Background: an optimization exercise with open tools, aiming at small area and a short achievable clock period. Do not read the settings as production practice. Only simulation tests tie the RTL to the original design; equivalence was not proved. Not every run is shown, and edits may drop behaviour that the tests do not exercise.

==> run_1/sizes.png <==
Drawn at 2 px/µm.
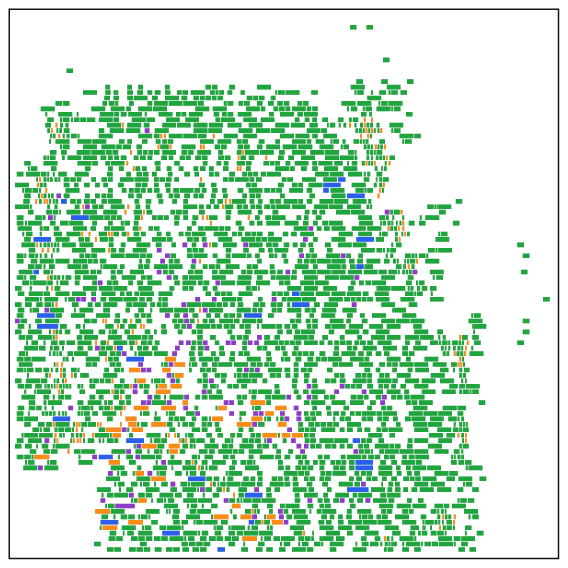
==> run_1/placement_by_type.png <==
Drawn at 1.5 px/µm.
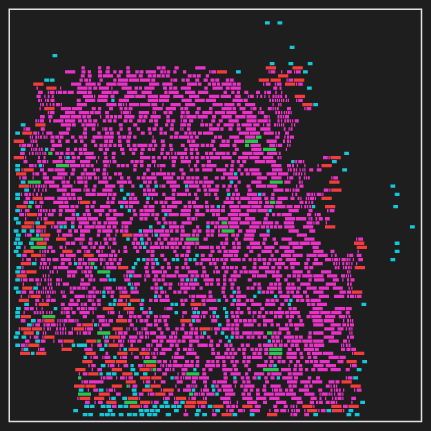
==> run_1/io_fan.png <==
Drawn at 2 px/µm.
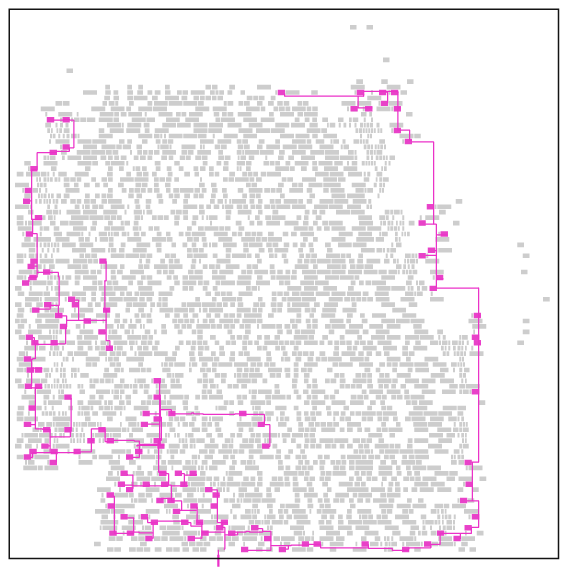
[design.v]
module booth_enc (
    input  b2,
    input  b1,
    input  b0,
    output one,
    output two,
    output neg
);
assign one = b1 ^ b0;
assign two = (b2 & ~b1 & ~b0) | (~b2 & b1 & b0);
assign neg = b2;
endmodule
module booth_enc0 (
    input  b2,
    input  b1,
    output one,
    output two,
    output neg
);
assign one = b1;
assign two = b2 & ~b1;
assign neg = b2;
endmodule
module booth_sel (
    input  one,
    input  two,
    input  neg,
    input  x1,
    input  x0,
    output pp
);
assign pp = ((one & x1) | (two & x0)) ^ neg;
endmodule
module booth_sel0 (
    input  one,
    input  neg,
    input  x1,
    output pp
);
assign pp = (one & x1) ^ neg;
endmodule
module booth_sel_n (
    input  one,
    input  two,
    input  neg,
    input  x,
    output pp
);
assign pp = ~(((one | two) & x) ^ neg);
endmodule
module CSA (
    input  x,
    input  y,
    input  z,
    output sum,
    output c
);
assign sum = x ^ y ^ z;
assign c = (x & y) | (y & z) | (z & x);
endmodule
module HADD (
    input  x,
    input  y,
    output sum,
    output c
);
assign sum = x ^ y;
assign c = x & y;
endmodule
module CSA1 (
    input  x,
    input  y,
    output sum,
    output c
);
assign sum = ~(x ^ y);
assign c = x | y;
endmodule
module simple_Adder (
    input  [63:0] a,
    input  [63:0] b,
    output [63:0] S
);
wire w1;
k_nand2 u2 (a[0], b[0], w1);
wire w3;
k_xnor2 u4 (a[0], b[0], w3);
wire w5;
k_nand2 u6 (a[2], b[2], w5);
wire w7;
k_xnor2 u8 (a[2], b[2], w7);
wire w9;
k_nand2 u10 (a[3], b[3], w9);
wire w11;
k_xnor2 u12 (a[3], b[3], w11);
wire w13;
k_nand2 u14 (a[4], b[4], w13);
wire w15;
k_xnor2 u16 (a[4], b[4], w15);
wire w17;
k_nand2 u18 (a[5], b[5], w17);
wire w19;
k_xnor2 u20 (a[5], b[5], w19);
wire w21;
k_nand2 u22 (a[6], b[6], w21);
wire w23;
k_xnor2 u24 (a[6], b[6], w23);
wire w25;
k_nand2 u26 (a[7], b[7], w25);
wire w27;
k_xnor2 u28 (a[7], b[7], w27);
wire w29;
k_nand2 u30 (a[8], b[8], w29);
wire w31;
k_xnor2 u32 (a[8], b[8], w31);
wire w33;
k_nand2 u34 (a[9], b[9], w33);
wire w35;
k_xnor2 u36 (a[9], b[9], w35);
wire w37;
k_nand2 u38 (a[10], b[10], w37);
wire w39;
k_xnor2 u40 (a[10], b[10], w39);
wire w41;
k_nand2 u42 (a[11], b[11], w41);
wire w43;
k_xnor2 u44 (a[11], b[11], w43);
wire w45;
k_nand2 u46 (a[12], b[12], w45);
wire w47;
k_xnor2 u48 (a[12], b[12], w47);
wire w49;
k_nand2 u50 (a[13], b[13], w49);
wire w51;
k_xnor2 u52 (a[13], b[13], w51);
wire w53;
k_nand2 u54 (a[14], b[14], w53);
wire w55;
k_xnor2 u56 (a[14], b[14], w55);
wire w57;
k_nand2 u58 (a[15], b[15], w57);
wire w59;
k_xnor2 u60 (a[15], b[15], w59);
wire w61;
k_nand2 u62 (a[16], b[16], w61);
wire w63;
k_xnor2 u64 (a[16], b[16], w63);
wire w65;
k_nand2 u66 (a[17], b[17], w65);
wire w67;
k_xnor2 u68 (a[17], b[17], w67);
wire w69;
k_nand2 u70 (a[18], b[18], w69);
wire w71;
k_xnor2 u72 (a[18], b[18], w71);
wire w73;
k_nand2 u74 (a[19], b[19], w73);
wire w75;
k_xnor2 u76 (a[19], b[19], w75);
wire w77;
k_nand2 u78 (a[20], b[20], w77);
wire w79;
k_xnor2 u80 (a[20], b[20], w79);
wire w81;
k_nand2 u82 (a[21], b[21], w81);
wire w83;
k_xnor2 u84 (a[21], b[21], w83);
wire w85;
k_nand2 u86 (a[22], b[22], w85);
wire w87;
k_xnor2 u88 (a[22], b[22], w87);
wire w89;
k_nand2 u90 (a[23], b[23], w89);
wire w91;
k_xnor2 u92 (a[23], b[23], w91);
wire w93;
k_nand2 u94 (a[24], b[24], w93);
wire w95;
k_xnor2 u96 (a[24], b[24], w95);
wire w97;
k_nand2 u98 (a[25], b[25], w97);
wire w99;
k_xnor2 u100 (a[25], b[25], w99);
wire w101;
k_nand2 u102 (a[26], b[26], w101);
wire w103;
k_xnor2 u104 (a[26], b[26], w103);
wire w105;
k_nand2 u106 (a[27], b[27], w105);
wire w107;
k_xnor2 u108 (a[27], b[27], w107);
wire w109;
k_nand2 u110 (a[28], b[28], w109);
wire w111;
k_xnor2 u112 (a[28], b[28], w111);
wire w113;
k_nand2 u114 (a[29], b[29], w113);
wire w115;
k_xnor2 u116 (a[29], b[29], w115);
wire w117;
k_nand2 u118 (a[30], b[30], w117);
wire w119;
k_xnor2 u120 (a[30], b[30], w119);
wire w121;
k_nand2 u122 (a[31], b[31], w121);
wire w123;
k_xnor2 u124 (a[31], b[31], w123);
wire w125;
k_nand2 u126 (a[32], b[32], w125);
wire w127;
k_xnor2 u128 (a[32], b[32], w127);
wire w129;
k_nand2 u130 (a[33], b[33], w129);
wire w131;
k_xnor2 u132 (a[33], b[33], w131);
wire w133;
k_nand2 u134 (a[34], b[34], w133);
wire w135;
k_xnor2 u136 (a[34], b[34], w135);
wire w137;
k_nand2 u138 (a[35], b[35], w137);
wire w139;
k_xnor2 u140 (a[35], b[35], w139);
wire w141;
k_nand2 u142 (a[36], b[36], w141);
wire w143;
k_xnor2 u144 (a[36], b[36], w143);
wire w145;
k_nand2 u146 (a[37], b[37], w145);
wire w147;
k_xnor2 u148 (a[37], b[37], w147);
wire w149;
k_nand2 u150 (a[38], b[38], w149);
wire w151;
k_xnor2 u152 (a[38], b[38], w151);
wire w153;
k_nand2 u154 (a[39], b[39], w153);
wire w155;
k_xnor2 u156 (a[39], b[39], w155);
wire w157;
k_nand2 u158 (a[40], b[40], w157);
wire w159;
k_xnor2 u160 (a[40], b[40], w159);
wire w161;
k_nand2 u162 (a[41], b[41], w161);
wire w163;
k_xnor2 u164 (a[41], b[41], w163);
wire w165;
k_nand2 u166 (a[42], b[42], w165);
wire w167;
k_xnor2 u168 (a[42], b[42], w167);
wire w169;
k_nand2 u170 (a[43], b[43], w169);
wire w171;
k_xnor2 u172 (a[43], b[43], w171);
wire w173;
k_nand2 u174 (a[44], b[44], w173);
wire w175;
k_xnor2 u176 (a[44], b[44], w175);
wire w177;
k_nand2 u178 (a[45], b[45], w177);
wire w179;
k_xnor2 u180 (a[45], b[45], w179);
wire w181;
k_nand2 u182 (a[46], b[46], w181);
wire w183;
k_xnor2 u184 (a[46], b[46], w183);
wire w185;
k_nand2 u186 (a[47], b[47], w185);
wire w187;
k_xnor2 u188 (a[47], b[47], w187);
wire w189;
k_nand2 u190 (a[48], b[48], w189);
wire w191;
k_xnor2 u192 (a[48], b[48], w191);
wire w193;
k_nand2 u194 (a[49], b[49], w193);
wire w195;
k_xnor2 u196 (a[49], b[49], w195);
wire w197;
k_nand2 u198 (a[50], b[50], w197);
wire w199;
k_xnor2 u200 (a[50], b[50], w199);
wire w201;
k_nand2 u202 (a[51], b[51], w201);
wire w203;
k_xnor2 u204 (a[51], b[51], w203);
wire w205;
k_nand2 u206 (a[52], b[52], w205);
wire w207;
k_xnor2 u208 (a[52], b[52], w207);
wire w209;
k_nand2 u210 (a[53], b[53], w209);
wire w211;
k_xnor2 u212 (a[53], b[53], w211);
wire w213;
k_nand2 u214 (a[54], b[54], w213);
wire w215;
k_xnor2 u216 (a[54], b[54], w215);
wire w217;
k_nand2 u218 (a[55], b[55], w217);
wire w219;
k_xnor2 u220 (a[55], b[55], w219);
wire w221;
k_nand2 u222 (a[56], b[56], w221);
wire w223;
k_xnor2 u224 (a[56], b[56], w223);
wire w225;
k_nand2 u226 (a[57], b[57], w225);
wire w227;
k_xnor2 u228 (a[57], b[57], w227);
wire w229;
k_nand2 u230 (a[58], b[58], w229);
wire w231;
k_xnor2 u232 (a[58], b[58], w231);
wire w233;
k_nand2 u234 (a[59], b[59], w233);
wire w235;
k_xnor2 u236 (a[59], b[59], w235);
wire w237;
k_nand2 u238 (a[60], b[60], w237);
wire w239;
k_xnor2 u240 (a[60], b[60], w239);
wire w241;
k_nand2 u242 (a[62], b[62], w241);
wire w243;
k_xnor2 u244 (a[62], b[62], w243);
wire w245;
k_inv u246 (a[1], w245);
wire w247;
k_nor2 u248 (w1, w245, w247);
wire w249;
k_inv u250 (w247, w249);
wire w251;
k_oai21 u252 (w7, w249, w5, w251);
wire w253;
k_inv u254 (w251, w253);
wire w255;
k_oai21 u256 (w11, w253, w9, w255);
wire w257;
k_inv u258 (w255, w257);
wire w259;
k_oai21 u260 (w15, w257, w13, w259);
wire w261;
k_inv u262 (w259, w261);
wire w263;
k_oai21 u264 (w19, w261, w17, w263);
wire w265;
k_inv u266 (w263, w265);
wire w267;
k_oai21 u268 (w23, w265, w21, w267);
wire w269;
k_inv u270 (w267, w269);
wire w271;
k_oai21 u272 (w27, w269, w25, w271);
wire w273;
k_inv u274 (w271, w273);
wire w275;
k_oai21 u276 (w31, w273, w29, w275);
wire w277;
k_inv u278 (w275, w277);
wire w279;
k_oai21 u280 (w35, w277, w33, w279);
wire w281;
k_inv u282 (w279, w281);
wire w283;
k_oai21 u284 (w39, w281, w37, w283);
wire w285;
k_inv u286 (w283, w285);
wire w287;
k_oai21 u288 (w43, w285, w41, w287);
wire w289;
k_inv u290 (w287, w289);
wire w291;
k_oai21 u292 (w47, w289, w45, w291);
wire w293;
k_oai21 u294 (w55, w49, w53, w293);
wire w295;
k_nor2 u296 (w55, w51, w295);
wire w297;
k_oai21 u298 (w63, w57, w61, w297);
wire w299;
k_nor2 u300 (w63, w59, w299);
wire w301;
k_oai21 u302 (w71, w65, w69, w301);
wire w303;
k_nor2 u304 (w71, w67, w303);
wire w305;
k_oai21 u306 (w79, w73, w77, w305);
wire w307;
k_nor2 u308 (w79, w75, w307);
wire w309;
k_oai21 u310 (w87, w81, w85, w309);
wire w311;
k_nor2 u312 (w87, w83, w311);
wire w313;
k_oai21 u314 (w95, w89, w93, w313);
wire w315;
k_nor2 u316 (w95, w91, w315);
wire w317;
k_oai21 u318 (w103, w97, w101, w317);
wire w319;
k_nor2 u320 (w103, w99, w319);
wire w321;
k_oai21 u322 (w111, w105, w109, w321);
wire w323;
k_nor2 u324 (w111, w107, w323);
wire w325;
k_oai21 u326 (w119, w113, w117, w325);
wire w327;
k_nor2 u328 (w119, w115, w327);
wire w329;
k_oai21 u330 (w127, w121, w125, w329);
wire w331;
k_nor2 u332 (w127, w123, w331);
wire w333;
k_oai21 u334 (w135, w129, w133, w333);
wire w335;
k_nor2 u336 (w135, w131, w335);
wire w337;
k_oai21 u338 (w143, w137, w141, w337);
wire w339;
k_nor2 u340 (w143, w139, w339);
wire w341;
k_oai21 u342 (w151, w145, w149, w341);
wire w343;
k_nor2 u344 (w147, w151, w343);
wire w345;
k_oai21 u346 (w159, w153, w157, w345);
wire w347;
k_nor2 u348 (w155, w159, w347);
wire w349;
k_oai21 u350 (w167, w161, w165, w349);
wire w351;
k_nor2 u352 (w167, w163, w351);
wire w353;
k_oai21 u354 (w175, w169, w173, w353);
wire w355;
k_nor2 u356 (w175, w171, w355);
wire w357;
k_oai21 u358 (w183, w177, w181, w357);
wire w359;
k_nor2 u360 (w183, w179, w359);
wire w361;
k_oai21 u362 (w191, w185, w189, w361);
wire w363;
k_nor2 u364 (w187, w191, w363);
wire w365;
k_oai21 u366 (w199, w193, w197, w365);
wire w367;
k_nor2 u368 (w199, w195, w367);
wire w369;
k_oai21 u370 (w207, w201, w205, w369);
wire w371;
k_nor2 u372 (w203, w207, w371);
wire w373;
k_oai21 u374 (w215, w209, w213, w373);
wire w375;
k_nor2 u376 (w211, w215, w375);
wire w377;
k_oai21 u378 (w223, w217, w221, w377);
wire w379;
k_nor2 u380 (w219, w223, w379);
wire w381;
k_oai21 u382 (w231, w225, w229, w381);
wire w383;
k_nor2 u384 (w227, w231, w383);
wire w385;
k_oai21 u386 (w239, w233, w237, w385);
wire w387;
k_nor2 u388 (w235, w239, w387);
wire w389;
k_inv u390 (a[61], w389);
wire w391;
k_nor2 u392 (w243, w389, w391);
wire w393;
k_inv u394 (w291, w393);
wire w395;
k_oai21 u396 (w51, w393, w49, w395);
wire w397;
k_aoi21 u398 (w295, w291, w293, w397);
wire w399;
k_inv u400 (w297, w399);
wire w401;
k_oai21 u402 (w67, w399, w65, w401);
wire w403;
k_inv u404 (w67, w403);
wire w405;
k_nand2 u406 (w299, w403, w405);
wire w407;
k_aoi21 u408 (w303, w297, w301, w407);
wire w409;
k_nand2 u410 (w303, w299, w409);
wire w411;
k_inv u412 (w305, w411);
wire w413;
k_oai21 u414 (w83, w411, w81, w413);
wire w415;
k_inv u416 (w83, w415);
wire w417;
k_nand2 u418 (w307, w415, w417);
wire w419;
k_aoi21 u420 (w311, w305, w309, w419);
wire w421;
k_nand2 u422 (w311, w307, w421);
wire w423;
k_inv u424 (w313, w423);
wire w425;
k_oai21 u426 (w99, w423, w97, w425);
wire w427;
k_inv u428 (w99, w427);
wire w429;
k_nand2 u430 (w315, w427, w429);
wire w431;
k_aoi21 u432 (w319, w313, w317, w431);
wire w433;
k_nand2 u434 (w319, w315, w433);
wire w435;
k_inv u436 (w321, w435);
wire w437;
k_oai21 u438 (w115, w435, w113, w437);
wire w439;
k_inv u440 (w323, w439);
wire w441;
k_nor2 u442 (w115, w439, w441);
wire w443;
k_aoi21 u444 (w327, w321, w325, w443);
wire w445;
k_nand2 u446 (w327, w323, w445);
wire w447;
k_inv u448 (w329, w447);
wire w449;
k_oai21 u450 (w131, w447, w129, w449);
wire w451;
k_inv u452 (w131, w451);
wire w453;
k_nand2 u454 (w331, w451, w453);
wire w455;
k_aoi21 u456 (w335, w329, w333, w455);
wire w457;
k_nand2 u458 (w331, w335, w457);
wire w459;
k_inv u460 (w337, w459);
wire w461;
k_oai21 u462 (w147, w459, w145, w461);
wire w463;
k_inv u464 (w147, w463);
wire w465;
k_nand2 u466 (w339, w463, w465);
wire w467;
k_aoi21 u468 (w343, w337, w341, w467);
wire w469;
k_nand2 u470 (w339, w343, w469);
wire w471;
k_inv u472 (w345, w471);
wire w473;
k_oai21 u474 (w163, w471, w161, w473);
wire w475;
k_inv u476 (w163, w475);
wire w477;
k_nand2 u478 (w347, w475, w477);
wire w479;
k_aoi21 u480 (w351, w345, w349, w479);
wire w481;
k_nand2 u482 (w347, w351, w481);
wire w483;
k_inv u484 (w353, w483);
wire w485;
k_oai21 u486 (w179, w483, w177, w485);
wire w487;
k_inv u488 (w179, w487);
wire w489;
k_nand2 u490 (w355, w487, w489);
wire w491;
k_aoi21 u492 (w359, w353, w357, w491);
wire w493;
k_nand2 u494 (w355, w359, w493);
wire w495;
k_inv u496 (w361, w495);
wire w497;
k_oai21 u498 (w195, w495, w193, w497);
wire w499;
k_inv u500 (w195, w499);
wire w501;
k_nand2 u502 (w363, w499, w501);
wire w503;
k_aoi21 u504 (w367, w361, w365, w503);
wire w505;
k_nand2 u506 (w363, w367, w505);
wire w507;
k_inv u508 (w369, w507);
wire w509;
k_oai21 u510 (w211, w507, w209, w509);
wire w511;
k_inv u512 (w211, w511);
wire w513;
k_nand2 u514 (w371, w511, w513);
wire w515;
k_aoi21 u516 (w375, w369, w373, w515);
wire w517;
k_nand2 u518 (w371, w375, w517);
wire w519;
k_inv u520 (w377, w519);
wire w521;
k_oai21 u522 (w227, w519, w225, w521);
wire w523;
k_inv u524 (w227, w523);
wire w525;
k_nand2 u526 (w379, w523, w525);
wire w527;
k_aoi21 u528 (w383, w377, w381, w527);
wire w529;
k_nand2 u530 (w379, w383, w529);
wire w531;
k_nand2 u532 (w385, a[61], w531);
wire w533;
k_nand2 u534 (w387, a[61], w533);
wire w535;
k_inv u536 (w391, w535);
wire w537;
k_inv u538 (w385, w537);
wire w539;
k_oai21 u540 (w535, w537, w241, w539);
wire w541;
k_nand2 u542 (w387, w391, w541);
wire w543;
k_oai21 u544 (w59, w397, w57, w543);
wire w545;
k_inv u546 (w397, w545);
wire w547;
k_aoi21 u548 (w299, w545, w297, w547);
wire w549;
k_inv u550 (w405, w549);
wire w551;
k_aoi21 u552 (w549, w545, w401, w551);
wire w553;
k_oai21 u554 (w409, w397, w407, w553);
wire w555;
k_oai21 u556 (w91, w419, w89, w555);
wire w557;
k_nor2 u558 (w421, w91, w557);
wire w559;
k_inv u560 (w419, w559);
wire w561;
k_aoi21 u562 (w315, w559, w313, w561);
wire w563;
k_inv u564 (w315, w563);
wire w565;
k_nor2 u566 (w421, w563, w565);
wire w567;
k_inv u568 (w429, w567);
wire w569;
k_aoi21 u570 (w567, w559, w425, w569);
wire w571;
k_nor2 u572 (w429, w421, w571);
wire w573;
k_oai21 u574 (w433, w419, w431, w573);
wire w575;
k_nor2 u576 (w433, w421, w575);
wire w577;
k_oai21 u578 (w123, w443, w121, w577);
wire w579;
k_nor2 u580 (w445, w123, w579);
wire w581;
k_inv u582 (w443, w581);
wire w583;
k_aoi21 u584 (w331, w581, w329, w583);
wire w585;
k_inv u586 (w331, w585);
wire w587;
k_nor2 u588 (w445, w585, w587);
wire w589;
k_inv u590 (w453, w589);
wire w591;
k_aoi21 u592 (w589, w581, w449, w591);
wire w593;
k_nor2 u594 (w453, w445, w593);
wire w595;
k_oai21 u596 (w457, w443, w455, w595);
wire w597;
k_nor2 u598 (w457, w445, w597);
wire w599;
k_oai21 u600 (w155, w467, w153, w599);
wire w601;
k_nor2 u602 (w469, w155, w601);
wire w603;
k_inv u604 (w467, w603);
wire w605;
k_aoi21 u606 (w347, w603, w345, w605);
wire w607;
k_inv u608 (w347, w607);
wire w609;
k_nor2 u610 (w469, w607, w609);
wire w611;
k_inv u612 (w477, w611);
wire w613;
k_aoi21 u614 (w611, w603, w473, w613);
wire w615;
k_nor2 u616 (w469, w477, w615);
wire w617;
k_oai21 u618 (w481, w467, w479, w617);
wire w619;
k_nor2 u620 (w469, w481, w619);
wire w621;
k_oai21 u622 (w187, w491, w185, w621);
wire w623;
k_nor2 u624 (w493, w187, w623);
wire w625;
k_inv u626 (w491, w625);
wire w627;
k_aoi21 u628 (w363, w625, w361, w627);
wire w629;
k_inv u630 (w363, w629);
wire w631;
k_nor2 u632 (w493, w629, w631);
wire w633;
k_inv u634 (w501, w633);
wire w635;
k_aoi21 u636 (w633, w625, w497, w635);
wire w637;
k_nor2 u638 (w493, w501, w637);
wire w639;
k_oai21 u640 (w505, w491, w503, w639);
wire w641;
k_nor2 u642 (w493, w505, w641);
wire w643;
k_oai21 u644 (w219, w515, w217, w643);
wire w645;
k_nor2 u646 (w517, w219, w645);
wire w647;
k_inv u648 (w515, w647);
wire w649;
k_aoi21 u650 (w379, w647, w377, w649);
wire w651;
k_inv u652 (w379, w651);
wire w653;
k_nor2 u654 (w517, w651, w653);
wire w655;
k_inv u656 (w525, w655);
wire w657;
k_aoi21 u658 (w655, w647, w521, w657);
wire w659;
k_nor2 u660 (w517, w525, w659);
wire w661;
k_oai21 u662 (w529, w515, w527, w661);
wire w663;
k_nor2 u664 (w517, w529, w663);
wire w665;
k_inv u666 (w553, w665);
wire w667;
k_oai21 u668 (w75, w665, w73, w667);
wire w669;
k_aoi21 u670 (w307, w553, w305, w669);
wire w671;
k_inv u672 (w417, w671);
wire w673;
k_aoi21 u674 (w671, w553, w413, w673);
wire w675;
k_oai21 u676 (w421, w665, w419, w675);
wire w677;
k_aoi21 u678 (w557, w553, w555, w677);
wire w679;
k_inv u680 (w565, w679);
wire w681;
k_oai21 u682 (w679, w665, w561, w681);
wire w683;
k_inv u684 (w571, w683);
wire w685;
k_oai21 u686 (w683, w665, w569, w685);
wire w687;
k_aoi21 u688 (w575, w553, w573, w687);
wire w689;
k_inv u690 (w595, w689);
wire w691;
k_oai21 u692 (w139, w689, w137, w691);
wire w693;
k_inv u694 (w139, w693);
wire w695;
k_nand2 u696 (w597, w693, w695);
wire w697;
k_aoi21 u698 (w339, w595, w337, w697);
wire w699;
k_nand2 u700 (w597, w339, w699);
wire w701;
k_inv u702 (w465, w701);
wire w703;
k_aoi21 u704 (w701, w595, w461, w703);
wire w705;
k_nand2 u706 (w597, w701, w705);
wire w707;
k_oai21 u708 (w469, w689, w467, w707);
wire w709;
k_inv u710 (w469, w709);
wire w711;
k_nand2 u712 (w597, w709, w711);
wire w713;
k_aoi21 u714 (w601, w595, w599, w713);
wire w715;
k_nand2 u716 (w597, w601, w715);
wire w717;
k_inv u718 (w609, w717);
wire w719;
k_oai21 u720 (w717, w689, w605, w719);
wire w721;
k_nand2 u722 (w597, w609, w721);
wire w723;
k_inv u724 (w615, w723);
wire w725;
k_oai21 u726 (w723, w689, w613, w725);
wire w727;
k_nand2 u728 (w597, w615, w727);
wire w729;
k_aoi21 u730 (w619, w595, w617, w729);
wire w731;
k_nand2 u732 (w597, w619, w731);
wire w733;
k_inv u734 (w639, w733);
wire w735;
k_oai21 u736 (w203, w733, w201, w735);
wire w737;
k_inv u738 (w203, w737);
wire w739;
k_nand2 u740 (w641, w737, w739);
wire w741;
k_aoi21 u742 (w371, w639, w369, w741);
wire w743;
k_nand2 u744 (w641, w371, w743);
wire w745;
k_inv u746 (w513, w745);
wire w747;
k_aoi21 u748 (w745, w639, w509, w747);
wire w749;
k_nand2 u750 (w641, w745, w749);
wire w751;
k_oai21 u752 (w517, w733, w515, w751);
wire w753;
k_inv u754 (w517, w753);
wire w755;
k_nand2 u756 (w641, w753, w755);
wire w757;
k_aoi21 u758 (w645, w639, w643, w757);
wire w759;
k_nand2 u760 (w641, w645, w759);
wire w761;
k_inv u762 (w653, w761);
wire w763;
k_oai21 u764 (w761, w733, w649, w763);
wire w765;
k_nand2 u766 (w641, w653, w765);
wire w767;
k_inv u768 (w659, w767);
wire w769;
k_oai21 u770 (w767, w733, w657, w769);
wire w771;
k_nand2 u772 (w641, w659, w771);
wire w773;
k_aoi21 u774 (w663, w639, w661, w773);
wire w775;
k_nand2 u776 (w641, w663, w775);
wire w777;
k_oai21 u778 (w107, w687, w105, w777);
wire w779;
k_inv u780 (w687, w779);
wire w781;
k_aoi21 u782 (w323, w779, w321, w781);
wire w783;
k_aoi21 u784 (w441, w779, w437, w783);
wire w785;
k_oai21 u786 (w445, w687, w443, w785);
wire w787;
k_aoi21 u788 (w579, w779, w577, w787);
wire w789;
k_inv u790 (w587, w789);
wire w791;
k_oai21 u792 (w789, w687, w583, w791);
wire w793;
k_inv u794 (w593, w793);
wire w795;
k_oai21 u796 (w793, w687, w591, w795);
wire w797;
k_aoi21 u798 (w597, w779, w595, w797);
wire w799;
k_inv u800 (w695, w799);
wire w801;
k_aoi21 u802 (w799, w779, w691, w801);
wire w803;
k_oai21 u804 (w699, w687, w697, w803);
wire w805;
k_oai21 u806 (w705, w687, w703, w805);
wire w807;
k_inv u808 (w711, w807);
wire w809;
k_aoi21 u810 (w807, w779, w707, w809);
wire w811;
k_oai21 u812 (w715, w687, w713, w811);
wire w813;
k_inv u814 (w721, w813);
wire w815;
k_aoi21 u816 (w813, w779, w719, w815);
wire w817;
k_inv u818 (w727, w817);
wire w819;
k_aoi21 u820 (w817, w779, w725, w819);
wire w821;
k_oai21 u822 (w731, w687, w729, w821);
wire w823;
k_oai21 u824 (w235, w773, w233, w823);
wire w825;
k_nor2 u826 (w775, w235, w825);
wire w827;
k_inv u828 (w773, w827);
wire w829;
k_aoi21 u830 (w387, w827, w385, w829);
wire w831;
k_inv u832 (w387, w831);
wire w833;
k_nor2 u834 (w775, w831, w833);
wire w835;
k_oai21 u836 (w533, w773, w531, w835);
wire w837;
k_nor2 u838 (w775, w533, w837);
wire w839;
k_inv u840 (w541, w839);
wire w841;
k_aoi21 u842 (w839, w827, w539, w841);
wire w843;
k_nor2 u844 (w775, w541, w843);
wire w845;
k_inv u846 (w821, w845);
wire w847;
k_oai21 u848 (w171, w845, w169, w847);
wire w849;
k_aoi21 u850 (w355, w821, w353, w849);
wire w851;
k_inv u852 (w489, w851);
wire w853;
k_aoi21 u854 (w851, w821, w485, w853);
wire w855;
k_oai21 u856 (w493, w845, w491, w855);
wire w857;
k_aoi21 u858 (w623, w821, w621, w857);
wire w859;
k_inv u860 (w631, w859);
wire w861;
k_oai21 u862 (w859, w845, w627, w861);
wire w863;
k_inv u864 (w637, w863);
wire w865;
k_oai21 u866 (w863, w845, w635, w865);
wire w867;
k_aoi21 u868 (w641, w821, w639, w867);
wire w869;
k_inv u870 (w739, w869);
wire w871;
k_aoi21 u872 (w869, w821, w735, w871);
wire w873;
k_oai21 u874 (w743, w845, w741, w873);
wire w875;
k_oai21 u876 (w749, w845, w747, w875);
wire w877;
k_inv u878 (w755, w877);
wire w879;
k_aoi21 u880 (w877, w821, w751, w879);
wire w881;
k_oai21 u882 (w759, w845, w757, w881);
wire w883;
k_inv u884 (w765, w883);
wire w885;
k_aoi21 u886 (w883, w821, w763, w885);
wire w887;
k_inv u888 (w771, w887);
wire w889;
k_aoi21 u890 (w887, w821, w769, w889);
wire w891;
k_oai21 u892 (w775, w845, w773, w891);
wire w893;
k_aoi21 u894 (w825, w821, w823, w893);
wire w895;
k_inv u896 (w833, w895);
wire w897;
k_oai21 u898 (w895, w845, w829, w897);
wire w899;
k_aoi21 u900 (w837, w821, w835, w899);
wire w901;
k_inv u902 (w843, w901);
wire w903;
k_oai21 u904 (w901, w845, w841, w903);
wire w905;
k_inv u906 (w3, w905);
wire w907;
k_xnor2 u908 (a[1], w1, w907);
wire w909;
k_xnor2 u910 (w7, w247, w909);
wire w911;
k_xnor2 u912 (w11, w251, w911);
wire w913;
k_xnor2 u914 (w15, w255, w913);
wire w915;
k_xnor2 u916 (w19, w259, w915);
wire w917;
k_xnor2 u918 (w23, w263, w917);
wire w919;
k_xnor2 u920 (w27, w267, w919);
wire w921;
k_xnor2 u922 (w31, w271, w921);
wire w923;
k_xnor2 u924 (w35, w275, w923);
wire w925;
k_xnor2 u926 (w39, w279, w925);
wire w927;
k_xnor2 u928 (w43, w283, w927);
wire w929;
k_xnor2 u930 (w47, w287, w929);
wire w931;
k_xnor2 u932 (w51, w291, w931);
wire w933;
k_xnor2 u934 (w55, w395, w933);
wire w935;
k_xor2 u936 (w59, w397, w935);
wire w937;
k_xnor2 u938 (w63, w543, w937);
wire w939;
k_xor2 u940 (w67, w547, w939);
wire w941;
k_xor2 u942 (w71, w551, w941);
wire w943;
k_xnor2 u944 (w75, w553, w943);
wire w945;
k_xnor2 u946 (w79, w667, w945);
wire w947;
k_xor2 u948 (w83, w669, w947);
wire w949;
k_xor2 u950 (w87, w673, w949);
wire w951;
k_xnor2 u952 (w91, w675, w951);
wire w953;
k_xor2 u954 (w95, w677, w953);
wire w955;
k_xnor2 u956 (w99, w681, w955);
wire w957;
k_xnor2 u958 (w103, w685, w957);
wire w959;
k_xor2 u960 (w107, w687, w959);
wire w961;
k_xnor2 u962 (w111, w777, w961);
wire w963;
k_xor2 u964 (w115, w781, w963);
wire w965;
k_xor2 u966 (w119, w783, w965);
wire w967;
k_xnor2 u968 (w123, w785, w967);
wire w969;
k_xor2 u970 (w127, w787, w969);
wire w971;
k_xnor2 u972 (w131, w791, w971);
wire w973;
k_xnor2 u974 (w135, w795, w973);
wire w975;
k_xor2 u976 (w139, w797, w975);
wire w977;
k_xor2 u978 (w143, w801, w977);
wire w979;
k_xnor2 u980 (w147, w803, w979);
wire w981;
k_xnor2 u982 (w151, w805, w981);
wire w983;
k_xor2 u984 (w155, w809, w983);
wire w985;
k_xnor2 u986 (w159, w811, w985);
wire w987;
k_xor2 u988 (w163, w815, w987);
wire w989;
k_xor2 u990 (w167, w819, w989);
wire w991;
k_xnor2 u992 (w171, w821, w991);
wire w993;
k_xnor2 u994 (w175, w847, w993);
wire w995;
k_xor2 u996 (w179, w849, w995);
wire w997;
k_xor2 u998 (w183, w853, w997);
wire w999;
k_xnor2 u1000 (w187, w855, w999);
wire w1001;
k_xor2 u1002 (w191, w857, w1001);
wire w1003;
k_xnor2 u1004 (w195, w861, w1003);
wire w1005;
k_xnor2 u1006 (w199, w865, w1005);
wire w1007;
k_xor2 u1008 (w203, w867, w1007);
wire w1009;
k_xor2 u1010 (w207, w871, w1009);
wire w1011;
k_xnor2 u1012 (w211, w873, w1011);
wire w1013;
k_xnor2 u1014 (w215, w875, w1013);
wire w1015;
k_xor2 u1016 (w219, w879, w1015);
wire w1017;
k_xnor2 u1018 (w223, w881, w1017);
wire w1019;
k_xor2 u1020 (w227, w885, w1019);
wire w1021;
k_xor2 u1022 (w231, w889, w1021);
wire w1023;
k_xnor2 u1024 (w235, w891, w1023);
wire w1025;
k_xor2 u1026 (w239, w893, w1025);
wire w1027;
k_xor2 u1028 (a[61], w897, w1027);
wire w1029;
k_xor2 u1030 (w243, w899, w1029);
wire w1031;
k_inv u1032 (w903, w1031);
assign S[0] = w905;
assign S[1] = w907;
assign S[2] = w909;
assign S[3] = w911;
assign S[4] = w913;
assign S[5] = w915;
assign S[6] = w917;
assign S[7] = w919;
assign S[8] = w921;
assign S[9] = w923;
assign S[10] = w925;
assign S[11] = w927;
assign S[12] = w929;
assign S[13] = w931;
assign S[14] = w933;
assign S[15] = w935;
assign S[16] = w937;
assign S[17] = w939;
assign S[18] = w941;
assign S[19] = w943;
assign S[20] = w945;
assign S[21] = w947;
assign S[22] = w949;
assign S[23] = w951;
assign S[24] = w953;
assign S[25] = w955;
assign S[26] = w957;
assign S[27] = w959;
assign S[28] = w961;
assign S[29] = w963;
assign S[30] = w965;
assign S[31] = w967;
assign S[32] = w969;
assign S[33] = w971;
assign S[34] = w973;
assign S[35] = w975;
assign S[36] = w977;
assign S[37] = w979;
assign S[38] = w981;
assign S[39] = w983;
assign S[40] = w985;
assign S[41] = w987;
assign S[42] = w989;
assign S[43] = w991;
assign S[44] = w993;
assign S[45] = w995;
assign S[46] = w997;
assign S[47] = w999;
assign S[48] = w1001;
assign S[49] = w1003;
assign S[50] = w1005;
assign S[51] = w1007;
assign S[52] = w1009;
assign S[53] = w1011;
assign S[54] = w1013;
assign S[55] = w1015;
assign S[56] = w1017;
assign S[57] = w1019;
assign S[58] = w1021;
assign S[59] = w1023;
assign S[60] = w1025;
assign S[61] = w1027;
assign S[62] = w1029;
assign S[63] = w1031;
endmodule
module k_nand2 (input a, input b, output y); assign y = ~(a & b); endmodule
module k_nor2 (input a, input b, output y); assign y = ~(a | b); endmodule
module k_xor2 (input a, input b, output y); assign y = a ^ b; endmodule
module k_xnor2 (input a, input b, output y); assign y = ~(a ^ b); endmodule
module k_inv (input a, output y); assign y = ~a; endmodule
module k_aoi21 (input a, input b, input c, output y); assign y = ~((a & b) | c); endmodule
module k_oai21 (input a, input b, input c, output y); assign y = ~((a | b) & c); endmodule
module wallace (
    input [31:0] a,
    input [31:0] b,
    output [63:0] c
);
wire one0;
wire two0;
wire neg0;
booth_enc0 u1 (b[1], b[0], one0, two0, neg0);
wire pp0_0;
booth_sel0 u2 (one0, neg0, a[0], pp0_0);
wire pp0_1;
booth_sel u3 (one0, two0, neg0, a[1], a[0], pp0_1);
wire pp0_2;
booth_sel u4 (one0, two0, neg0, a[2], a[1], pp0_2);
wire pp0_3;
booth_sel u5 (one0, two0, neg0, a[3], a[2], pp0_3);
wire pp0_4;
booth_sel u6 (one0, two0, neg0, a[4], a[3], pp0_4);
wire pp0_5;
booth_sel u7 (one0, two0, neg0, a[5], a[4], pp0_5);
wire pp0_6;
booth_sel u8 (one0, two0, neg0, a[6], a[5], pp0_6);
wire pp0_7;
booth_sel u9 (one0, two0, neg0, a[7], a[6], pp0_7);
wire pp0_8;
booth_sel u10 (one0, two0, neg0, a[8], a[7], pp0_8);
wire pp0_9;
booth_sel u11 (one0, two0, neg0, a[9], a[8], pp0_9);
wire pp0_10;
booth_sel u12 (one0, two0, neg0, a[10], a[9], pp0_10);
wire pp0_11;
booth_sel u13 (one0, two0, neg0, a[11], a[10], pp0_11);
wire pp0_12;
booth_sel u14 (one0, two0, neg0, a[12], a[11], pp0_12);
wire pp0_13;
booth_sel u15 (one0, two0, neg0, a[13], a[12], pp0_13);
wire pp0_14;
booth_sel u16 (one0, two0, neg0, a[14], a[13], pp0_14);
wire pp0_15;
booth_sel u17 (one0, two0, neg0, a[15], a[14], pp0_15);
wire pp0_16;
booth_sel u18 (one0, two0, neg0, a[16], a[15], pp0_16);
wire pp0_17;
booth_sel u19 (one0, two0, neg0, a[17], a[16], pp0_17);
wire pp0_18;
booth_sel u20 (one0, two0, neg0, a[18], a[17], pp0_18);
wire pp0_19;
booth_sel u21 (one0, two0, neg0, a[19], a[18], pp0_19);
wire pp0_20;
booth_sel u22 (one0, two0, neg0, a[20], a[19], pp0_20);
wire pp0_21;
booth_sel u23 (one0, two0, neg0, a[21], a[20], pp0_21);
wire pp0_22;
booth_sel u24 (one0, two0, neg0, a[22], a[21], pp0_22);
wire pp0_23;
booth_sel u25 (one0, two0, neg0, a[23], a[22], pp0_23);
wire pp0_24;
booth_sel u26 (one0, two0, neg0, a[24], a[23], pp0_24);
wire pp0_25;
booth_sel u27 (one0, two0, neg0, a[25], a[24], pp0_25);
wire pp0_26;
booth_sel u28 (one0, two0, neg0, a[26], a[25], pp0_26);
wire pp0_27;
booth_sel u29 (one0, two0, neg0, a[27], a[26], pp0_27);
wire pp0_28;
booth_sel u30 (one0, two0, neg0, a[28], a[27], pp0_28);
wire pp0_29;
booth_sel u31 (one0, two0, neg0, a[29], a[28], pp0_29);
wire pp0_30;
booth_sel u32 (one0, two0, neg0, a[30], a[29], pp0_30);
wire pp0_31;
booth_sel u33 (one0, two0, neg0, a[31], a[30], pp0_31);
wire pp0_32;
booth_sel_n u34 (one0, two0, neg0, a[31], pp0_32);
wire one1;
wire two1;
wire neg1;
booth_enc u35 (b[3], b[2], b[1], one1, two1, neg1);
wire pp1_0;
booth_sel0 u36 (one1, neg1, a[0], pp1_0);
wire pp1_1;
booth_sel u37 (one1, two1, neg1, a[1], a[0], pp1_1);
wire pp1_2;
booth_sel u38 (one1, two1, neg1, a[2], a[1], pp1_2);
wire pp1_3;
booth_sel u39 (one1, two1, neg1, a[3], a[2], pp1_3);
wire pp1_4;
booth_sel u40 (one1, two1, neg1, a[4], a[3], pp1_4);
wire pp1_5;
booth_sel u41 (one1, two1, neg1, a[5], a[4], pp1_5);
wire pp1_6;
booth_sel u42 (one1, two1, neg1, a[6], a[5], pp1_6);
wire pp1_7;
booth_sel u43 (one1, two1, neg1, a[7], a[6], pp1_7);
wire pp1_8;
booth_sel u44 (one1, two1, neg1, a[8], a[7], pp1_8);
wire pp1_9;
booth_sel u45 (one1, two1, neg1, a[9], a[8], pp1_9);
wire pp1_10;
booth_sel u46 (one1, two1, neg1, a[10], a[9], pp1_10);
wire pp1_11;
booth_sel u47 (one1, two1, neg1, a[11], a[10], pp1_11);
wire pp1_12;
booth_sel u48 (one1, two1, neg1, a[12], a[11], pp1_12);
wire pp1_13;
booth_sel u49 (one1, two1, neg1, a[13], a[12], pp1_13);
wire pp1_14;
booth_sel u50 (one1, two1, neg1, a[14], a[13], pp1_14);
wire pp1_15;
booth_sel u51 (one1, two1, neg1, a[15], a[14], pp1_15);
wire pp1_16;
booth_sel u52 (one1, two1, neg1, a[16], a[15], pp1_16);
wire pp1_17;
booth_sel u53 (one1, two1, neg1, a[17], a[16], pp1_17);
wire pp1_18;
booth_sel u54 (one1, two1, neg1, a[18], a[17], pp1_18);
wire pp1_19;
booth_sel u55 (one1, two1, neg1, a[19], a[18], pp1_19);
wire pp1_20;
booth_sel u56 (one1, two1, neg1, a[20], a[19], pp1_20);
wire pp1_21;
booth_sel u57 (one1, two1, neg1, a[21], a[20], pp1_21);
wire pp1_22;
booth_sel u58 (one1, two1, neg1, a[22], a[21], pp1_22);
wire pp1_23;
booth_sel u59 (one1, two1, neg1, a[23], a[22], pp1_23);
wire pp1_24;
booth_sel u60 (one1, two1, neg1, a[24], a[23], pp1_24);
wire pp1_25;
booth_sel u61 (one1, two1, neg1, a[25], a[24], pp1_25);
wire pp1_26;
booth_sel u62 (one1, two1, neg1, a[26], a[25], pp1_26);
wire pp1_27;
booth_sel u63 (one1, two1, neg1, a[27], a[26], pp1_27);
wire pp1_28;
booth_sel u64 (one1, two1, neg1, a[28], a[27], pp1_28);
wire pp1_29;
booth_sel u65 (one1, two1, neg1, a[29], a[28], pp1_29);
wire pp1_30;
booth_sel u66 (one1, two1, neg1, a[30], a[29], pp1_30);
wire pp1_31;
booth_sel u67 (one1, two1, neg1, a[31], a[30], pp1_31);
wire pp1_32;
booth_sel_n u68 (one1, two1, neg1, a[31], pp1_32);
wire one2;
wire two2;
wire neg2;
booth_enc u69 (b[5], b[4], b[3], one2, two2, neg2);
wire pp2_0;
booth_sel0 u70 (one2, neg2, a[0], pp2_0);
wire pp2_1;
booth_sel u71 (one2, two2, neg2, a[1], a[0], pp2_1);
wire pp2_2;
booth_sel u72 (one2, two2, neg2, a[2], a[1], pp2_2);
wire pp2_3;
booth_sel u73 (one2, two2, neg2, a[3], a[2], pp2_3);
wire pp2_4;
booth_sel u74 (one2, two2, neg2, a[4], a[3], pp2_4);
wire pp2_5;
booth_sel u75 (one2, two2, neg2, a[5], a[4], pp2_5);
wire pp2_6;
booth_sel u76 (one2, two2, neg2, a[6], a[5], pp2_6);
wire pp2_7;
booth_sel u77 (one2, two2, neg2, a[7], a[6], pp2_7);
wire pp2_8;
booth_sel u78 (one2, two2, neg2, a[8], a[7], pp2_8);
wire pp2_9;
booth_sel u79 (one2, two2, neg2, a[9], a[8], pp2_9);
wire pp2_10;
booth_sel u80 (one2, two2, neg2, a[10], a[9], pp2_10);
wire pp2_11;
booth_sel u81 (one2, two2, neg2, a[11], a[10], pp2_11);
wire pp2_12;
booth_sel u82 (one2, two2, neg2, a[12], a[11], pp2_12);
wire pp2_13;
booth_sel u83 (one2, two2, neg2, a[13], a[12], pp2_13);
wire pp2_14;
booth_sel u84 (one2, two2, neg2, a[14], a[13], pp2_14);
wire pp2_15;
booth_sel u85 (one2, two2, neg2, a[15], a[14], pp2_15);
wire pp2_16;
booth_sel u86 (one2, two2, neg2, a[16], a[15], pp2_16);
wire pp2_17;
booth_sel u87 (one2, two2, neg2, a[17], a[16], pp2_17);
wire pp2_18;
booth_sel u88 (one2, two2, neg2, a[18], a[17], pp2_18);
wire pp2_19;
booth_sel u89 (one2, two2, neg2, a[19], a[18], pp2_19);
wire pp2_20;
booth_sel u90 (one2, two2, neg2, a[20], a[19], pp2_20);
wire pp2_21;
booth_sel u91 (one2, two2, neg2, a[21], a[20], pp2_21);
wire pp2_22;
booth_sel u92 (one2, two2, neg2, a[22], a[21], pp2_22);
wire pp2_23;
booth_sel u93 (one2, two2, neg2, a[23], a[22], pp2_23);
wire pp2_24;
booth_sel u94 (one2, two2, neg2, a[24], a[23], pp2_24);
wire pp2_25;
booth_sel u95 (one2, two2, neg2, a[25], a[24], pp2_25);
wire pp2_26;
booth_sel u96 (one2, two2, neg2, a[26], a[25], pp2_26);
wire pp2_27;
booth_sel u97 (one2, two2, neg2, a[27], a[26], pp2_27);
wire pp2_28;
booth_sel u98 (one2, two2, neg2, a[28], a[27], pp2_28);
wire pp2_29;
booth_sel u99 (one2, two2, neg2, a[29], a[28], pp2_29);
wire pp2_30;
booth_sel u100 (one2, two2, neg2, a[30], a[29], pp2_30);
wire pp2_31;
booth_sel u101 (one2, two2, neg2, a[31], a[30], pp2_31);
wire pp2_32;
booth_sel_n u102 (one2, two2, neg2, a[31], pp2_32);
wire one3;
wire two3;
wire neg3;
booth_enc u103 (b[7], b[6], b[5], one3, two3, neg3);
wire pp3_0;
booth_sel0 u104 (one3, neg3, a[0], pp3_0);
wire pp3_1;
booth_sel u105 (one3, two3, neg3, a[1], a[0], pp3_1);
wire pp3_2;
booth_sel u106 (one3, two3, neg3, a[2], a[1], pp3_2);
wire pp3_3;
booth_sel u107 (one3, two3, neg3, a[3], a[2], pp3_3);
wire pp3_4;
booth_sel u108 (one3, two3, neg3, a[4], a[3], pp3_4);
wire pp3_5;
booth_sel u109 (one3, two3, neg3, a[5], a[4], pp3_5);
wire pp3_6;
booth_sel u110 (one3, two3, neg3, a[6], a[5], pp3_6);
wire pp3_7;
booth_sel u111 (one3, two3, neg3, a[7], a[6], pp3_7);
wire pp3_8;
booth_sel u112 (one3, two3, neg3, a[8], a[7], pp3_8);
wire pp3_9;
booth_sel u113 (one3, two3, neg3, a[9], a[8], pp3_9);
wire pp3_10;
booth_sel u114 (one3, two3, neg3, a[10], a[9], pp3_10);
wire pp3_11;
booth_sel u115 (one3, two3, neg3, a[11], a[10], pp3_11);
wire pp3_12;
booth_sel u116 (one3, two3, neg3, a[12], a[11], pp3_12);
wire pp3_13;
booth_sel u117 (one3, two3, neg3, a[13], a[12], pp3_13);
wire pp3_14;
booth_sel u118 (one3, two3, neg3, a[14], a[13], pp3_14);
wire pp3_15;
booth_sel u119 (one3, two3, neg3, a[15], a[14], pp3_15);
wire pp3_16;
booth_sel u120 (one3, two3, neg3, a[16], a[15], pp3_16);
wire pp3_17;
booth_sel u121 (one3, two3, neg3, a[17], a[16], pp3_17);
wire pp3_18;
booth_sel u122 (one3, two3, neg3, a[18], a[17], pp3_18);
wire pp3_19;
booth_sel u123 (one3, two3, neg3, a[19], a[18], pp3_19);
wire pp3_20;
booth_sel u124 (one3, two3, neg3, a[20], a[19], pp3_20);
wire pp3_21;
booth_sel u125 (one3, two3, neg3, a[21], a[20], pp3_21);
wire pp3_22;
booth_sel u126 (one3, two3, neg3, a[22], a[21], pp3_22);
wire pp3_23;
booth_sel u127 (one3, two3, neg3, a[23], a[22], pp3_23);
wire pp3_24;
booth_sel u128 (one3, two3, neg3, a[24], a[23], pp3_24);
wire pp3_25;
booth_sel u129 (one3, two3, neg3, a[25], a[24], pp3_25);
wire pp3_26;
booth_sel u130 (one3, two3, neg3, a[26], a[25], pp3_26);
wire pp3_27;
booth_sel u131 (one3, two3, neg3, a[27], a[26], pp3_27);
wire pp3_28;
booth_sel u132 (one3, two3, neg3, a[28], a[27], pp3_28);
wire pp3_29;
booth_sel u133 (one3, two3, neg3, a[29], a[28], pp3_29);
wire pp3_30;
booth_sel u134 (one3, two3, neg3, a[30], a[29], pp3_30);
wire pp3_31;
booth_sel u135 (one3, two3, neg3, a[31], a[30], pp3_31);
wire pp3_32;
booth_sel_n u136 (one3, two3, neg3, a[31], pp3_32);
wire one4;
wire two4;
wire neg4;
booth_enc u137 (b[9], b[8], b[7], one4, two4, neg4);
wire pp4_0;
booth_sel0 u138 (one4, neg4, a[0], pp4_0);
wire pp4_1;
booth_sel u139 (one4, two4, neg4, a[1], a[0], pp4_1);
wire pp4_2;
booth_sel u140 (one4, two4, neg4, a[2], a[1], pp4_2);
wire pp4_3;
booth_sel u141 (one4, two4, neg4, a[3], a[2], pp4_3);
wire pp4_4;
booth_sel u142 (one4, two4, neg4, a[4], a[3], pp4_4);
wire pp4_5;
booth_sel u143 (one4, two4, neg4, a[5], a[4], pp4_5);
wire pp4_6;
booth_sel u144 (one4, two4, neg4, a[6], a[5], pp4_6);
wire pp4_7;
booth_sel u145 (one4, two4, neg4, a[7], a[6], pp4_7);
wire pp4_8;
booth_sel u146 (one4, two4, neg4, a[8], a[7], pp4_8);
wire pp4_9;
booth_sel u147 (one4, two4, neg4, a[9], a[8], pp4_9);
wire pp4_10;
booth_sel u148 (one4, two4, neg4, a[10], a[9], pp4_10);
wire pp4_11;
booth_sel u149 (one4, two4, neg4, a[11], a[10], pp4_11);
wire pp4_12;
booth_sel u150 (one4, two4, neg4, a[12], a[11], pp4_12);
wire pp4_13;
booth_sel u151 (one4, two4, neg4, a[13], a[12], pp4_13);
wire pp4_14;
booth_sel u152 (one4, two4, neg4, a[14], a[13], pp4_14);
wire pp4_15;
booth_sel u153 (one4, two4, neg4, a[15], a[14], pp4_15);
wire pp4_16;
booth_sel u154 (one4, two4, neg4, a[16], a[15], pp4_16);
wire pp4_17;
booth_sel u155 (one4, two4, neg4, a[17], a[16], pp4_17);
wire pp4_18;
booth_sel u156 (one4, two4, neg4, a[18], a[17], pp4_18);
wire pp4_19;
booth_sel u157 (one4, two4, neg4, a[19], a[18], pp4_19);
wire pp4_20;
booth_sel u158 (one4, two4, neg4, a[20], a[19], pp4_20);
wire pp4_21;
booth_sel u159 (one4, two4, neg4, a[21], a[20], pp4_21);
wire pp4_22;
booth_sel u160 (one4, two4, neg4, a[22], a[21], pp4_22);
wire pp4_23;
booth_sel u161 (one4, two4, neg4, a[23], a[22], pp4_23);
wire pp4_24;
booth_sel u162 (one4, two4, neg4, a[24], a[23], pp4_24);
wire pp4_25;
booth_sel u163 (one4, two4, neg4, a[25], a[24], pp4_25);
wire pp4_26;
booth_sel u164 (one4, two4, neg4, a[26], a[25], pp4_26);
wire pp4_27;
booth_sel u165 (one4, two4, neg4, a[27], a[26], pp4_27);
wire pp4_28;
booth_sel u166 (one4, two4, neg4, a[28], a[27], pp4_28);
wire pp4_29;
booth_sel u167 (one4, two4, neg4, a[29], a[28], pp4_29);
wire pp4_30;
booth_sel u168 (one4, two4, neg4, a[30], a[29], pp4_30);
wire pp4_31;
booth_sel u169 (one4, two4, neg4, a[31], a[30], pp4_31);
wire pp4_32;
booth_sel_n u170 (one4, two4, neg4, a[31], pp4_32);
wire one5;
wire two5;
wire neg5;
booth_enc u171 (b[11], b[10], b[9], one5, two5, neg5);
wire pp5_0;
booth_sel0 u172 (one5, neg5, a[0], pp5_0);
wire pp5_1;
booth_sel u173 (one5, two5, neg5, a[1], a[0], pp5_1);
wire pp5_2;
booth_sel u174 (one5, two5, neg5, a[2], a[1], pp5_2);
wire pp5_3;
booth_sel u175 (one5, two5, neg5, a[3], a[2], pp5_3);
wire pp5_4;
booth_sel u176 (one5, two5, neg5, a[4], a[3], pp5_4);
wire pp5_5;
booth_sel u177 (one5, two5, neg5, a[5], a[4], pp5_5);
wire pp5_6;
booth_sel u178 (one5, two5, neg5, a[6], a[5], pp5_6);
wire pp5_7;
booth_sel u179 (one5, two5, neg5, a[7], a[6], pp5_7);
wire pp5_8;
booth_sel u180 (one5, two5, neg5, a[8], a[7], pp5_8);
wire pp5_9;
booth_sel u181 (one5, two5, neg5, a[9], a[8], pp5_9);
wire pp5_10;
booth_sel u182 (one5, two5, neg5, a[10], a[9], pp5_10);
wire pp5_11;
booth_sel u183 (one5, two5, neg5, a[11], a[10], pp5_11);
wire pp5_12;
booth_sel u184 (one5, two5, neg5, a[12], a[11], pp5_12);
wire pp5_13;
booth_sel u185 (one5, two5, neg5, a[13], a[12], pp5_13);
wire pp5_14;
booth_sel u186 (one5, two5, neg5, a[14], a[13], pp5_14);
wire pp5_15;
booth_sel u187 (one5, two5, neg5, a[15], a[14], pp5_15);
wire pp5_16;
booth_sel u188 (one5, two5, neg5, a[16], a[15], pp5_16);
wire pp5_17;
booth_sel u189 (one5, two5, neg5, a[17], a[16], pp5_17);
wire pp5_18;
booth_sel u190 (one5, two5, neg5, a[18], a[17], pp5_18);
wire pp5_19;
booth_sel u191 (one5, two5, neg5, a[19], a[18], pp5_19);
wire pp5_20;
booth_sel u192 (one5, two5, neg5, a[20], a[19], pp5_20);
wire pp5_21;
booth_sel u193 (one5, two5, neg5, a[21], a[20], pp5_21);
wire pp5_22;
booth_sel u194 (one5, two5, neg5, a[22], a[21], pp5_22);
wire pp5_23;
booth_sel u195 (one5, two5, neg5, a[23], a[22], pp5_23);
wire pp5_24;
booth_sel u196 (one5, two5, neg5, a[24], a[23], pp5_24);
wire pp5_25;
booth_sel u197 (one5, two5, neg5, a[25], a[24], pp5_25);
wire pp5_26;
booth_sel u198 (one5, two5, neg5, a[26], a[25], pp5_26);
wire pp5_27;
booth_sel u199 (one5, two5, neg5, a[27], a[26], pp5_27);
wire pp5_28;
booth_sel u200 (one5, two5, neg5, a[28], a[27], pp5_28);
wire pp5_29;
booth_sel u201 (one5, two5, neg5, a[29], a[28], pp5_29);
wire pp5_30;
booth_sel u202 (one5, two5, neg5, a[30], a[29], pp5_30);
wire pp5_31;
booth_sel u203 (one5, two5, neg5, a[31], a[30], pp5_31);
wire pp5_32;
booth_sel_n u204 (one5, two5, neg5, a[31], pp5_32);
wire one6;
wire two6;
wire neg6;
booth_enc u205 (b[13], b[12], b[11], one6, two6, neg6);
wire pp6_0;
booth_sel0 u206 (one6, neg6, a[0], pp6_0);
wire pp6_1;
booth_sel u207 (one6, two6, neg6, a[1], a[0], pp6_1);
wire pp6_2;
booth_sel u208 (one6, two6, neg6, a[2], a[1], pp6_2);
wire pp6_3;
booth_sel u209 (one6, two6, neg6, a[3], a[2], pp6_3);
wire pp6_4;
booth_sel u210 (one6, two6, neg6, a[4], a[3], pp6_4);
wire pp6_5;
booth_sel u211 (one6, two6, neg6, a[5], a[4], pp6_5);
wire pp6_6;
booth_sel u212 (one6, two6, neg6, a[6], a[5], pp6_6);
wire pp6_7;
booth_sel u213 (one6, two6, neg6, a[7], a[6], pp6_7);
wire pp6_8;
booth_sel u214 (one6, two6, neg6, a[8], a[7], pp6_8);
wire pp6_9;
booth_sel u215 (one6, two6, neg6, a[9], a[8], pp6_9);
wire pp6_10;
booth_sel u216 (one6, two6, neg6, a[10], a[9], pp6_10);
wire pp6_11;
booth_sel u217 (one6, two6, neg6, a[11], a[10], pp6_11);
wire pp6_12;
booth_sel u218 (one6, two6, neg6, a[12], a[11], pp6_12);
wire pp6_13;
booth_sel u219 (one6, two6, neg6, a[13], a[12], pp6_13);
wire pp6_14;
booth_sel u220 (one6, two6, neg6, a[14], a[13], pp6_14);
wire pp6_15;
booth_sel u221 (one6, two6, neg6, a[15], a[14], pp6_15);
wire pp6_16;
booth_sel u222 (one6, two6, neg6, a[16], a[15], pp6_16);
wire pp6_17;
booth_sel u223 (one6, two6, neg6, a[17], a[16], pp6_17);
wire pp6_18;
booth_sel u224 (one6, two6, neg6, a[18], a[17], pp6_18);
wire pp6_19;
booth_sel u225 (one6, two6, neg6, a[19], a[18], pp6_19);
wire pp6_20;
booth_sel u226 (one6, two6, neg6, a[20], a[19], pp6_20);
wire pp6_21;
booth_sel u227 (one6, two6, neg6, a[21], a[20], pp6_21);
wire pp6_22;
booth_sel u228 (one6, two6, neg6, a[22], a[21], pp6_22);
wire pp6_23;
booth_sel u229 (one6, two6, neg6, a[23], a[22], pp6_23);
wire pp6_24;
booth_sel u230 (one6, two6, neg6, a[24], a[23], pp6_24);
wire pp6_25;
booth_sel u231 (one6, two6, neg6, a[25], a[24], pp6_25);
wire pp6_26;
booth_sel u232 (one6, two6, neg6, a[26], a[25], pp6_26);
wire pp6_27;
booth_sel u233 (one6, two6, neg6, a[27], a[26], pp6_27);
wire pp6_28;
booth_sel u234 (one6, two6, neg6, a[28], a[27], pp6_28);
wire pp6_29;
booth_sel u235 (one6, two6, neg6, a[29], a[28], pp6_29);
wire pp6_30;
booth_sel u236 (one6, two6, neg6, a[30], a[29], pp6_30);
wire pp6_31;
booth_sel u237 (one6, two6, neg6, a[31], a[30], pp6_31);
wire pp6_32;
booth_sel_n u238 (one6, two6, neg6, a[31], pp6_32);
wire one7;
wire two7;
wire neg7;
booth_enc u239 (b[15], b[14], b[13], one7, two7, neg7);
wire pp7_0;
booth_sel0 u240 (one7, neg7, a[0], pp7_0);
wire pp7_1;
booth_sel u241 (one7, two7, neg7, a[1], a[0], pp7_1);
wire pp7_2;
booth_sel u242 (one7, two7, neg7, a[2], a[1], pp7_2);
wire pp7_3;
booth_sel u243 (one7, two7, neg7, a[3], a[2], pp7_3);
wire pp7_4;
booth_sel u244 (one7, two7, neg7, a[4], a[3], pp7_4);
wire pp7_5;
booth_sel u245 (one7, two7, neg7, a[5], a[4], pp7_5);
wire pp7_6;
booth_sel u246 (one7, two7, neg7, a[6], a[5], pp7_6);
wire pp7_7;
booth_sel u247 (one7, two7, neg7, a[7], a[6], pp7_7);
wire pp7_8;
booth_sel u248 (one7, two7, neg7, a[8], a[7], pp7_8);
wire pp7_9;
booth_sel u249 (one7, two7, neg7, a[9], a[8], pp7_9);
wire pp7_10;
booth_sel u250 (one7, two7, neg7, a[10], a[9], pp7_10);
wire pp7_11;
booth_sel u251 (one7, two7, neg7, a[11], a[10], pp7_11);
wire pp7_12;
booth_sel u252 (one7, two7, neg7, a[12], a[11], pp7_12);
wire pp7_13;
booth_sel u253 (one7, two7, neg7, a[13], a[12], pp7_13);
wire pp7_14;
booth_sel u254 (one7, two7, neg7, a[14], a[13], pp7_14);
wire pp7_15;
booth_sel u255 (one7, two7, neg7, a[15], a[14], pp7_15);
wire pp7_16;
booth_sel u256 (one7, two7, neg7, a[16], a[15], pp7_16);
wire pp7_17;
booth_sel u257 (one7, two7, neg7, a[17], a[16], pp7_17);
wire pp7_18;
booth_sel u258 (one7, two7, neg7, a[18], a[17], pp7_18);
wire pp7_19;
booth_sel u259 (one7, two7, neg7, a[19], a[18], pp7_19);
wire pp7_20;
booth_sel u260 (one7, two7, neg7, a[20], a[19], pp7_20);
wire pp7_21;
booth_sel u261 (one7, two7, neg7, a[21], a[20], pp7_21);
wire pp7_22;
booth_sel u262 (one7, two7, neg7, a[22], a[21], pp7_22);
wire pp7_23;
booth_sel u263 (one7, two7, neg7, a[23], a[22], pp7_23);
wire pp7_24;
booth_sel u264 (one7, two7, neg7, a[24], a[23], pp7_24);
wire pp7_25;
booth_sel u265 (one7, two7, neg7, a[25], a[24], pp7_25);
wire pp7_26;
booth_sel u266 (one7, two7, neg7, a[26], a[25], pp7_26);
wire pp7_27;
booth_sel u267 (one7, two7, neg7, a[27], a[26], pp7_27);
wire pp7_28;
booth_sel u268 (one7, two7, neg7, a[28], a[27], pp7_28);
wire pp7_29;
booth_sel u269 (one7, two7, neg7, a[29], a[28], pp7_29);
wire pp7_30;
booth_sel u270 (one7, two7, neg7, a[30], a[29], pp7_30);
wire pp7_31;
booth_sel u271 (one7, two7, neg7, a[31], a[30], pp7_31);
wire pp7_32;
booth_sel_n u272 (one7, two7, neg7, a[31], pp7_32);
wire one8;
wire two8;
wire neg8;
booth_enc u273 (b[17], b[16], b[15], one8, two8, neg8);
wire pp8_0;
booth_sel0 u274 (one8, neg8, a[0], pp8_0);
wire pp8_1;
booth_sel u275 (one8, two8, neg8, a[1], a[0], pp8_1);
wire pp8_2;
booth_sel u276 (one8, two8, neg8, a[2], a[1], pp8_2);
wire pp8_3;
booth_sel u277 (one8, two8, neg8, a[3], a[2], pp8_3);
wire pp8_4;
booth_sel u278 (one8, two8, neg8, a[4], a[3], pp8_4);
wire pp8_5;
booth_sel u279 (one8, two8, neg8, a[5], a[4], pp8_5);
wire pp8_6;
booth_sel u280 (one8, two8, neg8, a[6], a[5], pp8_6);
wire pp8_7;
booth_sel u281 (one8, two8, neg8, a[7], a[6], pp8_7);
wire pp8_8;
booth_sel u282 (one8, two8, neg8, a[8], a[7], pp8_8);
wire pp8_9;
booth_sel u283 (one8, two8, neg8, a[9], a[8], pp8_9);
wire pp8_10;
booth_sel u284 (one8, two8, neg8, a[10], a[9], pp8_10);
wire pp8_11;
booth_sel u285 (one8, two8, neg8, a[11], a[10], pp8_11);
wire pp8_12;
booth_sel u286 (one8, two8, neg8, a[12], a[11], pp8_12);
wire pp8_13;
booth_sel u287 (one8, two8, neg8, a[13], a[12], pp8_13);
wire pp8_14;
booth_sel u288 (one8, two8, neg8, a[14], a[13], pp8_14);
wire pp8_15;
booth_sel u289 (one8, two8, neg8, a[15], a[14], pp8_15);
wire pp8_16;
booth_sel u290 (one8, two8, neg8, a[16], a[15], pp8_16);
wire pp8_17;
booth_sel u291 (one8, two8, neg8, a[17], a[16], pp8_17);
wire pp8_18;
booth_sel u292 (one8, two8, neg8, a[18], a[17], pp8_18);
wire pp8_19;
booth_sel u293 (one8, two8, neg8, a[19], a[18], pp8_19);
wire pp8_20;
booth_sel u294 (one8, two8, neg8, a[20], a[19], pp8_20);
wire pp8_21;
booth_sel u295 (one8, two8, neg8, a[21], a[20], pp8_21);
wire pp8_22;
booth_sel u296 (one8, two8, neg8, a[22], a[21], pp8_22);
wire pp8_23;
booth_sel u297 (one8, two8, neg8, a[23], a[22], pp8_23);
wire pp8_24;
booth_sel u298 (one8, two8, neg8, a[24], a[23], pp8_24);
wire pp8_25;
booth_sel u299 (one8, two8, neg8, a[25], a[24], pp8_25);
wire pp8_26;
booth_sel u300 (one8, two8, neg8, a[26], a[25], pp8_26);
wire pp8_27;
booth_sel u301 (one8, two8, neg8, a[27], a[26], pp8_27);
wire pp8_28;
booth_sel u302 (one8, two8, neg8, a[28], a[27], pp8_28);
wire pp8_29;
booth_sel u303 (one8, two8, neg8, a[29], a[28], pp8_29);
wire pp8_30;
booth_sel u304 (one8, two8, neg8, a[30], a[29], pp8_30);
wire pp8_31;
booth_sel u305 (one8, two8, neg8, a[31], a[30], pp8_31);
wire pp8_32;
booth_sel_n u306 (one8, two8, neg8, a[31], pp8_32);
wire one9;
wire two9;
wire neg9;
booth_enc u307 (b[19], b[18], b[17], one9, two9, neg9);
wire pp9_0;
booth_sel0 u308 (one9, neg9, a[0], pp9_0);
wire pp9_1;
booth_sel u309 (one9, two9, neg9, a[1], a[0], pp9_1);
wire pp9_2;
booth_sel u310 (one9, two9, neg9, a[2], a[1], pp9_2);
wire pp9_3;
booth_sel u311 (one9, two9, neg9, a[3], a[2], pp9_3);
wire pp9_4;
booth_sel u312 (one9, two9, neg9, a[4], a[3], pp9_4);
wire pp9_5;
booth_sel u313 (one9, two9, neg9, a[5], a[4], pp9_5);
wire pp9_6;
booth_sel u314 (one9, two9, neg9, a[6], a[5], pp9_6);
wire pp9_7;
booth_sel u315 (one9, two9, neg9, a[7], a[6], pp9_7);
wire pp9_8;
booth_sel u316 (one9, two9, neg9, a[8], a[7], pp9_8);
wire pp9_9;
booth_sel u317 (one9, two9, neg9, a[9], a[8], pp9_9);
wire pp9_10;
booth_sel u318 (one9, two9, neg9, a[10], a[9], pp9_10);
wire pp9_11;
booth_sel u319 (one9, two9, neg9, a[11], a[10], pp9_11);
wire pp9_12;
booth_sel u320 (one9, two9, neg9, a[12], a[11], pp9_12);
wire pp9_13;
booth_sel u321 (one9, two9, neg9, a[13], a[12], pp9_13);
wire pp9_14;
booth_sel u322 (one9, two9, neg9, a[14], a[13], pp9_14);
wire pp9_15;
booth_sel u323 (one9, two9, neg9, a[15], a[14], pp9_15);
wire pp9_16;
booth_sel u324 (one9, two9, neg9, a[16], a[15], pp9_16);
wire pp9_17;
booth_sel u325 (one9, two9, neg9, a[17], a[16], pp9_17);
wire pp9_18;
booth_sel u326 (one9, two9, neg9, a[18], a[17], pp9_18);
wire pp9_19;
booth_sel u327 (one9, two9, neg9, a[19], a[18], pp9_19);
wire pp9_20;
booth_sel u328 (one9, two9, neg9, a[20], a[19], pp9_20);
wire pp9_21;
booth_sel u329 (one9, two9, neg9, a[21], a[20], pp9_21);
wire pp9_22;
booth_sel u330 (one9, two9, neg9, a[22], a[21], pp9_22);
wire pp9_23;
booth_sel u331 (one9, two9, neg9, a[23], a[22], pp9_23);
wire pp9_24;
booth_sel u332 (one9, two9, neg9, a[24], a[23], pp9_24);
wire pp9_25;
booth_sel u333 (one9, two9, neg9, a[25], a[24], pp9_25);
wire pp9_26;
booth_sel u334 (one9, two9, neg9, a[26], a[25], pp9_26);
wire pp9_27;
booth_sel u335 (one9, two9, neg9, a[27], a[26], pp9_27);
wire pp9_28;
booth_sel u336 (one9, two9, neg9, a[28], a[27], pp9_28);
wire pp9_29;
booth_sel u337 (one9, two9, neg9, a[29], a[28], pp9_29);
wire pp9_30;
booth_sel u338 (one9, two9, neg9, a[30], a[29], pp9_30);
wire pp9_31;
booth_sel u339 (one9, two9, neg9, a[31], a[30], pp9_31);
wire pp9_32;
booth_sel_n u340 (one9, two9, neg9, a[31], pp9_32);
wire one10;
wire two10;
wire neg10;
booth_enc u341 (b[21], b[20], b[19], one10, two10, neg10);
wire pp10_0;
booth_sel0 u342 (one10, neg10, a[0], pp10_0);
wire pp10_1;
booth_sel u343 (one10, two10, neg10, a[1], a[0], pp10_1);
wire pp10_2;
booth_sel u344 (one10, two10, neg10, a[2], a[1], pp10_2);
wire pp10_3;
booth_sel u345 (one10, two10, neg10, a[3], a[2], pp10_3);
wire pp10_4;
booth_sel u346 (one10, two10, neg10, a[4], a[3], pp10_4);
wire pp10_5;
booth_sel u347 (one10, two10, neg10, a[5], a[4], pp10_5);
wire pp10_6;
booth_sel u348 (one10, two10, neg10, a[6], a[5], pp10_6);
wire pp10_7;
booth_sel u349 (one10, two10, neg10, a[7], a[6], pp10_7);
wire pp10_8;
booth_sel u350 (one10, two10, neg10, a[8], a[7], pp10_8);
wire pp10_9;
booth_sel u351 (one10, two10, neg10, a[9], a[8], pp10_9);
wire pp10_10;
booth_sel u352 (one10, two10, neg10, a[10], a[9], pp10_10);
wire pp10_11;
booth_sel u353 (one10, two10, neg10, a[11], a[10], pp10_11);
wire pp10_12;
booth_sel u354 (one10, two10, neg10, a[12], a[11], pp10_12);
wire pp10_13;
booth_sel u355 (one10, two10, neg10, a[13], a[12], pp10_13);
wire pp10_14;
booth_sel u356 (one10, two10, neg10, a[14], a[13], pp10_14);
wire pp10_15;
booth_sel u357 (one10, two10, neg10, a[15], a[14], pp10_15);
wire pp10_16;
booth_sel u358 (one10, two10, neg10, a[16], a[15], pp10_16);
wire pp10_17;
booth_sel u359 (one10, two10, neg10, a[17], a[16], pp10_17);
wire pp10_18;
booth_sel u360 (one10, two10, neg10, a[18], a[17], pp10_18);
wire pp10_19;
booth_sel u361 (one10, two10, neg10, a[19], a[18], pp10_19);
wire pp10_20;
booth_sel u362 (one10, two10, neg10, a[20], a[19], pp10_20);
wire pp10_21;
booth_sel u363 (one10, two10, neg10, a[21], a[20], pp10_21);
wire pp10_22;
booth_sel u364 (one10, two10, neg10, a[22], a[21], pp10_22);
wire pp10_23;
booth_sel u365 (one10, two10, neg10, a[23], a[22], pp10_23);
wire pp10_24;
booth_sel u366 (one10, two10, neg10, a[24], a[23], pp10_24);
wire pp10_25;
booth_sel u367 (one10, two10, neg10, a[25], a[24], pp10_25);
wire pp10_26;
booth_sel u368 (one10, two10, neg10, a[26], a[25], pp10_26);
wire pp10_27;
booth_sel u369 (one10, two10, neg10, a[27], a[26], pp10_27);
wire pp10_28;
booth_sel u370 (one10, two10, neg10, a[28], a[27], pp10_28);
wire pp10_29;
booth_sel u371 (one10, two10, neg10, a[29], a[28], pp10_29);
wire pp10_30;
booth_sel u372 (one10, two10, neg10, a[30], a[29], pp10_30);
wire pp10_31;
booth_sel u373 (one10, two10, neg10, a[31], a[30], pp10_31);
wire pp10_32;
booth_sel_n u374 (one10, two10, neg10, a[31], pp10_32);
wire one11;
wire two11;
wire neg11;
booth_enc u375 (b[23], b[22], b[21], one11, two11, neg11);
wire pp11_0;
booth_sel0 u376 (one11, neg11, a[0], pp11_0);
wire pp11_1;
booth_sel u377 (one11, two11, neg11, a[1], a[0], pp11_1);
wire pp11_2;
booth_sel u378 (one11, two11, neg11, a[2], a[1], pp11_2);
wire pp11_3;
booth_sel u379 (one11, two11, neg11, a[3], a[2], pp11_3);
wire pp11_4;
booth_sel u380 (one11, two11, neg11, a[4], a[3], pp11_4);
wire pp11_5;
booth_sel u381 (one11, two11, neg11, a[5], a[4], pp11_5);
wire pp11_6;
booth_sel u382 (one11, two11, neg11, a[6], a[5], pp11_6);
wire pp11_7;
booth_sel u383 (one11, two11, neg11, a[7], a[6], pp11_7);
wire pp11_8;
booth_sel u384 (one11, two11, neg11, a[8], a[7], pp11_8);
wire pp11_9;
booth_sel u385 (one11, two11, neg11, a[9], a[8], pp11_9);
wire pp11_10;
booth_sel u386 (one11, two11, neg11, a[10], a[9], pp11_10);
wire pp11_11;
booth_sel u387 (one11, two11, neg11, a[11], a[10], pp11_11);
wire pp11_12;
booth_sel u388 (one11, two11, neg11, a[12], a[11], pp11_12);
wire pp11_13;
booth_sel u389 (one11, two11, neg11, a[13], a[12], pp11_13);
wire pp11_14;
booth_sel u390 (one11, two11, neg11, a[14], a[13], pp11_14);
wire pp11_15;
booth_sel u391 (one11, two11, neg11, a[15], a[14], pp11_15);
wire pp11_16;
booth_sel u392 (one11, two11, neg11, a[16], a[15], pp11_16);
wire pp11_17;
booth_sel u393 (one11, two11, neg11, a[17], a[16], pp11_17);
wire pp11_18;
booth_sel u394 (one11, two11, neg11, a[18], a[17], pp11_18);
wire pp11_19;
booth_sel u395 (one11, two11, neg11, a[19], a[18], pp11_19);
wire pp11_20;
booth_sel u396 (one11, two11, neg11, a[20], a[19], pp11_20);
wire pp11_21;
booth_sel u397 (one11, two11, neg11, a[21], a[20], pp11_21);
wire pp11_22;
booth_sel u398 (one11, two11, neg11, a[22], a[21], pp11_22);
wire pp11_23;
booth_sel u399 (one11, two11, neg11, a[23], a[22], pp11_23);
wire pp11_24;
booth_sel u400 (one11, two11, neg11, a[24], a[23], pp11_24);
wire pp11_25;
booth_sel u401 (one11, two11, neg11, a[25], a[24], pp11_25);
wire pp11_26;
booth_sel u402 (one11, two11, neg11, a[26], a[25], pp11_26);
wire pp11_27;
booth_sel u403 (one11, two11, neg11, a[27], a[26], pp11_27);
wire pp11_28;
booth_sel u404 (one11, two11, neg11, a[28], a[27], pp11_28);
wire pp11_29;
booth_sel u405 (one11, two11, neg11, a[29], a[28], pp11_29);
wire pp11_30;
booth_sel u406 (one11, two11, neg11, a[30], a[29], pp11_30);
wire pp11_31;
booth_sel u407 (one11, two11, neg11, a[31], a[30], pp11_31);
wire pp11_32;
booth_sel_n u408 (one11, two11, neg11, a[31], pp11_32);
wire one12;
wire two12;
wire neg12;
booth_enc u409 (b[25], b[24], b[23], one12, two12, neg12);
wire pp12_0;
booth_sel0 u410 (one12, neg12, a[0], pp12_0);
wire pp12_1;
booth_sel u411 (one12, two12, neg12, a[1], a[0], pp12_1);
wire pp12_2;
booth_sel u412 (one12, two12, neg12, a[2], a[1], pp12_2);
wire pp12_3;
booth_sel u413 (one12, two12, neg12, a[3], a[2], pp12_3);
wire pp12_4;
booth_sel u414 (one12, two12, neg12, a[4], a[3], pp12_4);
wire pp12_5;
booth_sel u415 (one12, two12, neg12, a[5], a[4], pp12_5);
wire pp12_6;
booth_sel u416 (one12, two12, neg12, a[6], a[5], pp12_6);
wire pp12_7;
booth_sel u417 (one12, two12, neg12, a[7], a[6], pp12_7);
wire pp12_8;
booth_sel u418 (one12, two12, neg12, a[8], a[7], pp12_8);
wire pp12_9;
booth_sel u419 (one12, two12, neg12, a[9], a[8], pp12_9);
wire pp12_10;
booth_sel u420 (one12, two12, neg12, a[10], a[9], pp12_10);
wire pp12_11;
booth_sel u421 (one12, two12, neg12, a[11], a[10], pp12_11);
wire pp12_12;
booth_sel u422 (one12, two12, neg12, a[12], a[11], pp12_12);
wire pp12_13;
booth_sel u423 (one12, two12, neg12, a[13], a[12], pp12_13);
wire pp12_14;
booth_sel u424 (one12, two12, neg12, a[14], a[13], pp12_14);
wire pp12_15;
booth_sel u425 (one12, two12, neg12, a[15], a[14], pp12_15);
wire pp12_16;
booth_sel u426 (one12, two12, neg12, a[16], a[15], pp12_16);
wire pp12_17;
booth_sel u427 (one12, two12, neg12, a[17], a[16], pp12_17);
wire pp12_18;
booth_sel u428 (one12, two12, neg12, a[18], a[17], pp12_18);
wire pp12_19;
booth_sel u429 (one12, two12, neg12, a[19], a[18], pp12_19);
wire pp12_20;
booth_sel u430 (one12, two12, neg12, a[20], a[19], pp12_20);
wire pp12_21;
booth_sel u431 (one12, two12, neg12, a[21], a[20], pp12_21);
wire pp12_22;
booth_sel u432 (one12, two12, neg12, a[22], a[21], pp12_22);
wire pp12_23;
booth_sel u433 (one12, two12, neg12, a[23], a[22], pp12_23);
wire pp12_24;
booth_sel u434 (one12, two12, neg12, a[24], a[23], pp12_24);
wire pp12_25;
booth_sel u435 (one12, two12, neg12, a[25], a[24], pp12_25);
wire pp12_26;
booth_sel u436 (one12, two12, neg12, a[26], a[25], pp12_26);
wire pp12_27;
booth_sel u437 (one12, two12, neg12, a[27], a[26], pp12_27);
wire pp12_28;
booth_sel u438 (one12, two12, neg12, a[28], a[27], pp12_28);
wire pp12_29;
booth_sel u439 (one12, two12, neg12, a[29], a[28], pp12_29);
wire pp12_30;
booth_sel u440 (one12, two12, neg12, a[30], a[29], pp12_30);
wire pp12_31;
booth_sel u441 (one12, two12, neg12, a[31], a[30], pp12_31);
wire pp12_32;
booth_sel_n u442 (one12, two12, neg12, a[31], pp12_32);
wire one13;
wire two13;
wire neg13;
booth_enc u443 (b[27], b[26], b[25], one13, two13, neg13);
wire pp13_0;
booth_sel0 u444 (one13, neg13, a[0], pp13_0);
wire pp13_1;
booth_sel u445 (one13, two13, neg13, a[1], a[0], pp13_1);
wire pp13_2;
booth_sel u446 (one13, two13, neg13, a[2], a[1], pp13_2);
wire pp13_3;
booth_sel u447 (one13, two13, neg13, a[3], a[2], pp13_3);
wire pp13_4;
booth_sel u448 (one13, two13, neg13, a[4], a[3], pp13_4);
wire pp13_5;
booth_sel u449 (one13, two13, neg13, a[5], a[4], pp13_5);
wire pp13_6;
booth_sel u450 (one13, two13, neg13, a[6], a[5], pp13_6);
wire pp13_7;
booth_sel u451 (one13, two13, neg13, a[7], a[6], pp13_7);
wire pp13_8;
booth_sel u452 (one13, two13, neg13, a[8], a[7], pp13_8);
wire pp13_9;
booth_sel u453 (one13, two13, neg13, a[9], a[8], pp13_9);
wire pp13_10;
booth_sel u454 (one13, two13, neg13, a[10], a[9], pp13_10);
wire pp13_11;
booth_sel u455 (one13, two13, neg13, a[11], a[10], pp13_11);
wire pp13_12;
booth_sel u456 (one13, two13, neg13, a[12], a[11], pp13_12);
wire pp13_13;
booth_sel u457 (one13, two13, neg13, a[13], a[12], pp13_13);
wire pp13_14;
booth_sel u458 (one13, two13, neg13, a[14], a[13], pp13_14);
wire pp13_15;
booth_sel u459 (one13, two13, neg13, a[15], a[14], pp13_15);
wire pp13_16;
booth_sel u460 (one13, two13, neg13, a[16], a[15], pp13_16);
wire pp13_17;
booth_sel u461 (one13, two13, neg13, a[17], a[16], pp13_17);
wire pp13_18;
booth_sel u462 (one13, two13, neg13, a[18], a[17], pp13_18);
wire pp13_19;
booth_sel u463 (one13, two13, neg13, a[19], a[18], pp13_19);
wire pp13_20;
booth_sel u464 (one13, two13, neg13, a[20], a[19], pp13_20);
wire pp13_21;
booth_sel u465 (one13, two13, neg13, a[21], a[20], pp13_21);
wire pp13_22;
booth_sel u466 (one13, two13, neg13, a[22], a[21], pp13_22);
wire pp13_23;
booth_sel u467 (one13, two13, neg13, a[23], a[22], pp13_23);
wire pp13_24;
booth_sel u468 (one13, two13, neg13, a[24], a[23], pp13_24);
wire pp13_25;
booth_sel u469 (one13, two13, neg13, a[25], a[24], pp13_25);
wire pp13_26;
booth_sel u470 (one13, two13, neg13, a[26], a[25], pp13_26);
wire pp13_27;
booth_sel u471 (one13, two13, neg13, a[27], a[26], pp13_27);
wire pp13_28;
booth_sel u472 (one13, two13, neg13, a[28], a[27], pp13_28);
wire pp13_29;
booth_sel u473 (one13, two13, neg13, a[29], a[28], pp13_29);
wire pp13_30;
booth_sel u474 (one13, two13, neg13, a[30], a[29], pp13_30);
wire pp13_31;
booth_sel u475 (one13, two13, neg13, a[31], a[30], pp13_31);
wire pp13_32;
booth_sel_n u476 (one13, two13, neg13, a[31], pp13_32);
wire one14;
wire two14;
wire neg14;
booth_enc u477 (b[29], b[28], b[27], one14, two14, neg14);
wire pp14_0;
booth_sel0 u478 (one14, neg14, a[0], pp14_0);
wire pp14_1;
booth_sel u479 (one14, two14, neg14, a[1], a[0], pp14_1);
wire pp14_2;
booth_sel u480 (one14, two14, neg14, a[2], a[1], pp14_2);
wire pp14_3;
booth_sel u481 (one14, two14, neg14, a[3], a[2], pp14_3);
wire pp14_4;
booth_sel u482 (one14, two14, neg14, a[4], a[3], pp14_4);
wire pp14_5;
booth_sel u483 (one14, two14, neg14, a[5], a[4], pp14_5);
wire pp14_6;
booth_sel u484 (one14, two14, neg14, a[6], a[5], pp14_6);
wire pp14_7;
booth_sel u485 (one14, two14, neg14, a[7], a[6], pp14_7);
wire pp14_8;
booth_sel u486 (one14, two14, neg14, a[8], a[7], pp14_8);
wire pp14_9;
booth_sel u487 (one14, two14, neg14, a[9], a[8], pp14_9);
wire pp14_10;
booth_sel u488 (one14, two14, neg14, a[10], a[9], pp14_10);
wire pp14_11;
booth_sel u489 (one14, two14, neg14, a[11], a[10], pp14_11);
wire pp14_12;
booth_sel u490 (one14, two14, neg14, a[12], a[11], pp14_12);
wire pp14_13;
booth_sel u491 (one14, two14, neg14, a[13], a[12], pp14_13);
wire pp14_14;
booth_sel u492 (one14, two14, neg14, a[14], a[13], pp14_14);
wire pp14_15;
booth_sel u493 (one14, two14, neg14, a[15], a[14], pp14_15);
wire pp14_16;
booth_sel u494 (one14, two14, neg14, a[16], a[15], pp14_16);
wire pp14_17;
booth_sel u495 (one14, two14, neg14, a[17], a[16], pp14_17);
wire pp14_18;
booth_sel u496 (one14, two14, neg14, a[18], a[17], pp14_18);
wire pp14_19;
booth_sel u497 (one14, two14, neg14, a[19], a[18], pp14_19);
wire pp14_20;
booth_sel u498 (one14, two14, neg14, a[20], a[19], pp14_20);
wire pp14_21;
booth_sel u499 (one14, two14, neg14, a[21], a[20], pp14_21);
wire pp14_22;
booth_sel u500 (one14, two14, neg14, a[22], a[21], pp14_22);
wire pp14_23;
booth_sel u501 (one14, two14, neg14, a[23], a[22], pp14_23);
wire pp14_24;
booth_sel u502 (one14, two14, neg14, a[24], a[23], pp14_24);
wire pp14_25;
booth_sel u503 (one14, two14, neg14, a[25], a[24], pp14_25);
wire pp14_26;
booth_sel u504 (one14, two14, neg14, a[26], a[25], pp14_26);
wire pp14_27;
booth_sel u505 (one14, two14, neg14, a[27], a[26], pp14_27);
wire pp14_28;
booth_sel u506 (one14, two14, neg14, a[28], a[27], pp14_28);
wire pp14_29;
booth_sel u507 (one14, two14, neg14, a[29], a[28], pp14_29);
wire pp14_30;
booth_sel u508 (one14, two14, neg14, a[30], a[29], pp14_30);
wire pp14_31;
booth_sel u509 (one14, two14, neg14, a[31], a[30], pp14_31);
wire pp14_32;
booth_sel_n u510 (one14, two14, neg14, a[31], pp14_32);
wire one15;
wire two15;
wire neg15;
booth_enc u511 (b[31], b[30], b[29], one15, two15, neg15);
wire pp15_0;
booth_sel0 u512 (one15, neg15, a[0], pp15_0);
wire pp15_1;
booth_sel u513 (one15, two15, neg15, a[1], a[0], pp15_1);
wire pp15_2;
booth_sel u514 (one15, two15, neg15, a[2], a[1], pp15_2);
wire pp15_3;
booth_sel u515 (one15, two15, neg15, a[3], a[2], pp15_3);
wire pp15_4;
booth_sel u516 (one15, two15, neg15, a[4], a[3], pp15_4);
wire pp15_5;
booth_sel u517 (one15, two15, neg15, a[5], a[4], pp15_5);
wire pp15_6;
booth_sel u518 (one15, two15, neg15, a[6], a[5], pp15_6);
wire pp15_7;
booth_sel u519 (one15, two15, neg15, a[7], a[6], pp15_7);
wire pp15_8;
booth_sel u520 (one15, two15, neg15, a[8], a[7], pp15_8);
wire pp15_9;
booth_sel u521 (one15, two15, neg15, a[9], a[8], pp15_9);
wire pp15_10;
booth_sel u522 (one15, two15, neg15, a[10], a[9], pp15_10);
wire pp15_11;
booth_sel u523 (one15, two15, neg15, a[11], a[10], pp15_11);
wire pp15_12;
booth_sel u524 (one15, two15, neg15, a[12], a[11], pp15_12);
wire pp15_13;
booth_sel u525 (one15, two15, neg15, a[13], a[12], pp15_13);
wire pp15_14;
booth_sel u526 (one15, two15, neg15, a[14], a[13], pp15_14);
wire pp15_15;
booth_sel u527 (one15, two15, neg15, a[15], a[14], pp15_15);
wire pp15_16;
booth_sel u528 (one15, two15, neg15, a[16], a[15], pp15_16);
wire pp15_17;
booth_sel u529 (one15, two15, neg15, a[17], a[16], pp15_17);
wire pp15_18;
booth_sel u530 (one15, two15, neg15, a[18], a[17], pp15_18);
wire pp15_19;
booth_sel u531 (one15, two15, neg15, a[19], a[18], pp15_19);
wire pp15_20;
booth_sel u532 (one15, two15, neg15, a[20], a[19], pp15_20);
wire pp15_21;
booth_sel u533 (one15, two15, neg15, a[21], a[20], pp15_21);
wire pp15_22;
booth_sel u534 (one15, two15, neg15, a[22], a[21], pp15_22);
wire pp15_23;
booth_sel u535 (one15, two15, neg15, a[23], a[22], pp15_23);
wire pp15_24;
booth_sel u536 (one15, two15, neg15, a[24], a[23], pp15_24);
wire pp15_25;
booth_sel u537 (one15, two15, neg15, a[25], a[24], pp15_25);
wire pp15_26;
booth_sel u538 (one15, two15, neg15, a[26], a[25], pp15_26);
wire pp15_27;
booth_sel u539 (one15, two15, neg15, a[27], a[26], pp15_27);
wire pp15_28;
booth_sel u540 (one15, two15, neg15, a[28], a[27], pp15_28);
wire pp15_29;
booth_sel u541 (one15, two15, neg15, a[29], a[28], pp15_29);
wire pp15_30;
booth_sel u542 (one15, two15, neg15, a[30], a[29], pp15_30);
wire pp15_31;
booth_sel u543 (one15, two15, neg15, a[31], a[30], pp15_31);
wire pp15_32;
booth_sel_n u544 (one15, two15, neg15, a[31], pp15_32);
wire s545;
wire c546;
HADD u547 (neg1, pp0_2, s545, c546);
wire s548;
wire c549;
HADD u550 (pp0_3, pp1_1, s548, c549);
wire s551;
wire c552;
CSA u553 (neg2, pp0_4, pp1_2, s551, c552);
wire s554;
wire c555;
HADD u556 (pp2_0, c549, s554, c555);
wire s557;
wire c558;
CSA u559 (pp0_5, pp1_3, pp2_1, s557, c558);
wire s560;
wire c561;
HADD u562 (c552, c555, s560, c561);
wire s563;
wire c564;
CSA u565 (neg3, pp0_6, pp1_4, s563, c564);
wire s566;
wire c567;
CSA u568 (pp2_2, pp3_0, c558, s566, c567);
wire s569;
wire c570;
HADD u571 (s563, c561, s569, c570);
wire s572;
wire c573;
CSA u574 (pp0_7, pp1_5, pp2_3, s572, c573);
wire s575;
wire c576;
CSA u577 (pp3_1, c564, s572, s575, c576);
wire s578;
wire c579;
HADD u580 (c567, c570, s578, c579);
wire s581;
wire c582;
CSA u583 (neg4, pp0_8, pp1_6, s581, c582);
wire s584;
wire c585;
CSA u586 (pp2_4, pp3_2, pp4_0, s584, c585);
wire s587;
wire c588;
CSA u589 (c573, s581, s584, s587, c588);
wire s590;
wire c591;
HADD u592 (c576, s587, s590, c591);
wire s593;
wire c594;
CSA u595 (pp0_9, pp1_7, pp2_5, s593, c594);
wire s596;
wire c597;
CSA u598 (pp3_3, pp4_1, c582, s596, c597);
wire s599;
wire c600;
CSA u601 (c585, s593, c588, s599, c600);
wire s602;
wire c603;
HADD u604 (s596, c591, s602, c603);
wire s605;
wire c606;
CSA u607 (neg5, pp0_10, pp1_8, s605, c606);
wire s608;
wire c609;
CSA u610 (pp2_6, pp3_4, pp4_2, s608, c609);
wire s611;
wire c612;
CSA u613 (pp5_0, c594, s605, s611, c612);
wire s614;
wire c615;
CSA u616 (s608, c597, s611, s614, c615);
wire s617;
wire c618;
HADD u619 (c600, c603, s617, c618);
wire s620;
wire c621;
CSA u622 (pp0_11, pp1_9, pp2_7, s620, c621);
wire s623;
wire c624;
CSA u625 (pp3_5, pp4_3, pp5_1, s623, c624);
wire s626;
wire c627;
CSA u628 (c606, c609, s620, s626, c627);
wire s629;
wire c630;
CSA u631 (s623, c612, s626, s629, c630);
wire s632;
wire c633;
HADD u634 (c615, s629, s632, c633);
wire s635;
wire c636;
CSA u637 (neg6, pp0_12, pp1_10, s635, c636);
wire s638;
wire c639;
CSA u640 (pp2_8, pp3_6, pp4_4, s638, c639);
wire s641;
wire c642;
CSA u643 (pp5_2, pp6_0, c621, s641, c642);
wire s644;
wire c645;
CSA u646 (c624, s635, s638, s644, c645);
wire s647;
wire c648;
CSA u649 (c627, s641, s644, s647, c648);
wire s650;
wire c651;
HADD u652 (c630, s647, s650, c651);
wire s653;
wire c654;
CSA u655 (pp0_13, pp1_11, pp2_9, s653, c654);
wire s656;
wire c657;
CSA u658 (pp3_7, pp4_5, pp5_3, s656, c657);
wire s659;
wire c660;
CSA u661 (pp6_1, c636, c639, s659, c660);
wire s662;
wire c663;
CSA u664 (s653, s656, c642, s662, c663);
wire s665;
wire c666;
CSA u667 (c645, s659, s662, s665, c666);
wire s668;
wire c669;
HADD u670 (c648, c651, s668, c669);
wire s671;
wire c672;
CSA u673 (neg7, pp0_14, pp1_12, s671, c672);
wire s674;
wire c675;
CSA u676 (pp2_10, pp3_8, pp4_6, s674, c675);
wire s677;
wire c678;
CSA u679 (pp5_4, pp6_2, pp7_0, s677, c678);
wire s680;
wire c681;
CSA u682 (c654, c657, s671, s680, c681);
wire s683;
wire c684;
CSA u685 (s674, s677, c660, s683, c684);
wire s686;
wire c687;
CSA u688 (s680, c663, s683, s686, c687);
wire s689;
wire c690;
HADD u691 (c666, s686, s689, c690);
wire s692;
wire c693;
CSA u694 (pp0_15, pp1_13, pp2_11, s692, c693);
wire s695;
wire c696;
CSA u697 (pp3_9, pp4_7, pp5_5, s695, c696);
wire s698;
wire c699;
CSA u700 (pp6_3, pp7_1, c672, s698, c699);
wire s701;
wire c702;
CSA u703 (c675, c678, s692, s701, c702);
wire s704;
wire c705;
CSA u706 (s695, c681, s698, s704, c705);
wire s707;
wire c708;
CSA u709 (s701, c684, s704, s707, c708);
wire s710;
wire c711;
HADD u712 (c687, s707, s710, c711);
wire s713;
wire c714;
CSA u715 (neg8, pp0_16, pp1_14, s713, c714);
wire s716;
wire c717;
CSA u718 (pp2_12, pp3_10, pp4_8, s716, c717);
wire s719;
wire c720;
CSA u721 (pp5_6, pp6_4, pp7_2, s719, c720);
wire s722;
wire c723;
CSA u724 (pp8_0, c693, c696, s722, c723);
wire s725;
wire c726;
CSA u727 (s713, s716, s719, s725, c726);
wire s728;
wire c729;
CSA u730 (c699, c702, s722, s728, c729);
wire s731;
wire c732;
CSA u733 (s725, c705, s728, s731, c732);
wire s734;
wire c735;
HADD u736 (c708, s731, s734, c735);
wire s737;
wire c738;
CSA u739 (pp0_17, pp1_15, pp2_13, s737, c738);
wire s740;
wire c741;
CSA u742 (pp3_11, pp4_9, pp5_7, s740, c741);
wire s743;
wire c744;
CSA u745 (pp6_5, pp7_3, pp8_1, s743, c744);
wire s746;
wire c747;
CSA u748 (c714, c717, c720, s746, c747);
wire s749;
wire c750;
CSA u751 (s737, s740, s743, s749, c750);
wire s752;
wire c753;
CSA u754 (c723, c726, s746, s752, c753);
wire s755;
wire c756;
CSA u757 (s749, c729, s752, s755, c756);
wire s758;
wire c759;
HADD u760 (c732, s755, s758, c759);
wire s761;
wire c762;
CSA u763 (neg9, pp0_18, pp1_16, s761, c762);
wire s764;
wire c765;
CSA u766 (pp2_14, pp3_12, pp4_10, s764, c765);
wire s767;
wire c768;
CSA u769 (pp5_8, pp6_6, pp7_4, s767, c768);
wire s770;
wire c771;
CSA u772 (pp8_2, pp9_0, c738, s770, c771);
wire s773;
wire c774;
CSA u775 (c741, c744, s761, s773, c774);
wire s776;
wire c777;
CSA u778 (s764, s767, c747, s776, c777);
wire s779;
wire c780;
CSA u781 (c750, s770, s773, s779, c780);
wire s782;
wire c783;
CSA u784 (c753, s776, s779, s782, c783);
wire s785;
wire c786;
HADD u787 (c756, s782, s785, c786);
wire s788;
wire c789;
CSA u790 (pp0_19, pp1_17, pp2_15, s788, c789);
wire s791;
wire c792;
CSA u793 (pp3_13, pp4_11, pp5_9, s791, c792);
wire s794;
wire c795;
CSA u796 (pp6_7, pp7_5, pp8_3, s794, c795);
wire s797;
wire c798;
CSA u799 (pp9_1, c762, c765, s797, c798);
wire s800;
wire c801;
CSA u802 (c768, s788, s791, s800, c801);
wire s803;
wire c804;
CSA u805 (s794, c771, c774, s803, c804);
wire s806;
wire c807;
CSA u808 (s797, s800, c777, s806, c807);
wire s809;
wire c810;
CSA u811 (c780, s803, s806, s809, c810);
wire s812;
wire c813;
HADD u814 (c783, c786, s812, c813);
wire s815;
wire c816;
CSA u817 (neg10, pp0_20, pp10_0, s815, c816);
wire s818;
wire c819;
CSA u820 (pp1_18, pp2_16, pp3_14, s818, c819);
wire s821;
wire c822;
CSA u823 (pp4_12, pp5_10, pp6_8, s821, c822);
wire s824;
wire c825;
CSA u826 (pp7_6, pp8_4, pp9_2, s824, c825);
wire s827;
wire c828;
CSA u829 (c789, c792, c795, s827, c828);
wire s830;
wire c831;
CSA u832 (s815, s818, s821, s830, c831);
wire s833;
wire c834;
CSA u835 (s824, c798, c801, s833, c834);
wire s836;
wire c837;
CSA u838 (s827, s830, c804, s836, c837);
wire s839;
wire c840;
CSA u841 (s833, c807, s836, s839, c840);
wire s842;
wire c843;
HADD u844 (c810, s839, s842, c843);
wire s845;
wire c846;
CSA u847 (pp0_21, pp10_1, pp1_19, s845, c846);
wire s848;
wire c849;
CSA u850 (pp2_17, pp3_15, pp4_13, s848, c849);
wire s851;
wire c852;
CSA u853 (pp5_11, pp6_9, pp7_7, s851, c852);
wire s854;
wire c855;
CSA u856 (pp8_5, pp9_3, c816, s854, c855);
wire s857;
wire c858;
CSA u859 (c819, c822, c825, s857, c858);
wire s860;
wire c861;
CSA u862 (s845, s848, s851, s860, c861);
wire s863;
wire c864;
CSA u865 (c828, c831, s854, s863, c864);
wire s866;
wire c867;
CSA u868 (s857, s860, c834, s866, c867);
wire s869;
wire c870;
CSA u871 (s863, c837, s866, s869, c870);
wire s872;
wire c873;
HADD u874 (c840, s869, s872, c873);
wire s875;
wire c876;
CSA u877 (neg11, pp0_22, pp10_2, s875, c876);
wire s878;
wire c879;
CSA u880 (pp11_0, pp1_20, pp2_18, s878, c879);
wire s881;
wire c882;
CSA u883 (pp3_16, pp4_14, pp5_12, s881, c882);
wire s884;
wire c885;
CSA u886 (pp6_10, pp7_8, pp8_6, s884, c885);
wire s887;
wire c888;
CSA u889 (pp9_4, c846, c849, s887, c888);
wire s890;
wire c891;
CSA u892 (c852, s875, s878, s890, c891);
wire s893;
wire c894;
CSA u895 (s881, s884, c855, s893, c894);
wire s896;
wire c897;
CSA u898 (c858, c861, s887, s896, c897);
wire s899;
wire c900;
CSA u901 (s890, c864, s893, s899, c900);
wire s902;
wire c903;
CSA u904 (s896, c867, s899, s902, c903);
wire s905;
wire c906;
HADD u907 (c870, s902, s905, c906);
wire s908;
wire c909;
CSA u910 (pp0_23, pp10_3, pp11_1, s908, c909);
wire s911;
wire c912;
CSA u913 (pp1_21, pp2_19, pp3_17, s911, c912);
wire s914;
wire c915;
CSA u916 (pp4_15, pp5_13, pp6_11, s914, c915);
wire s917;
wire c918;
CSA u919 (pp7_9, pp8_7, pp9_5, s917, c918);
wire s920;
wire c921;
CSA u922 (c876, c879, c882, s920, c921);
wire s923;
wire c924;
CSA u925 (c885, s908, s911, s923, c924);
wire s926;
wire c927;
CSA u928 (s914, s917, c888, s926, c927);
wire s929;
wire c930;
CSA u931 (c891, s920, s923, s929, c930);
wire s932;
wire c933;
CSA u934 (c894, c897, s926, s932, c933);
wire s935;
wire c936;
CSA u937 (s929, c900, s932, s935, c936);
wire s938;
wire c939;
HADD u940 (c903, s935, s938, c939);
wire s941;
wire c942;
CSA u943 (neg12, pp0_24, pp10_4, s941, c942);
wire s944;
wire c945;
CSA u946 (pp11_2, pp12_0, pp1_22, s944, c945);
wire s947;
wire c948;
CSA u949 (pp2_20, pp3_18, pp4_16, s947, c948);
wire s950;
wire c951;
CSA u952 (pp5_14, pp6_12, pp7_10, s950, c951);
wire s953;
wire c954;
CSA u955 (pp8_8, pp9_6, c909, s953, c954);
wire s956;
wire c957;
CSA u958 (c912, c915, c918, s956, c957);
wire s959;
wire c960;
CSA u961 (s941, s944, s947, s959, c960);
wire s962;
wire c963;
CSA u964 (s950, c921, c924, s962, c963);
wire s965;
wire c966;
CSA u967 (s953, s956, s959, s965, c966);
wire s968;
wire c969;
CSA u970 (c927, c930, s962, s968, c969);
wire s971;
wire c972;
CSA u973 (s965, c933, s968, s971, c972);
wire s974;
wire c975;
HADD u976 (c936, s971, s974, c975);
wire s977;
wire c978;
CSA u979 (pp0_25, pp10_5, pp11_3, s977, c978);
wire s980;
wire c981;
CSA u982 (pp12_1, pp1_23, pp2_21, s980, c981);
wire s983;
wire c984;
CSA u985 (pp3_19, pp4_17, pp5_15, s983, c984);
wire s986;
wire c987;
CSA u988 (pp6_13, pp7_11, pp8_9, s986, c987);
wire s989;
wire c990;
CSA u991 (pp9_7, c942, c945, s989, c990);
wire s992;
wire c993;
CSA u994 (c948, c951, s977, s992, c993);
wire s995;
wire c996;
CSA u997 (s980, s983, s986, s995, c996);
wire s998;
wire c999;
CSA u1000 (c954, c957, c960, s998, c999);
wire s1001;
wire c1002;
CSA u1003 (s989, s992, s995, s1001, c1002);
wire s1004;
wire c1005;
CSA u1006 (c963, c966, s998, s1004, c1005);
wire s1007;
wire c1008;
CSA u1009 (s1001, c969, s1004, s1007, c1008);
wire s1010;
wire c1011;
HADD u1012 (c972, s1007, s1010, c1011);
wire s1013;
wire c1014;
CSA u1015 (neg13, pp0_26, pp10_6, s1013, c1014);
wire s1016;
wire c1017;
CSA u1018 (pp11_4, pp12_2, pp13_0, s1016, c1017);
wire s1019;
wire c1020;
CSA u1021 (pp1_24, pp2_22, pp3_20, s1019, c1020);
wire s1022;
wire c1023;
CSA u1024 (pp4_18, pp5_16, pp6_14, s1022, c1023);
wire s1025;
wire c1026;
CSA u1027 (pp7_12, pp8_10, pp9_8, s1025, c1026);
wire s1028;
wire c1029;
CSA u1030 (c978, c981, c984, s1028, c1029);
wire s1031;
wire c1032;
CSA u1033 (c987, s1013, s1016, s1031, c1032);
wire s1034;
wire c1035;
CSA u1036 (s1019, s1022, s1025, s1034, c1035);
wire s1037;
wire c1038;
CSA u1039 (c990, c993, c996, s1037, c1038);
wire s1040;
wire c1041;
CSA u1042 (s1028, s1031, s1034, s1040, c1041);
wire s1043;
wire c1044;
CSA u1045 (c999, c1002, s1037, s1043, c1044);
wire s1046;
wire c1047;
CSA u1048 (s1040, c1005, s1043, s1046, c1047);
wire s1049;
wire c1050;
HADD u1051 (c1008, s1046, s1049, c1050);
wire s1052;
wire c1053;
CSA u1054 (pp0_27, pp10_7, pp11_5, s1052, c1053);
wire s1055;
wire c1056;
CSA u1057 (pp12_3, pp13_1, pp1_25, s1055, c1056);
wire s1058;
wire c1059;
CSA u1060 (pp2_23, pp3_21, pp4_19, s1058, c1059);
wire s1061;
wire c1062;
CSA u1063 (pp5_17, pp6_15, pp7_13, s1061, c1062);
wire s1064;
wire c1065;
CSA u1066 (pp8_11, pp9_9, c1014, s1064, c1065);
wire s1067;
wire c1068;
CSA u1069 (c1017, c1020, c1023, s1067, c1068);
wire s1070;
wire c1071;
CSA u1072 (c1026, s1052, s1055, s1070, c1071);
wire s1073;
wire c1074;
CSA u1075 (s1058, s1061, c1029, s1073, c1074);
wire s1076;
wire c1077;
CSA u1078 (c1032, c1035, s1064, s1076, c1077);
wire s1079;
wire c1080;
CSA u1081 (s1067, s1070, c1038, s1079, c1080);
wire s1082;
wire c1083;
CSA u1084 (s1073, c1041, s1076, s1082, c1083);
wire s1085;
wire c1086;
CSA u1087 (s1079, c1044, s1082, s1085, c1086);
wire s1088;
wire c1089;
HADD u1090 (c1047, s1085, s1088, c1089);
wire s1091;
wire c1092;
CSA u1093 (neg14, pp0_28, pp10_8, s1091, c1092);
wire s1094;
wire c1095;
CSA u1096 (pp11_6, pp12_4, pp13_2, s1094, c1095);
wire s1097;
wire c1098;
CSA u1099 (pp14_0, pp1_26, pp2_24, s1097, c1098);
wire s1100;
wire c1101;
CSA u1102 (pp3_22, pp4_20, pp5_18, s1100, c1101);
wire s1103;
wire c1104;
CSA u1105 (pp6_16, pp7_14, pp8_12, s1103, c1104);
wire s1106;
wire c1107;
CSA u1108 (pp9_10, c1053, c1056, s1106, c1107);
wire s1109;
wire c1110;
CSA u1111 (c1059, c1062, s1091, s1109, c1110);
wire s1112;
wire c1113;
CSA u1114 (s1094, s1097, s1100, s1112, c1113);
wire s1115;
wire c1116;
CSA u1117 (s1103, c1065, c1068, s1115, c1116);
wire s1118;
wire c1119;
CSA u1120 (c1071, s1106, s1109, s1118, c1119);
wire s1121;
wire c1122;
CSA u1123 (s1112, c1074, c1077, s1121, c1122);
wire s1124;
wire c1125;
CSA u1126 (s1115, s1118, c1080, s1124, c1125);
wire s1127;
wire c1128;
CSA u1129 (s1121, c1083, s1124, s1127, c1128);
wire s1130;
wire c1131;
HADD u1132 (c1086, c1089, s1130, c1131);
wire s1133;
wire c1134;
CSA u1135 (pp0_29, pp10_9, pp11_7, s1133, c1134);
wire s1136;
wire c1137;
CSA u1138 (pp12_5, pp13_3, pp14_1, s1136, c1137);
wire s1139;
wire c1140;
CSA u1141 (pp1_27, pp2_25, pp3_23, s1139, c1140);
wire s1142;
wire c1143;
CSA u1144 (pp4_21, pp5_19, pp6_17, s1142, c1143);
wire s1145;
wire c1146;
CSA u1147 (pp7_15, pp8_13, pp9_11, s1145, c1146);
wire s1148;
wire c1149;
CSA u1150 (c1092, c1095, c1098, s1148, c1149);
wire s1151;
wire c1152;
CSA u1153 (c1101, c1104, s1133, s1151, c1152);
wire s1154;
wire c1155;
CSA u1156 (s1136, s1139, s1142, s1154, c1155);
wire s1157;
wire c1158;
CSA u1159 (s1145, c1107, c1110, s1157, c1158);
wire s1160;
wire c1161;
CSA u1162 (c1113, s1148, s1151, s1160, c1161);
wire s1163;
wire c1164;
CSA u1165 (s1154, c1116, c1119, s1163, c1164);
wire s1166;
wire c1167;
CSA u1168 (s1157, s1160, c1122, s1166, c1167);
wire s1169;
wire c1170;
CSA u1171 (s1163, c1125, s1166, s1169, c1170);
wire s1172;
wire c1173;
HADD u1174 (c1128, s1169, s1172, c1173);
wire s1175;
wire c1176;
CSA u1177 (neg15, pp0_30, pp10_10, s1175, c1176);
wire s1178;
wire c1179;
CSA u1180 (pp11_8, pp12_6, pp13_4, s1178, c1179);
wire s1181;
wire c1182;
CSA u1183 (pp14_2, pp15_0, pp1_28, s1181, c1182);
wire s1184;
wire c1185;
CSA u1186 (pp2_26, pp3_24, pp4_22, s1184, c1185);
wire s1187;
wire c1188;
CSA u1189 (pp5_20, pp6_18, pp7_16, s1187, c1188);
wire s1190;
wire c1191;
CSA u1192 (pp8_14, pp9_12, c1134, s1190, c1191);
wire s1193;
wire c1194;
CSA u1195 (c1137, c1140, c1143, s1193, c1194);
wire s1196;
wire c1197;
CSA u1198 (c1146, s1175, s1178, s1196, c1197);
wire s1199;
wire c1200;
CSA u1201 (s1181, s1184, s1187, s1199, c1200);
wire s1202;
wire c1203;
CSA u1204 (c1149, c1152, c1155, s1202, c1203);
wire s1205;
wire c1206;
CSA u1207 (s1190, s1193, s1196, s1205, c1206);
wire s1208;
wire c1209;
CSA u1210 (s1199, c1158, c1161, s1208, c1209);
wire s1211;
wire c1212;
CSA u1213 (s1202, s1205, c1164, s1211, c1212);
wire s1214;
wire c1215;
CSA u1216 (s1208, c1167, s1211, s1214, c1215);
wire s1217;
wire c1218;
HADD u1219 (c1170, s1214, s1217, c1218);
wire s1220;
wire c1221;
CSA u1222 (pp0_31, pp10_11, pp11_9, s1220, c1221);
wire s1223;
wire c1224;
CSA u1225 (pp12_7, pp13_5, pp14_3, s1223, c1224);
wire s1226;
wire c1227;
CSA u1228 (pp15_1, pp1_29, pp2_27, s1226, c1227);
wire s1229;
wire c1230;
CSA u1231 (pp3_25, pp4_23, pp5_21, s1229, c1230);
wire s1232;
wire c1233;
CSA u1234 (pp6_19, pp7_17, pp8_15, s1232, c1233);
wire s1235;
wire c1236;
CSA u1237 (pp9_13, c1176, c1179, s1235, c1236);
wire s1238;
wire c1239;
CSA u1240 (c1182, c1185, c1188, s1238, c1239);
wire s1241;
wire c1242;
CSA u1243 (s1220, s1223, s1226, s1241, c1242);
wire s1244;
wire c1245;
CSA u1246 (s1229, s1232, c1191, s1244, c1245);
wire s1247;
wire c1248;
CSA u1249 (c1194, c1197, c1200, s1247, c1248);
wire s1250;
wire c1251;
CSA u1252 (s1235, s1238, s1241, s1250, c1251);
wire s1253;
wire c1254;
CSA u1255 (c1203, s1244, c1206, s1253, c1254);
wire s1256;
wire c1257;
CSA u1258 (s1247, s1250, c1209, s1256, c1257);
wire s1259;
wire c1260;
CSA u1261 (s1253, c1212, s1256, s1259, c1260);
wire s1262;
wire c1263;
HADD u1264 (c1215, s1259, s1262, c1263);
wire s1265;
wire c1266;
CSA1 u1267 (pp0_32, pp10_12, s1265, c1266);
wire s1268;
wire c1269;
CSA u1270 (pp11_10, pp12_8, pp13_6, s1268, c1269);
wire s1271;
wire c1272;
CSA u1273 (pp14_4, pp15_2, pp1_30, s1271, c1272);
wire s1274;
wire c1275;
CSA u1276 (pp2_28, pp3_26, pp4_24, s1274, c1275);
wire s1277;
wire c1278;
CSA u1279 (pp5_22, pp6_20, pp7_18, s1277, c1278);
wire s1280;
wire c1281;
CSA u1282 (pp8_16, pp9_14, s1265, s1280, c1281);
wire s1283;
wire c1284;
CSA u1285 (c1221, c1224, c1227, s1283, c1284);
wire s1286;
wire c1287;
CSA u1288 (c1230, c1233, s1268, s1286, c1287);
wire s1289;
wire c1290;
CSA u1291 (s1271, s1274, s1277, s1289, c1290);
wire s1292;
wire c1293;
CSA u1294 (s1280, c1236, c1239, s1292, c1293);
wire s1295;
wire c1296;
CSA u1297 (c1242, s1283, s1286, s1295, c1296);
wire s1298;
wire c1299;
CSA u1300 (s1289, c1245, c1248, s1298, c1299);
wire s1301;
wire c1302;
CSA u1303 (s1292, c1251, s1295, s1301, c1302);
wire s1304;
wire c1305;
CSA u1306 (s1298, c1254, s1301, s1304, c1305);
wire s1307;
wire c1308;
CSA u1309 (c1257, s1304, c1260, s1307, c1308);
wire s1310;
wire c1311;
CSA1 u1312 (pp10_13, pp11_11, s1310, c1311);
wire s1313;
wire c1314;
CSA u1315 (pp12_9, pp13_7, pp14_5, s1313, c1314);
wire s1316;
wire c1317;
CSA u1318 (pp15_3, pp1_31, pp2_29, s1316, c1317);
wire s1319;
wire c1320;
CSA u1321 (pp3_27, pp4_25, pp5_23, s1319, c1320);
wire s1322;
wire c1323;
CSA u1324 (pp6_21, pp7_19, pp8_17, s1322, c1323);
wire s1325;
wire c1326;
CSA u1327 (pp9_15, c1266, s1310, s1325, c1326);
wire s1328;
wire c1329;
CSA u1330 (c1269, c1272, c1275, s1328, c1329);
wire s1331;
wire c1332;
CSA u1333 (c1278, s1313, s1316, s1331, c1332);
wire s1334;
wire c1335;
CSA u1336 (s1319, s1322, c1281, s1334, c1335);
wire s1337;
wire c1338;
CSA u1339 (s1325, c1284, c1287, s1337, c1338);
wire s1340;
wire c1341;
CSA u1342 (c1290, s1328, s1331, s1340, c1341);
wire s1343;
wire c1344;
CSA u1345 (s1334, c1293, c1296, s1343, c1344);
wire s1346;
wire c1347;
CSA u1348 (s1337, s1340, c1299, s1346, c1347);
wire s1349;
wire c1350;
CSA u1351 (c1302, s1343, s1346, s1349, c1350);
wire s1352;
wire c1353;
HADD u1354 (c1305, s1349, s1352, c1353);
wire s1355;
wire c1356;
CSA u1357 (pp10_14, pp11_12, pp12_10, s1355, c1356);
wire s1358;
wire c1359;
CSA u1360 (pp13_8, pp14_6, pp15_4, s1358, c1359);
wire s1361;
wire c1362;
CSA u1363 (pp1_32, pp2_30, pp3_28, s1361, c1362);
wire s1364;
wire c1365;
CSA u1366 (pp4_26, pp5_24, pp6_22, s1364, c1365);
wire s1367;
wire c1368;
CSA u1369 (pp7_20, pp8_18, pp9_16, s1367, c1368);
wire s1370;
wire c1371;
CSA u1372 (c1311, c1314, c1317, s1370, c1371);
wire s1373;
wire c1374;
CSA u1375 (c1320, c1323, s1355, s1373, c1374);
wire s1376;
wire c1377;
CSA u1378 (s1358, s1361, s1364, s1376, c1377);
wire s1379;
wire c1380;
CSA u1381 (s1367, c1326, c1329, s1379, c1380);
wire s1382;
wire c1383;
CSA u1384 (c1332, s1370, s1373, s1382, c1383);
wire s1385;
wire c1386;
CSA u1387 (s1376, c1335, c1338, s1385, c1386);
wire s1388;
wire c1389;
CSA u1390 (s1379, c1341, s1382, s1388, c1389);
wire s1391;
wire c1392;
CSA u1393 (s1385, c1344, s1388, s1391, c1392);
wire s1394;
wire c1395;
CSA u1396 (c1347, s1391, c1350, s1394, c1395);
wire s1397;
wire c1398;
CSA1 u1399 (pp10_15, pp11_13, s1397, c1398);
wire s1400;
wire c1401;
CSA u1402 (pp12_11, pp13_9, pp14_7, s1400, c1401);
wire s1403;
wire c1404;
CSA u1405 (pp15_5, pp2_31, pp3_29, s1403, c1404);
wire s1406;
wire c1407;
CSA u1408 (pp4_27, pp5_25, pp6_23, s1406, c1407);
wire s1409;
wire c1410;
CSA u1411 (pp7_21, pp8_19, pp9_17, s1409, c1410);
wire s1412;
wire c1413;
CSA u1414 (s1397, c1356, c1359, s1412, c1413);
wire s1415;
wire c1416;
CSA u1417 (c1362, c1365, c1368, s1415, c1416);
wire s1418;
wire c1419;
CSA u1420 (s1400, s1403, s1406, s1418, c1419);
wire s1421;
wire c1422;
CSA u1423 (s1409, c1371, c1374, s1421, c1422);
wire s1424;
wire c1425;
CSA u1426 (c1377, s1412, s1415, s1424, c1425);
wire s1427;
wire c1428;
CSA u1429 (s1418, c1380, c1383, s1427, c1428);
wire s1430;
wire c1431;
CSA u1432 (s1421, s1424, c1386, s1430, c1431);
wire s1433;
wire c1434;
CSA u1435 (c1389, s1427, s1430, s1433, c1434);
wire s1436;
wire c1437;
HADD u1438 (c1392, s1433, s1436, c1437);
wire s1439;
wire c1440;
CSA u1441 (pp10_16, pp11_14, pp12_12, s1439, c1440);
wire s1442;
wire c1443;
CSA u1444 (pp13_10, pp14_8, pp15_6, s1442, c1443);
wire s1445;
wire c1446;
CSA u1447 (pp2_32, pp3_30, pp4_28, s1445, c1446);
wire s1448;
wire c1449;
CSA u1450 (pp5_26, pp6_24, pp7_22, s1448, c1449);
wire s1451;
wire c1452;
CSA u1453 (pp8_20, pp9_18, c1398, s1451, c1452);
wire s1454;
wire c1455;
CSA u1456 (c1401, c1404, c1407, s1454, c1455);
wire s1457;
wire c1458;
CSA u1459 (c1410, s1439, s1442, s1457, c1458);
wire s1460;
wire c1461;
CSA u1462 (s1445, s1448, s1451, s1460, c1461);
wire s1463;
wire c1464;
CSA u1465 (c1413, c1416, c1419, s1463, c1464);
wire s1466;
wire c1467;
CSA u1468 (s1454, s1457, s1460, s1466, c1467);
wire s1469;
wire c1470;
CSA u1471 (c1422, c1425, s1463, s1469, c1470);
wire s1472;
wire c1473;
CSA u1474 (s1466, c1428, s1469, s1472, c1473);
wire s1475;
wire c1476;
CSA u1477 (c1431, s1472, c1434, s1475, c1476);
wire s1478;
wire c1479;
CSA1 u1480 (pp10_17, pp11_15, s1478, c1479);
wire s1481;
wire c1482;
CSA u1483 (pp12_13, pp13_11, pp14_9, s1481, c1482);
wire s1484;
wire c1485;
CSA u1486 (pp15_7, pp3_31, pp4_29, s1484, c1485);
wire s1487;
wire c1488;
CSA u1489 (pp5_27, pp6_25, pp7_23, s1487, c1488);
wire s1490;
wire c1491;
CSA u1492 (pp8_21, pp9_19, s1478, s1490, c1491);
wire s1493;
wire c1494;
CSA u1495 (c1440, c1443, c1446, s1493, c1494);
wire s1496;
wire c1497;
CSA u1498 (c1449, s1481, s1484, s1496, c1497);
wire s1499;
wire c1500;
CSA u1501 (s1487, c1452, s1490, s1499, c1500);
wire s1502;
wire c1503;
CSA u1504 (c1455, c1458, s1493, s1502, c1503);
wire s1505;
wire c1506;
CSA u1507 (s1496, c1461, s1499, s1505, c1506);
wire s1508;
wire c1509;
CSA u1510 (c1464, s1502, c1467, s1508, c1509);
wire s1511;
wire c1512;
CSA u1513 (s1505, c1470, s1508, s1511, c1512);
wire s1514;
wire c1515;
HADD u1516 (c1473, s1511, s1514, c1515);
wire s1517;
wire c1518;
CSA u1519 (pp10_18, pp11_16, pp12_14, s1517, c1518);
wire s1520;
wire c1521;
CSA u1522 (pp13_12, pp14_10, pp15_8, s1520, c1521);
wire s1523;
wire c1524;
CSA u1525 (pp3_32, pp4_30, pp5_28, s1523, c1524);
wire s1526;
wire c1527;
CSA u1528 (pp6_26, pp7_24, pp8_22, s1526, c1527);
wire s1529;
wire c1530;
CSA u1531 (pp9_20, c1479, c1482, s1529, c1530);
wire s1532;
wire c1533;
CSA u1534 (c1485, c1488, s1517, s1532, c1533);
wire s1535;
wire c1536;
CSA u1537 (s1520, s1523, s1526, s1535, c1536);
wire s1538;
wire c1539;
CSA u1540 (c1491, c1494, c1497, s1538, c1539);
wire s1541;
wire c1542;
CSA u1543 (s1529, s1532, s1535, s1541, c1542);
wire s1544;
wire c1545;
CSA u1546 (c1500, c1503, s1538, s1544, c1545);
wire s1547;
wire c1548;
CSA u1549 (s1541, c1506, s1544, s1547, c1548);
wire s1550;
wire c1551;
CSA u1552 (c1509, s1547, c1512, s1550, c1551);
wire s1553;
wire c1554;
CSA1 u1555 (pp10_19, pp11_17, s1553, c1554);
wire s1556;
wire c1557;
CSA u1558 (pp12_15, pp13_13, pp14_11, s1556, c1557);
wire s1559;
wire c1560;
CSA u1561 (pp15_9, pp4_31, pp5_29, s1559, c1560);
wire s1562;
wire c1563;
CSA u1564 (pp6_27, pp7_25, pp8_23, s1562, c1563);
wire s1565;
wire c1566;
CSA u1567 (pp9_21, s1553, c1518, s1565, c1566);
wire s1568;
wire c1569;
CSA u1570 (c1521, c1524, c1527, s1568, c1569);
wire s1571;
wire c1572;
CSA u1573 (s1556, s1559, s1562, s1571, c1572);
wire s1574;
wire c1575;
CSA u1576 (c1530, c1533, c1536, s1574, c1575);
wire s1577;
wire c1578;
CSA u1579 (s1565, s1568, s1571, s1577, c1578);
wire s1580;
wire c1581;
CSA u1582 (c1539, c1542, s1574, s1580, c1581);
wire s1583;
wire c1584;
CSA u1585 (s1577, c1545, s1580, s1583, c1584);
wire s1586;
wire c1587;
HADD u1588 (c1548, s1583, s1586, c1587);
wire s1589;
wire c1590;
CSA u1591 (pp10_20, pp11_18, pp12_16, s1589, c1590);
wire s1592;
wire c1593;
CSA u1594 (pp13_14, pp14_12, pp15_10, s1592, c1593);
wire s1595;
wire c1596;
CSA u1597 (pp4_32, pp5_30, pp6_28, s1595, c1596);
wire s1598;
wire c1599;
CSA u1600 (pp7_26, pp8_24, pp9_22, s1598, c1599);
wire s1601;
wire c1602;
CSA u1603 (c1554, c1557, c1560, s1601, c1602);
wire s1604;
wire c1605;
CSA u1606 (c1563, s1589, s1592, s1604, c1605);
wire s1607;
wire c1608;
CSA u1609 (s1595, s1598, c1566, s1607, c1608);
wire s1610;
wire c1611;
CSA u1612 (c1569, c1572, s1601, s1610, c1611);
wire s1613;
wire c1614;
CSA u1615 (s1604, c1575, s1607, s1613, c1614);
wire s1616;
wire c1617;
CSA u1618 (c1578, s1610, s1613, s1616, c1617);
wire s1619;
wire c1620;
CSA u1621 (c1581, s1616, c1584, s1619, c1620);
wire s1622;
wire c1623;
CSA1 u1624 (pp10_21, pp11_19, s1622, c1623);
wire s1625;
wire c1626;
CSA u1627 (pp12_17, pp13_15, pp14_13, s1625, c1626);
wire s1628;
wire c1629;
CSA u1630 (pp15_11, pp5_31, pp6_29, s1628, c1629);
wire s1631;
wire c1632;
CSA u1633 (pp7_27, pp8_25, pp9_23, s1631, c1632);
wire s1634;
wire c1635;
CSA u1636 (s1622, c1590, c1593, s1634, c1635);
wire s1637;
wire c1638;
CSA u1639 (c1596, c1599, s1625, s1637, c1638);
wire s1640;
wire c1641;
CSA u1642 (s1628, s1631, c1602, s1640, c1641);
wire s1643;
wire c1644;
CSA u1645 (c1605, s1634, s1637, s1643, c1644);
wire s1646;
wire c1647;
CSA u1648 (c1608, c1611, s1640, s1646, c1647);
wire s1649;
wire c1650;
CSA u1651 (s1643, c1614, s1646, s1649, c1650);
wire s1652;
wire c1653;
HADD u1654 (c1617, s1649, s1652, c1653);
wire s1655;
wire c1656;
CSA u1657 (pp10_22, pp11_20, pp12_18, s1655, c1656);
wire s1658;
wire c1659;
CSA u1660 (pp13_16, pp14_14, pp15_12, s1658, c1659);
wire s1661;
wire c1662;
CSA u1663 (pp5_32, pp6_30, pp7_28, s1661, c1662);
wire s1664;
wire c1665;
CSA u1666 (pp8_26, pp9_24, c1623, s1664, c1665);
wire s1667;
wire c1668;
CSA u1669 (c1626, c1629, c1632, s1667, c1668);
wire s1670;
wire c1671;
CSA u1672 (s1655, s1658, s1661, s1670, c1671);
wire s1673;
wire c1674;
CSA u1675 (s1664, c1635, c1638, s1673, c1674);
wire s1676;
wire c1677;
CSA u1678 (s1667, s1670, c1641, s1676, c1677);
wire s1679;
wire c1680;
CSA u1681 (c1644, s1673, c1647, s1679, c1680);
wire s1682;
wire c1683;
CSA u1684 (s1676, c1650, s1679, s1682, c1683);
wire s1685;
wire c1686;
CSA1 u1687 (pp10_23, pp11_21, s1685, c1686);
wire s1688;
wire c1689;
CSA u1690 (pp12_19, pp13_17, pp14_15, s1688, c1689);
wire s1691;
wire c1692;
CSA u1693 (pp15_13, pp6_31, pp7_29, s1691, c1692);
wire s1694;
wire c1695;
CSA u1696 (pp8_27, pp9_25, s1685, s1694, c1695);
wire s1697;
wire c1698;
CSA u1699 (c1656, c1659, c1662, s1697, c1698);
wire s1700;
wire c1701;
CSA u1702 (s1688, s1691, c1665, s1700, c1701);
wire s1703;
wire c1704;
CSA u1705 (s1694, c1668, c1671, s1703, c1704);
wire s1706;
wire c1707;
CSA u1708 (s1697, s1700, c1674, s1706, c1707);
wire s1709;
wire c1710;
CSA u1711 (s1703, c1677, s1706, s1709, c1710);
wire s1712;
wire c1713;
HADD u1714 (c1680, s1709, s1712, c1713);
wire s1715;
wire c1716;
CSA u1717 (pp10_24, pp11_22, pp12_20, s1715, c1716);
wire s1718;
wire c1719;
CSA u1720 (pp13_18, pp14_16, pp15_14, s1718, c1719);
wire s1721;
wire c1722;
CSA u1723 (pp6_32, pp7_30, pp8_28, s1721, c1722);
wire s1724;
wire c1725;
CSA u1726 (pp9_26, c1686, c1689, s1724, c1725);
wire s1727;
wire c1728;
CSA u1729 (c1692, s1715, s1718, s1727, c1728);
wire s1730;
wire c1731;
CSA u1732 (s1721, c1695, c1698, s1730, c1731);
wire s1733;
wire c1734;
CSA u1735 (s1724, s1727, c1701, s1733, c1734);
wire s1736;
wire c1737;
CSA u1738 (c1704, s1730, s1733, s1736, c1737);
wire s1739;
wire c1740;
CSA u1741 (c1707, s1736, c1710, s1739, c1740);
wire s1742;
wire c1743;
CSA1 u1744 (pp10_25, pp11_23, s1742, c1743);
wire s1745;
wire c1746;
CSA u1747 (pp12_21, pp13_19, pp14_17, s1745, c1746);
wire s1748;
wire c1749;
CSA u1750 (pp15_15, pp7_31, pp8_29, s1748, c1749);
wire s1751;
wire c1752;
CSA u1753 (pp9_27, s1742, c1716, s1751, c1752);
wire s1754;
wire c1755;
CSA u1756 (c1719, c1722, s1745, s1754, c1755);
wire s1757;
wire c1758;
CSA u1759 (s1748, c1725, c1728, s1757, c1758);
wire s1760;
wire c1761;
CSA u1762 (s1751, s1754, c1731, s1760, c1761);
wire s1763;
wire c1764;
CSA u1765 (s1757, c1734, s1760, s1763, c1764);
wire s1766;
wire c1767;
HADD u1768 (c1737, s1763, s1766, c1767);
wire s1769;
wire c1770;
CSA u1771 (pp10_26, pp11_24, pp12_22, s1769, c1770);
wire s1772;
wire c1773;
CSA u1774 (pp13_20, pp14_18, pp15_16, s1772, c1773);
wire s1775;
wire c1776;
CSA u1777 (pp7_32, pp8_30, pp9_28, s1775, c1776);
wire s1778;
wire c1779;
CSA u1780 (c1743, c1746, c1749, s1778, c1779);
wire s1781;
wire c1782;
CSA u1783 (s1769, s1772, s1775, s1781, c1782);
wire s1784;
wire c1785;
CSA u1786 (c1752, c1755, s1778, s1784, c1785);
wire s1787;
wire c1788;
CSA u1789 (s1781, c1758, s1784, s1787, c1788);
wire s1790;
wire c1791;
CSA u1792 (c1761, s1787, c1764, s1790, c1791);
wire s1793;
wire c1794;
CSA1 u1795 (pp10_27, pp11_25, s1793, c1794);
wire s1796;
wire c1797;
CSA u1798 (pp12_23, pp13_21, pp14_19, s1796, c1797);
wire s1799;
wire c1800;
CSA u1801 (pp15_17, pp8_31, pp9_29, s1799, c1800);
wire s1802;
wire c1803;
CSA u1804 (s1793, c1770, c1773, s1802, c1803);
wire s1805;
wire c1806;
CSA u1807 (c1776, s1796, s1799, s1805, c1806);
wire s1808;
wire c1809;
CSA u1810 (c1779, c1782, s1802, s1808, c1809);
wire s1811;
wire c1812;
CSA u1813 (s1805, c1785, s1808, s1811, c1812);
wire s1814;
wire c1815;
HADD u1816 (c1788, s1811, s1814, c1815);
wire s1817;
wire c1818;
CSA u1819 (pp10_28, pp11_26, pp12_24, s1817, c1818);
wire s1820;
wire c1821;
CSA u1822 (pp13_22, pp14_20, pp15_18, s1820, c1821);
wire s1823;
wire c1824;
CSA u1825 (pp8_32, pp9_30, c1794, s1823, c1824);
wire s1826;
wire c1827;
CSA u1828 (c1797, c1800, s1817, s1826, c1827);
wire s1829;
wire c1830;
CSA u1831 (s1820, s1823, c1803, s1829, c1830);
wire s1832;
wire c1833;
CSA u1834 (c1806, s1826, c1809, s1832, c1833);
wire s1835;
wire c1836;
CSA u1837 (s1829, s1832, c1812, s1835, c1836);
wire s1838;
wire c1839;
CSA1 u1840 (pp10_29, pp11_27, s1838, c1839);
wire s1841;
wire c1842;
CSA u1843 (pp12_25, pp13_23, pp14_21, s1841, c1842);
wire s1844;
wire c1845;
CSA u1846 (pp15_19, pp9_31, s1838, s1844, c1845);
wire s1847;
wire c1848;
CSA u1849 (c1818, c1821, s1841, s1847, c1848);
wire s1850;
wire c1851;
CSA u1852 (c1824, s1844, c1827, s1850, c1851);
wire s1853;
wire c1854;
CSA u1855 (s1847, c1830, s1850, s1853, c1854);
wire s1856;
wire c1857;
HADD u1858 (c1833, s1853, s1856, c1857);
wire s1859;
wire c1860;
CSA u1861 (pp10_30, pp11_28, pp12_26, s1859, c1860);
wire s1862;
wire c1863;
CSA u1864 (pp13_24, pp14_22, pp15_20, s1862, c1863);
wire s1865;
wire c1866;
CSA u1867 (pp9_32, c1839, c1842, s1865, c1866);
wire s1868;
wire c1869;
CSA u1870 (s1859, s1862, c1845, s1868, c1869);
wire s1871;
wire c1872;
CSA u1873 (c1848, s1865, s1868, s1871, c1872);
wire s1874;
wire c1875;
CSA u1876 (c1851, s1871, c1854, s1874, c1875);
wire s1877;
wire c1878;
CSA1 u1879 (pp10_31, pp11_29, s1877, c1878);
wire s1880;
wire c1881;
CSA u1882 (pp12_27, pp13_25, pp14_23, s1880, c1881);
wire s1883;
wire c1884;
CSA u1885 (pp15_21, s1877, c1860, s1883, c1884);
wire s1886;
wire c1887;
CSA u1888 (c1863, s1880, c1866, s1886, c1887);
wire s1889;
wire c1890;
CSA u1891 (s1883, c1869, s1886, s1889, c1890);
wire s1892;
wire c1893;
HADD u1894 (c1872, s1889, s1892, c1893);
wire s1895;
wire c1896;
CSA u1897 (pp10_32, pp11_30, pp12_28, s1895, c1896);
wire s1898;
wire c1899;
CSA u1900 (pp13_26, pp14_24, pp15_22, s1898, c1899);
wire s1901;
wire c1902;
CSA u1903 (c1878, c1881, s1895, s1901, c1902);
wire s1904;
wire c1905;
CSA u1906 (s1898, c1884, s1901, s1904, c1905);
wire s1907;
wire c1908;
CSA u1909 (c1887, s1904, c1890, s1907, c1908);
wire s1910;
wire c1911;
CSA1 u1912 (pp11_31, pp12_29, s1910, c1911);
wire s1913;
wire c1914;
CSA u1915 (pp13_27, pp14_25, pp15_23, s1913, c1914);
wire s1916;
wire c1917;
CSA u1918 (s1910, c1896, c1899, s1916, c1917);
wire s1919;
wire c1920;
CSA u1921 (s1913, c1902, s1916, s1919, c1920);
wire s1922;
wire c1923;
HADD u1924 (c1905, s1919, s1922, c1923);
wire s1925;
wire c1926;
CSA u1927 (pp11_32, pp12_30, pp13_28, s1925, c1926);
wire s1928;
wire c1929;
CSA u1930 (pp14_26, pp15_24, c1911, s1928, c1929);
wire s1931;
wire c1932;
CSA u1933 (c1914, s1925, s1928, s1931, c1932);
wire s1934;
wire c1935;
CSA u1936 (c1917, s1931, c1920, s1934, c1935);
wire s1937;
wire c1938;
CSA1 u1939 (pp12_31, pp13_29, s1937, c1938);
wire s1940;
wire c1941;
CSA u1942 (pp14_27, pp15_25, s1937, s1940, c1941);
wire s1943;
wire c1944;
CSA u1945 (c1926, c1929, s1940, s1943, c1944);
wire s1946;
wire c1947;
HADD u1948 (c1932, s1943, s1946, c1947);
wire s1949;
wire c1950;
CSA u1951 (pp12_32, pp13_30, pp14_28, s1949, c1950);
wire s1952;
wire c1953;
CSA u1954 (pp15_26, c1938, s1949, s1952, c1953);
wire s1955;
wire c1956;
CSA u1957 (c1941, s1952, c1944, s1955, c1956);
wire s1958;
wire c1959;
CSA1 u1960 (pp13_31, pp14_29, s1958, c1959);
wire s1961;
wire c1962;
CSA u1963 (pp15_27, s1958, c1950, s1961, c1962);
wire s1964;
wire c1965;
HADD u1966 (c1953, s1961, s1964, c1965);
wire s1967;
wire c1968;
CSA u1969 (pp13_32, pp14_30, pp15_28, s1967, c1968);
wire s1970;
wire c1971;
CSA u1972 (c1959, s1967, c1962, s1970, c1971);
wire s1973;
wire c1974;
CSA1 u1975 (pp14_31, pp15_29, s1973, c1974);
wire s1976;
wire c1977;
HADD u1978 (s1973, c1968, s1976, c1977);
wire s1979;
wire c1980;
CSA u1981 (pp14_32, pp15_30, c1974, s1979, c1980);
wire s1982;
wire c1983;
CSA1 u1984 (pp15_31, c1980, s1982, c1983);
wire [63:0] x = {1'b1, pp15_32, s1982, c1977, s1976, c1965, s1964, c1947, s1946, c1923, s1922, c1893, s1892, c1857, s1856, c1815, s1814, c1767, s1766, c1713, s1712, c1653, s1652, c1587, s1586, c1515, s1514, c1437, s1436, c1353, s1352, c1263, c1218, c1173, c1131, s1127, c1050, c1011, c975, c939, c906, c873, c843, c813, s809, c759, c735, c711, c690, c669, s665, c633, c618, s614, s599, c579, s575, s566, s557, s551, c546, pp1_0, pp0_1, neg0};
wire [63:0] y = {1'b0, c1983, 1'b0, s1979, c1971, s1970, c1956, s1955, c1935, s1934, c1908, s1907, c1875, s1874, c1836, s1835, c1791, s1790, c1740, s1739, c1683, s1682, c1620, s1619, c1551, s1550, c1476, s1475, c1395, s1394, c1308, s1307, s1262, s1217, s1172, s1130, s1088, s1049, s1010, s974, s938, s905, s872, s842, s812, s785, s758, s734, s710, s689, s668, s650, s632, s617, s602, s590, s578, s569, s560, s554, s548, s545, 1'b0, pp0_0};
simple_Adder cpa (.a(x), .b(y), .S(c));
endmodule
module multiplierTree (
    input clk,
    input rst,
    input en,
    input [31:0] a,
    input [31:0] b,
    output reg [63:0] c
);
reg [31:0] A;
reg [31:0] B;
wire [63:0] prod;
always @(posedge clk)
begin
    if (rst) begin
        A <= 32'b0;
        B <= 32'b0;
        c <= 64'b0;
    end
    else if (en) begin
        A <= a;
        B <= b;
        c <= prod;
    end
end
wallace M64 (A, B, prod);
endmodule
[flow/run.sh]
#!/bin/bash
# Standard synthesis and layout; before placement every cell is set to its
# smallest drive (flow/downsize.tcl) so that repair sizes up only what timing needs.
set -euo pipefail
here=$(pwd)
bash standard.sh synth > synth.log 2>&1
export POST_FLOORPLAN_TCL=$here/flow/downsize.tcl
bash standard.sh finish POST_FLOORPLAN_TCL=$here/flow/downsize.tcl > layout.log 2>&1
[flow/downsize.tcl]
# Set every standard cell to the smallest drive of its function before
# placement; repair_design and repair_timing then size up what needs it.
set db [ord::get_db]
set smallest [dict create]
foreach lib [$db getLibs] {
  foreach m [$lib getMasters] {
    set n [$m getName]
    if {![regexp {^(sky130_fd_sc_hd__[a-z0-9]+)_([0-9]+)$} $n -> base drv]} { continue }
    if {[string match "*lpflow*" $n] || [string match "*probe*" $n]} { continue }
    set a [expr {[$m getWidth] * [$m getHeight]}]
    if {![dict exists $smallest $base]} {
      dict set smallest $base [list $m $a $drv]
    } else {
      lassign [dict get $smallest $base] bm ba bd
      if {$a < $ba || ($a == $ba && $drv > $bd)} {
        dict set smallest $base [list $m $a $drv]
      }
    }
  }
}
set count 0
foreach inst [[ord::get_db_block] getInsts] {
  set m [$inst getMaster]
  set n [$m getName]
  if {![regexp {^(sky130_fd_sc_hd__[a-z0-9]+)_([0-9]+)$} $n -> base drv]} { continue }
  if {[string match "*df*" $base] || [string match "*clkbuf*" $base]} { continue }
  if {![dict exists $smallest $base]} { continue }
  set sm [lindex [dict get $smallest $base] 0]
  if {[$sm getName] ne $n} {
    $inst swapMaster $sm
    incr count
  }
}
puts "downsize: swapped $count instances"
[standard.sh]
#!/bin/bash
# synth_recipe.tcl (not shown) runs the flow's synth.tcl, then flattens the netlist and writes it again
# the make line also repeats each setting of config.mk as NAME=value (left out here)
make -C /OpenROAD-flow-scripts/flow DESIGN_CONFIG=/design/flow/config.mk WORK_HOME=/design/flow/orfs CLKGATE_MAP_FILE= SYNTH_SCRIPT=/design/flow/synth_recipe.tcl "${@:-finish}"
[config.mk]
export PLATFORM = sky130hd
export DESIGN_NAME = multiplierTree
export DESIGN_NICKNAME = multiplierTree
export VERILOG_FILES = /design/flow/design.v
export SDC_FILE = /design/flow/constraint.sdc
export NUM_CORES = 4
export LEC_CHECK = 0
export CAP_MARGIN = 20
export CORE_MARGIN = 2
export CORE_UTILIZATION = 40
export SLEW_MARGIN = 20
export SYNTH_HIERARCHICAL = 1
[constraint.sdc]
create_clock -name core_clock -period 9.0 [get_ports {clk}]
set_input_delay 1.8000 -clock core_clock [delete_from_list [all_inputs] [get_ports {clk}]]
set_output_delay 1.8000 -clock core_clock [all_outputs]
set_load 0.01 [all_outputs]
==> impl_metrics.tcl, run 1 <==
set metrics [dict create \
    run_status "timing/DRC/antenna clean" \
    cts_max_path_buffers 2 \
    htree_levels 4 \
    cp-start-kind "register" \
    grt_pass1_wl_um 139000 \
    design_area_um2 29600 \
    fin_crit_ns 7.97 \
    hp-class "register to register" \
    dieHeight_um 274 \
    setup_violations 0 \
    place_inst 3759 \
    yosys_warnings 7 \
    die_area_um2 75000 \
    vias 21600 \
    cp_common_cell "fa_1" \
    required_ns 9.34 \
    placeableCoreArea_um2 71700 \
    post-cts-setup-buffers 0 \
    syn_inst 2670 \
    nNetsFinal 3375 \
    critPathMaxFanout 23 \
    final_common_cell "xnor2_1" \
    worst_clock_skew_ns 0.0201 \
    num_rows 98 \
    clk_latency_ns 0.49 \
    holdPathStages 2 \
    crit_path_top_delay_cell "dfxtp_2" \
    fin_hold_ws_ns 0.491 \
    wl_per_cell_um 23.9 \
    critical_path_class "register to register" \
    first_iter_violations 2972 \
    cp-startpoint "B[17]" \
    clkTransAtPathRegs_ns 0.07 \
    final_util_pct 41.2 \
    dp_slack_ns 1.17 \
    initial_core_util_pct 40.6 \
    cts-root-buf "clkbuf_16" \
    dpl.hpwl_um 66300 \
    tritoncts "done" \
    vias_per_cell 5.70 \
    rrSetupSlack_ns 1.03 \
    grt_usage_pct 24.5 \
    cts_resized 0 \
    numPortBuffers 130 \
    hold_viol_final 0 \
    synth_nets 3217 \
    tightest_slew_ns 1.13 \
]
Notes on sizes.png above:
Key: purple = _3 and _4 cells [cells 122]; orange = _2 cells [cells 203]; blue = _6 and larger [cells 30]; green = _0 and _1 cells [cells 2486]

Notes on placement_by_type.png above:
Key: red = sequential cells [cells 128]; green = clock drivers and dummy loads [cells 32]; magenta = combinational and other logic [cells 2433]; cyan = remaining buffers and delay cells [cells 248]

Notes on io_fan.png above:
Key: magenta = `en` [direction input, edge bottom, end cells 128, buffers 2, wire 1500 µm]

run 1: layout make-up:
| type | instances | area, µm² |
|---|---|---|
| clock buffers | 18 | 429 |
| clock inverters | 14 | 171 |
| fillers | 7074 | 42200 |
| inverters | 157 | 589 |
| multi-input cells | 2276 | 22400 |
| flip-flops and latches | 128 | 2580 |
| well taps | 950 | 1190 |
| repair buffers | 248 | 2200 |
run 1: critical path, delay by kind of cell, from the launching register on:
kind                     cells  cell delay, ns
XOR/XNOR                     3            0.59
multiplexers                 1            0.17
buffers and inverters        2            0.81
AO/OA/AOI/OAI                4            1.43
AND/OR/NAND/NOR              6            0.87
flip-flops                   1            0.65
adder cells (fa/ha/maj)      7            3.27
run 1: flip-flops by register name (all words and copies together), names as in the netlist:
signal	flops
B	32
A	32
c	64
run 1: per-layer routing:
metal  GRT usage [%]  part of all wire [%]  vias up
li1                -                     -     9491
met1            33.9                    42    10700
met2            38.0                    45     1192
met3            4.85                   9.5      189
met4            8.63                   3.4        0
met5               0                     0        -
==> run_1/layer_met3.png <==
Drawn at 1.5 px/µm.
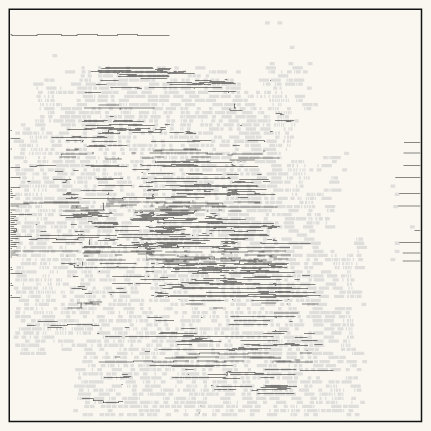

## Run 2: what changed since run 1
==> run.sh (new file) <==
#!/bin/bash
# synth_recipe.tcl (not shown) runs the flow's synth.tcl, then flattens the netlist and writes it again
# the make line also repeats each setting of config.mk as NAME=value (left out here)
make -C /OpenROAD-flow-scripts/flow DESIGN_CONFIG=/design/flow/config.mk WORK_HOME=/design/flow/orfs CLKGATE_MAP_FILE= SYNTH_SCRIPT=/design/flow/synth_recipe.tcl finish
removed: flow/run.sh
removed: flow/downsize.tcl
removed: standard.sh
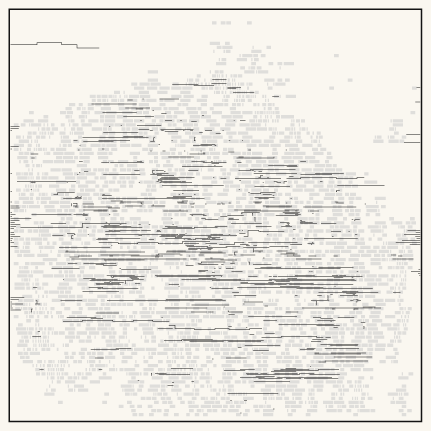
(run_2/layer_met3.png)
Drawn at 1.5 px/µm.
The wires run mostly horizontal. The longest straight run is 78.9 µm.

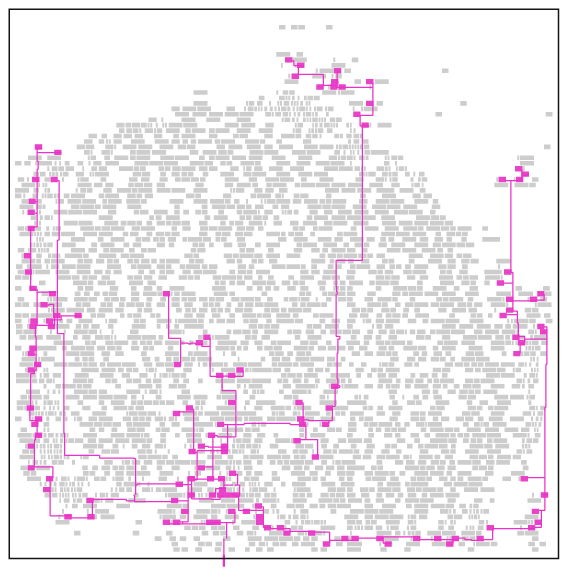
(run_2/io_fan.png)
Drawn at 2 px/µm.
Key: magenta = `en` [direction input, edge bottom, end cells 128, buffers 3, wire 1860 µm]

==> run 2 against run 1 <==
  * Still clean on timing, DRC and antenna
  * Cell area increased by 10%
  * Critical path depth unchanged
  * Sequential share of layout area decreased by 0.69 points
  * First-iteration DRC count decreased by 40%
  * Cell count decreased by 0.11%
  * Clock skew increased by 0.015 ns
  * Core utilization increased by 4.2 points
  * Largest cell class unchanged
==> impl_metrics.tcl, run 2 <==
set metrics [dict create \
    run_status "timing/DRC/antenna clean" \
    seq_share_pct 8.05 \
    setup_violations 0 \
    non_clock_buffer_count 244 \
    numPortBuffers 130 \
    cts_resized 0 \
    syn_inst 2670 \
    num_rows 98 \
    nWellTaps 950 \
    dpl.hpwl_um 70600 \
    inverters_excl_clock 157 \
    htree_levels 4 \
    multi_input_area_um2 25400 \
    vias 22100 \
    rrSetupSlack_ns 1.07 \
    seq_area_um2 2620 \
    initial_core_util_pct 40.6 \
    critPathMaxFanout 17 \
    post-cts-setup-buffers 0 \
    worst-path-buf-inv 2 \
    layout_top_registers "c x64, A x32, B x32" \
    fin_crit_ns 7.93 \
    synth_nets 3217 \
    cp-start-kind "register" \
    hp-class "register to register" \
    first_iter_violations 1770 \
    crit_path_top_delay_cell "o22ai_4" \
    dieHeight_um 274 \
    cts-root-buf "clkbuf_16" \
    placeableCoreArea_um2 71700 \
    cts_max_path_buffers 2 \
    nNetsFinal 3371 \
    required_ns 9.35 \
    clkTransAtPathRegs_ns 0.07 \
    final_util_pct 45.4 \
    grt_usage_pct 26.6 \
    die_area_um2 75000 \
    non_clock_buffer_area_share_pct 6.68 \
    seq_cell_count 128 \
    place_inst 3755 \
    wl_per_cell_um 25.7 \
    tightest_slew_ns 1.12 \
    crit_cells 23 \
    cp_common_cell "fa_1" \
    fin_hold_ws_ns 0.494 \
    grt_pass1_wl_um 150000 \
    critical_path_class "register to register" \
    cp_top_family "adder cells" \
    clk_latency_ns 0.51 \
    num-multi-input-gates 2276 \
    largest_reg_flops 64 \
]
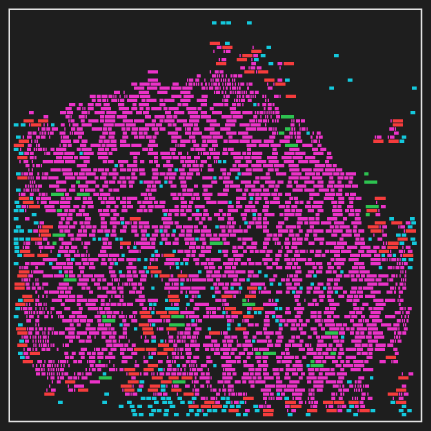
(run_2/placement_by_type.png)
Drawn at 1.5 px/µm.
Key: cyan = remaining buffers and delay cells [cells 244]; red = sequential cells [cells 128]; magenta = combinational and other logic [cells 2433]; green = clock drivers and dummy loads [cells 32]

==> run 2: worst min-delay path by stage <==
stage | to | cells after the start
6_report | A[12] | 2
5_1_grt | A[12] | 2
4_1_cts | A[12] | 2
3_5_place_dp | A[12] | 2
3_3_place_gp | A[12] | 2
2_1_floorplan | B[10] | 2
==> run 2: layer usage <==
metal  vias up  track usage [%]  routed length [µm]
met5         -                0                   0
met4         0             14.1                5440
met3       285             4.04                6290
met2      1025             43.1               45800
met1     11300             34.2               39800
li1       9500                -                   -
==> run 2: metrics by stage <==
| stage | setup WS (ns) | area (µm²) |
|---|---|---|
| after global routing | 0.696 | 32600 |
| after floorplan | 0.0138 | 29100 |
| after global placement | 1.26 | 32000 |
| final | 1.07 | 32600 |
| after detailed placement | 1.14 | 32000 |
| after CTS | 1.12 | 32600 |
==> run_2/sizes.png <==
Drawn at 2 px/µm.
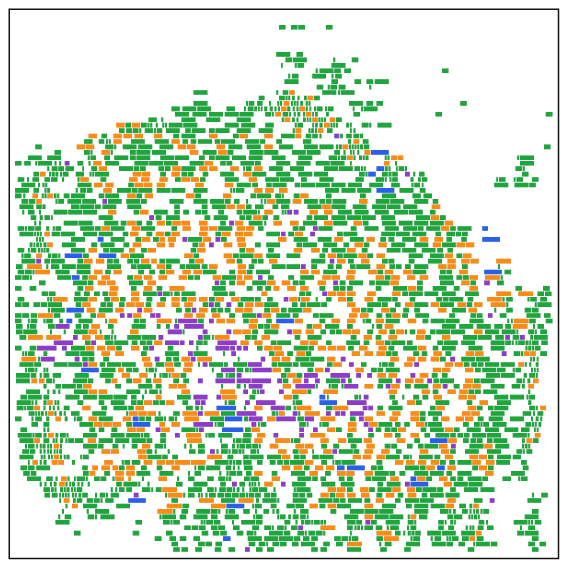

==> run 3: too many edits to list; what changed since run 2 <==
design.v: 3782 -> 4812 lines; modules unchanged: 12
  booth_enc: edited, 12 -> 12 lines
  booth_enc0: edited, 11 -> 11 lines
  booth_xn: new, 7 lines
  booth_sel: edited, 10 -> 9 lines
  booth_sel0: edited, 8 -> 9 lines
  booth_sel_n: edited, 9 -> 8 lines
  wallace: edited, 2569 -> 3593 lines
==> module booth_sel0 as of run 3 <==
module booth_sel0 (
    input  onen,
    input  twon,
    input  xn1,
    input  neg,
    output pp
);
assign pp = ~((onen | xn1) & (twon | ~neg));
endmodule
==> module booth_xn as of run 3 <==
module booth_xn (
    input  a,
    input  neg,
    output xn
);
assign xn = ~(a ^ neg);
endmodule
==> module booth_enc as of run 3 <==
module booth_enc (
    input  b2,
    input  b1,
    input  b0,
    output onen,
    output twon,
    output negc
);
assign onen = ~(b1 ^ b0);
assign twon = ~((b2 ^ b1) & ~(b1 ^ b0));
assign negc = b2 & ~(b1 & b0);
endmodule
==> module booth_sel as of run 3 <==
module booth_sel (
    input  onen,
    input  twon,
    input  xn1,
    input  xn0,
    output pp
);
assign pp = ~((onen | xn1) & (twon | xn0));
endmodule
==> module booth_enc0 as of run 3 <==
module booth_enc0 (
    input  b2,
    input  b1,
    output onen,
    output twon,
    output negc
);
assign onen = ~b1;
assign twon = ~(b2 & ~b1);
assign negc = b2;
endmodule
==> module booth_sel_n as of run 3 <==
module booth_sel_n (
    input  onen,
    input  twon,
    input  xn,
    output pp
);
assign pp = (onen | xn) & (twon | xn);
endmodule
==> flow/run.sh (new file) <==
#!/bin/bash
# Standard synthesis and layout; before placement every cell is set to its
# smallest drive (flow/downsize.tcl) so that repair sizes up only what timing needs.
set -euo pipefail
here=$(pwd)
bash standard.sh synth > synth.log 2>&1
export POST_FLOORPLAN_TCL=$here/flow/downsize.tcl
bash standard.sh finish POST_FLOORPLAN_TCL=$here/flow/downsize.tcl > layout.log 2>&1
==> flow/downsize.tcl (new file) <==
# Set every standard cell to the smallest drive of its function before
# placement; repair_design and repair_timing then size up what needs it.
set db [ord::get_db]
set smallest [dict create]
foreach lib [$db getLibs] {
  foreach m [$lib getMasters] {
    set n [$m getName]
    if {![regexp {^(sky130_fd_sc_hd__[a-z0-9]+)_([0-9]+)$} $n -> base drv]} { continue }
    if {[string match "*lpflow*" $n] || [string match "*probe*" $n]} { continue }
    set a [expr {[$m getWidth] * [$m getHeight]}]
    if {![dict exists $smallest $base]} {
      dict set smallest $base [list $m $a $drv]
    } else {
      lassign [dict get $smallest $base] bm ba bd
      if {$a < $ba || ($a == $ba && $drv > $bd)} {
        dict set smallest $base [list $m $a $drv]
      }
    }
  }
}
set count 0
foreach inst [[ord::get_db_block] getInsts] {
  set m [$inst getMaster]
  set n [$m getName]
  if {![regexp {^(sky130_fd_sc_hd__[a-z0-9]+)_([0-9]+)$} $n -> base drv]} { continue }
  if {[string match "*df*" $base] || [string match "*clkbuf*" $base]} { continue }
  if {![dict exists $smallest $base]} { continue }
  set sm [lindex [dict get $smallest $base] 0]
  if {[$sm getName] ne $n} {
    $inst swapMaster $sm
    incr count
  }
}
puts "downsize: swapped $count instances"
==> standard.sh (new file) <==
#!/bin/bash
# synth_recipe.tcl (not shown) runs the flow's synth.tcl, then flattens the netlist and writes it again
# the make line also repeats each setting of config.mk as NAME=value (left out here)
make -C /OpenROAD-flow-scripts/flow DESIGN_CONFIG=/design/flow/config.mk WORK_HOME=/design/flow/orfs CLKGATE_MAP_FILE= SYNTH_SCRIPT=/design/flow/synth_recipe.tcl "${@:-finish}"
removed: run.sh
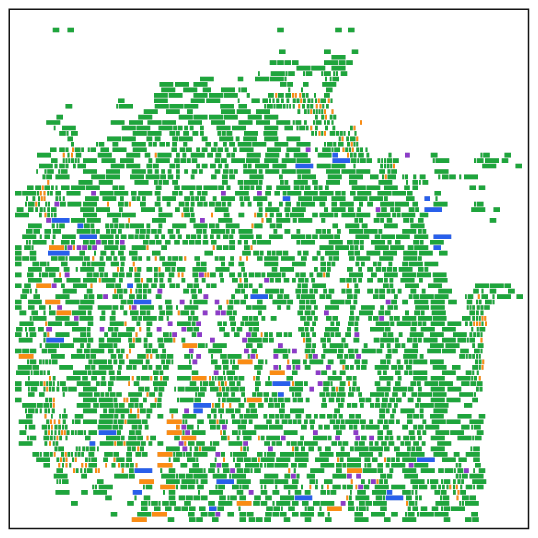
(run_3/sizes.png)
Drawn at 2 px/µm.
Key: blue = _6 and larger [cells 30]; orange = _2 cells [cells 212]; purple = _3 and _4 cells [cells 90]; green = _0 and _1 cells [cells 2493]

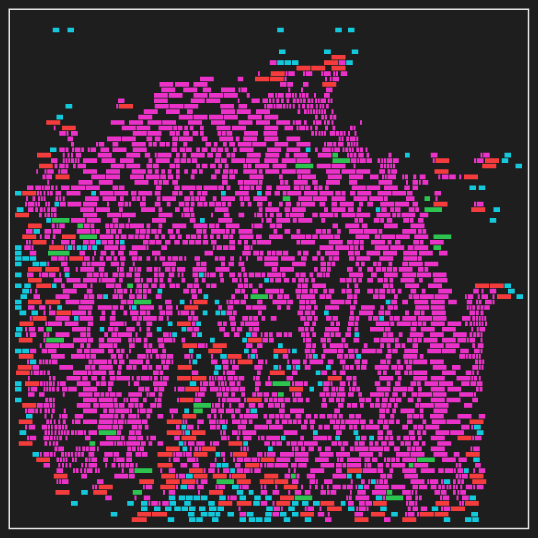
(run_3/placement_by_type.png)
Drawn at 2 px/µm.
Key: red = sequential cells [cells 128]; cyan = remaining buffers and delay cells [cells 216]; magenta = combinational and other logic [cells 2449]; green = clock drivers and dummy loads [cells 32]

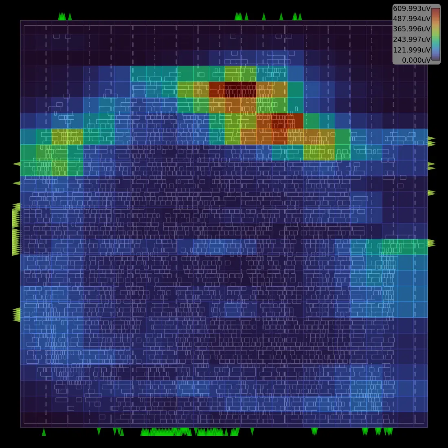
(run_3/ir_drop.png)

==> run 3 against run 2 <==
  * Register-to-register slack improved by 0.03 ns
  * Sequential share of layout area rose by 1.0 points
  * Cell count fell by 2.8%
  * Worst setup slack improved by 0.030 ns
  * Highest routed layer unchanged
  * Worst hold slack improved by 0.0045 ns
  * Global-route usage fell by 0.75 points
==> impl_metrics.tcl, run 3 <==
set metrics [dict create \
    run_status "timing/DRC/antenna clean" \
    cts_made_buffers 17 \
    setup_violations 0 \
    rrSetupSlack_ns 1.10 \
    design_area_um2 28500 \
    required_ns 9.34 \
    grt_pass1_vias 22300 \
    use_met1_pct 33.3 \
    worst_r2r_path_depth 23 \
    wl_met3_um 7150 \
    cts_resized 0 \
    htree_levels 4 \
    route.met2.wl_um 39800 \
    wl_met1_um 34600 \
    post-cts-setup-buffers 0 \
    syn_inst 2670 \
    dp_slack_ns 1.14 \
    vias 21700 \
    largest_reg_flops 64 \
    grt_pass1_wl_um 133000 \
    clkTransAtPathRegs_ns 0.08 \
    first_iter_violations 2386 \
    top_layer "met4" \
    placeableCoreArea_um2 64300 \
    fin_crit_ns 7.90 \
    cp_top_family "adder cells" \
    wl_per_cell_um 23.2 \
    grt.busiest_layer "met2" \
    die_area_um2 67000 \
    tightest_slew_ns 1.20 \
    worst-path-buf-inv 3 \
    dieHeight_um 259 \
    num_rows 93 \
    crit_path_top_delay_cell "nand2_1" \
    initial_core_util_pct 40.4 \
    holdPathStages 2 \
    cp-start-kind "register" \
    placed_area_um2 27900 \
    fin_hold_ws_ns 0.499 \
    critical_path_class "register to register" \
    cp_common_cell "fa_1" \
    nNetsFinal 3374 \
    dpl.hpwl_um 66900 \
    place_inst 3648 \
    crit_cells 23 \
    cts-root-buf "clkbuf_16" \
    clk_latency_ns 0.50 \
    numPortBuffers 130 \
    synth_nets 3232 \
    syn-cell-area_um2 26000 \
    cts_max_path_buffers 2 \
    final_util_pct 44.3 \
    layout_top_registers "c x64, A x32, B x32" \
    grt_usage_pct 25.9 \
    grtUsageMet3_pct 5.08 \
]
-- run 3: cell count changes in the layout (fill, tap and decap cells not counted), sizes merged, moves of 2 or more --
cell    before  now
buf        116   88
clkbuf      17   19
nor2b        1   15
xor2        57   41
inv        168  198
o22ai       15  512
nand2b      15    1
a21o         0   16
a22oi      496    0
nand2      132  116
ha          60   75
o21ai      108   92
-- run 3: worst reg2reg max path, delay by kind of cell (launching register included) --
kind	cells	cell delay [ns]
xor+xnor	2	0.28
mux	1	0.18
buf+inv	3	0.98
compound gates	3	0.77
flops	1	0.34
fa+ha+maj	8	3.49
simple gates	6	1.70
-- run 3: area by class of cell --
cell class / count / area [µm²]
flip-flops and latches: 128 / 2590
clock buffers: 19 / 453
fillers: 6157 / 35800
diodes: 1 / 2.50
inverters: 189 / 709
clock inverters: 13 / 138
repair buffers: 216 / 1950
well taps: 855 / 1070
multi-input cells: 2260 / 21600
-- run 3: how the worst min path moves through the flow --
| stage | from | endpoint |
|---|---|---|
| after floorplan | B[0] | B[0] |
| after global placement | c[12] | c[12] |
| after detailed placement | c[17] | c[17] |
| after CTS | c[14] | c[14] |
| after global routing | c[21] | c[21] |
| final | c[57] | c[57] |
==> run_3/io_fan.png <==
Drawn at 2 px/µm.
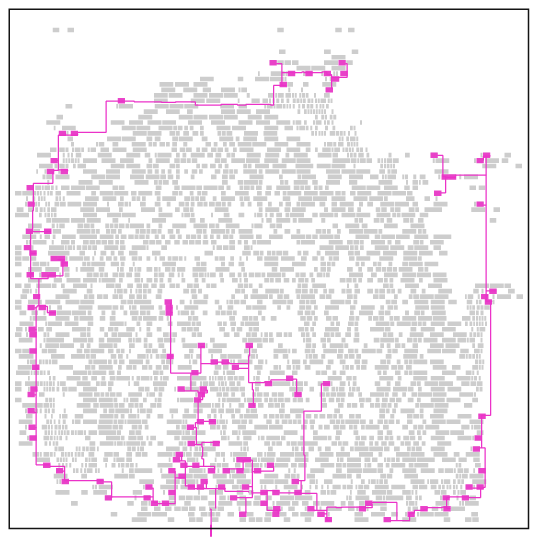

## Run 4: what changed since run 3
--- a/config.mk
+++ b/config.mk
@@ -9,4 +9,5 @@
 export CORE_MARGIN = 2
 export CORE_UTILIZATION = 40
+export SETUP_SLACK_MARGIN = 2.0
 export SLEW_MARGIN = 20
 export SYNTH_HIERARCHICAL = 1
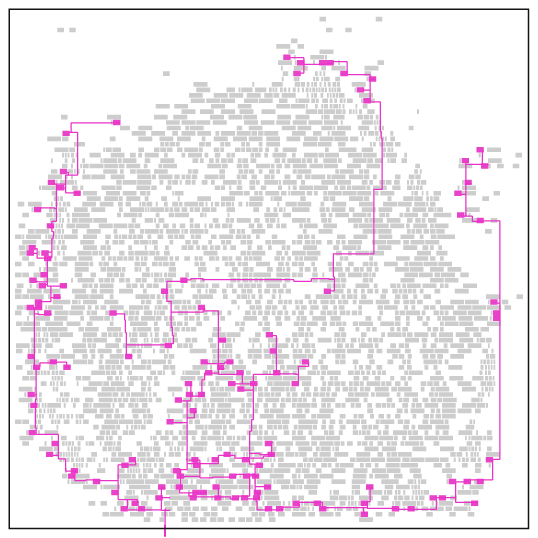
(run_4/io_fan.png)
Drawn at 2 px/µm.
Key: magenta = `en` [direction input, edge bottom, end cells 128, buffers 3, wire 1790 µm]

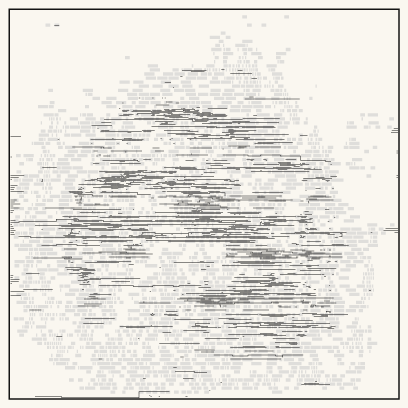
(run_4/layer_met3.png)
Drawn at 1.5 px/µm.
The layer holds 9.9% of the routed length. The wires run mostly horizontal.

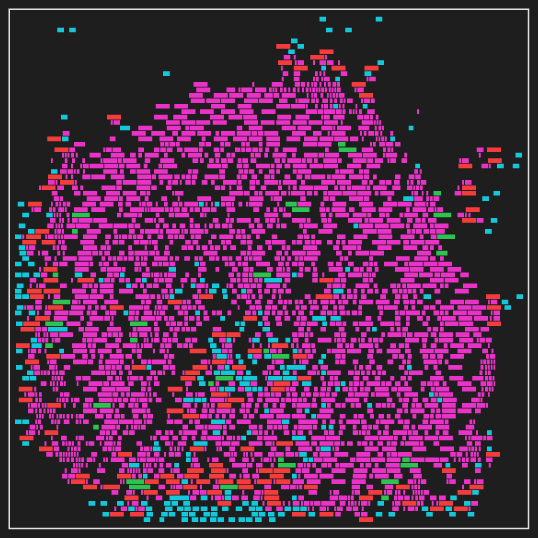
(run_4/placement_by_type.png)
Drawn at 2 px/µm.
Key: red = sequential cells [cells 128]; cyan = remaining buffers and delay cells [cells 247]; green = clock drivers and dummy loads [cells 32]; magenta = combinational and other logic [cells 2452]

==> run 4 against run 3 <==
  * Clock skew is 0.0025 ns lower
  * Via count is 2.6% higher
  * Flip-flop and latch count stayed put
  * Critical path depth stayed put
  * Synthesized cell count stayed put
  * Core utilization is 1.7 points higher
  * Count of clock-buffer cells in the layout is 2 lower
  * Wire length is 5.4% higher
  * Cell area is 3.9% higher
  * Worst hold slack worse by 0.0060 ns
==> impl_metrics.tcl, run 4 <==
set metrics [dict create \
    seq_area_um2 2640 \
    wl_met3_um 8960 \
    gp_routability_congestion 0.991 \
    design_area_um2 29600 \
    critical_path_class "register to register" \
    placed_area_um2 27900 \
    die_w_um 259 \
    num-multi-input-gates 2263 \
    nWellTaps 855 \
    crit_chain "ha_1, clkinvlp_2, buf_6, o22ai_1, fa_1, fa_1, fa_1, fa_1, fa_1, fa_1, fa_1, xnor2_2, o21ai_1, a21oi_2, o21ai_4, a21oi_2, o21ai_4, buf_8, inv_4, o21ai_1, xnor2_1, mux2i_1, nor2_1" \
    final_util_pct 46.0 \
    non_clock_buffer_area_share_pct 8.46 \
    grt_pass1_wl_um 137000 \
    num_rows 93 \
    cts.sinks 128 \
    fin_crit_ns 6.72 \
    cp_common_cell "fa_1" \
    n_clock_buffer 17 \
    inverters_excl_clock 189 \
    nNetsFinal 3408 \
    largest_reg_flops 64 \
    hp-start "c[26]" \
    seq_share_pct 8.92 \
    route.met2.wl_um 40900 \
    cp_top_family "adder cells" \
    multi_input_area_um2 22000 \
    worst_r2r_path_depth 23 \
    placeableCoreArea_um2 64300 \
    cp-start-kind "register" \
    dominant-cell-class "multi-input gates" \
    rr_endpoint "c[56]" \
    postCtsHoldBufs 0 \
    hold_viol_final 0 \
    timing.fmax_ghz 0.149 \
    rrSetupSlack_ns 2.28 \
    layout_top_registers "c x64, A x32, B x32" \
    synth_nets 3232 \
    tns_ns 0 \
    seq_cell_count 128 \
    wl_met1_um 34900 \
    worstPathArrival_ns 7.09 \
    use_met1_pct 34.4 \
    max_stage_delay_ns 0.55 \
    required_ns 9.37 \
    run_status "timing/DRC/antenna clean" \
    place_inst 3646 \
    final_max_slew_viol_count 0 \
    syn_inst 2670 \
    critPathMaxFanout 33 \
    cts_made_buffers 17 \
    cts-root-buf "clkbuf_16" \
    crit_path_top_delay_cell "fa_1" \
    vias 22300 \
    dpl.hpwl_um 67400 \
    dr.pass1.iters 6 \
    area_growth_pct 13.9 \
    wl_per_cell_um 24.2 \
    first_iter_violations 2358 \
    grt_usage_pct 26.8 \
    non_clock_buffer_count 247 \
    worst-path-buf-inv 4 \
    nFillCells 6076 \
    initial_core_util_pct 40.4 \
    end_kind "register" \
    route.detailed.drc 0 \
    dieHeight_um 259 \
    drive_gt1_share_pct 15.2 \
    setup_violations 0 \
    top_layer "met4" \
    multi_input_area_share_pct 74.4 \
    numPortBuffers 130 \
    holdPathEnd "c[26]" \
    dp_slack_ns 0.947 \
    diodes 7 \
    grt_pass1_vias 22800 \
    tightest_slew_ns 1.04 \
    die_area_um2 67000 \
    fin_hold_ws_ns 0.493 \
    htree_levels 4 \
    clkTransAtPathRegs_ns 0.08 \
    syn-cell-area_um2 26000 \
    grtUsageMet3_pct 5.32 \
    clk_latency_ns 0.50 \
    grt-ovfl-total 0 \
    holdPathStages 2 \
    grt.busiest_layer "met2" \
    hp-class "register to register" \
    vias_per_cell 5.99 \
    cts_max_path_buffers 2 \
    clkCellAreaFrac_pct 2.05 \
]
run 4: worst max-delay path by stage:
stage | startpoint | slack, ns | to | depth (start not counted)
after detailed placement | B[19] | 0.95 | c[56] | 24
after global placement | B[19] | 1.09 | c[44] | 24
after CTS | B[11] | 2.03 | c[56] | 24
after floorplan | B[19] | 2.04 | c[59] | 23
final | B[28] | 2.28 | c[56] | 23
after global routing | B[22] | 1.98 | c[49] | 24
run 4: repair_timing:
item | CTS | global route
resized for setup | 61 | 89
gates cloned | 0 | 4
pin swaps | 1 | 11
setup buffers | 8 | 23
endpoints found under the setup margin | 37 | 37
run 4: worst register-to-register path, cell delays in order (launching register included):
cell        delay [ns]
dfxtp_1           0.40
ha_1              0.33
clkinvlp_2        0.11
buf_6             0.21
o22ai_1           0.42
fa_1              0.55
fa_1              0.45
fa_1              0.40
fa_1              0.45
fa_1              0.50
fa_1              0.43
fa_1              0.52
xnor2_2           0.26
o21ai_1           0.17
a21oi_2           0.19
o21ai_4           0.11
a21oi_2           0.18
o21ai_4           0.11
buf_8             0.18
inv_4             0.15
o21ai_1           0.11
xnor2_1           0.13
mux2i_1           0.15
nor2_1            0.07
==> run_4/sizes.png <==
Drawn at 2 px/µm.
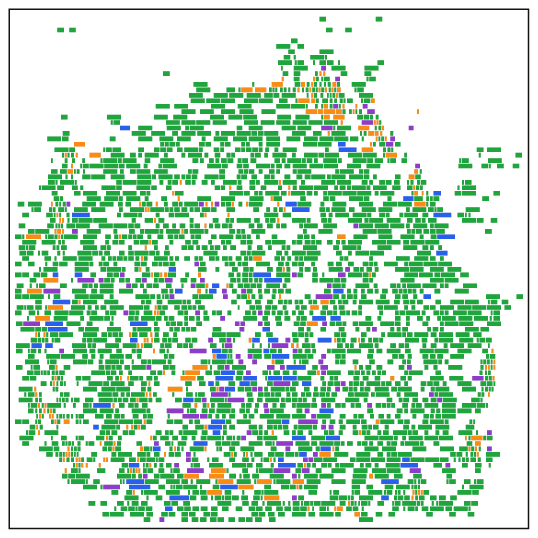

==> run 5: too many edits to list; what changed since run 4 <==
design.v: 4812 -> 4771 lines; modules unchanged: 17
  booth_enc: edited, 12 -> 12 lines
  booth_onen: new, 3 lines
  booth_twon: new, 3 lines
  booth_negc: new, 3 lines
  simple_Adder: edited, 1102 -> 1052 lines
==> module booth_enc as of run 5 <==
module booth_enc (
    input  b2,
    input  b1,
    input  b0,
    output onen,
    output twon,
    output negc
);
booth_onen u_one (b1, b0, onen);
booth_twon u_two (b2, b1, b0, twon);
booth_negc u_neg (b2, b1, b0, negc);
endmodule
==> module booth_twon as of run 5 <==
module booth_twon (input b2, input b1, input b0, output twon);
assign twon = ~((b2 ^ b1) & ~(b1 ^ b0));
endmodule
==> module booth_onen as of run 5 <==
module booth_onen (input b1, input b0, output onen);
assign onen = ~(b1 ^ b0);
endmodule
==> module booth_negc as of run 5 <==
module booth_negc (input b2, input b1, input b0, output negc);
assign negc = b2 & ~(b1 & b0);
endmodule
--- a/config.mk
+++ b/config.mk
@@ -9,5 +9,5 @@
 export CORE_MARGIN = 2
 export CORE_UTILIZATION = 40
-export SETUP_SLACK_MARGIN = 2.0
+export SETUP_SLACK_MARGIN = 2.5
 export SLEW_MARGIN = 20
 export SYNTH_HIERARCHICAL = 1
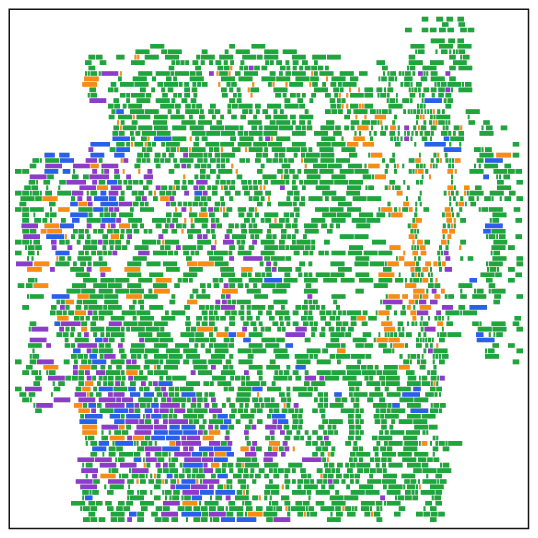
(run_5/sizes.png)
Drawn at 2 px/µm.
Key: purple = _3 and _4 cells [cells 234]; green = _0 and _1 cells [cells 2349]; blue = _6 and larger [cells 107]; orange = _2 cells [cells 247]

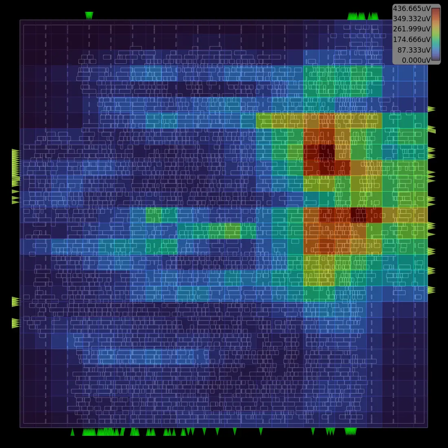
(run_5/ir_drop.png)

==> run 5 against run 4 <==
  * First-iteration DRC count is 26% higher
  * Worst setup slack improved by 0.31 ns
  * Critical path depth shrank 3
  * Still clean
  * Count of clock-buffer cells in the layout up 1
==> impl_metrics.tcl, run 5 <==
set metrics [dict create \
    cts_max_path_buffers 2 \
    cp-start-kind "register" \
    wl_per_cell_um 28.0 \
    critical_path_class "register to register" \
    worst-path-buf-inv 0 \
    cts.sinks 128 \
    cts-root-buf "clkbuf_16" \
    syn_inst 2645 \
    final_max_slew_viol_count 0 \
    run_status "timing/DRC/antenna clean" \
    grt-ovfl-total 0 \
    first_iter_violations 2980 \
    grt_pass1_wl_um 155000 \
    max_stage_delay_ns 0.66 \
    numPortBuffers 130 \
    dpl.hpwl_um 75800 \
    dieHeight_um 259 \
    worstPathArrival_ns 6.77 \
    largest_reg_flops 64 \
    clk_latency_ns 0.49 \
    crit_cells 20 \
    required_ns 9.36 \
    die_w_um 259 \
    critPathMaxFanout 17 \
    postCtsHoldBufs 0 \
    setup_violations 0 \
    grt_usage_pct 31.3 \
    nNetsFinal 3471 \
    num_rows 93 \
    wl_met3_um 14400 \
    crit_chain "xnor2_1, o22ai_1, fa_1, fa_1, fa_1, fa_1, fa_1, fa_2, fa_2, xnor2_2, o21ai_1, a21oi_2, o21ai_1, a21oi_2, o21ai_1, a21oi_2, o21ai_1, xnor2_1, mux2i_1, nor2_1" \
    hp-class "register to register" \
    htree_levels 4 \
    placeableCoreArea_um2 64300 \
    grt_pass1_vias 23500 \
    drive_gt1_share_pct 20.0 \
    die_area_um2 67000 \
    synth_nets 3192 \
    tightest_slew_ns 0.833 \
    dr.pass1.iters 8 \
    end_kind "register" \
    timing.fmax_ghz 0.156 \
    place_inst 3604 \
    route.met2.wl_um 44800 \
    vias_per_cell 6.18 \
    placed_area_um2 28000 \
    route.detailed.drc 0 \
    nFillCells 5879 \
    worst_r2r_path_depth 20 \
    area_growth_pct 21.3 \
]
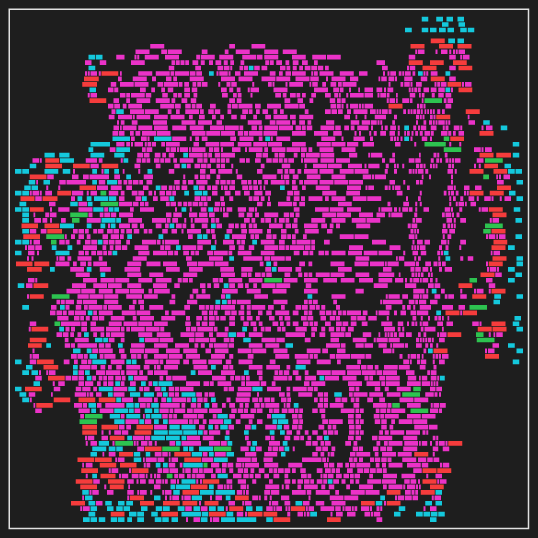
(run_5/placement_by_type.png)
Drawn at 2 px/µm.
Key: magenta = combinational and other logic [cells 2432]; cyan = remaining buffers and delay cells [cells 345]; red = sequential cells [cells 128]; green = clock drivers and dummy loads [cells 32]

==> run 5: changes by cell type in the layout (fill, tap and decap cells not counted), sizes merged, moves of 24 or more <==
cell   change
inv       -54
xor2      -27
a21oi     +24
xnor2     +29
buf       +98
==> run 5: layout make-up <==
class	count	area, µm²	area share [%]
antenna	1	2.50	0.00794
clock buffer	18	450	1.43
clock inverter	14	156	0.496
inverter	119	449	1.43
timing repair buffer	345	3620	11.5
sequential	128	2740	8.68
tap	855	1070	3.39
multi-input combinational	2313	23000	73.1
==> run 5: worst paths after layout <==
| check | start | to | slack [ns] |
|---|---|---|---|
| min reg2reg | c[59] | c[59] | 0.49 |
| min | c[59] | c[59] | 0.49 |
| max reg2reg | A[7] | c[52] | 2.59 |
| max | A[7] | c[52] | 2.59 |
==> run 5: timing repair <==
item                                    CTS  global route
endpoints found under the hold margin     0             0
gates resized for setup                 155           131
pin swaps                                19            21
gates cloned                              8             2
setup buffers                            83            63
endpoints found under the setup margin   44            40
==> run 5: routing by layer <==
metal  track usage (%)  vias to the layer above
li1                  -                     9938
met1              41.1                    11500
met2              46.4                     1707
met3              11.7                      330
met4              13.0                        0
met5                 0                        -
==> run_5/io_fan.png <==
Drawn at 2 px/µm.
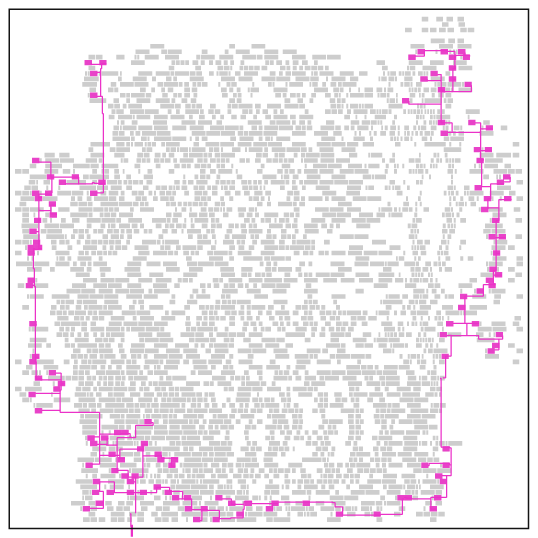

## Run 6: what changed since run 5
--- a/config.mk
+++ b/config.mk
@@ -9,5 +9,5 @@
 export CORE_MARGIN = 2
 export CORE_UTILIZATION = 40
-export SETUP_SLACK_MARGIN = 2.5
+export SETUP_SLACK_MARGIN = 3.0
 export SLEW_MARGIN = 20
 export SYNTH_HIERARCHICAL = 1
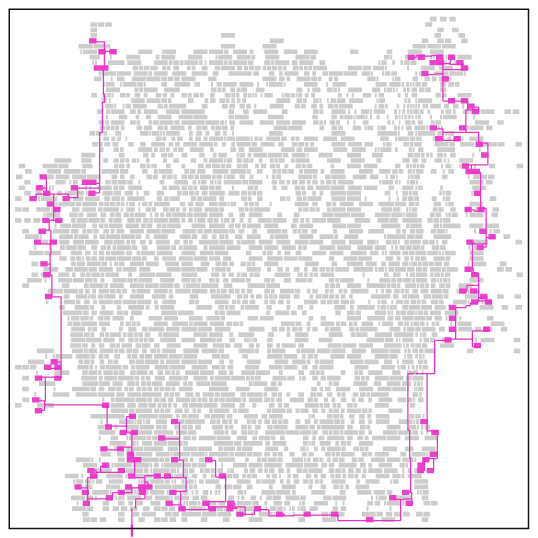
(run_6/io_fan.png)
Drawn at 2 px/µm.
IO Count: 131
Port-buffer cells: 130

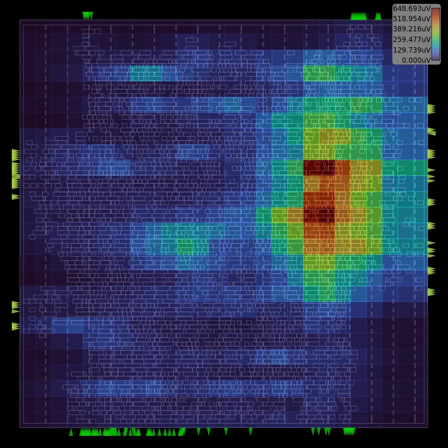
(run_6/ir_drop.png)

==> run 6 against run 5 <==
  * First-iteration DRC count increased by 11%
  * Worst setup slack improved by 0.16 ns
  * Largest cell class unchanged
  * Flip-flop and latch count unchanged
  * Highest routed layer unchanged
  * Core utilization increased by 3.3 points
  * Synthesized cell count unchanged
  * Global-route usage increased by 0.17 points
  * Die area unchanged
  * Area after synthesis unchanged
  * Worst hold slack improved by 0.0021 ns
==> impl_metrics.tcl, run 6 <==
set metrics [dict create \
    rr_endpoint "c[44]" \
    n_clock_buffer 17 \
    num-multi-input-gates 2308 \
    htree_levels 4 \
    placeableCoreArea_um2 64300 \
    first_iter_violations 3297 \
    die_area_um2 67000 \
    non_clock_buffer_count 399 \
    num_rows 93 \
    seq_cell_count 128 \
    inverters_excl_clock 119 \
    worst_r2r_path_depth 22 \
    run_status "timing/DRC/antenna clean" \
    route.detailed.drc 0 \
    place_inst 3600 \
    crit_cells 22 \
    critPathMaxFanout 11 \
    hp-start "c[35]" \
    end_kind "register" \
    die_w_um 259 \
    cts-root-buf "clkbuf_16" \
    synth_nets 3192 \
    multi_input_area_share_pct 72.6 \
    rr_startpoint "B[25]" \
    grt_usage_pct 31.5 \
    vias_per_cell 6.29 \
    grt_pass1_vias 24400 \
    crit_chain "buf_4, buf_8, xnor2_2, o22ai_1, fa_1, fa_2, fa_1, fa_1, fa_2, fa_2, xnor2_4, o21ai_4, a21oi_4, o21ai_2, a21oi_2, o21ai_2, a21oi_2, buf_4, o21ai_1, xnor2_1, mux2i_1, nor2_1" \
    cts_resized 347 \
    clkCellAreaFrac_pct 1.79 \
    nWellTaps 855 \
    diodes 0 \
    grt-ovfl-total 0 \
    setup_violations 0 \
    cts.sinks 128 \
    timing.fmax_ghz 0.160 \
    area_growth_pct 29.4 \
    syn_inst 2645 \
    seq_area_um2 2720 \
    required_ns 9.36 \
    dr.pass1.iters 7 \
    dpl.hpwl_um 72200 \
    clk_latency_ns 0.53 \
    nNetsFinal 3520 \
    nFillCells 5515 \
    post-cts-setup-buffers 153 \
    crit_end "c[44]" \
    critical_path_class "register to register" \
    cp-startpoint "B[25]" \
    hp-class "register to register" \
    dieHeight_um 259 \
    worst-path-buf-inv 3 \
    rrSetupSlack_ns 2.75 \
    wl_per_cell_um 28.0 \
]
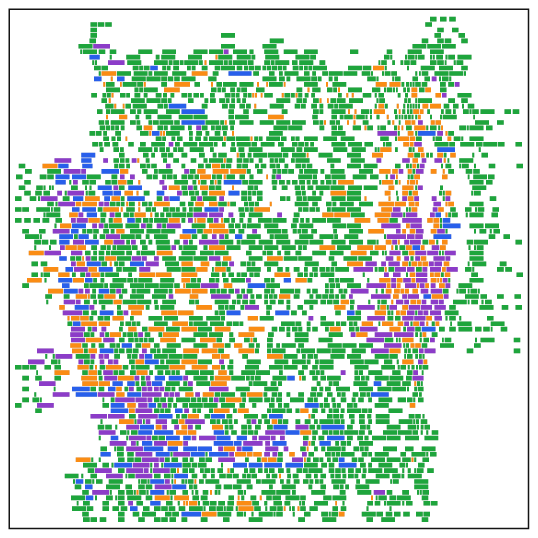
(run_6/sizes.png)
Drawn at 2 px/µm.
Key: orange = _2 cells [cells 420]; purple = _3 and _4 cells [cells 311]; blue = _6 and larger [cells 137]; green = _0 and _1 cells [cells 2118]

[run 6: per-stage QoR]
stage,instance area [µm²],utilization [%],setup slack (ns),hold slack [ns]
2_1_floorplan,27400,-,2.90,0.474
3_3_place_gp,27900,43.4,1.43,0.475
3_5_place_dp,27900,43.4,1.41,0.484
4_1_cts,31800,49.4,2.86,0.505
5_1_grt,33600,52.3,2.56,0.527
6_report,33600,52.3,2.75,0.497
[run 6: how the worst min path moves through the flow]
| stage | end | slack (ns) | cells after the start |
|---|---|---|---|
| after global placement | c[10] | 0.47 | 2 |
| after global routing | c[6] | 0.53 | 2 |
| after detailed placement | c[59] | 0.48 | 2 |
| final | c[35] | 0.50 | 2 |
| after CTS | c[7] | 0.51 | 2 |
| after floorplan | B[0] | 0.47 | 2 |
[run 6: routing by layer]
layer,vias to the layer above,track usage [%],wire length (µm)
met4,0,15.7,6580
met2,1892,46.2,45100
li1,10000,-,-
met1,11800,41.0,41100
met5,-,0,0
met3,456,11.2,15000
==> run_6/layer_met3.png <==
Drawn at 1.5 px/µm.
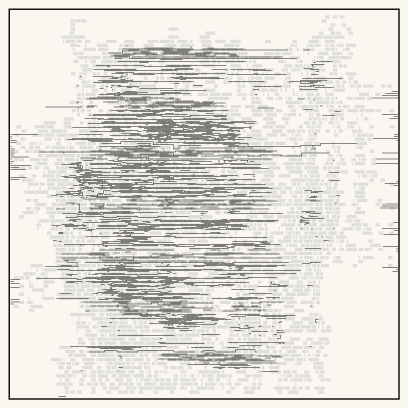

## Run 7: what changed since run 6
--- a/design.v
+++ b/design.v
@@ -4755,17 +4755,27 @@
 reg [31:0] B;
 wire [63:0] prod;
+wire load = en & ~rst;
+wire hold = ~en & ~rst;
+wire [31:0] nA;
+wire [31:0] nB;
+wire [63:0] nc;
+regnext #(32) nxA (load, hold, a, A, nA);
+regnext #(32) nxB (load, hold, b, B, nB);
+regnext #(64) nxc (load, hold, prod, c, nc);
 always @(posedge clk)
 begin
-    if (rst) begin
-        A <= 32'b0;
-        B <= 32'b0;
-        c <= 64'b0;
-    end
-    else if (en) begin
-        A <= a;
-        B <= b;
-        c <= prod;
-    end
+    A <= nA;
+    B <= nB;
+    c <= nc;
 end
 wallace M64 (A, B, prod);
 endmodule
+module regnext #(parameter size = 8) (
+    input load,
+    input hold,
+    input [size-1:0] d,
+    input [size-1:0] q,
+    output [size-1:0] n
+);
+assign n = ({size{load}} & d) | ({size{hold}} & q);
+endmodule
--- a/config.mk
+++ b/config.mk
@@ -9,5 +9,5 @@
 export CORE_MARGIN = 2
 export CORE_UTILIZATION = 40
-export SETUP_SLACK_MARGIN = 3.0
+export SETUP_SLACK_MARGIN = 2.0
 export SLEW_MARGIN = 20
 export SYNTH_HIERARCHICAL = 1
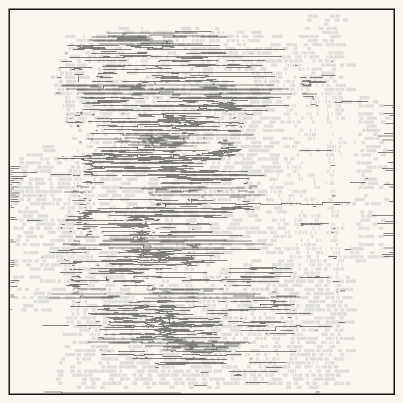
(run_7/layer_met3.png)
Drawn at 1.5 px/µm.
The layer holds 14% of the routed length. 416 nets have wire on it.

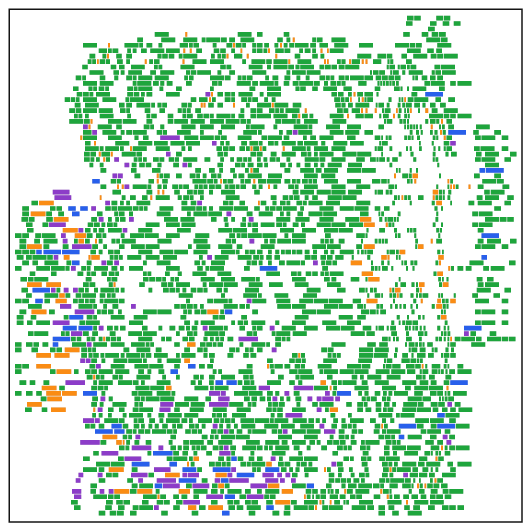
(run_7/sizes.png)
Drawn at 2 px/µm.
Key: orange = _2 cells [cells 189]; purple = _3 and _4 cells [cells 126]; green = _0 and _1 cells [cells 2332]; blue = _6 and larger [cells 53]

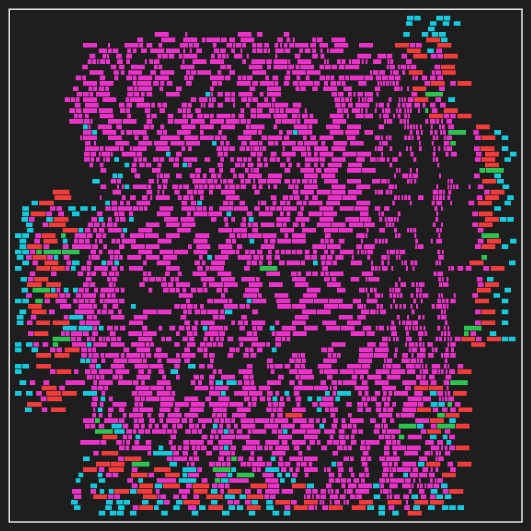
(run_7/placement_by_type.png)
Drawn at 2 px/µm.
Key: green = clock drivers and dummy loads [cells 32]; cyan = remaining buffers and delay cells [cells 236]; magenta = combinational and other logic [cells 2304]; red = sequential cells [cells 128]

==> run 7 against run 6 <==
  * Sequential share of layout area up 1.1 points
  * Fmax shrank 8.4%
  * Critical endpoint is now c[60]
  * Largest cell class unchanged
  * Critical path depth is 2 lower
  * Clock skew down 0.016 ns
==> impl_metrics.tcl, run 7 <==
set metrics [dict create \
    crit_cells 20 \
    vias_per_cell 6.27 \
    crit_chain "nor2b_2, a21oi_4, buf_4, o22ai_1, fa_1, fa_1, fa_1, fa_1, fa_1, fa_1, xnor2_1, nor2_1, a21oi_1, o21ai_1, a21oi_1, o21ai_1, a21oi_2, o21ai_1, xnor2_1, a22o_1" \
    worst-path-buf-inv 1 \
    crit_path_top_delay_cell "fa_1" \
    die_area_um2 65400 \
    worst_clock_skew_ns 0.0210 \
    max_stage_delay_ns 0.64 \
    mostFrequentLayoutCells "xnor2_1, o22ai_1, fa_1, clkdlybuf4s50_1, a22o_1" \
    grt_antenna_before_repair 0 \
    dpl.hpwl_um 74800 \
    dieHeight_um 256 \
    end_kind "register" \
    rrSetupSlack_ns 2.18 \
    synth_area_per_cell_um2 10.1 \
    gp_routability_congestion 1.02 \
    placeableCoreArea_um2 62900 \
    hp-start "c[25]" \
    seq_area_um2 2650 \
    diodes 0 \
    required_ns 9.36 \
    final_max_slew_viol_count 0 \
    dp_slack_ns 1.40 \
    cts.sinks 128 \
    first_iter_violations 2709 \
    htree_levels 4 \
    cp_common_cell "fa_1" \
    finalCritPeriodShare_pct 75.8 \
    numPortBuffers 130 \
    grt_pass1_vias 22800 \
    setup_violations 0 \
    grt_usage_pct 30.2 \
    final_antenna_net_count 0 \
    multi_input_area_um2 21800 \
    tightest_slew_ns 0.975 \
    worstPathArrival_ns 7.19 \
    timing.fmax_ghz 0.147 \
    maxSlewHeadroom_pct 35.0 \
    fin_crit_ns 6.82 \
    die_w_um 256 \
    syn_inst 2517 \
    worst_r2r_path_depth 20 \
    nNetsFinal 3234 \
    largest_reg_flops 64 \
    nFillCells 6049 \
    post-cts-setup-buffers 17 \
    routed_wl_um 100000 \
    holdPathEnd "c[25]" \
    critical_path_class "register to register" \
    holdPathStages 1 \
    worst_slack_ns 2.18 \
    run_status "timing/DRC/antenna clean" \
    route.detailed.drc 0 \
    area_growth_pct 13.7 \
    critPathMaxFanout 19 \
    place_inst 3477 \
    rr_endpoint "c[60]" \
    cts-root-buf "clkbuf_16" \
    dr.pass1.iters 6 \
    tns_ns 0 \
    io_pins 131 \
    rr_startpoint "B[15]" \
    cts_resized 49 \
    synth_nets 3064 \
    num_rows 92 \
    clk_latency_ns 0.48 \
    hp-class "register to register" \
    grt-ovfl-total 0 \
    wl_per_cell_um 28.3 \
]
-- run 7: final cells by class --
type / instances / area share (%)
clock buffer: 17 / 1.48
clock inverter: 15 / 0.443
inverter: 119 / 1.55
multi-input combinational: 2185 / 75.6
sequential: 128 / 9.21
tap: 846 / 3.68
timing repair buffer: 236 / 8.01
-- run 7: layer usage --
metal	GRT usage (%)	wire length [µm]	up-vias
met5	0	0	-
met4	12.3	4850	0
met3	11.6	13700	334
met2	43.4	40700	1575
met1	40.6	41100	10900
li1	-	-	9418
-- run 7: per-stage QoR --
stage	instance area [µm²]	utilization [%]	hold WS, ns
4_1_cts	28400	45.2	0.475
3_5_place_dp	27400	43.6	0.456
2_1_floorplan	25500	-	0.453
6_report	28800	45.8	0.470
3_3_place_gp	27400	43.6	0.451
5_1_grt	28800	45.8	0.486
-- run 7: worst max path at each step --
stage / startpoint / to / slack [ns]
CTS: B[25] / c[46] / 1.96
detailed placement: B[11] / c[46] / 1.40
global placement: B[11] / c[46] / 1.37
finish: B[15] / c[60] / 2.18
floorplan: B[21] / c[48] / 2.05
global route: B[16] / c[42] / 1.97
==> run_7/io_fan.png <==
Drawn at 2 px/µm.
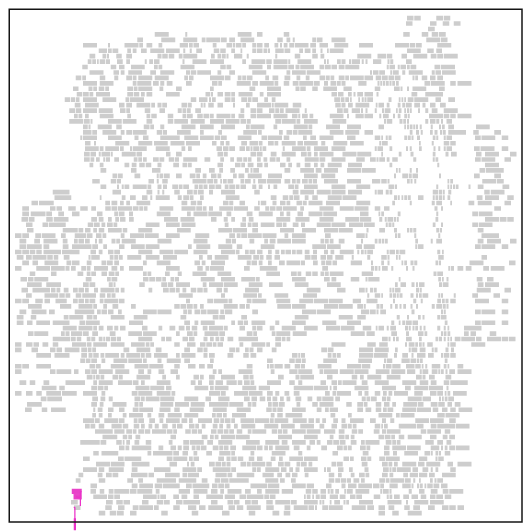

## Run 8: what changed since run 7
--- a/config.mk
+++ b/config.mk
@@ -8,5 +8,5 @@
 export CAP_MARGIN = 20
 export CORE_MARGIN = 2
-export CORE_UTILIZATION = 40
+export CORE_UTILIZATION = 60
 export SETUP_SLACK_MARGIN = 2.0
 export SLEW_MARGIN = 20
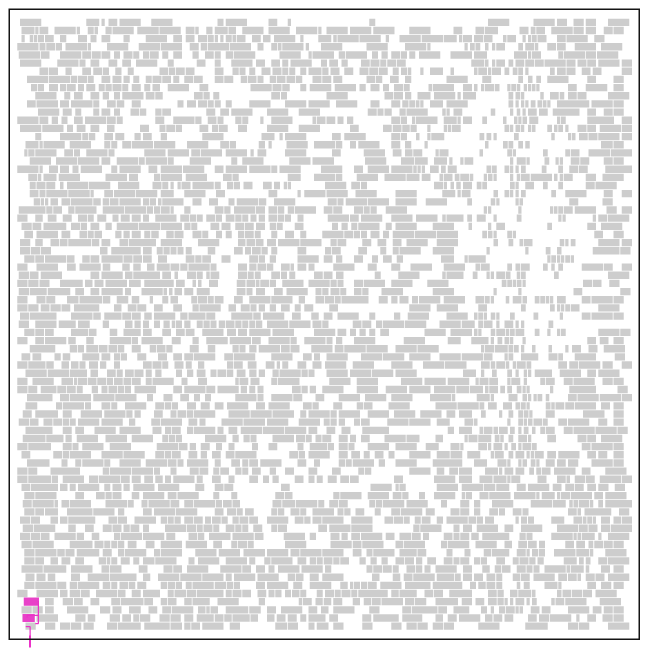
(run_8/io_fan.png)
Drawn at 3 px/µm.

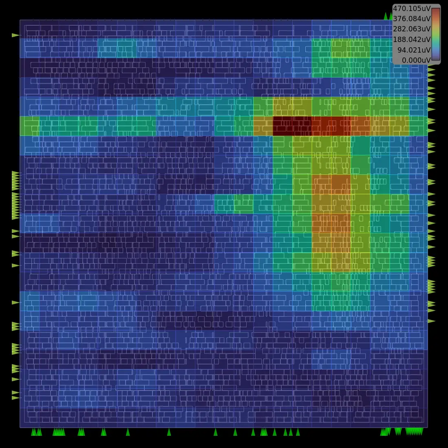
(run_8/ir_drop.png)

==> run 8 against run 7 <==
  * Synthesized cell count is the same
  * Via count up 1.0%
  * Die area fell by 33%
  * Count of clock-buffer cells in the layout unchanged
  * Non-clock buffer count shrank 5
  * Cell count decreased by 8.9%
  * Register-to-register slack about the same
  * Cell area is 2.1% lower
==> impl_metrics.tcl, run 8 <==
set metrics [dict create \
    run_status "timing/DRC/antenna clean" \
    dieHeight_um 209 \
    vias_per_cell 6.96 \
    grt_pass1_vias 22500 \
    max_stage_delay_ns 0.55 \
    largest_reg_flops 64 \
    final_max_slew_viol_count 0 \
    hp-class "register to register" \
    cts.sinks 128 \
    wl_per_cell_um 28.2 \
    dp_slack_ns 1.73 \
    tightest_slew_ns 0.964 \
    gp_routability_congestion 1.09 \
    grtUsageMet3_pct 16.2 \
    grt_use_met2_pct 57.5 \
    nFillCells 3427 \
    num_rows 75 \
    grt_antenna_before_repair 0 \
    worst_clock_skew_ns 0.0110 \
    cts-root-buf "clkbuf_16" \
    mostFrequentLayoutCells "xnor2_1, o22ai_1, fa_1, clkdlybuf4s50_1, a22o_1" \
    diodes 0 \
    area_growth_pct 11.3 \
    rr_endpoint "c[48]" \
    synth_area_per_cell_um2 10.1 \
    final_antenna_net_count 0 \
    io_pins 131 \
    worst_r2r_path_depth 20 \
    fin_crit_ns 6.83 \
    route.met2.wl_um 36100 \
    design_area_um2 28200 \
    required_ns 9.37 \
    setup_violations 0 \
    crit_path_top_delay_cell "fa_1" \
    grt.busiest_layer "met2" \
    worstPathArrival_ns 7.20 \
    rr_startpoint "B[10]" \
    routed_wl_um 91000 \
    die_w_um 209 \
    die_area_um2 43900 \
    syn_inst 2517 \
    critical_path_class "register to register" \
    synth_nets 3064 \
    placed_area_um2 27000 \
    dpl.hpwl_um 68600 \
    nNetsFinal 3225 \
    top_layer "met4" \
    layout_top_registers "c x64, A x32, B x32" \
    worst_slack_ns 2.17 \
    finalCritPeriodShare_pct 75.9 \
    tns_ns 0 \
    hp-start "c[43]" \
    crit_chain "xnor2_4, buf_4, o22ai_1, fa_1, fa_1, fa_1, fa_1, fa_1, fa_1, ha_1, xnor2_2, nor2_1, a21oi_1, o21ai_1, a21oi_2, o21ai_1, a21oi_1, o21ai_1, xnor2_1, a22o_1" \
    final_common_cell "xnor2_1" \
    fin_hold_ws_ns 0.467 \
    cp_common_cell "fa_1" \
    grt-ovfl-total 0 \
    clk_latency_ns 0.48 \
    holdPathStages 1 \
    htree_levels 4 \
    wl_met1_um 35500 \
    end_kind "register" \
    holdPathEnd "c[43]" \
    place_inst 3177 \
    grt_usage_pct 41.1 \
    maxSlewHeadroom_pct 35.7 \
    critPathMaxFanout 23 \
    rrSetupSlack_ns 2.17 \
    timing.fmax_ghz 0.146 \
    dr.pass1.iters 10 \
    use_met1_pct 57.2 \
    numPortBuffers 130 \
    route.detailed.drc 0 \
    first_iter_violations 2917 \
    wl_met3_um 14800 \
]
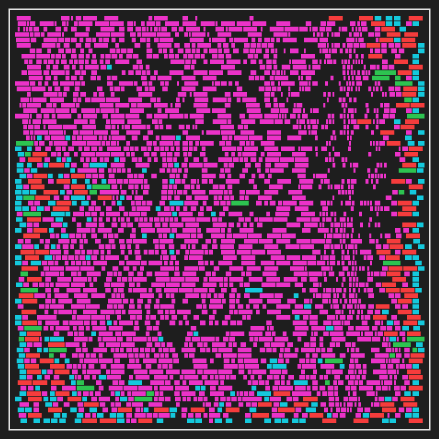
(run_8/placement_by_type.png)
Drawn at 2 px/µm.
core area: 41900 µm²
fin util: 67.4%

==> run 8: repair_timing <==
item	CTS	global route
buffers inserted	0	17
pin swaps	1	5
resized for setup	23	60
endpoints found under the setup margin	24	36
cloned	0	4
==> run 8: worst max path at each step <==
stage          endpoint  depth (start not counted)  startpoint
3_5_place_dp      c[52]                         20       B[23]
4_1_cts           c[50]                         20        B[5]
2_1_floorplan     c[48]                         21       B[21]
5_1_grt           c[48]                         21       B[23]
6_report          c[48]                         20       B[10]
3_3_place_gp      c[48]                         22        B[9]
==> run 8: layout make-up <==
type / count / area (µm²) / share of cell area, %
inverters: 119 / 447 / 1.58
repair buffers: 231 / 2270 / 8.05
well taps: 539 / 674 / 2.39
clock inverters: 15 / 169 / 0.599
multi-input cells: 2181 / 21600 / 76.6
clock buffers: 17 / 425 / 1.51
flip-flops and latches: 128 / 2620 / 9.28
==> run 8: critical path: cells and delay by family, from the launching register on <==
| family | cells | cell delay [ns] |
|---|---|---|
| adder cells (fa/ha/maj) | 7 | 3.28 |
| AND/OR/NAND/NOR | 1 | 0.13 |
| buffers and inverters | 1 | 0.41 |
| XOR/XNOR | 3 | 0.86 |
| flip-flops | 1 | 0.40 |
| AO/OA/AOI/OAI | 8 | 1.63 |
==> run_8/layer_met3.png <==
Drawn at 2 px/µm.
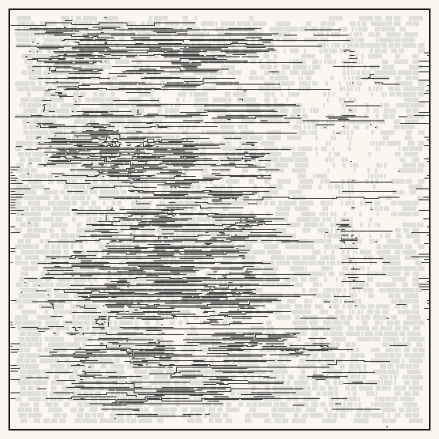

## Run 9: large edit since run 8, in outline
design.v: 4781 -> 4823 lines; modules unchanged: 21
  simple_Adder: edited, 1052 -> 1100 lines
  wallace: edited, 3593 -> 3587 lines
--- a/config.mk
+++ b/config.mk
@@ -8,5 +8,5 @@
 export CAP_MARGIN = 20
 export CORE_MARGIN = 2
-export CORE_UTILIZATION = 60
+export CORE_UTILIZATION = 40
 export SETUP_SLACK_MARGIN = 2.0
 export SLEW_MARGIN = 20
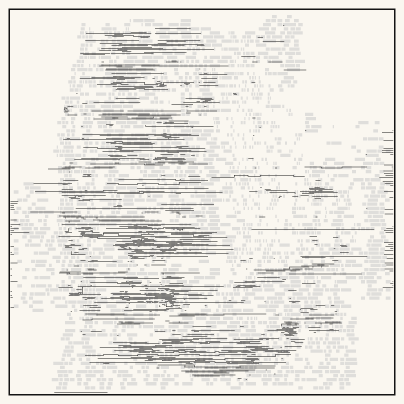
(run_9/layer_met3.png)
Drawn at 1.5 px/µm.
The layer holds 10% of the routed length. The layer carries 9110 µm of wire. The longest straight run is 108 µm.

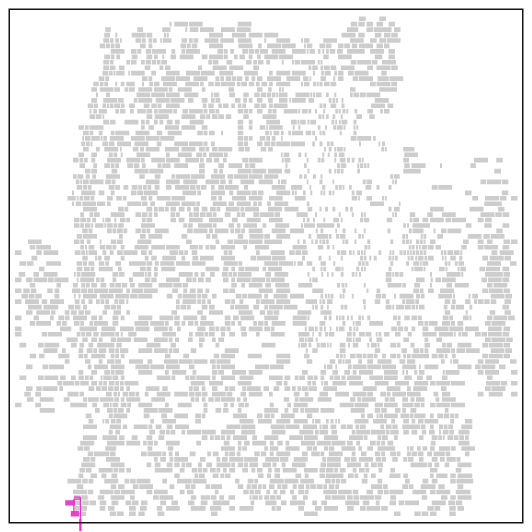
(run_9/io_fan.png)
Drawn at 2 px/µm.

==> run 9 against run 8 <==
  * Core utilization is 23 points lower
  * Worst hold slack better by 0.0030 ns
  * First-iteration DRC count is 30% lower
  * Via count is 3.5% lower
  * Register-to-register slack better by 0.08 ns
  * Area after synthesis is 0.26% higher
  * Die area is 49% higher
  * Fmax is 1.2% higher
  * Highest routed layer unchanged
  * Still clean
==> impl_metrics.tcl, run 9 <==
set metrics [dict create \
    run_status "timing/DRC/antenna clean" \
    dominant-cell-class "multi-input gates" \
    tns_ns 0 \
    grt_usage_pct 27.8 \
    layout_top_registers "c x64, A x32, B x32" \
    num-multi-input-gates 2216 \
    dp_slack_ns 1.61 \
    grtUsageMet3_pct 7.14 \
    hold_viol_final 0 \
    cts_resized 11 \
    placeableCoreArea_um2 63000 \
    nWellTaps 846 \
    non_clock_buffer_area_share_pct 7.09 \
    critPathMaxFanout 36 \
    critical_path_class "register to register" \
    post-cts-setup-buffers 0 \
    route.detailed.drc 0 \
    non_clock_buffer_count 214 \
    io_pins 131 \
    die_w_um 256 \
    cp-startpoint "B[7]" \
    grt.busiest_layer "met2" \
    seq_area_um2 2600 \
    htree_levels 4 \
    cts.sinks 128 \
    maxSlewHeadroom_pct 34.9 \
    area_growth_pct 11.1 \
    cts-root-buf "clkbuf_16" \
    use_met1_pct 36.5 \
    finalCritPeriodShare_pct 75.0 \
    fin_hold_ws_ns 0.470 \
    gp_routability_congestion 0.996 \
    nFillCells 5952 \
    inverters_excl_clock 82 \
    place_inst 3483 \
    grt_use_met2_pct 43.7 \
    vias_per_cell 6.17 \
    largest_reg_flops 64 \
    final_max_slew_viol_count 0 \
    seq_share_pct 9.22 \
    synth_nets 3058 \
    worst_slack_ns 2.25 \
    grt_antenna_before_repair 0 \
    clk_latency_ns 0.50 \
    multi_input_area_um2 21600 \
    final_common_cell "xnor2_1" \
    numPortBuffers 130 \
    synth_area_per_cell_um2 10.1 \
    nNetsFinal 3200 \
    routed_wl_um 91200 \
    seq_cell_count 128 \
    final_antenna_net_count 0 \
    die_area_um2 65500 \
    timing.fmax_ghz 0.148 \
    n_clock_buffer 17 \
    first_iter_violations 2040 \
    grt-ovfl-total 0 \
    multi_input_area_share_pct 76.7 \
    hp-class "register to register" \
    tightest_slew_ns 0.977 \
    worstPathArrival_ns 7.12 \
    mostFrequentLayoutCells "xnor2_1, o22ai_1, fa_1, clkdlybuf4s50_1, a22o_1" \
    dieHeight_um 256 \
    dr.pass1.iters 7 \
    wl_per_cell_um 25.9 \
    required_ns 9.37 \
    setup_violations 0 \
    grt_pass1_vias 22700 \
    rr_startpoint "B[7]" \
    diodes 0 \
    fin_crit_ns 6.75 \
    hp-start "c[16]" \
    syn_inst 2517 \
    clkCellAreaFrac_pct 2.18 \
]
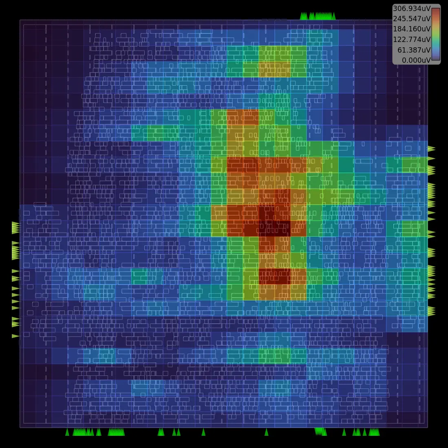
(run_9/ir_drop.png)

[run 9: path summary, 6_finish.rpt]
path	to	slack, ns	cells past startpoint
worst max register to register	c[41]	2.25	20
worst max-delay path	c[41]	2.25	20
worst min-delay path	c[16]	0.47	1
worst min register to register	c[16]	0.47	1
[run 9: metrics by stage]
step | util [%] | area (µm²)
floorplan | - | 25500
global placement | 43.5 | 27400
detailed placement | 43.5 | 27400
CTS | 44.5 | 28000
global route | 44.8 | 28200
finish | 44.8 | 28200
[run 9: critical path, cell delays in order (launching register included)]
cell and delay, ns:
dfxtp_2 0.38, clkbuf_8 0.40, xnor2_2 0.15, buf_4 0.39, o22ai_1 0.16, fa_1 0.50, fa_1 0.58, fa_1 0.46
fa_1 0.47, fa_1 0.58, fa_1 0.45, xnor2_1 0.32, nor2_1 0.13, a21oi_1 0.22, o21ai_1 0.15, a21oi_1 0.27
o21ai_1 0.12, a21oi_1 0.27, o21ai_1 0.13, xnor2_1 0.19, a22o_1 0.26
[run 9: metal layers]
layer	share of wire, %	vias to the layer above
met5	0	-
met4	4.1	0
met1	42	10800
met2	44	1255
met3	10	247
li1	-	9392
==> run_9/sizes.png <==
Drawn at 2 px/µm.
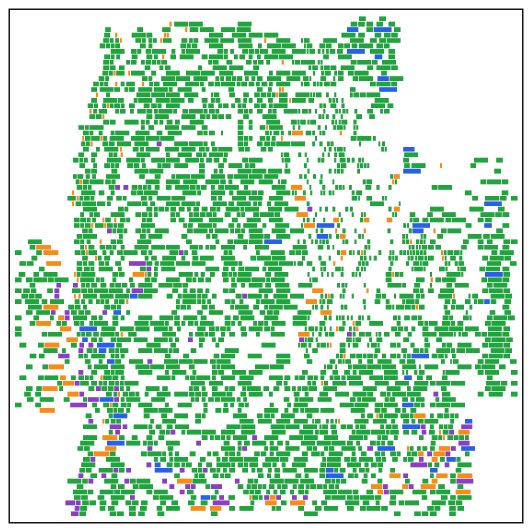

## Run 10: what changed since run 9
--- a/config.mk
+++ b/config.mk
@@ -8,6 +8,7 @@
 export CAP_MARGIN = 20
 export CORE_MARGIN = 2
-export CORE_UTILIZATION = 40
-export SETUP_SLACK_MARGIN = 2.0
+export CORE_UTILIZATION = 60
+export CTS_BUF_LIST = sky130_fd_sc_hd__clkbuf_8
+export SETUP_SLACK_MARGIN = 2.3
 export SLEW_MARGIN = 20
 export SYNTH_HIERARCHICAL = 1
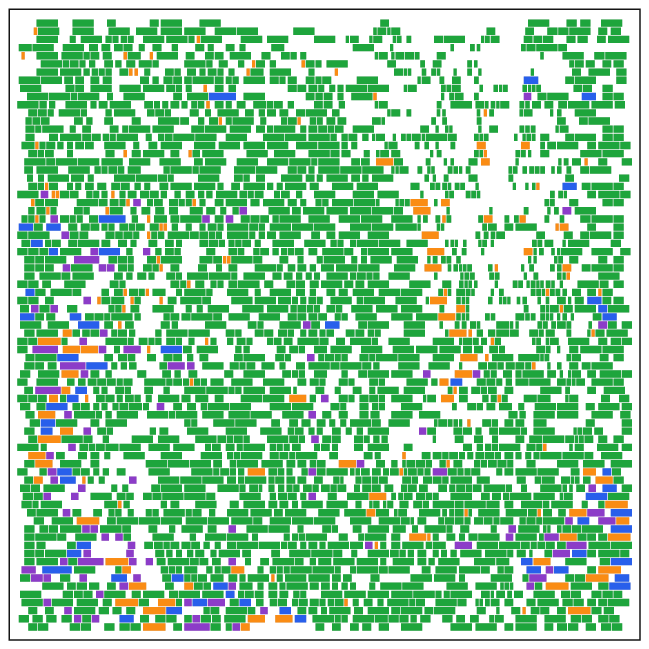
(run_10/sizes.png)
Drawn at 3 px/µm.
Key: green = _0 and _1 cells [cells 2390]; purple = _3 and _4 cells [cells 98]; blue = _6 and larger [cells 55]; orange = _2 cells [cells 149]

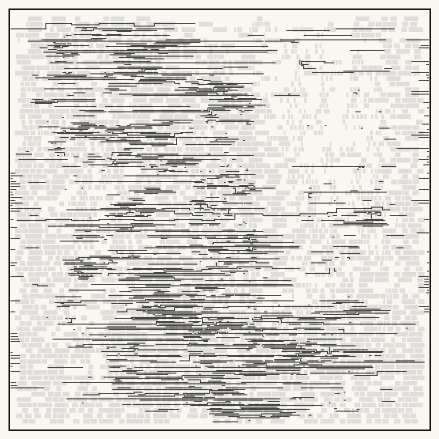
(run_10/layer_met3.png)
Drawn at 2 px/µm.
The layer carries 12400 µm of wire. 487 nets have wire on it. The wires run mostly horizontal. The longest straight run is 118 µm. The layer holds 14% of the routed length.

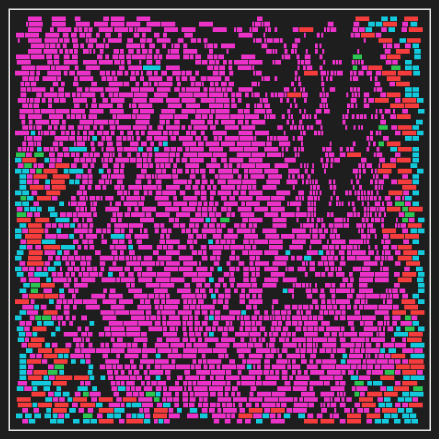
(run_10/placement_by_type.png)
Drawn at 2 px/µm.
post-route cell area: 28100 µm²
Seq area share: 9.27%
fin util: 67.1%
num rows: 75

==> run 10 against run 9 <==
  * Still clean
  * Die area shrank 33%
  * Core utilization up 22 points
  * First-iteration DRC count increased by 46%
  * Clock skew is 0.0031 ns higher
  * Synthesized cell count stayed put
==> impl_metrics.tcl, run 10 <==
set metrics [dict create \
    end_kind "register" \
    routed_wl_um 88100 \
    worstPathArrival_ns 6.99 \
    grt_max_degree 78 \
    rr_startpoint "B[19]" \
    die_w_um 210 \
    crit_cells 17 \
    first_iter_violations 2986 \
    clk_latency_ns 0.55 \
    initial_core_util_pct 60.7 \
    fin_hold_ws_ns 0.469 \
    crit_chain "buf_4, a21boi_1, fa_1, fa_1, fa_1, fa_1, fa_1, xnor2_1, nor2_1, nand2_1, nor2_1, nand2_1, o21ai_1, a21oi_2, o21ai_1, xnor2_1, a22o_1" \
    placeableCoreArea_um2 41900 \
    syn_inst 2517 \
    worst_slack_ns 2.46 \
    grt_usage_pct 40.8 \
    final_antenna_net_count 0 \
    layout_top_registers "c x64, A x32, B x32" \
    crit_path_top_delay_cell "o21ai_1" \
    cp-startpoint "B[19]" \
    final_common_cell "xnor2_1" \
    gp_routability_congestion 1.01 \
    largest_reg_flops 64 \
    timing.fmax_ghz 0.153 \
    vias_per_cell 6.90 \
    syn-cell-area_um2 25400 \
    grt.busiest_layer "met2" \
    postCtsHoldBufs 0 \
    nNetsFinal 3220 \
    finalCritPeriodShare_pct 72.7 \
    nFillCells 3416 \
    area_growth_pct 10.5 \
    grt_pass1_vias 22500 \
    cts.sinks 128 \
    cts-root-buf "clkbuf_8" \
    dieHeight_um 210 \
    place_inst 3176 \
    drv_cap 0 \
    critical_path_class "register to register" \
    run_status "timing/DRC/antenna clean" \
    tightest_slew_ns 0.875 \
    rsz0062_at_grt "yes" \
    grt_pass1_wl_um 135000 \
    die_area_um2 44000 \
    use_met1_pct 55.2 \
    cp_common_cell "fa_1" \
    rr_endpoint "c[53]" \
    cp-start-kind "register" \
    wl_per_cell_um 27.3 \
    route.detailed.drc 0 \
    holdPathEnd "c[0]" \
    tritoncts "done" \
    final_cells 3232 \
    rrSetupSlack_ns 2.46 \
    setup_violations 0 \
    tns_ns 0 \
    dpl.hpwl_um 67800 \
    yosys_warnings 7 \
    fin_crit_ns 6.54 \
    final_max_slew_viol_count 0 \
    synth_area_per_cell_um2 10.1 \
    drive_gt1_share_pct 11.2 \
    max_stage_delay_ns 0.56 \
    vias 22300 \
    dr.pass1.iters 9 \
    grt_use_met2_pct 59.9 \
    dp_slack_ns 1.58 \
    placed_area_um2 27000 \
    worst_r2r_path_depth 17 \
    worst_clock_skew_ns 0.0272 \
    numPortBuffers 130 \
    maxSlewHeadroom_pct 41.7 \
    crit_end "c[53]" \
    hp-start "c[0]" \
    cp_top_family "adder cells" \
    worst-path-buf-inv 1 \
    hold_viol_final 0 \
    htree_levels 4 \
    grt_antenna_before_repair 1 \
    synth_nets 3058 \
    required_ns 9.45 \
    mostFrequentLayoutCells "xnor2_1, o22ai_1, fa_1, clkdlybuf4s50_1, a22o_1" \
    hp-class "register to register" \
    top_register "c" \
    cts_made_buffers 17 \
    grt-ovfl-total 0 \
    holdPathStages 1 \
    cts_max_path_buffers 2 \
    io_pins 131 \
    grtUsageMet3_pct 13.0 \
    critPathMaxFanout 29 \
    clkTransAtPathRegs_ns 0.10 \
]
==> run 10: metal layers <==
| layer | routed length [µm] | part of all wire [%] | vias to the layer above |
|---|---|---|---|
| met1 | 34200 | 39 | 10900 |
| met3 | 12400 | 14 | 324 |
| met2 | 36800 | 42 | 1686 |
| li1 | - | - | 9424 |
| met4 | 4640 | 5.3 | 0 |
| met5 | 0 | 0 | - |
==> run 10: final cells by class <==
class	count	area [µm²]	share of cell area (%)
Multi-Input combinational cell	2218	21800	77.6
Sequential cell	128	2600	9.27
Timing Repair Buffer	232	2330	8.31
Tap cell	539	674	2.40
Inverter	82	308	1.10
Clock buffer	19	262	0.932
Clock inverter	13	116	0.415
Antenna cell	1	2.50	0.00892
==> run 10: what timing repair did <==
action                                  in CTS  in global routing
pin swaps                                    3                  3
buffers inserted                             9                  9
endpoints found under the setup margin      45                 40
cloned                                       1                  3
resized for setup                           32                 64
==> run_10/io_fan.png <==
Drawn at 3 px/µm.
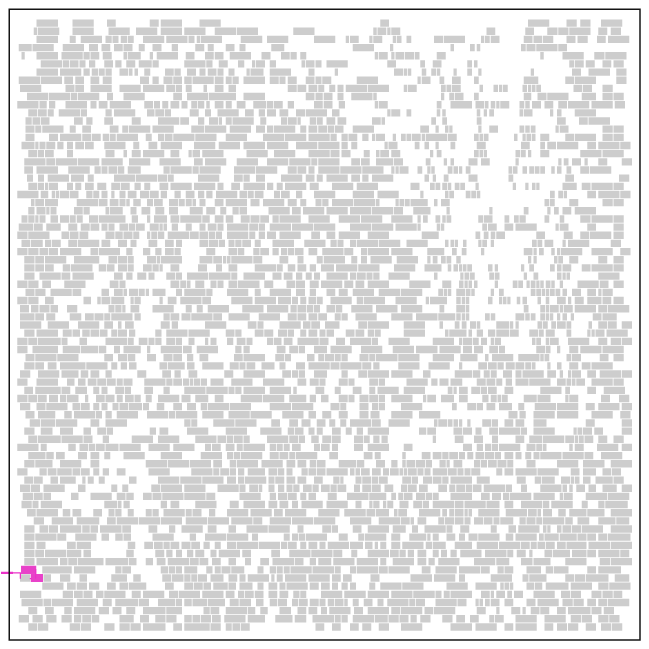

## Run 11: what changed since run 10
--- a/config.mk
+++ b/config.mk
@@ -10,5 +10,5 @@
 export CORE_UTILIZATION = 60
 export CTS_BUF_LIST = sky130_fd_sc_hd__clkbuf_8
-export SETUP_SLACK_MARGIN = 2.3
+export SETUP_SLACK_MARGIN = 2.6
 export SLEW_MARGIN = 20
 export SYNTH_HIERARCHICAL = 1
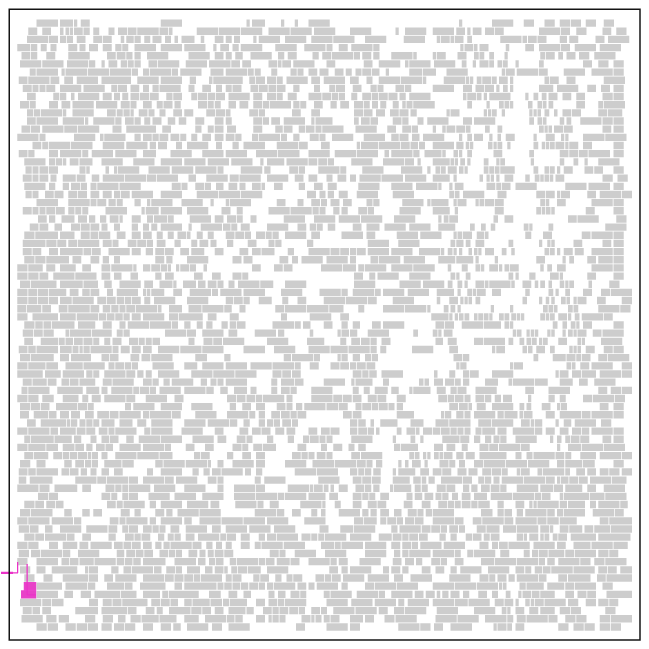
(run_11/io_fan.png)
Drawn at 3 px/µm.

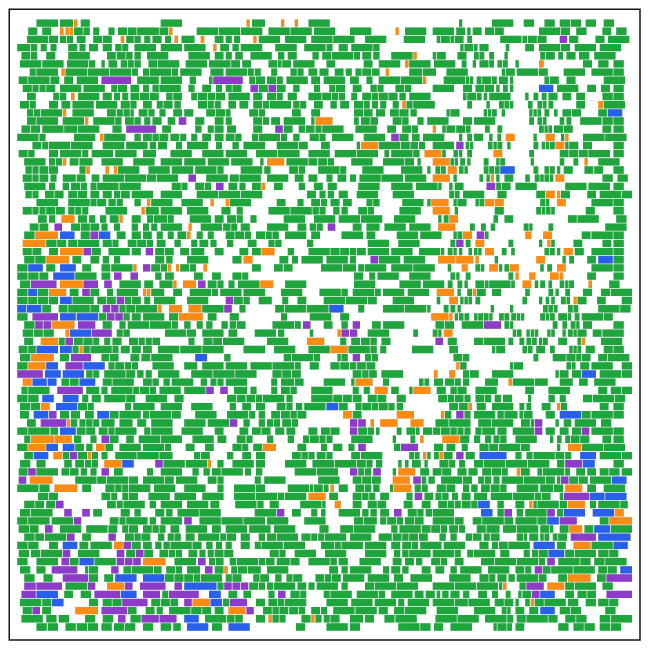
(run_11/sizes.png)
Drawn at 3 px/µm.
Buffers, non-clock: 275
post-route cell area: 28800 µm²
Area growth syn-to-layout: 13.5%
final setup margin: 2.78 ns

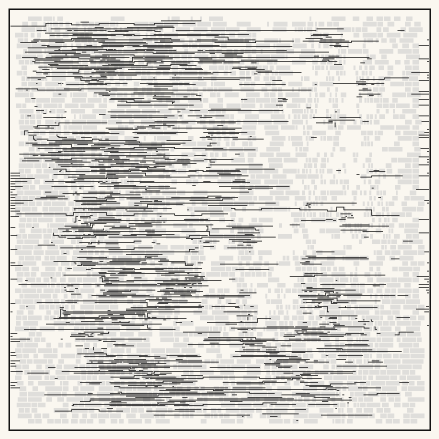
(run_11/layer_met3.png)
Drawn at 2 px/µm.
The longest straight run is 112 µm. The layer holds 14% of the routed length.

==> run 11 against run 10 <==
  * Still clean on timing, DRC and antenna
  * Fmax up 5.1%
  * Cell area up 2.7%
  * Critical path depth up 3
  * Area after synthesis unchanged
  * Register-to-register slack better by 0.32 ns
  * Largest cell class unchanged
==> impl_metrics.tcl, run 11 <==
set metrics [dict create \
    first_iter_violations 3038 \
    cts_resized 55 \
    grt_usage_pct 42.8 \
    worst_clock_skew_ns 0.0223 \
    initial_core_util_pct 60.7 \
    synth_nets 3058 \
    drv_cap 0 \
    io_pins 131 \
    cp-start-kind "register" \
    cp_common_cell "fa_1" \
    largest_reg_flops 64 \
    cp-startpoint "B[31]" \
    vias 22900 \
    seq_area_um2 2640 \
    postCtsHoldBufs 0 \
    syn-cell-area_um2 25400 \
    tritoncts "done" \
    post-cts-setup-buffers 31 \
    drive_gt1_share_pct 14.4 \
    crit_end "c[55]" \
    setup_violations 0 \
    fin_crit_ns 6.22 \
    mostFrequentLayoutCells "xnor2_1, o22ai_1, fa_1, clkdlybuf4s50_1, a22o_1" \
    multi_input_area_um2 22000 \
    cts-root-buf "clkbuf_8" \
    critPathMaxFanout 36 \
    dpl.hpwl_um 70400 \
    layout_top_registers "c x64, A x32, B x32" \
    crit_chain "buf_12, nor3b_4, a21oi_4, o22ai_1, fa_1, fa_1, fa_1, fa_1, fa_1, fa_1, xnor2_2, nor2_1, nand2_1, nor2_1, a21oi_1, o21ai_1, a21oi_2, o21ai_1, xnor2_1, a22o_1" \
    tns_ns 0 \
    yosys_warnings 7 \
    nNetsFinal 3262 \
    grt_pass1_vias 22700 \
    grt-ovfl-total 0 \
    routed_wl_um 94900 \
    holdPathStages 1 \
    tightest_slew_ns 1.03 \
    cts_max_path_buffers 2 \
    rr_startpoint "B[31]" \
    nFillCells 3340 \
    clk_latency_ns 0.56 \
    holdPathEnd "c[60]" \
    use_met1_pct 58.0 \
    timing.fmax_ghz 0.161 \
    clkTransAtPathRegs_ns 0.08 \
    critical_path_class "register to register" \
    cts_made_buffers 17 \
    end_kind "register" \
    cts.sinks 128 \
    cp_top_family "adder cells" \
    top_register "c" \
    diodes 0 \
    maxSlewHeadroom_pct 30.9 \
    hp-class "register to register" \
    rr_endpoint "c[55]" \
    grt_pass1_wl_um 140000 \
    route.met2.wl_um 39100 \
    vias_per_cell 7.01 \
    gp_routability_congestion 1.08 \
    wl_met3_um 13800 \
    finalCritPeriodShare_pct 69.1 \
    max_stage_delay_ns 0.61 \
    hp-start "c[60]" \
    final_common_cell "xnor2_1" \
    wl_met1_um 36700 \
    numPortBuffers 130 \
    route.detailed.drc 0 \
    die_area_um2 44000 \
    grtUsageMet3_pct 14.5 \
    grt_antenna_before_repair 0 \
    dr.pass1.iters 8 \
    worst_r2r_path_depth 20 \
    run_status "timing/DRC/antenna clean" \
    top_layer "met4" \
    rsz0062_at_grt "yes" \
    crit_path_top_delay_cell "fa_1" \
    synth_area_per_cell_um2 10.1 \
    final_antenna_net_count 0 \
    required_ns 9.44 \
    final_max_slew_viol_count 0 \
    crit_cells 20 \
    grt_use_met2_pct 62.1 \
    dieHeight_um 210 \
]
[run 11: cell types whose count changed in the layout (fill, tap and decap cells not counted), sizes merged, moves of 2 or more]
cell,change
clkbuf,-2
inv,-3
bufinv,+2
clkinvlp,+2
buf,+44
[run 11: per-stage QoR]
| step | std cells | hold slack (ns) | worst slack (ns) | instance area (µm²) |
|---|---|---|---|---|
| after global placement | 3172 | 0.450 | 1.76 | 27000 |
| after global routing | 3272 | 0.490 | 2.55 | 28800 |
| after CTS | 3234 | 0.476 | 2.60 | 28000 |
| after detailed placement | 3172 | 0.455 | 1.72 | 27000 |
| after floorplan | 2517 | 0.453 | 2.61 | 25700 |
| final | 3272 | 0.468 | 2.78 | 28800 |
[run 11: final cells by class]
| cell class | instances | area share (%) |
|---|---|---|
| Clock buffer | 18 | 0.860 |
| Multi-Input combinational cell | 2217 | 76.4 |
| Tap cell | 539 | 2.34 |
| Inverter | 82 | 1.07 |
| Clock inverter | 13 | 0.482 |
| Timing Repair Buffer | 275 | 9.64 |
| Sequential cell | 128 | 9.16 |
==> run_11/ir_drop.png <==
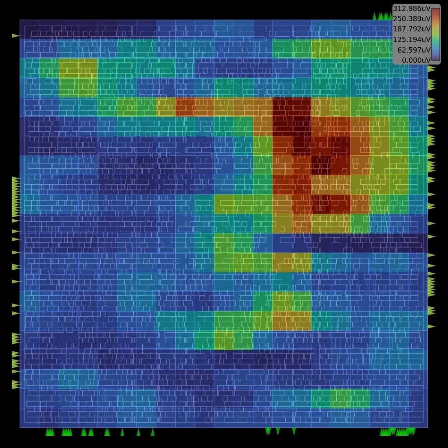

## Run 12: what changed since run 11
==> flow/run.sh (replaced) <==
#!/bin/bash
# Standard synthesis and layout, with two changes: before placement every
# cell is set to its smallest drive (flow/downsize.tcl) so that repair sizes
# up only what timing needs, and the port buffers are buf_1 cells.
set -euo pipefail
here=$(pwd)
bash standard.sh synth > synth.log 2>&1
export POST_FLOORPLAN_TCL=$here/flow/downsize.tcl
export BUFFER_PORTS_ARGS="-buffer_cell sky130_fd_sc_hd__buf_1"
bash standard.sh finish "POST_FLOORPLAN_TCL=$POST_FLOORPLAN_TCL" "BUFFER_PORTS_ARGS=$BUFFER_PORTS_ARGS" > layout.log 2>&1
--- a/config.mk
+++ b/config.mk
@@ -10,5 +10,5 @@
 export CORE_UTILIZATION = 60
 export CTS_BUF_LIST = sky130_fd_sc_hd__clkbuf_8
-export SETUP_SLACK_MARGIN = 2.6
+export SETUP_SLACK_MARGIN = 2.3
 export SLEW_MARGIN = 20
 export SYNTH_HIERARCHICAL = 1
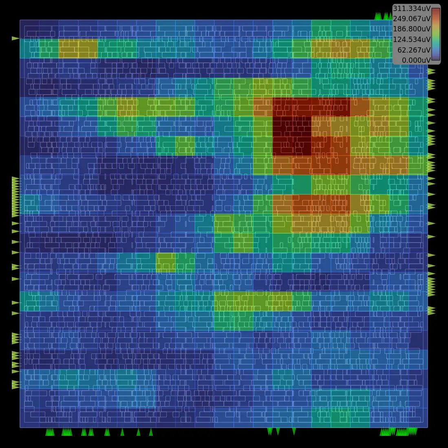
(run_12/ir_drop.png)

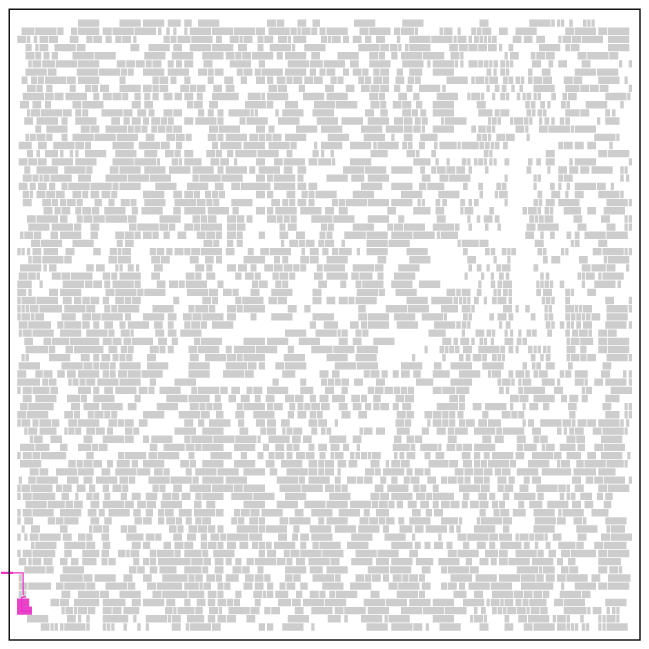
(run_12/io_fan.png)
Drawn at 3 px/µm.

==> run 12 against run 11 <==
  * Worst setup slack lost 0.30 ns
  * Cell area shrank 5.5%
  * Critical endpoint is now c[51]
  * Area after synthesis is the same
  * Fmax shrank 4.6%
  * Global-route usage shrank 0.25 points
  * Still clean on timing, DRC and antenna
  * Core utilization shrank 3.8 points
  * Register-to-register slack lost 0.30 ns
==> impl_metrics.tcl, run 12 <==
set metrics [dict create \
    syn-cell-area_um2 25400 \
    worst_clock_skew_ns 0.0199 \
    wl_met1_um 35900 \
    cp_top_family "adder cells" \
    seq_area_um2 2610 \
    clkTransAtPathRegs_ns 0.08 \
    clk_latency_ns 0.54 \
    fin_crit_ns 6.52 \
    grt_pass1_wl_um 139000 \
    route.detailed.drc 0 \
    critPathMaxFanout 36 \
    dr.pass1.iters 6 \
    vias 22200 \
    first_iter_violations 2734 \
    die_area_um2 44000 \
    rsz0062_at_grt "yes" \
    gp_routability_congestion 1.11 \
    diodes 0 \
    crit_cells 20 \
    run_status "timing/DRC/antenna clean" \
    clkCellAreaFrac_pct 1.45 \
    largest_reg_flops 64 \
    layout_top_registers "c x64, A x32, B x32" \
    finalCritPeriodShare_pct 72.5 \
    tritoncts "done" \
    final_max_slew_viol_count 0 \
    n_clock_buffer 19 \
    crit_chain "clkbuf_8, nor3b_2, a21oi_4, o22ai_1, fa_1, fa_1, fa_1, fa_1, fa_1, fa_1, xnor2_1, nor2_1, a21oi_2, o21ai_1, a21oi_1, o21ai_1, a21oi_1, o21ai_1, xnor2_1, a22o_1" \
    grt-ovfl-total 0 \
    cts.sinks 128 \
    critical_path_class "register to register" \
    hp-class "register to register" \
    nWellTaps 539 \
    final_common_cell "xnor2_1" \
    non_clock_buffer_count 230 \
    routed_wl_um 92500 \
    cp-start-kind "register" \
    top_register "c" \
    seq_share_pct 9.58 \
    area_growth_pct 7.27 \
    maxSlewHeadroom_pct 33.2 \
    drive_gt1_share_pct 11.5 \
    end_kind "register" \
    top_layer "met4" \
    nFillCells 3496 \
    drv_cap 0 \
    nNetsFinal 3217 \
    dieHeight_um 210 \
    wl_met3_um 13500 \
    synth_area_per_cell_um2 10.1 \
    tightest_slew_ns 0.999 \
    tns_ns 0 \
    num-multi-input-gates 2217 \
    multi_input_area_share_pct 80.2 \
    cts_made_buffers 17 \
    route.met2.wl_um 39100 \
    dpl.hpwl_um 71000 \
    worst_r2r_path_depth 20 \
    vias_per_cell 6.88 \
    max_stage_delay_ns 0.55 \
    initial_core_util_pct 60.7 \
    cts_max_path_buffers 2 \
    dominant-cell-class "multi-input gates" \
    synth_nets 3058 \
    grt_antenna_before_repair 0 \
    cts-root-buf "clkbuf_8" \
    grt_usage_pct 42.6 \
    yosys_warnings 7 \
    timing.fmax_ghz 0.153 \
    mostFrequentLayoutCells "xnor2_1, o22ai_1, fa_1, buf_1, a22o_1" \
    non_clock_buffer_area_share_pct 5.16 \
    grt_pass1_vias 22400 \
    cp_common_cell "fa_1" \
    crit_path_top_delay_cell "fa_1" \
    inverters_excl_clock 82 \
]
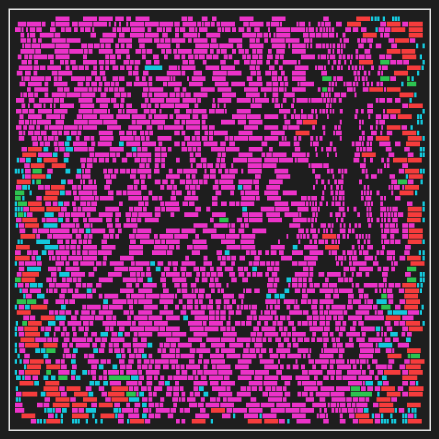
(run_12/placement_by_type.png)
Drawn at 2 px/µm.
Key: green = clock drivers and dummy loads [cells 31]; cyan = remaining buffers and delay cells [cells 230]; red = sequential cells [cells 128]; magenta = combinational and other logic [cells 2299]

[run 12: worst paths after layout]
| check | from | endpoint | slack [ns] |
|---|---|---|---|
| min reg2reg | c[38] | c[38] | 0.47 |
| max reg2reg | B[31] | c[51] | 2.48 |
| min | c[38] | c[38] | 0.47 |
| max | B[31] | c[51] | 2.48 |
[run 12: what timing repair did]
item,4_1_cts,5_1_grt
setup buffers,6,10
gates resized for setup,43,64
hold buffers,0,0
setup endpoints to repair,36,37
gates cloned,0,2
pin swaps,2,3
[run 12: per-stage QoR]
step           setup slack, ns  hold slack (ns)  cells  cell area [µm²]
2_1_floorplan             2.32            0.453   2517            25500
3_3_place_gp              1.84            0.444   3178            26200
3_5_place_dp              1.79            0.445   3178            26200
4_1_cts                   2.26            0.475   3215            26800
5_1_grt                   2.21            0.481   3227            27200
6_report                  2.48            0.470   3227            27200
[run 12: routing by layer]
metal  up-vias  GRT usage (%)
met5         -              0
met4         0           15.7
met3       285           16.6
met2      1641           62.6
met1     10800           57.1
li1       9437              -
==> run_12/sizes.png <==
Drawn at 3 px/µm.
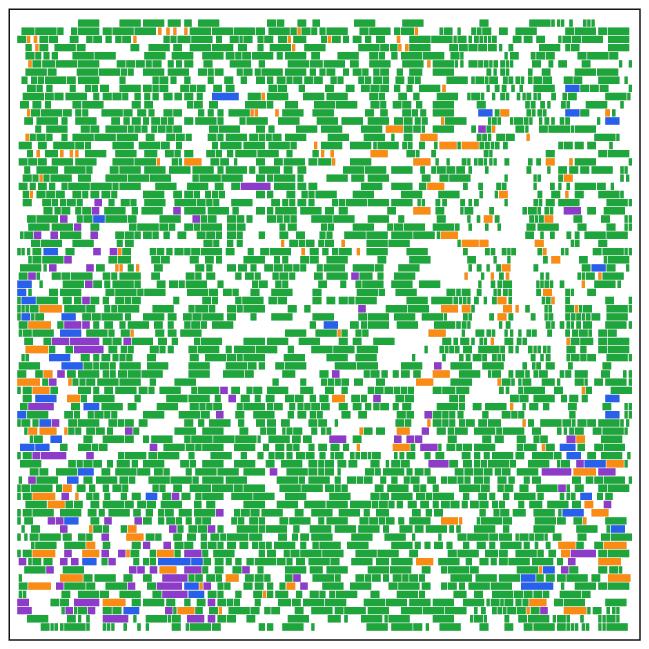

--- run 13: outline of the changes from run 12 ---
design.v: 4823 -> 5085 lines; modules unchanged: 20
  simple_Adder: edited, 1100 -> 1356 lines
  k_a22o: new, 1 lines
  k_and2: new, 1 lines
  k_or2: new, 1 lines
  wallace: edited, 3587 -> 3591 lines
  multiplierTree: edited, 27 -> 26 lines
==> module multiplierTree as of run 13 <==
module multiplierTree (
    input clk,
    input rst,
    input en,
    input [31:0] a,
    input [31:0] b,
    output reg [63:0] c
);
reg [31:0] A;
reg [31:0] B;
wire load = en & ~rst;
wire hold = ~en & ~rst;
wire [31:0] nA;
wire [31:0] nB;
wire [63:0] nc;
wire loadn = ~load;
regnext #(32) nxA (load, hold, a, A, nA);
regnext #(32) nxB (load, hold, b, B, nB);
always @(posedge clk)
begin
    A <= nA;
    B <= nB;
    c <= nc;
end
wallace M64 (A, B, load, loadn, hold, c, nc);
endmodule
==> module k_a22o as of run 13 <==
module k_a22o (input a1, input a2, input b1, input b2, output y); assign y = (a1 & a2) | (b1 & b2); endmodule
==> module k_or2 as of run 13 <==
module k_or2 (input a, input b, output y); assign y = a | b; endmodule
==> module k_and2 as of run 13 <==
module k_and2 (input a, input b, output y); assign y = a & b; endmodule
--- a/config.mk
+++ b/config.mk
@@ -10,5 +10,5 @@
 export CORE_UTILIZATION = 60
 export CTS_BUF_LIST = sky130_fd_sc_hd__clkbuf_8
-export SETUP_SLACK_MARGIN = 2.3
+export SETUP_SLACK_MARGIN = 2.6
 export SLEW_MARGIN = 20
 export SYNTH_HIERARCHICAL = 1
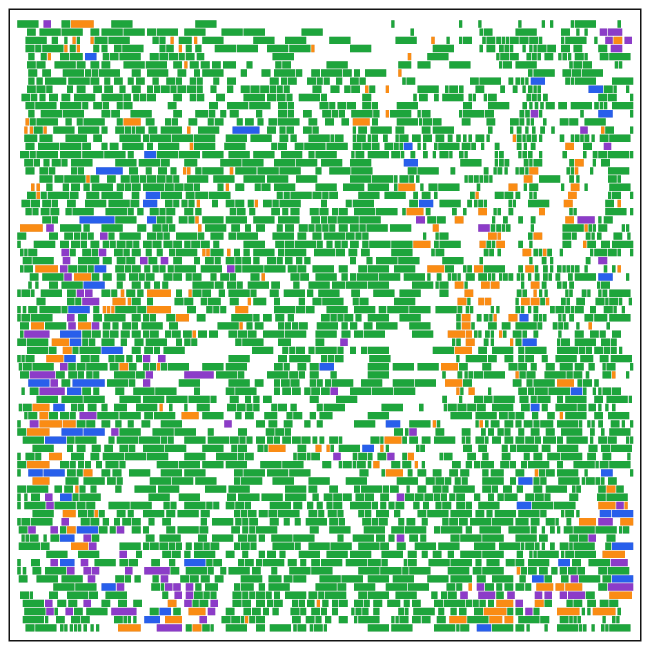
(run_13/sizes.png)
Drawn at 3 px/µm.
Area growth syn-to-layout: 8.67%
Buffers, non-clock: 237
post-route cell area: 27700 µm²
final setup margin: 2.75 ns

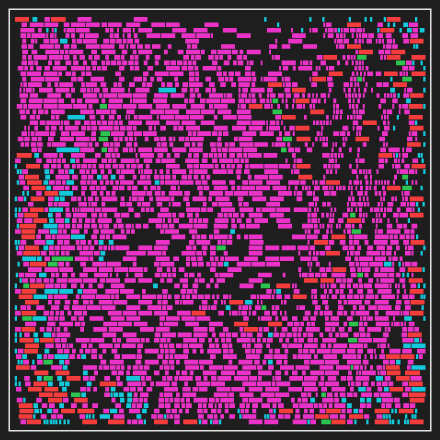
(run_13/placement_by_type.png)
Drawn at 2 px/µm.
Key: cyan = remaining buffers and delay cells [cells 237]; red = sequential cells [cells 128]; green = clock drivers and dummy loads [cells 32]; magenta = combinational and other logic [cells 2361]

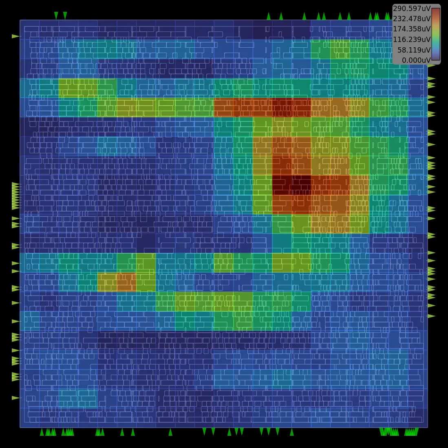
(run_13/ir_drop.png)

==> run 13 against run 12 <==
  * Still clean on timing, DRC and antenna
  * Count of clock-buffer cells in the layout unchanged
  * Worst hold slack improved by 0.0033 ns
  * Fmax increased by 4.4%
  * Sequential share of layout area decreased by 0.17 points
  * Die area increased by 0.29%
  * Clock skew increased by 0.0048 ns
  * Register-to-register slack improved by 0.28 ns
  * Wire length increased by 1.8%
  * Worst setup slack improved by 0.28 ns
  * Critical path type unchanged
  * Critical endpoint is now c[39]
  * Largest cell class unchanged
==> impl_metrics.tcl, run 13 <==
set metrics [dict create \
    cts.sinks 128 \
    crit_chain "buf_12, nor2b_1, a21oi_2, buf_12, o22ai_1, fa_1, fa_1, fa_1, fa_1, fa_1, fa_1, xnor2_2, nor2_1, nand2_1, nor2_2, nand2_1, o21ai_1, a21oi_2, o21ai_1, nor2_1, xor2_1" \
    die_w_um 210 \
    route.detailed.drc 0 \
    holdPathEnd "A[18]" \
    inverters_excl_clock 82 \
    first_iter_violations 3283 \
    die_area_um2 44100 \
    route.met2.wl_um 39100 \
    layout_top_registers "c x64, A x32, B x32" \
    worst-path-buf-inv 2 \
    cts_made_buffers 17 \
    num-multi-input-gates 2279 \
    required_ns 9.46 \
    final_cells 3298 \
    nWellTaps 539 \
    hp-start "A[18]" \
    nFillCells 3471 \
    final_common_cell "xnor2_1" \
    cp-start-kind "register" \
    non_clock_buffer_area_share_pct 5.72 \
    initial_core_util_pct 60.7 \
    diodes 1 \
    grt-ovfl-total 0 \
    rr_endpoint "c[39]" \
    num_rows 75 \
    grt_pass1_vias 23200 \
    vias 23100 \
    drive_gt1_share_pct 12.4 \
    rsz0062_at_grt "yes" \
    placeableCoreArea_um2 41900 \
    run_status "timing/DRC/antenna clean" \
    synth_nets 3107 \
    grt_max_degree 81 \
    rrSetupSlack_ns 2.75 \
    syn-cell-area_um2 25500 \
    drv_cap 0 \
    wl_per_cell_um 28.5 \
    dp_slack_ns 1.59 \
    n_clock_buffer 19 \
    seq_area_um2 2600 \
    fin_crit_ns 6.25 \
    numPortBuffers 130 \
    dieHeight_um 210 \
    gp_routability_congestion 1.04 \
    finalCritPeriodShare_pct 69.4 \
    cts_max_path_buffers 2 \
    cp_top_family "adder cells" \
    yosys_warnings 7 \
    wl_met1_um 35600 \
    worst_clock_skew_ns 0.0246 \
    top_layer "met5" \
    multi_input_area_um2 22100 \
    clk_latency_ns 0.57 \
    grt_antenna_before_repair 2 \
    dr.pass1.iters 7 \
    largest_reg_flops 64 \
    postCtsHoldBufs 0 \
    tightest_slew_ns 0.900 \
    nNetsFinal 3286 \
    setup_violations 0 \
    top_register "c" \
    htree_levels 4 \
    final_max_slew_viol_count 0 \
    seq_share_pct 9.41 \
    vias_per_cell 6.99 \
    grt_usage_pct 43.0 \
    hp-class "register to register" \
    maxSlewHeadroom_pct 40.0 \
    multi_input_area_share_pct 79.9 \
    tritoncts "done" \
    mostFrequentLayoutCells "xnor2_1, o22ai_1, fa_1, nand2_1, buf_1" \
    hold_viol_final 0 \
    holdPathStages 1 \
    timing.fmax_ghz 0.160 \
    final_antenna_net_count 0 \
    rr_startpoint "B[23]" \
    dominant-cell-class "multi-input gates" \
    worst_r2r_path_depth 21 \
    seq_cell_count 128 \
    crit_path_top_delay_cell "fa_1" \
    io_pins 131 \
    max_stage_delay_ns 0.61 \
    cp_common_cell "fa_1" \
    cts-root-buf "clkbuf_8" \
    dpl.hpwl_um 70800 \
    wl_met3_um 14100 \
    grt_pass1_wl_um 141000 \
    place_inst 3242 \
    critPathMaxFanout 33 \
    final_util_pct 66.0 \
    critical_path_class "register to register" \
    routed_wl_um 94100 \
    clkTransAtPathRegs_ns 0.09 \
    tns_ns 0 \
    synth_area_per_cell_um2 9.93 \
    clkCellAreaFrac_pct 1.41 \
    end_kind "register" \
]
==> run 13: worst max path at each step <==
stage	startpoint	end	cells after the start
2_1_floorplan	B[1]	c[39]	19
3_3_place_gp	B[25]	c[47]	19
3_5_place_dp	B[25]	c[47]	19
4_1_cts	B[21]	c[51]	21
5_1_grt	B[23]	c[51]	21
6_report	B[23]	c[39]	21
==> run 13: metal layers <==
metal  GRT usage (%)  vias up
met2            62.5     1834
met1            55.9    11200
li1                -     9612
met5            1.56        -
met3            17.7      408
met4            20.4        2
==> run 13: metrics by stage <==
stage	hold WS (ns)	cell area (µm²)
after floorplan	0.453	25700
after global placement	0.453	26400
after detailed placement	0.452	26400
after CTS	0.478	27200
after global routing	0.486	27700
final	0.473	27700
==> run 13: what timing repair did <==
item                       in CTS  in global routing
setup endpoints to repair      44                 37
buffers inserted               14                  6
gates resized for setup        43                 88
pin swaps                       2                  3
cloned                          1                  2
==> run_13/io_fan.png <==
Drawn at 3 px/µm.
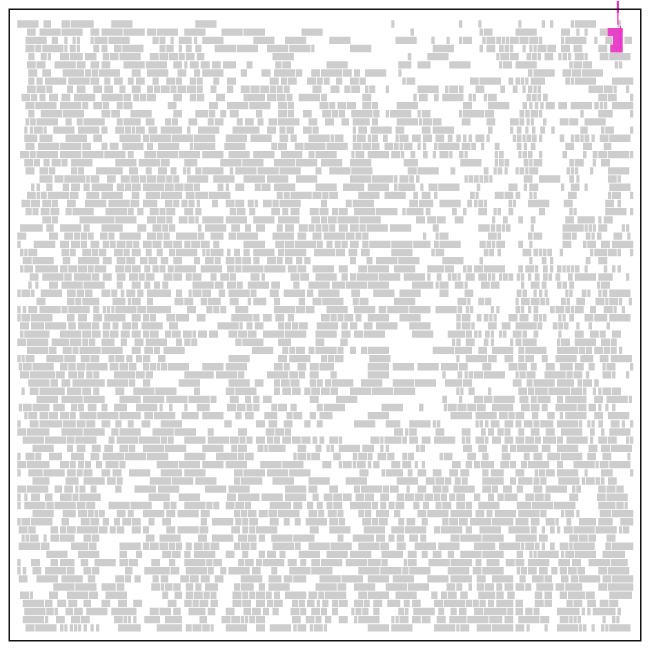

## Run 14: what changed since run 13
--- a/config.mk
+++ b/config.mk
@@ -10,5 +10,5 @@
 export CORE_UTILIZATION = 60
 export CTS_BUF_LIST = sky130_fd_sc_hd__clkbuf_8
-export SETUP_SLACK_MARGIN = 2.6
+export SETUP_SLACK_MARGIN = 2.9
 export SLEW_MARGIN = 20
 export SYNTH_HIERARCHICAL = 1
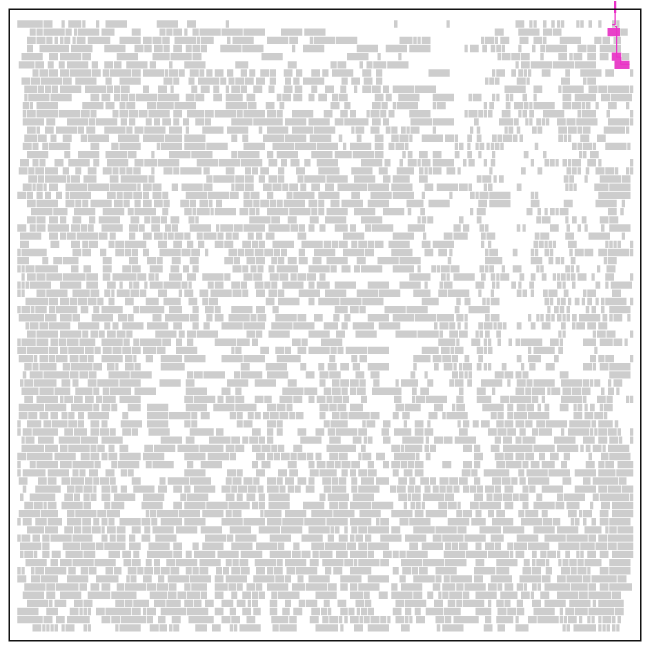
(run_14/io_fan.png)
Drawn at 3 px/µm.
Key: magenta = `en` [direction input, edge top, end cells 3, buffers 1, wire 22.7 µm]

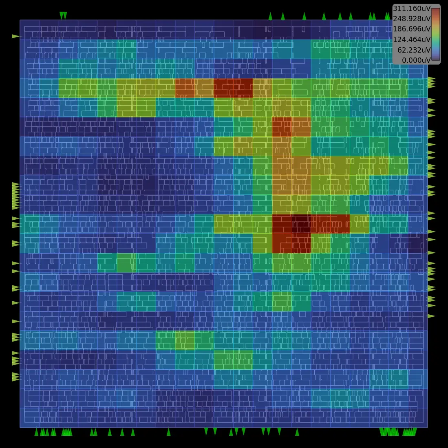
(run_14/ir_drop.png)

==> run 14 against run 13 <==
  * Still clean
  * Cell count rose by 1.0%
  * Register-to-register slack gained 0.18 ns
  * Sequential share of layout area is essentially flat
  * Cell area grew 2.8%
  * Global-route usage grew 2.2 points
  * Worst setup slack improved by 0.18 ns
  * Area after synthesis unchanged
  * Via count increased by 2.4%
  * Clock skew about the same
==> impl_metrics.tcl, run 14 <==
set metrics [dict create \
    cp-start-kind "register" \
    place_inst 3229 \
    hold_viol_final 0 \
    design_area_um2 28400 \
    rsz0062_at_grt "yes" \
    crit_chain "buf_4, xnor2_1, o22ai_1, fa_1, fa_1, fa_1, fa_1, fa_1, fa_2, xnor2_2, o21ai_1, a21oi_2, o21ai_1, a21oi_2, o21ai_1, a21oi_2, buf_4, nand2_1, xnor2_1" \
    cts-root-buf "clkbuf_8" \
    dpl.hpwl_um 71700 \
    rrSetupSlack_ns 2.93 \
    tightest_slew_ns 0.949 \
    placeableCoreArea_um2 41900 \
    cp_common_cell "fa_1" \
    initial_core_util_pct 60.7 \
    routed_wl_um 99600 \
    synth_area_per_cell_um2 9.93 \
    grt_usage_pct 45.3 \
    tns_ns 0 \
    vias 23600 \
    run_status "timing/DRC/antenna clean" \
    nNetsFinal 3321 \
    critical_path_class "register to register" \
    mostFrequentLayoutCells "xnor2_1, o22ai_1, fa_1, nand2_1, buf_1" \
    maxSlewHeadroom_pct 36.7 \
    cp_top_family "adder cells" \
    grt_max_degree 77 \
    required_ns 9.46 \
    final_antenna_net_count 0 \
    fin_crit_ns 6.07 \
    area_growth_pct 11.7 \
    largest_reg_flops 64 \
    die_w_um 210 \
    cts_made_buffers 17 \
    htree_levels 4 \
    dr.pass1.iters 10 \
    fin_hold_ws_ns 0.482 \
    cts_max_path_buffers 2 \
    numPortBuffers 130 \
    placed_area_um2 26300 \
    drv_cap 0 \
    tritoncts "done" \
    grt_pass1_vias 24000 \
    hp-class "register to register" \
    worst_slack_ns 2.93 \
    setup_violations 0 \
    multi_input_area_um2 22300 \
    clk_latency_ns 0.57 \
    layout_top_registers "c x64, A x32, B x32" \
    clkTransAtPathRegs_ns 0.10 \
    final_cells 3332 \
    worst-path-buf-inv 2 \
    worst_clock_skew_ns 0.0250 \
    io_pins 131 \
    synth_nets 3107 \
    grt-ovfl-total 0 \
    nFillCells 3317 \
    crit_path_top_delay_cell "fa_1" \
    dp_slack_ns 1.77 \
    syn-cell-area_um2 25500 \
    critPathMaxFanout 7 \
    finalCritPeriodShare_pct 67.5 \
    yosys_warnings 7 \
    syn_inst 2566 \
    worstPathArrival_ns 6.53 \
    cts.sinks 128 \
    vias_per_cell 7.08 \
    final_util_pct 67.8 \
    drive_gt1_share_pct 15.1 \
    postCtsHoldBufs 0 \
    final_common_cell "xnor2_1" \
    route.detailed.drc 0 \
    grt_pass1_wl_um 147000 \
    dieHeight_um 210 \
    max_stage_delay_ns 0.66 \
    end_kind "register" \
    seq_area_um2 2670 \
    num_rows 75 \
    gp_routability_congestion 1.02 \
    die_area_um2 44100 \
    first_iter_violations 3011 \
    top_register "c" \
    final_max_slew_viol_count 0 \
    grt_antenna_before_repair 0 \
    wl_per_cell_um 29.9 \
    timing.fmax_ghz 0.165 \
    diodes 0 \
]
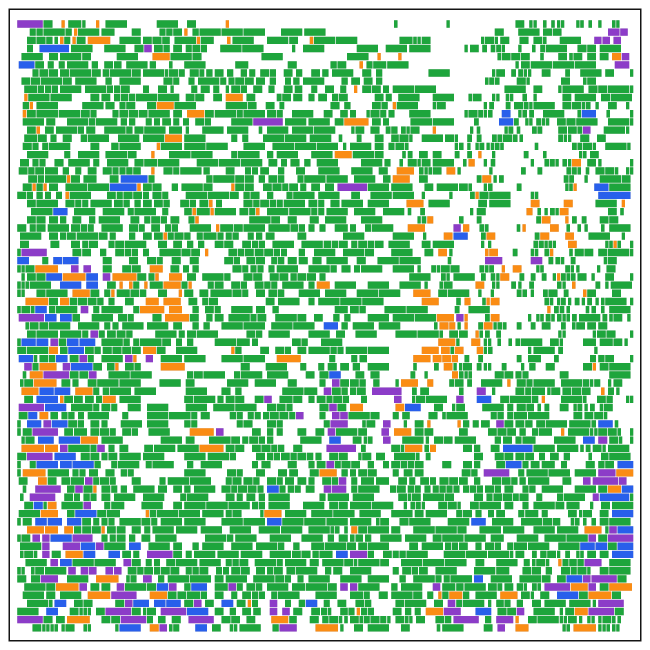
(run_14/sizes.png)
Drawn at 3 px/µm.
Key: purple = _3 and _4 cells [cells 126]; blue = _6 and larger [cells 91]; orange = _2 cells [cells 206]; green = _0 and _1 cells [cells 2370]

[run 14: routing by layer]
layer,up-vias,part of all wire [%],GRT usage [%]
li1,9696,-,-
met1,11500,37,58.6
met2,1985,41,64.8
met3,433,15,18.9
met4,0,6.4,23.5
met5,-,0,0
[run 14: cell type report]
cell class              instances  area share (%)
well taps                     539            2.37
flip-flops and latches        128            9.39
repair buffers                272            7.27
inverters                      82            1.09
multi-input cells            2279            78.5
clock buffers                  18           0.871
clock inverters                14           0.510
[run 14: what timing repair did]
action,in CTS,in global routing
buffers inserted,44,25
resized for setup,75,129
endpoints found under the setup margin,45,39
pin swaps,6,11
gates cloned,0,2
[run 14: path summary, 6_finish.rpt]
kind         start     to  cells past startpoint
max           B[1]  c[46]                     19
min reg2reg  A[16]  A[16]                      1
min          A[16]  A[16]                      1
max reg2reg   B[1]  c[46]                     19
==> run_14/layer_met3.png <==
Drawn at 2 px/µm.
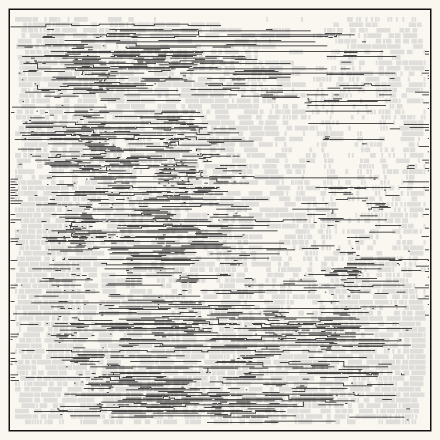

--- run 15: outline of the changes from run 14 ---
design.v: 5085 -> 5471 lines; modules unchanged: 25
  simple_Adder: edited, 1356 -> 1742 lines
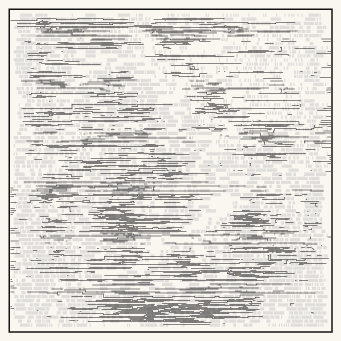
(run_15/layer_met3.png)
Drawn at 1.5 px/µm.
The longest straight run is 104 µm. The layer holds 13% of the routed length. The layer carries 13500 µm of wire. 532 nets have wire on it.

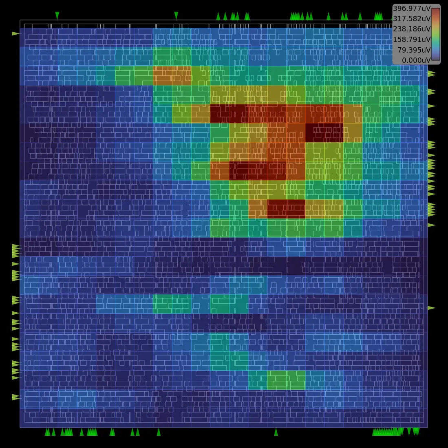
(run_15/ir_drop.png)

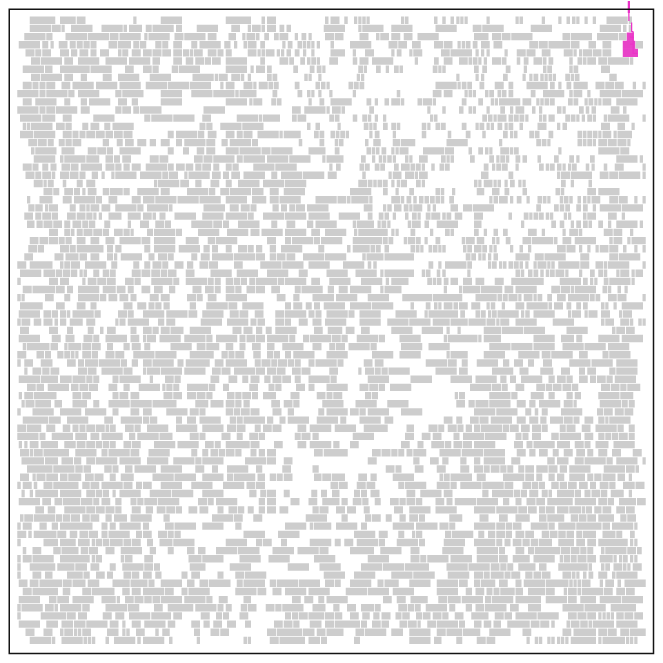
(run_15/io_fan.png)
Drawn at 3 px/µm.
Key: magenta = `en` [direction input, edge top, end cells 3, buffers 1, wire 17.6 µm]

==> run 15 against run 14 <==
  * Cell count up 7.6%
  * Die area rose by 4.0%
  * Fmax increased by 1.5%
  * Synthesized cell count grew 7.5%
  * Critical path depth shrank 2
  * Register-to-register slack gained 0.09 ns
  * Area after synthesis up 4.1%
  * First-iteration DRC count grew 7.0%
  * Worst setup slack better by 0.088 ns
  * Core utilization down 1.3 points
  * Flip-flop and latch count stayed put
  * Critical path type unchanged
  * Critical endpoint is now c[58]
==> impl_metrics.tcl, run 15 <==
set metrics [dict create \
    timing.fmax_ghz 0.167 \
    routed_wl_um 101000 \
    seq_cell_count 128 \
    numPortBuffers 130 \
    rr_startpoint "A[21]" \
    initial_core_util_pct 60.4 \
    io_pins 131 \
    nWellTaps 592 \
    final_common_cell "xnor2_1" \
    hp-class "register to register" \
    top_register "c" \
    mostFrequentLayoutCells "xnor2_1, o22ai_1, fa_1, nand2_1, nor2_1" \
    dominant-cell-class "multi-input gates" \
    drv_cap 0 \
    cp-start-kind "register" \
    design_area_um2 29200 \
    nNetsFinal 3520 \
    seq_share_pct 9.07 \
    cp_common_cell "fa_1" \
    seq_area_um2 2650 \
    setup_violations 0 \
    grt-ovfl-total 0 \
    non_clock_buffer_count 278 \
    htree_levels 4 \
    critPathMaxFanout 10 \
    cts-root-buf "clkbuf_8" \
    cp-startpoint "A[21]" \
    num_rows 77 \
    postCtsHoldBufs 0 \
    dr.pass1.iters 7 \
    yosys_warnings 7 \
    nFillCells 3704 \
    clk_latency_ns 0.59 \
    layout_top_registers "c x64, A x32, B x32" \
    clkTransAtPathRegs_ns 0.11 \
    gp_routability_congestion 1.06 \
    required_ns 9.49 \
    cts_max_path_buffers 2 \
    cts.sinks 128 \
    fin_crit_ns 5.98 \
    grt_usage_pct 44.1 \
    multi_input_area_share_pct 78.8 \
    area_growth_pct 10.2 \
    tightest_slew_ns 0.982 \
    placed_area_um2 27300 \
    diodes 0 \
    die_area_um2 45900 \
    dieHeight_um 214 \
    dpl.hpwl_um 74500 \
    non_clock_buffer_area_share_pct 7.07 \
    multi_input_area_um2 23000 \
    final_cells 3584 \
    final_antenna_net_count 0 \
    tns_ns 0 \
    crit_path_top_delay_cell "fa_1" \
    dp_slack_ns 2.07 \
    n_clock_buffer 17 \
    critical_path_class "register to register" \
    worst-path-buf-inv 1 \
    fin_hold_ws_ns 0.475 \
    grt_pass1_wl_um 153000 \
    drive_gt1_share_pct 13.2 \
    run_status "timing/DRC/antenna clean" \
    clkCellAreaFrac_pct 1.39 \
    max_stage_delay_ns 0.71 \
    final_max_slew_viol_count 0 \
    worstPathArrival_ns 6.47 \
    maxSlewHeadroom_pct 34.6 \
    synth_area_per_cell_um2 9.61 \
    tritoncts "done" \
    crit_chain "buf_4, xnor2_1, o22ai_1, fa_1, fa_1, fa_1, fa_1, fa_1, xnor2_4, nor2_1, a21oi_1, o21ai_1, a21oi_1, o21ai_1, a21oi_1, nand2_1, xnor2_1" \
    worst_clock_skew_ns 0.0295 \
    num-multi-input-gates 2467 \
    largest_reg_flops 64 \
    final_util_pct 66.5 \
    first_iter_violations 3222 \
    die_w_um 214 \
    grt_max_degree 83 \
    cts_made_buffers 17 \
    end_kind "register" \
    syn_inst 2759 \
    route.detailed.drc 0 \
    inverters_excl_clock 87 \
    syn-cell-area_um2 26500 \
    rsz0062_at_grt "yes" \
    synth_nets 3300 \
    cp_top_family "adder cells" \
    worst_slack_ns 3.02 \
    place_inst 3478 \
    grt_antenna_before_repair 0 \
    wl_per_cell_um 28.2 \
    vias_per_cell 6.90 \
    hp-start "A[16]" \
    grt_pass1_vias 25200 \
    vias 24700 \
    finalCritPeriodShare_pct 66.5 \
    placeableCoreArea_um2 43900 \
    hold_viol_final 0 \
]
==> run 15: path summary, 6_finish.rpt <==
path / endpoint / slack [ns] / cells after the start
worst max-delay path: c[58] / 3.02 / 17
worst min register to register: A[16] / 0.48 / 1
worst max register to register: c[58] / 3.02 / 17
worst min-delay path: A[16] / 0.48 / 1
==> run 15: layer usage <==
| metal | wire [µm] | global-route usage (%) | vias to the layer above |
|---|---|---|---|
| met5 | 0 | 0 | - |
| met4 | 5400 | 21.4 | 0 |
| met3 | 13500 | 14.0 | 375 |
| met2 | 43700 | 66.8 | 1812 |
| met1 | 38500 | 57.4 | 12200 |
| li1 | - | - | 10400 |
==> run 15: what timing repair did <==
item / in CTS / in global routing
gates resized for setup: 44 / 103
pin swaps: 8 / 13
buffers inserted: 39 / 34
endpoints found under the setup margin: 44 / 40
gates cloned: 0 / 1
==> run_15/sizes.png <==
Drawn at 3 px/µm.
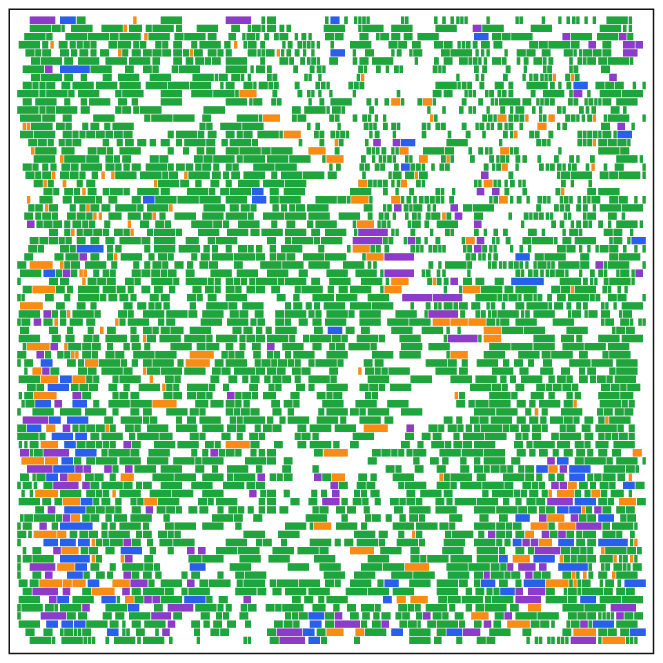

## Run 16: large edit since run 15, in outline
design.v: 5471 -> 5108 lines; modules unchanged: 23
  simple_Adder: edited, 1742 -> 1356 lines
  wallace: edited, 3591 -> 3623 lines
  removed: booth_sel0
--- a/config.mk
+++ b/config.mk
@@ -10,5 +10,5 @@
 export CORE_UTILIZATION = 60
 export CTS_BUF_LIST = sky130_fd_sc_hd__clkbuf_8
-export SETUP_SLACK_MARGIN = 2.9
+export SETUP_SLACK_MARGIN = 2.6
 export SLEW_MARGIN = 20
 export SYNTH_HIERARCHICAL = 1
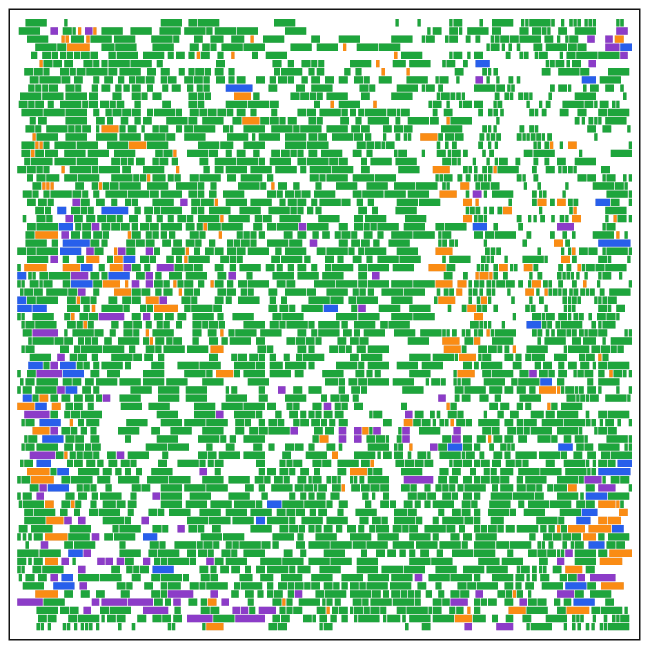
(run_16/sizes.png)
Drawn at 3 px/µm.
Key: purple = _3 and _4 cells [cells 112]; orange = _2 cells [cells 166]; blue = _6 and larger [cells 52]; green = _0 and _1 cells [cells 2431]

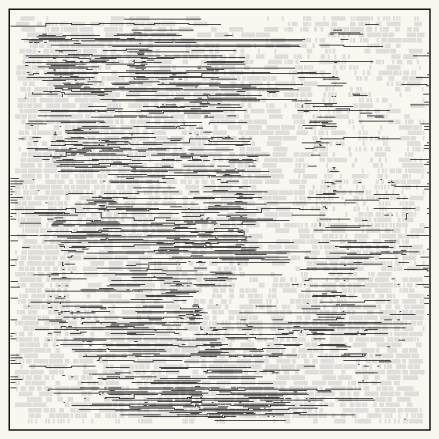
(run_16/layer_met3.png)
Drawn at 2 px/µm.
The layer holds 15% of the routed length. The layer carries 14000 µm of wire. The wires run mostly horizontal. The longest straight run is 124 µm.

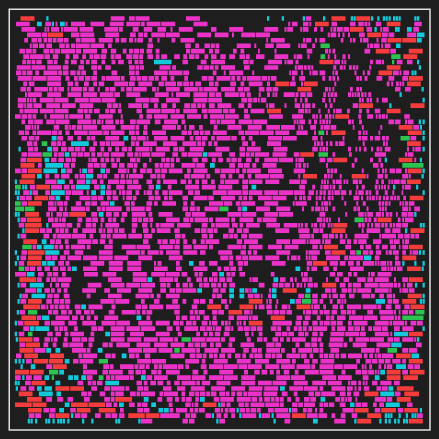
(run_16/placement_by_type.png)
Drawn at 2 px/µm.
Key: green = clock drivers and dummy loads [cells 32]; cyan = remaining buffers and delay cells [cells 239]; red = sequential cells [cells 128]; magenta = combinational and other logic [cells 2362]

==> run 16 against run 15 <==
  * Via count down 7.5%
  * Largest cell class unchanged
  * First-iteration DRC count fell by 9.0%
  * Worst hold slack worse by 0.0024 ns
  * Core utilization down 0.44 points
  * Die area fell by 4.2%
  * Count of clock-buffer cells in the layout is the same
  * Area after synthesis is 4.3% lower
  * Wire length shrank 7.1%
  * Still clean on timing, DRC and antenna
  * Register-to-register slack worse by 0.23 ns
  * Non-clock buffer count fell by 39
==> impl_metrics.tcl, run 16 <==
set metrics [dict create \
    nNetsFinal 3289 \
    wl_per_cell_um 28.4 \
    multi_input_area_um2 22100 \
    required_ns 9.47 \
    top_register "c" \
    maxSlewHeadroom_pct 40.2 \
    final_max_slew_viol_count 0 \
    multi_input_area_share_pct 79.9 \
    syn-cell-area_um2 25400 \
    critical_path_class "register to register" \
    wl_met3_um 14000 \
    vias_per_cell 6.93 \
    synth_nets 3107 \
    io_pins 131 \
    route.met2.wl_um 38700 \
    dominant-cell-class "multi-input gates" \
    numPortBuffers 130 \
    clkTransAtPathRegs_ns 0.09 \
    final_cells 3300 \
    holdPathEnd "c[0]" \
    final_antenna_net_count 0 \
    non_clock_buffer_area_share_pct 5.68 \
    seq_area_um2 2620 \
    die_w_um 210 \
    hold_viol_final 0 \
    dieHeight_um 210 \
    vias 22900 \
    critPathMaxFanout 37 \
    num_rows 75 \
    run_status "timing/DRC/antenna clean" \
    cp_common_cell "fa_1" \
    largest_reg_flops 64 \
    tritoncts "done" \
    cp-startpoint "B[1]" \
    seq_cell_count 128 \
    top_layer "met4" \
    timing.fmax_ghz 0.161 \
    cts_resized 42 \
    first_iter_violations 2931 \
    dr.pass1.iters 6 \
    dpl.hpwl_um 71600 \
]
run 16: cell count changes in the layout (fill, tap and decap cells not counted), sizes merged, moves of 3 or more:
cell and change:
xnor2 -13, clkbuf +3, xor2 +13, nor2 -41, inv -5, buf -42, nand2 -53, a21oi -53
o21ai -40
run 16: stage by stage:
step,hold WS [ns],area [µm²]
global placement,0.456,26400
floorplan,0.453,25600
CTS,0.480,27100
global route,0.497,27700
detailed placement,0.454,26400
finish,0.473,27700
run 16: worst max-delay path: cells and delay by family, from the launching register on:
kind                     cells  cell delay [ns]
flip-flops                   1             0.41
adder cells (fa/ha/maj)      6             3.15
XOR/XNOR                     2             0.39
buffers and inverters        2             0.39
AND/OR/NAND/NOR              4             0.70
AO/OA/AOI/OAI                5             1.01

## static timing again, ports no longer ideal
The results above use ideal ports. As a check the final layouts listed here were re-extracted and re-timed, cells and wires unchanged.
Step 1 (the two cells are an assumption about what drives the block):
set clk [get_ports {clk}]
set_driving_cell -lib_cell sky130_fd_sc_hd__clkbuf_16 $clk
set_driving_cell -lib_cell sky130_fd_sc_hd__buf_2 [delete_from_list [all_inputs] $clk]
Step 2 also shifts input and output timing later by t, the mid clock arrival at the registers, as if the neighbouring blocks saw the same clock.
Three values: no drivers, after step 1, after step 2; two values: the first two.
run | t, ns | slack for setup (ns) | clock arrival spread, ns
run 1 | 0.545 | 1.025 / 1.025 / 1.025 | 0.021 / 0.020
run 2 | 0.568 | 1.065 / 1.065 / 1.065 | 0.035 / 0.035
run 3 | 0.550 | 1.096 / 1.096 / 1.096 | 0.023 / 0.024
run 4 | 0.553 | 2.279 / 2.279 / 2.279 | 0.021 / 0.021
run 5 | 0.546 | 2.587 / 2.587 / 2.587 | 0.015 / 0.015
run 6 | 0.572 | 2.751 / 2.751 / 2.751 | 0.038 / 0.037
run 7 | 0.532 | 2.176 / 2.176 / 2.176 | 0.021 / 0.021
run 8 | 0.530 | 2.170 / 2.170 / 2.170 | 0.011 / 0.011
run 9 | 0.552 | 2.250 / 2.250 / 2.250 | 0.025 / 0.024
run 10 | 0.589 | 2.457 / 2.457 / 2.457 | 0.027 / 0.027
run 11 | 0.604 | 2.777 / 2.777 / 2.777 | 0.022 / 0.022
run 12 | 0.592 | 2.477 / 2.477 / 2.477 | 0.020 / 0.020
run 13 | 0.621 | 2.753 / 2.753 / 2.753 | 0.031 / 0.031
run 14 | 0.615 | 2.928 / 2.928 / 2.928 | 0.025 / 0.025
run 15 | 0.635 | 3.016 / 3.016 / 3.016 | 0.035 / 0.035
run 16 | 0.617 | 2.784 / 2.784 / 2.784 | 0.028 / 0.027
After both steps every run listed still meets setup and hold.
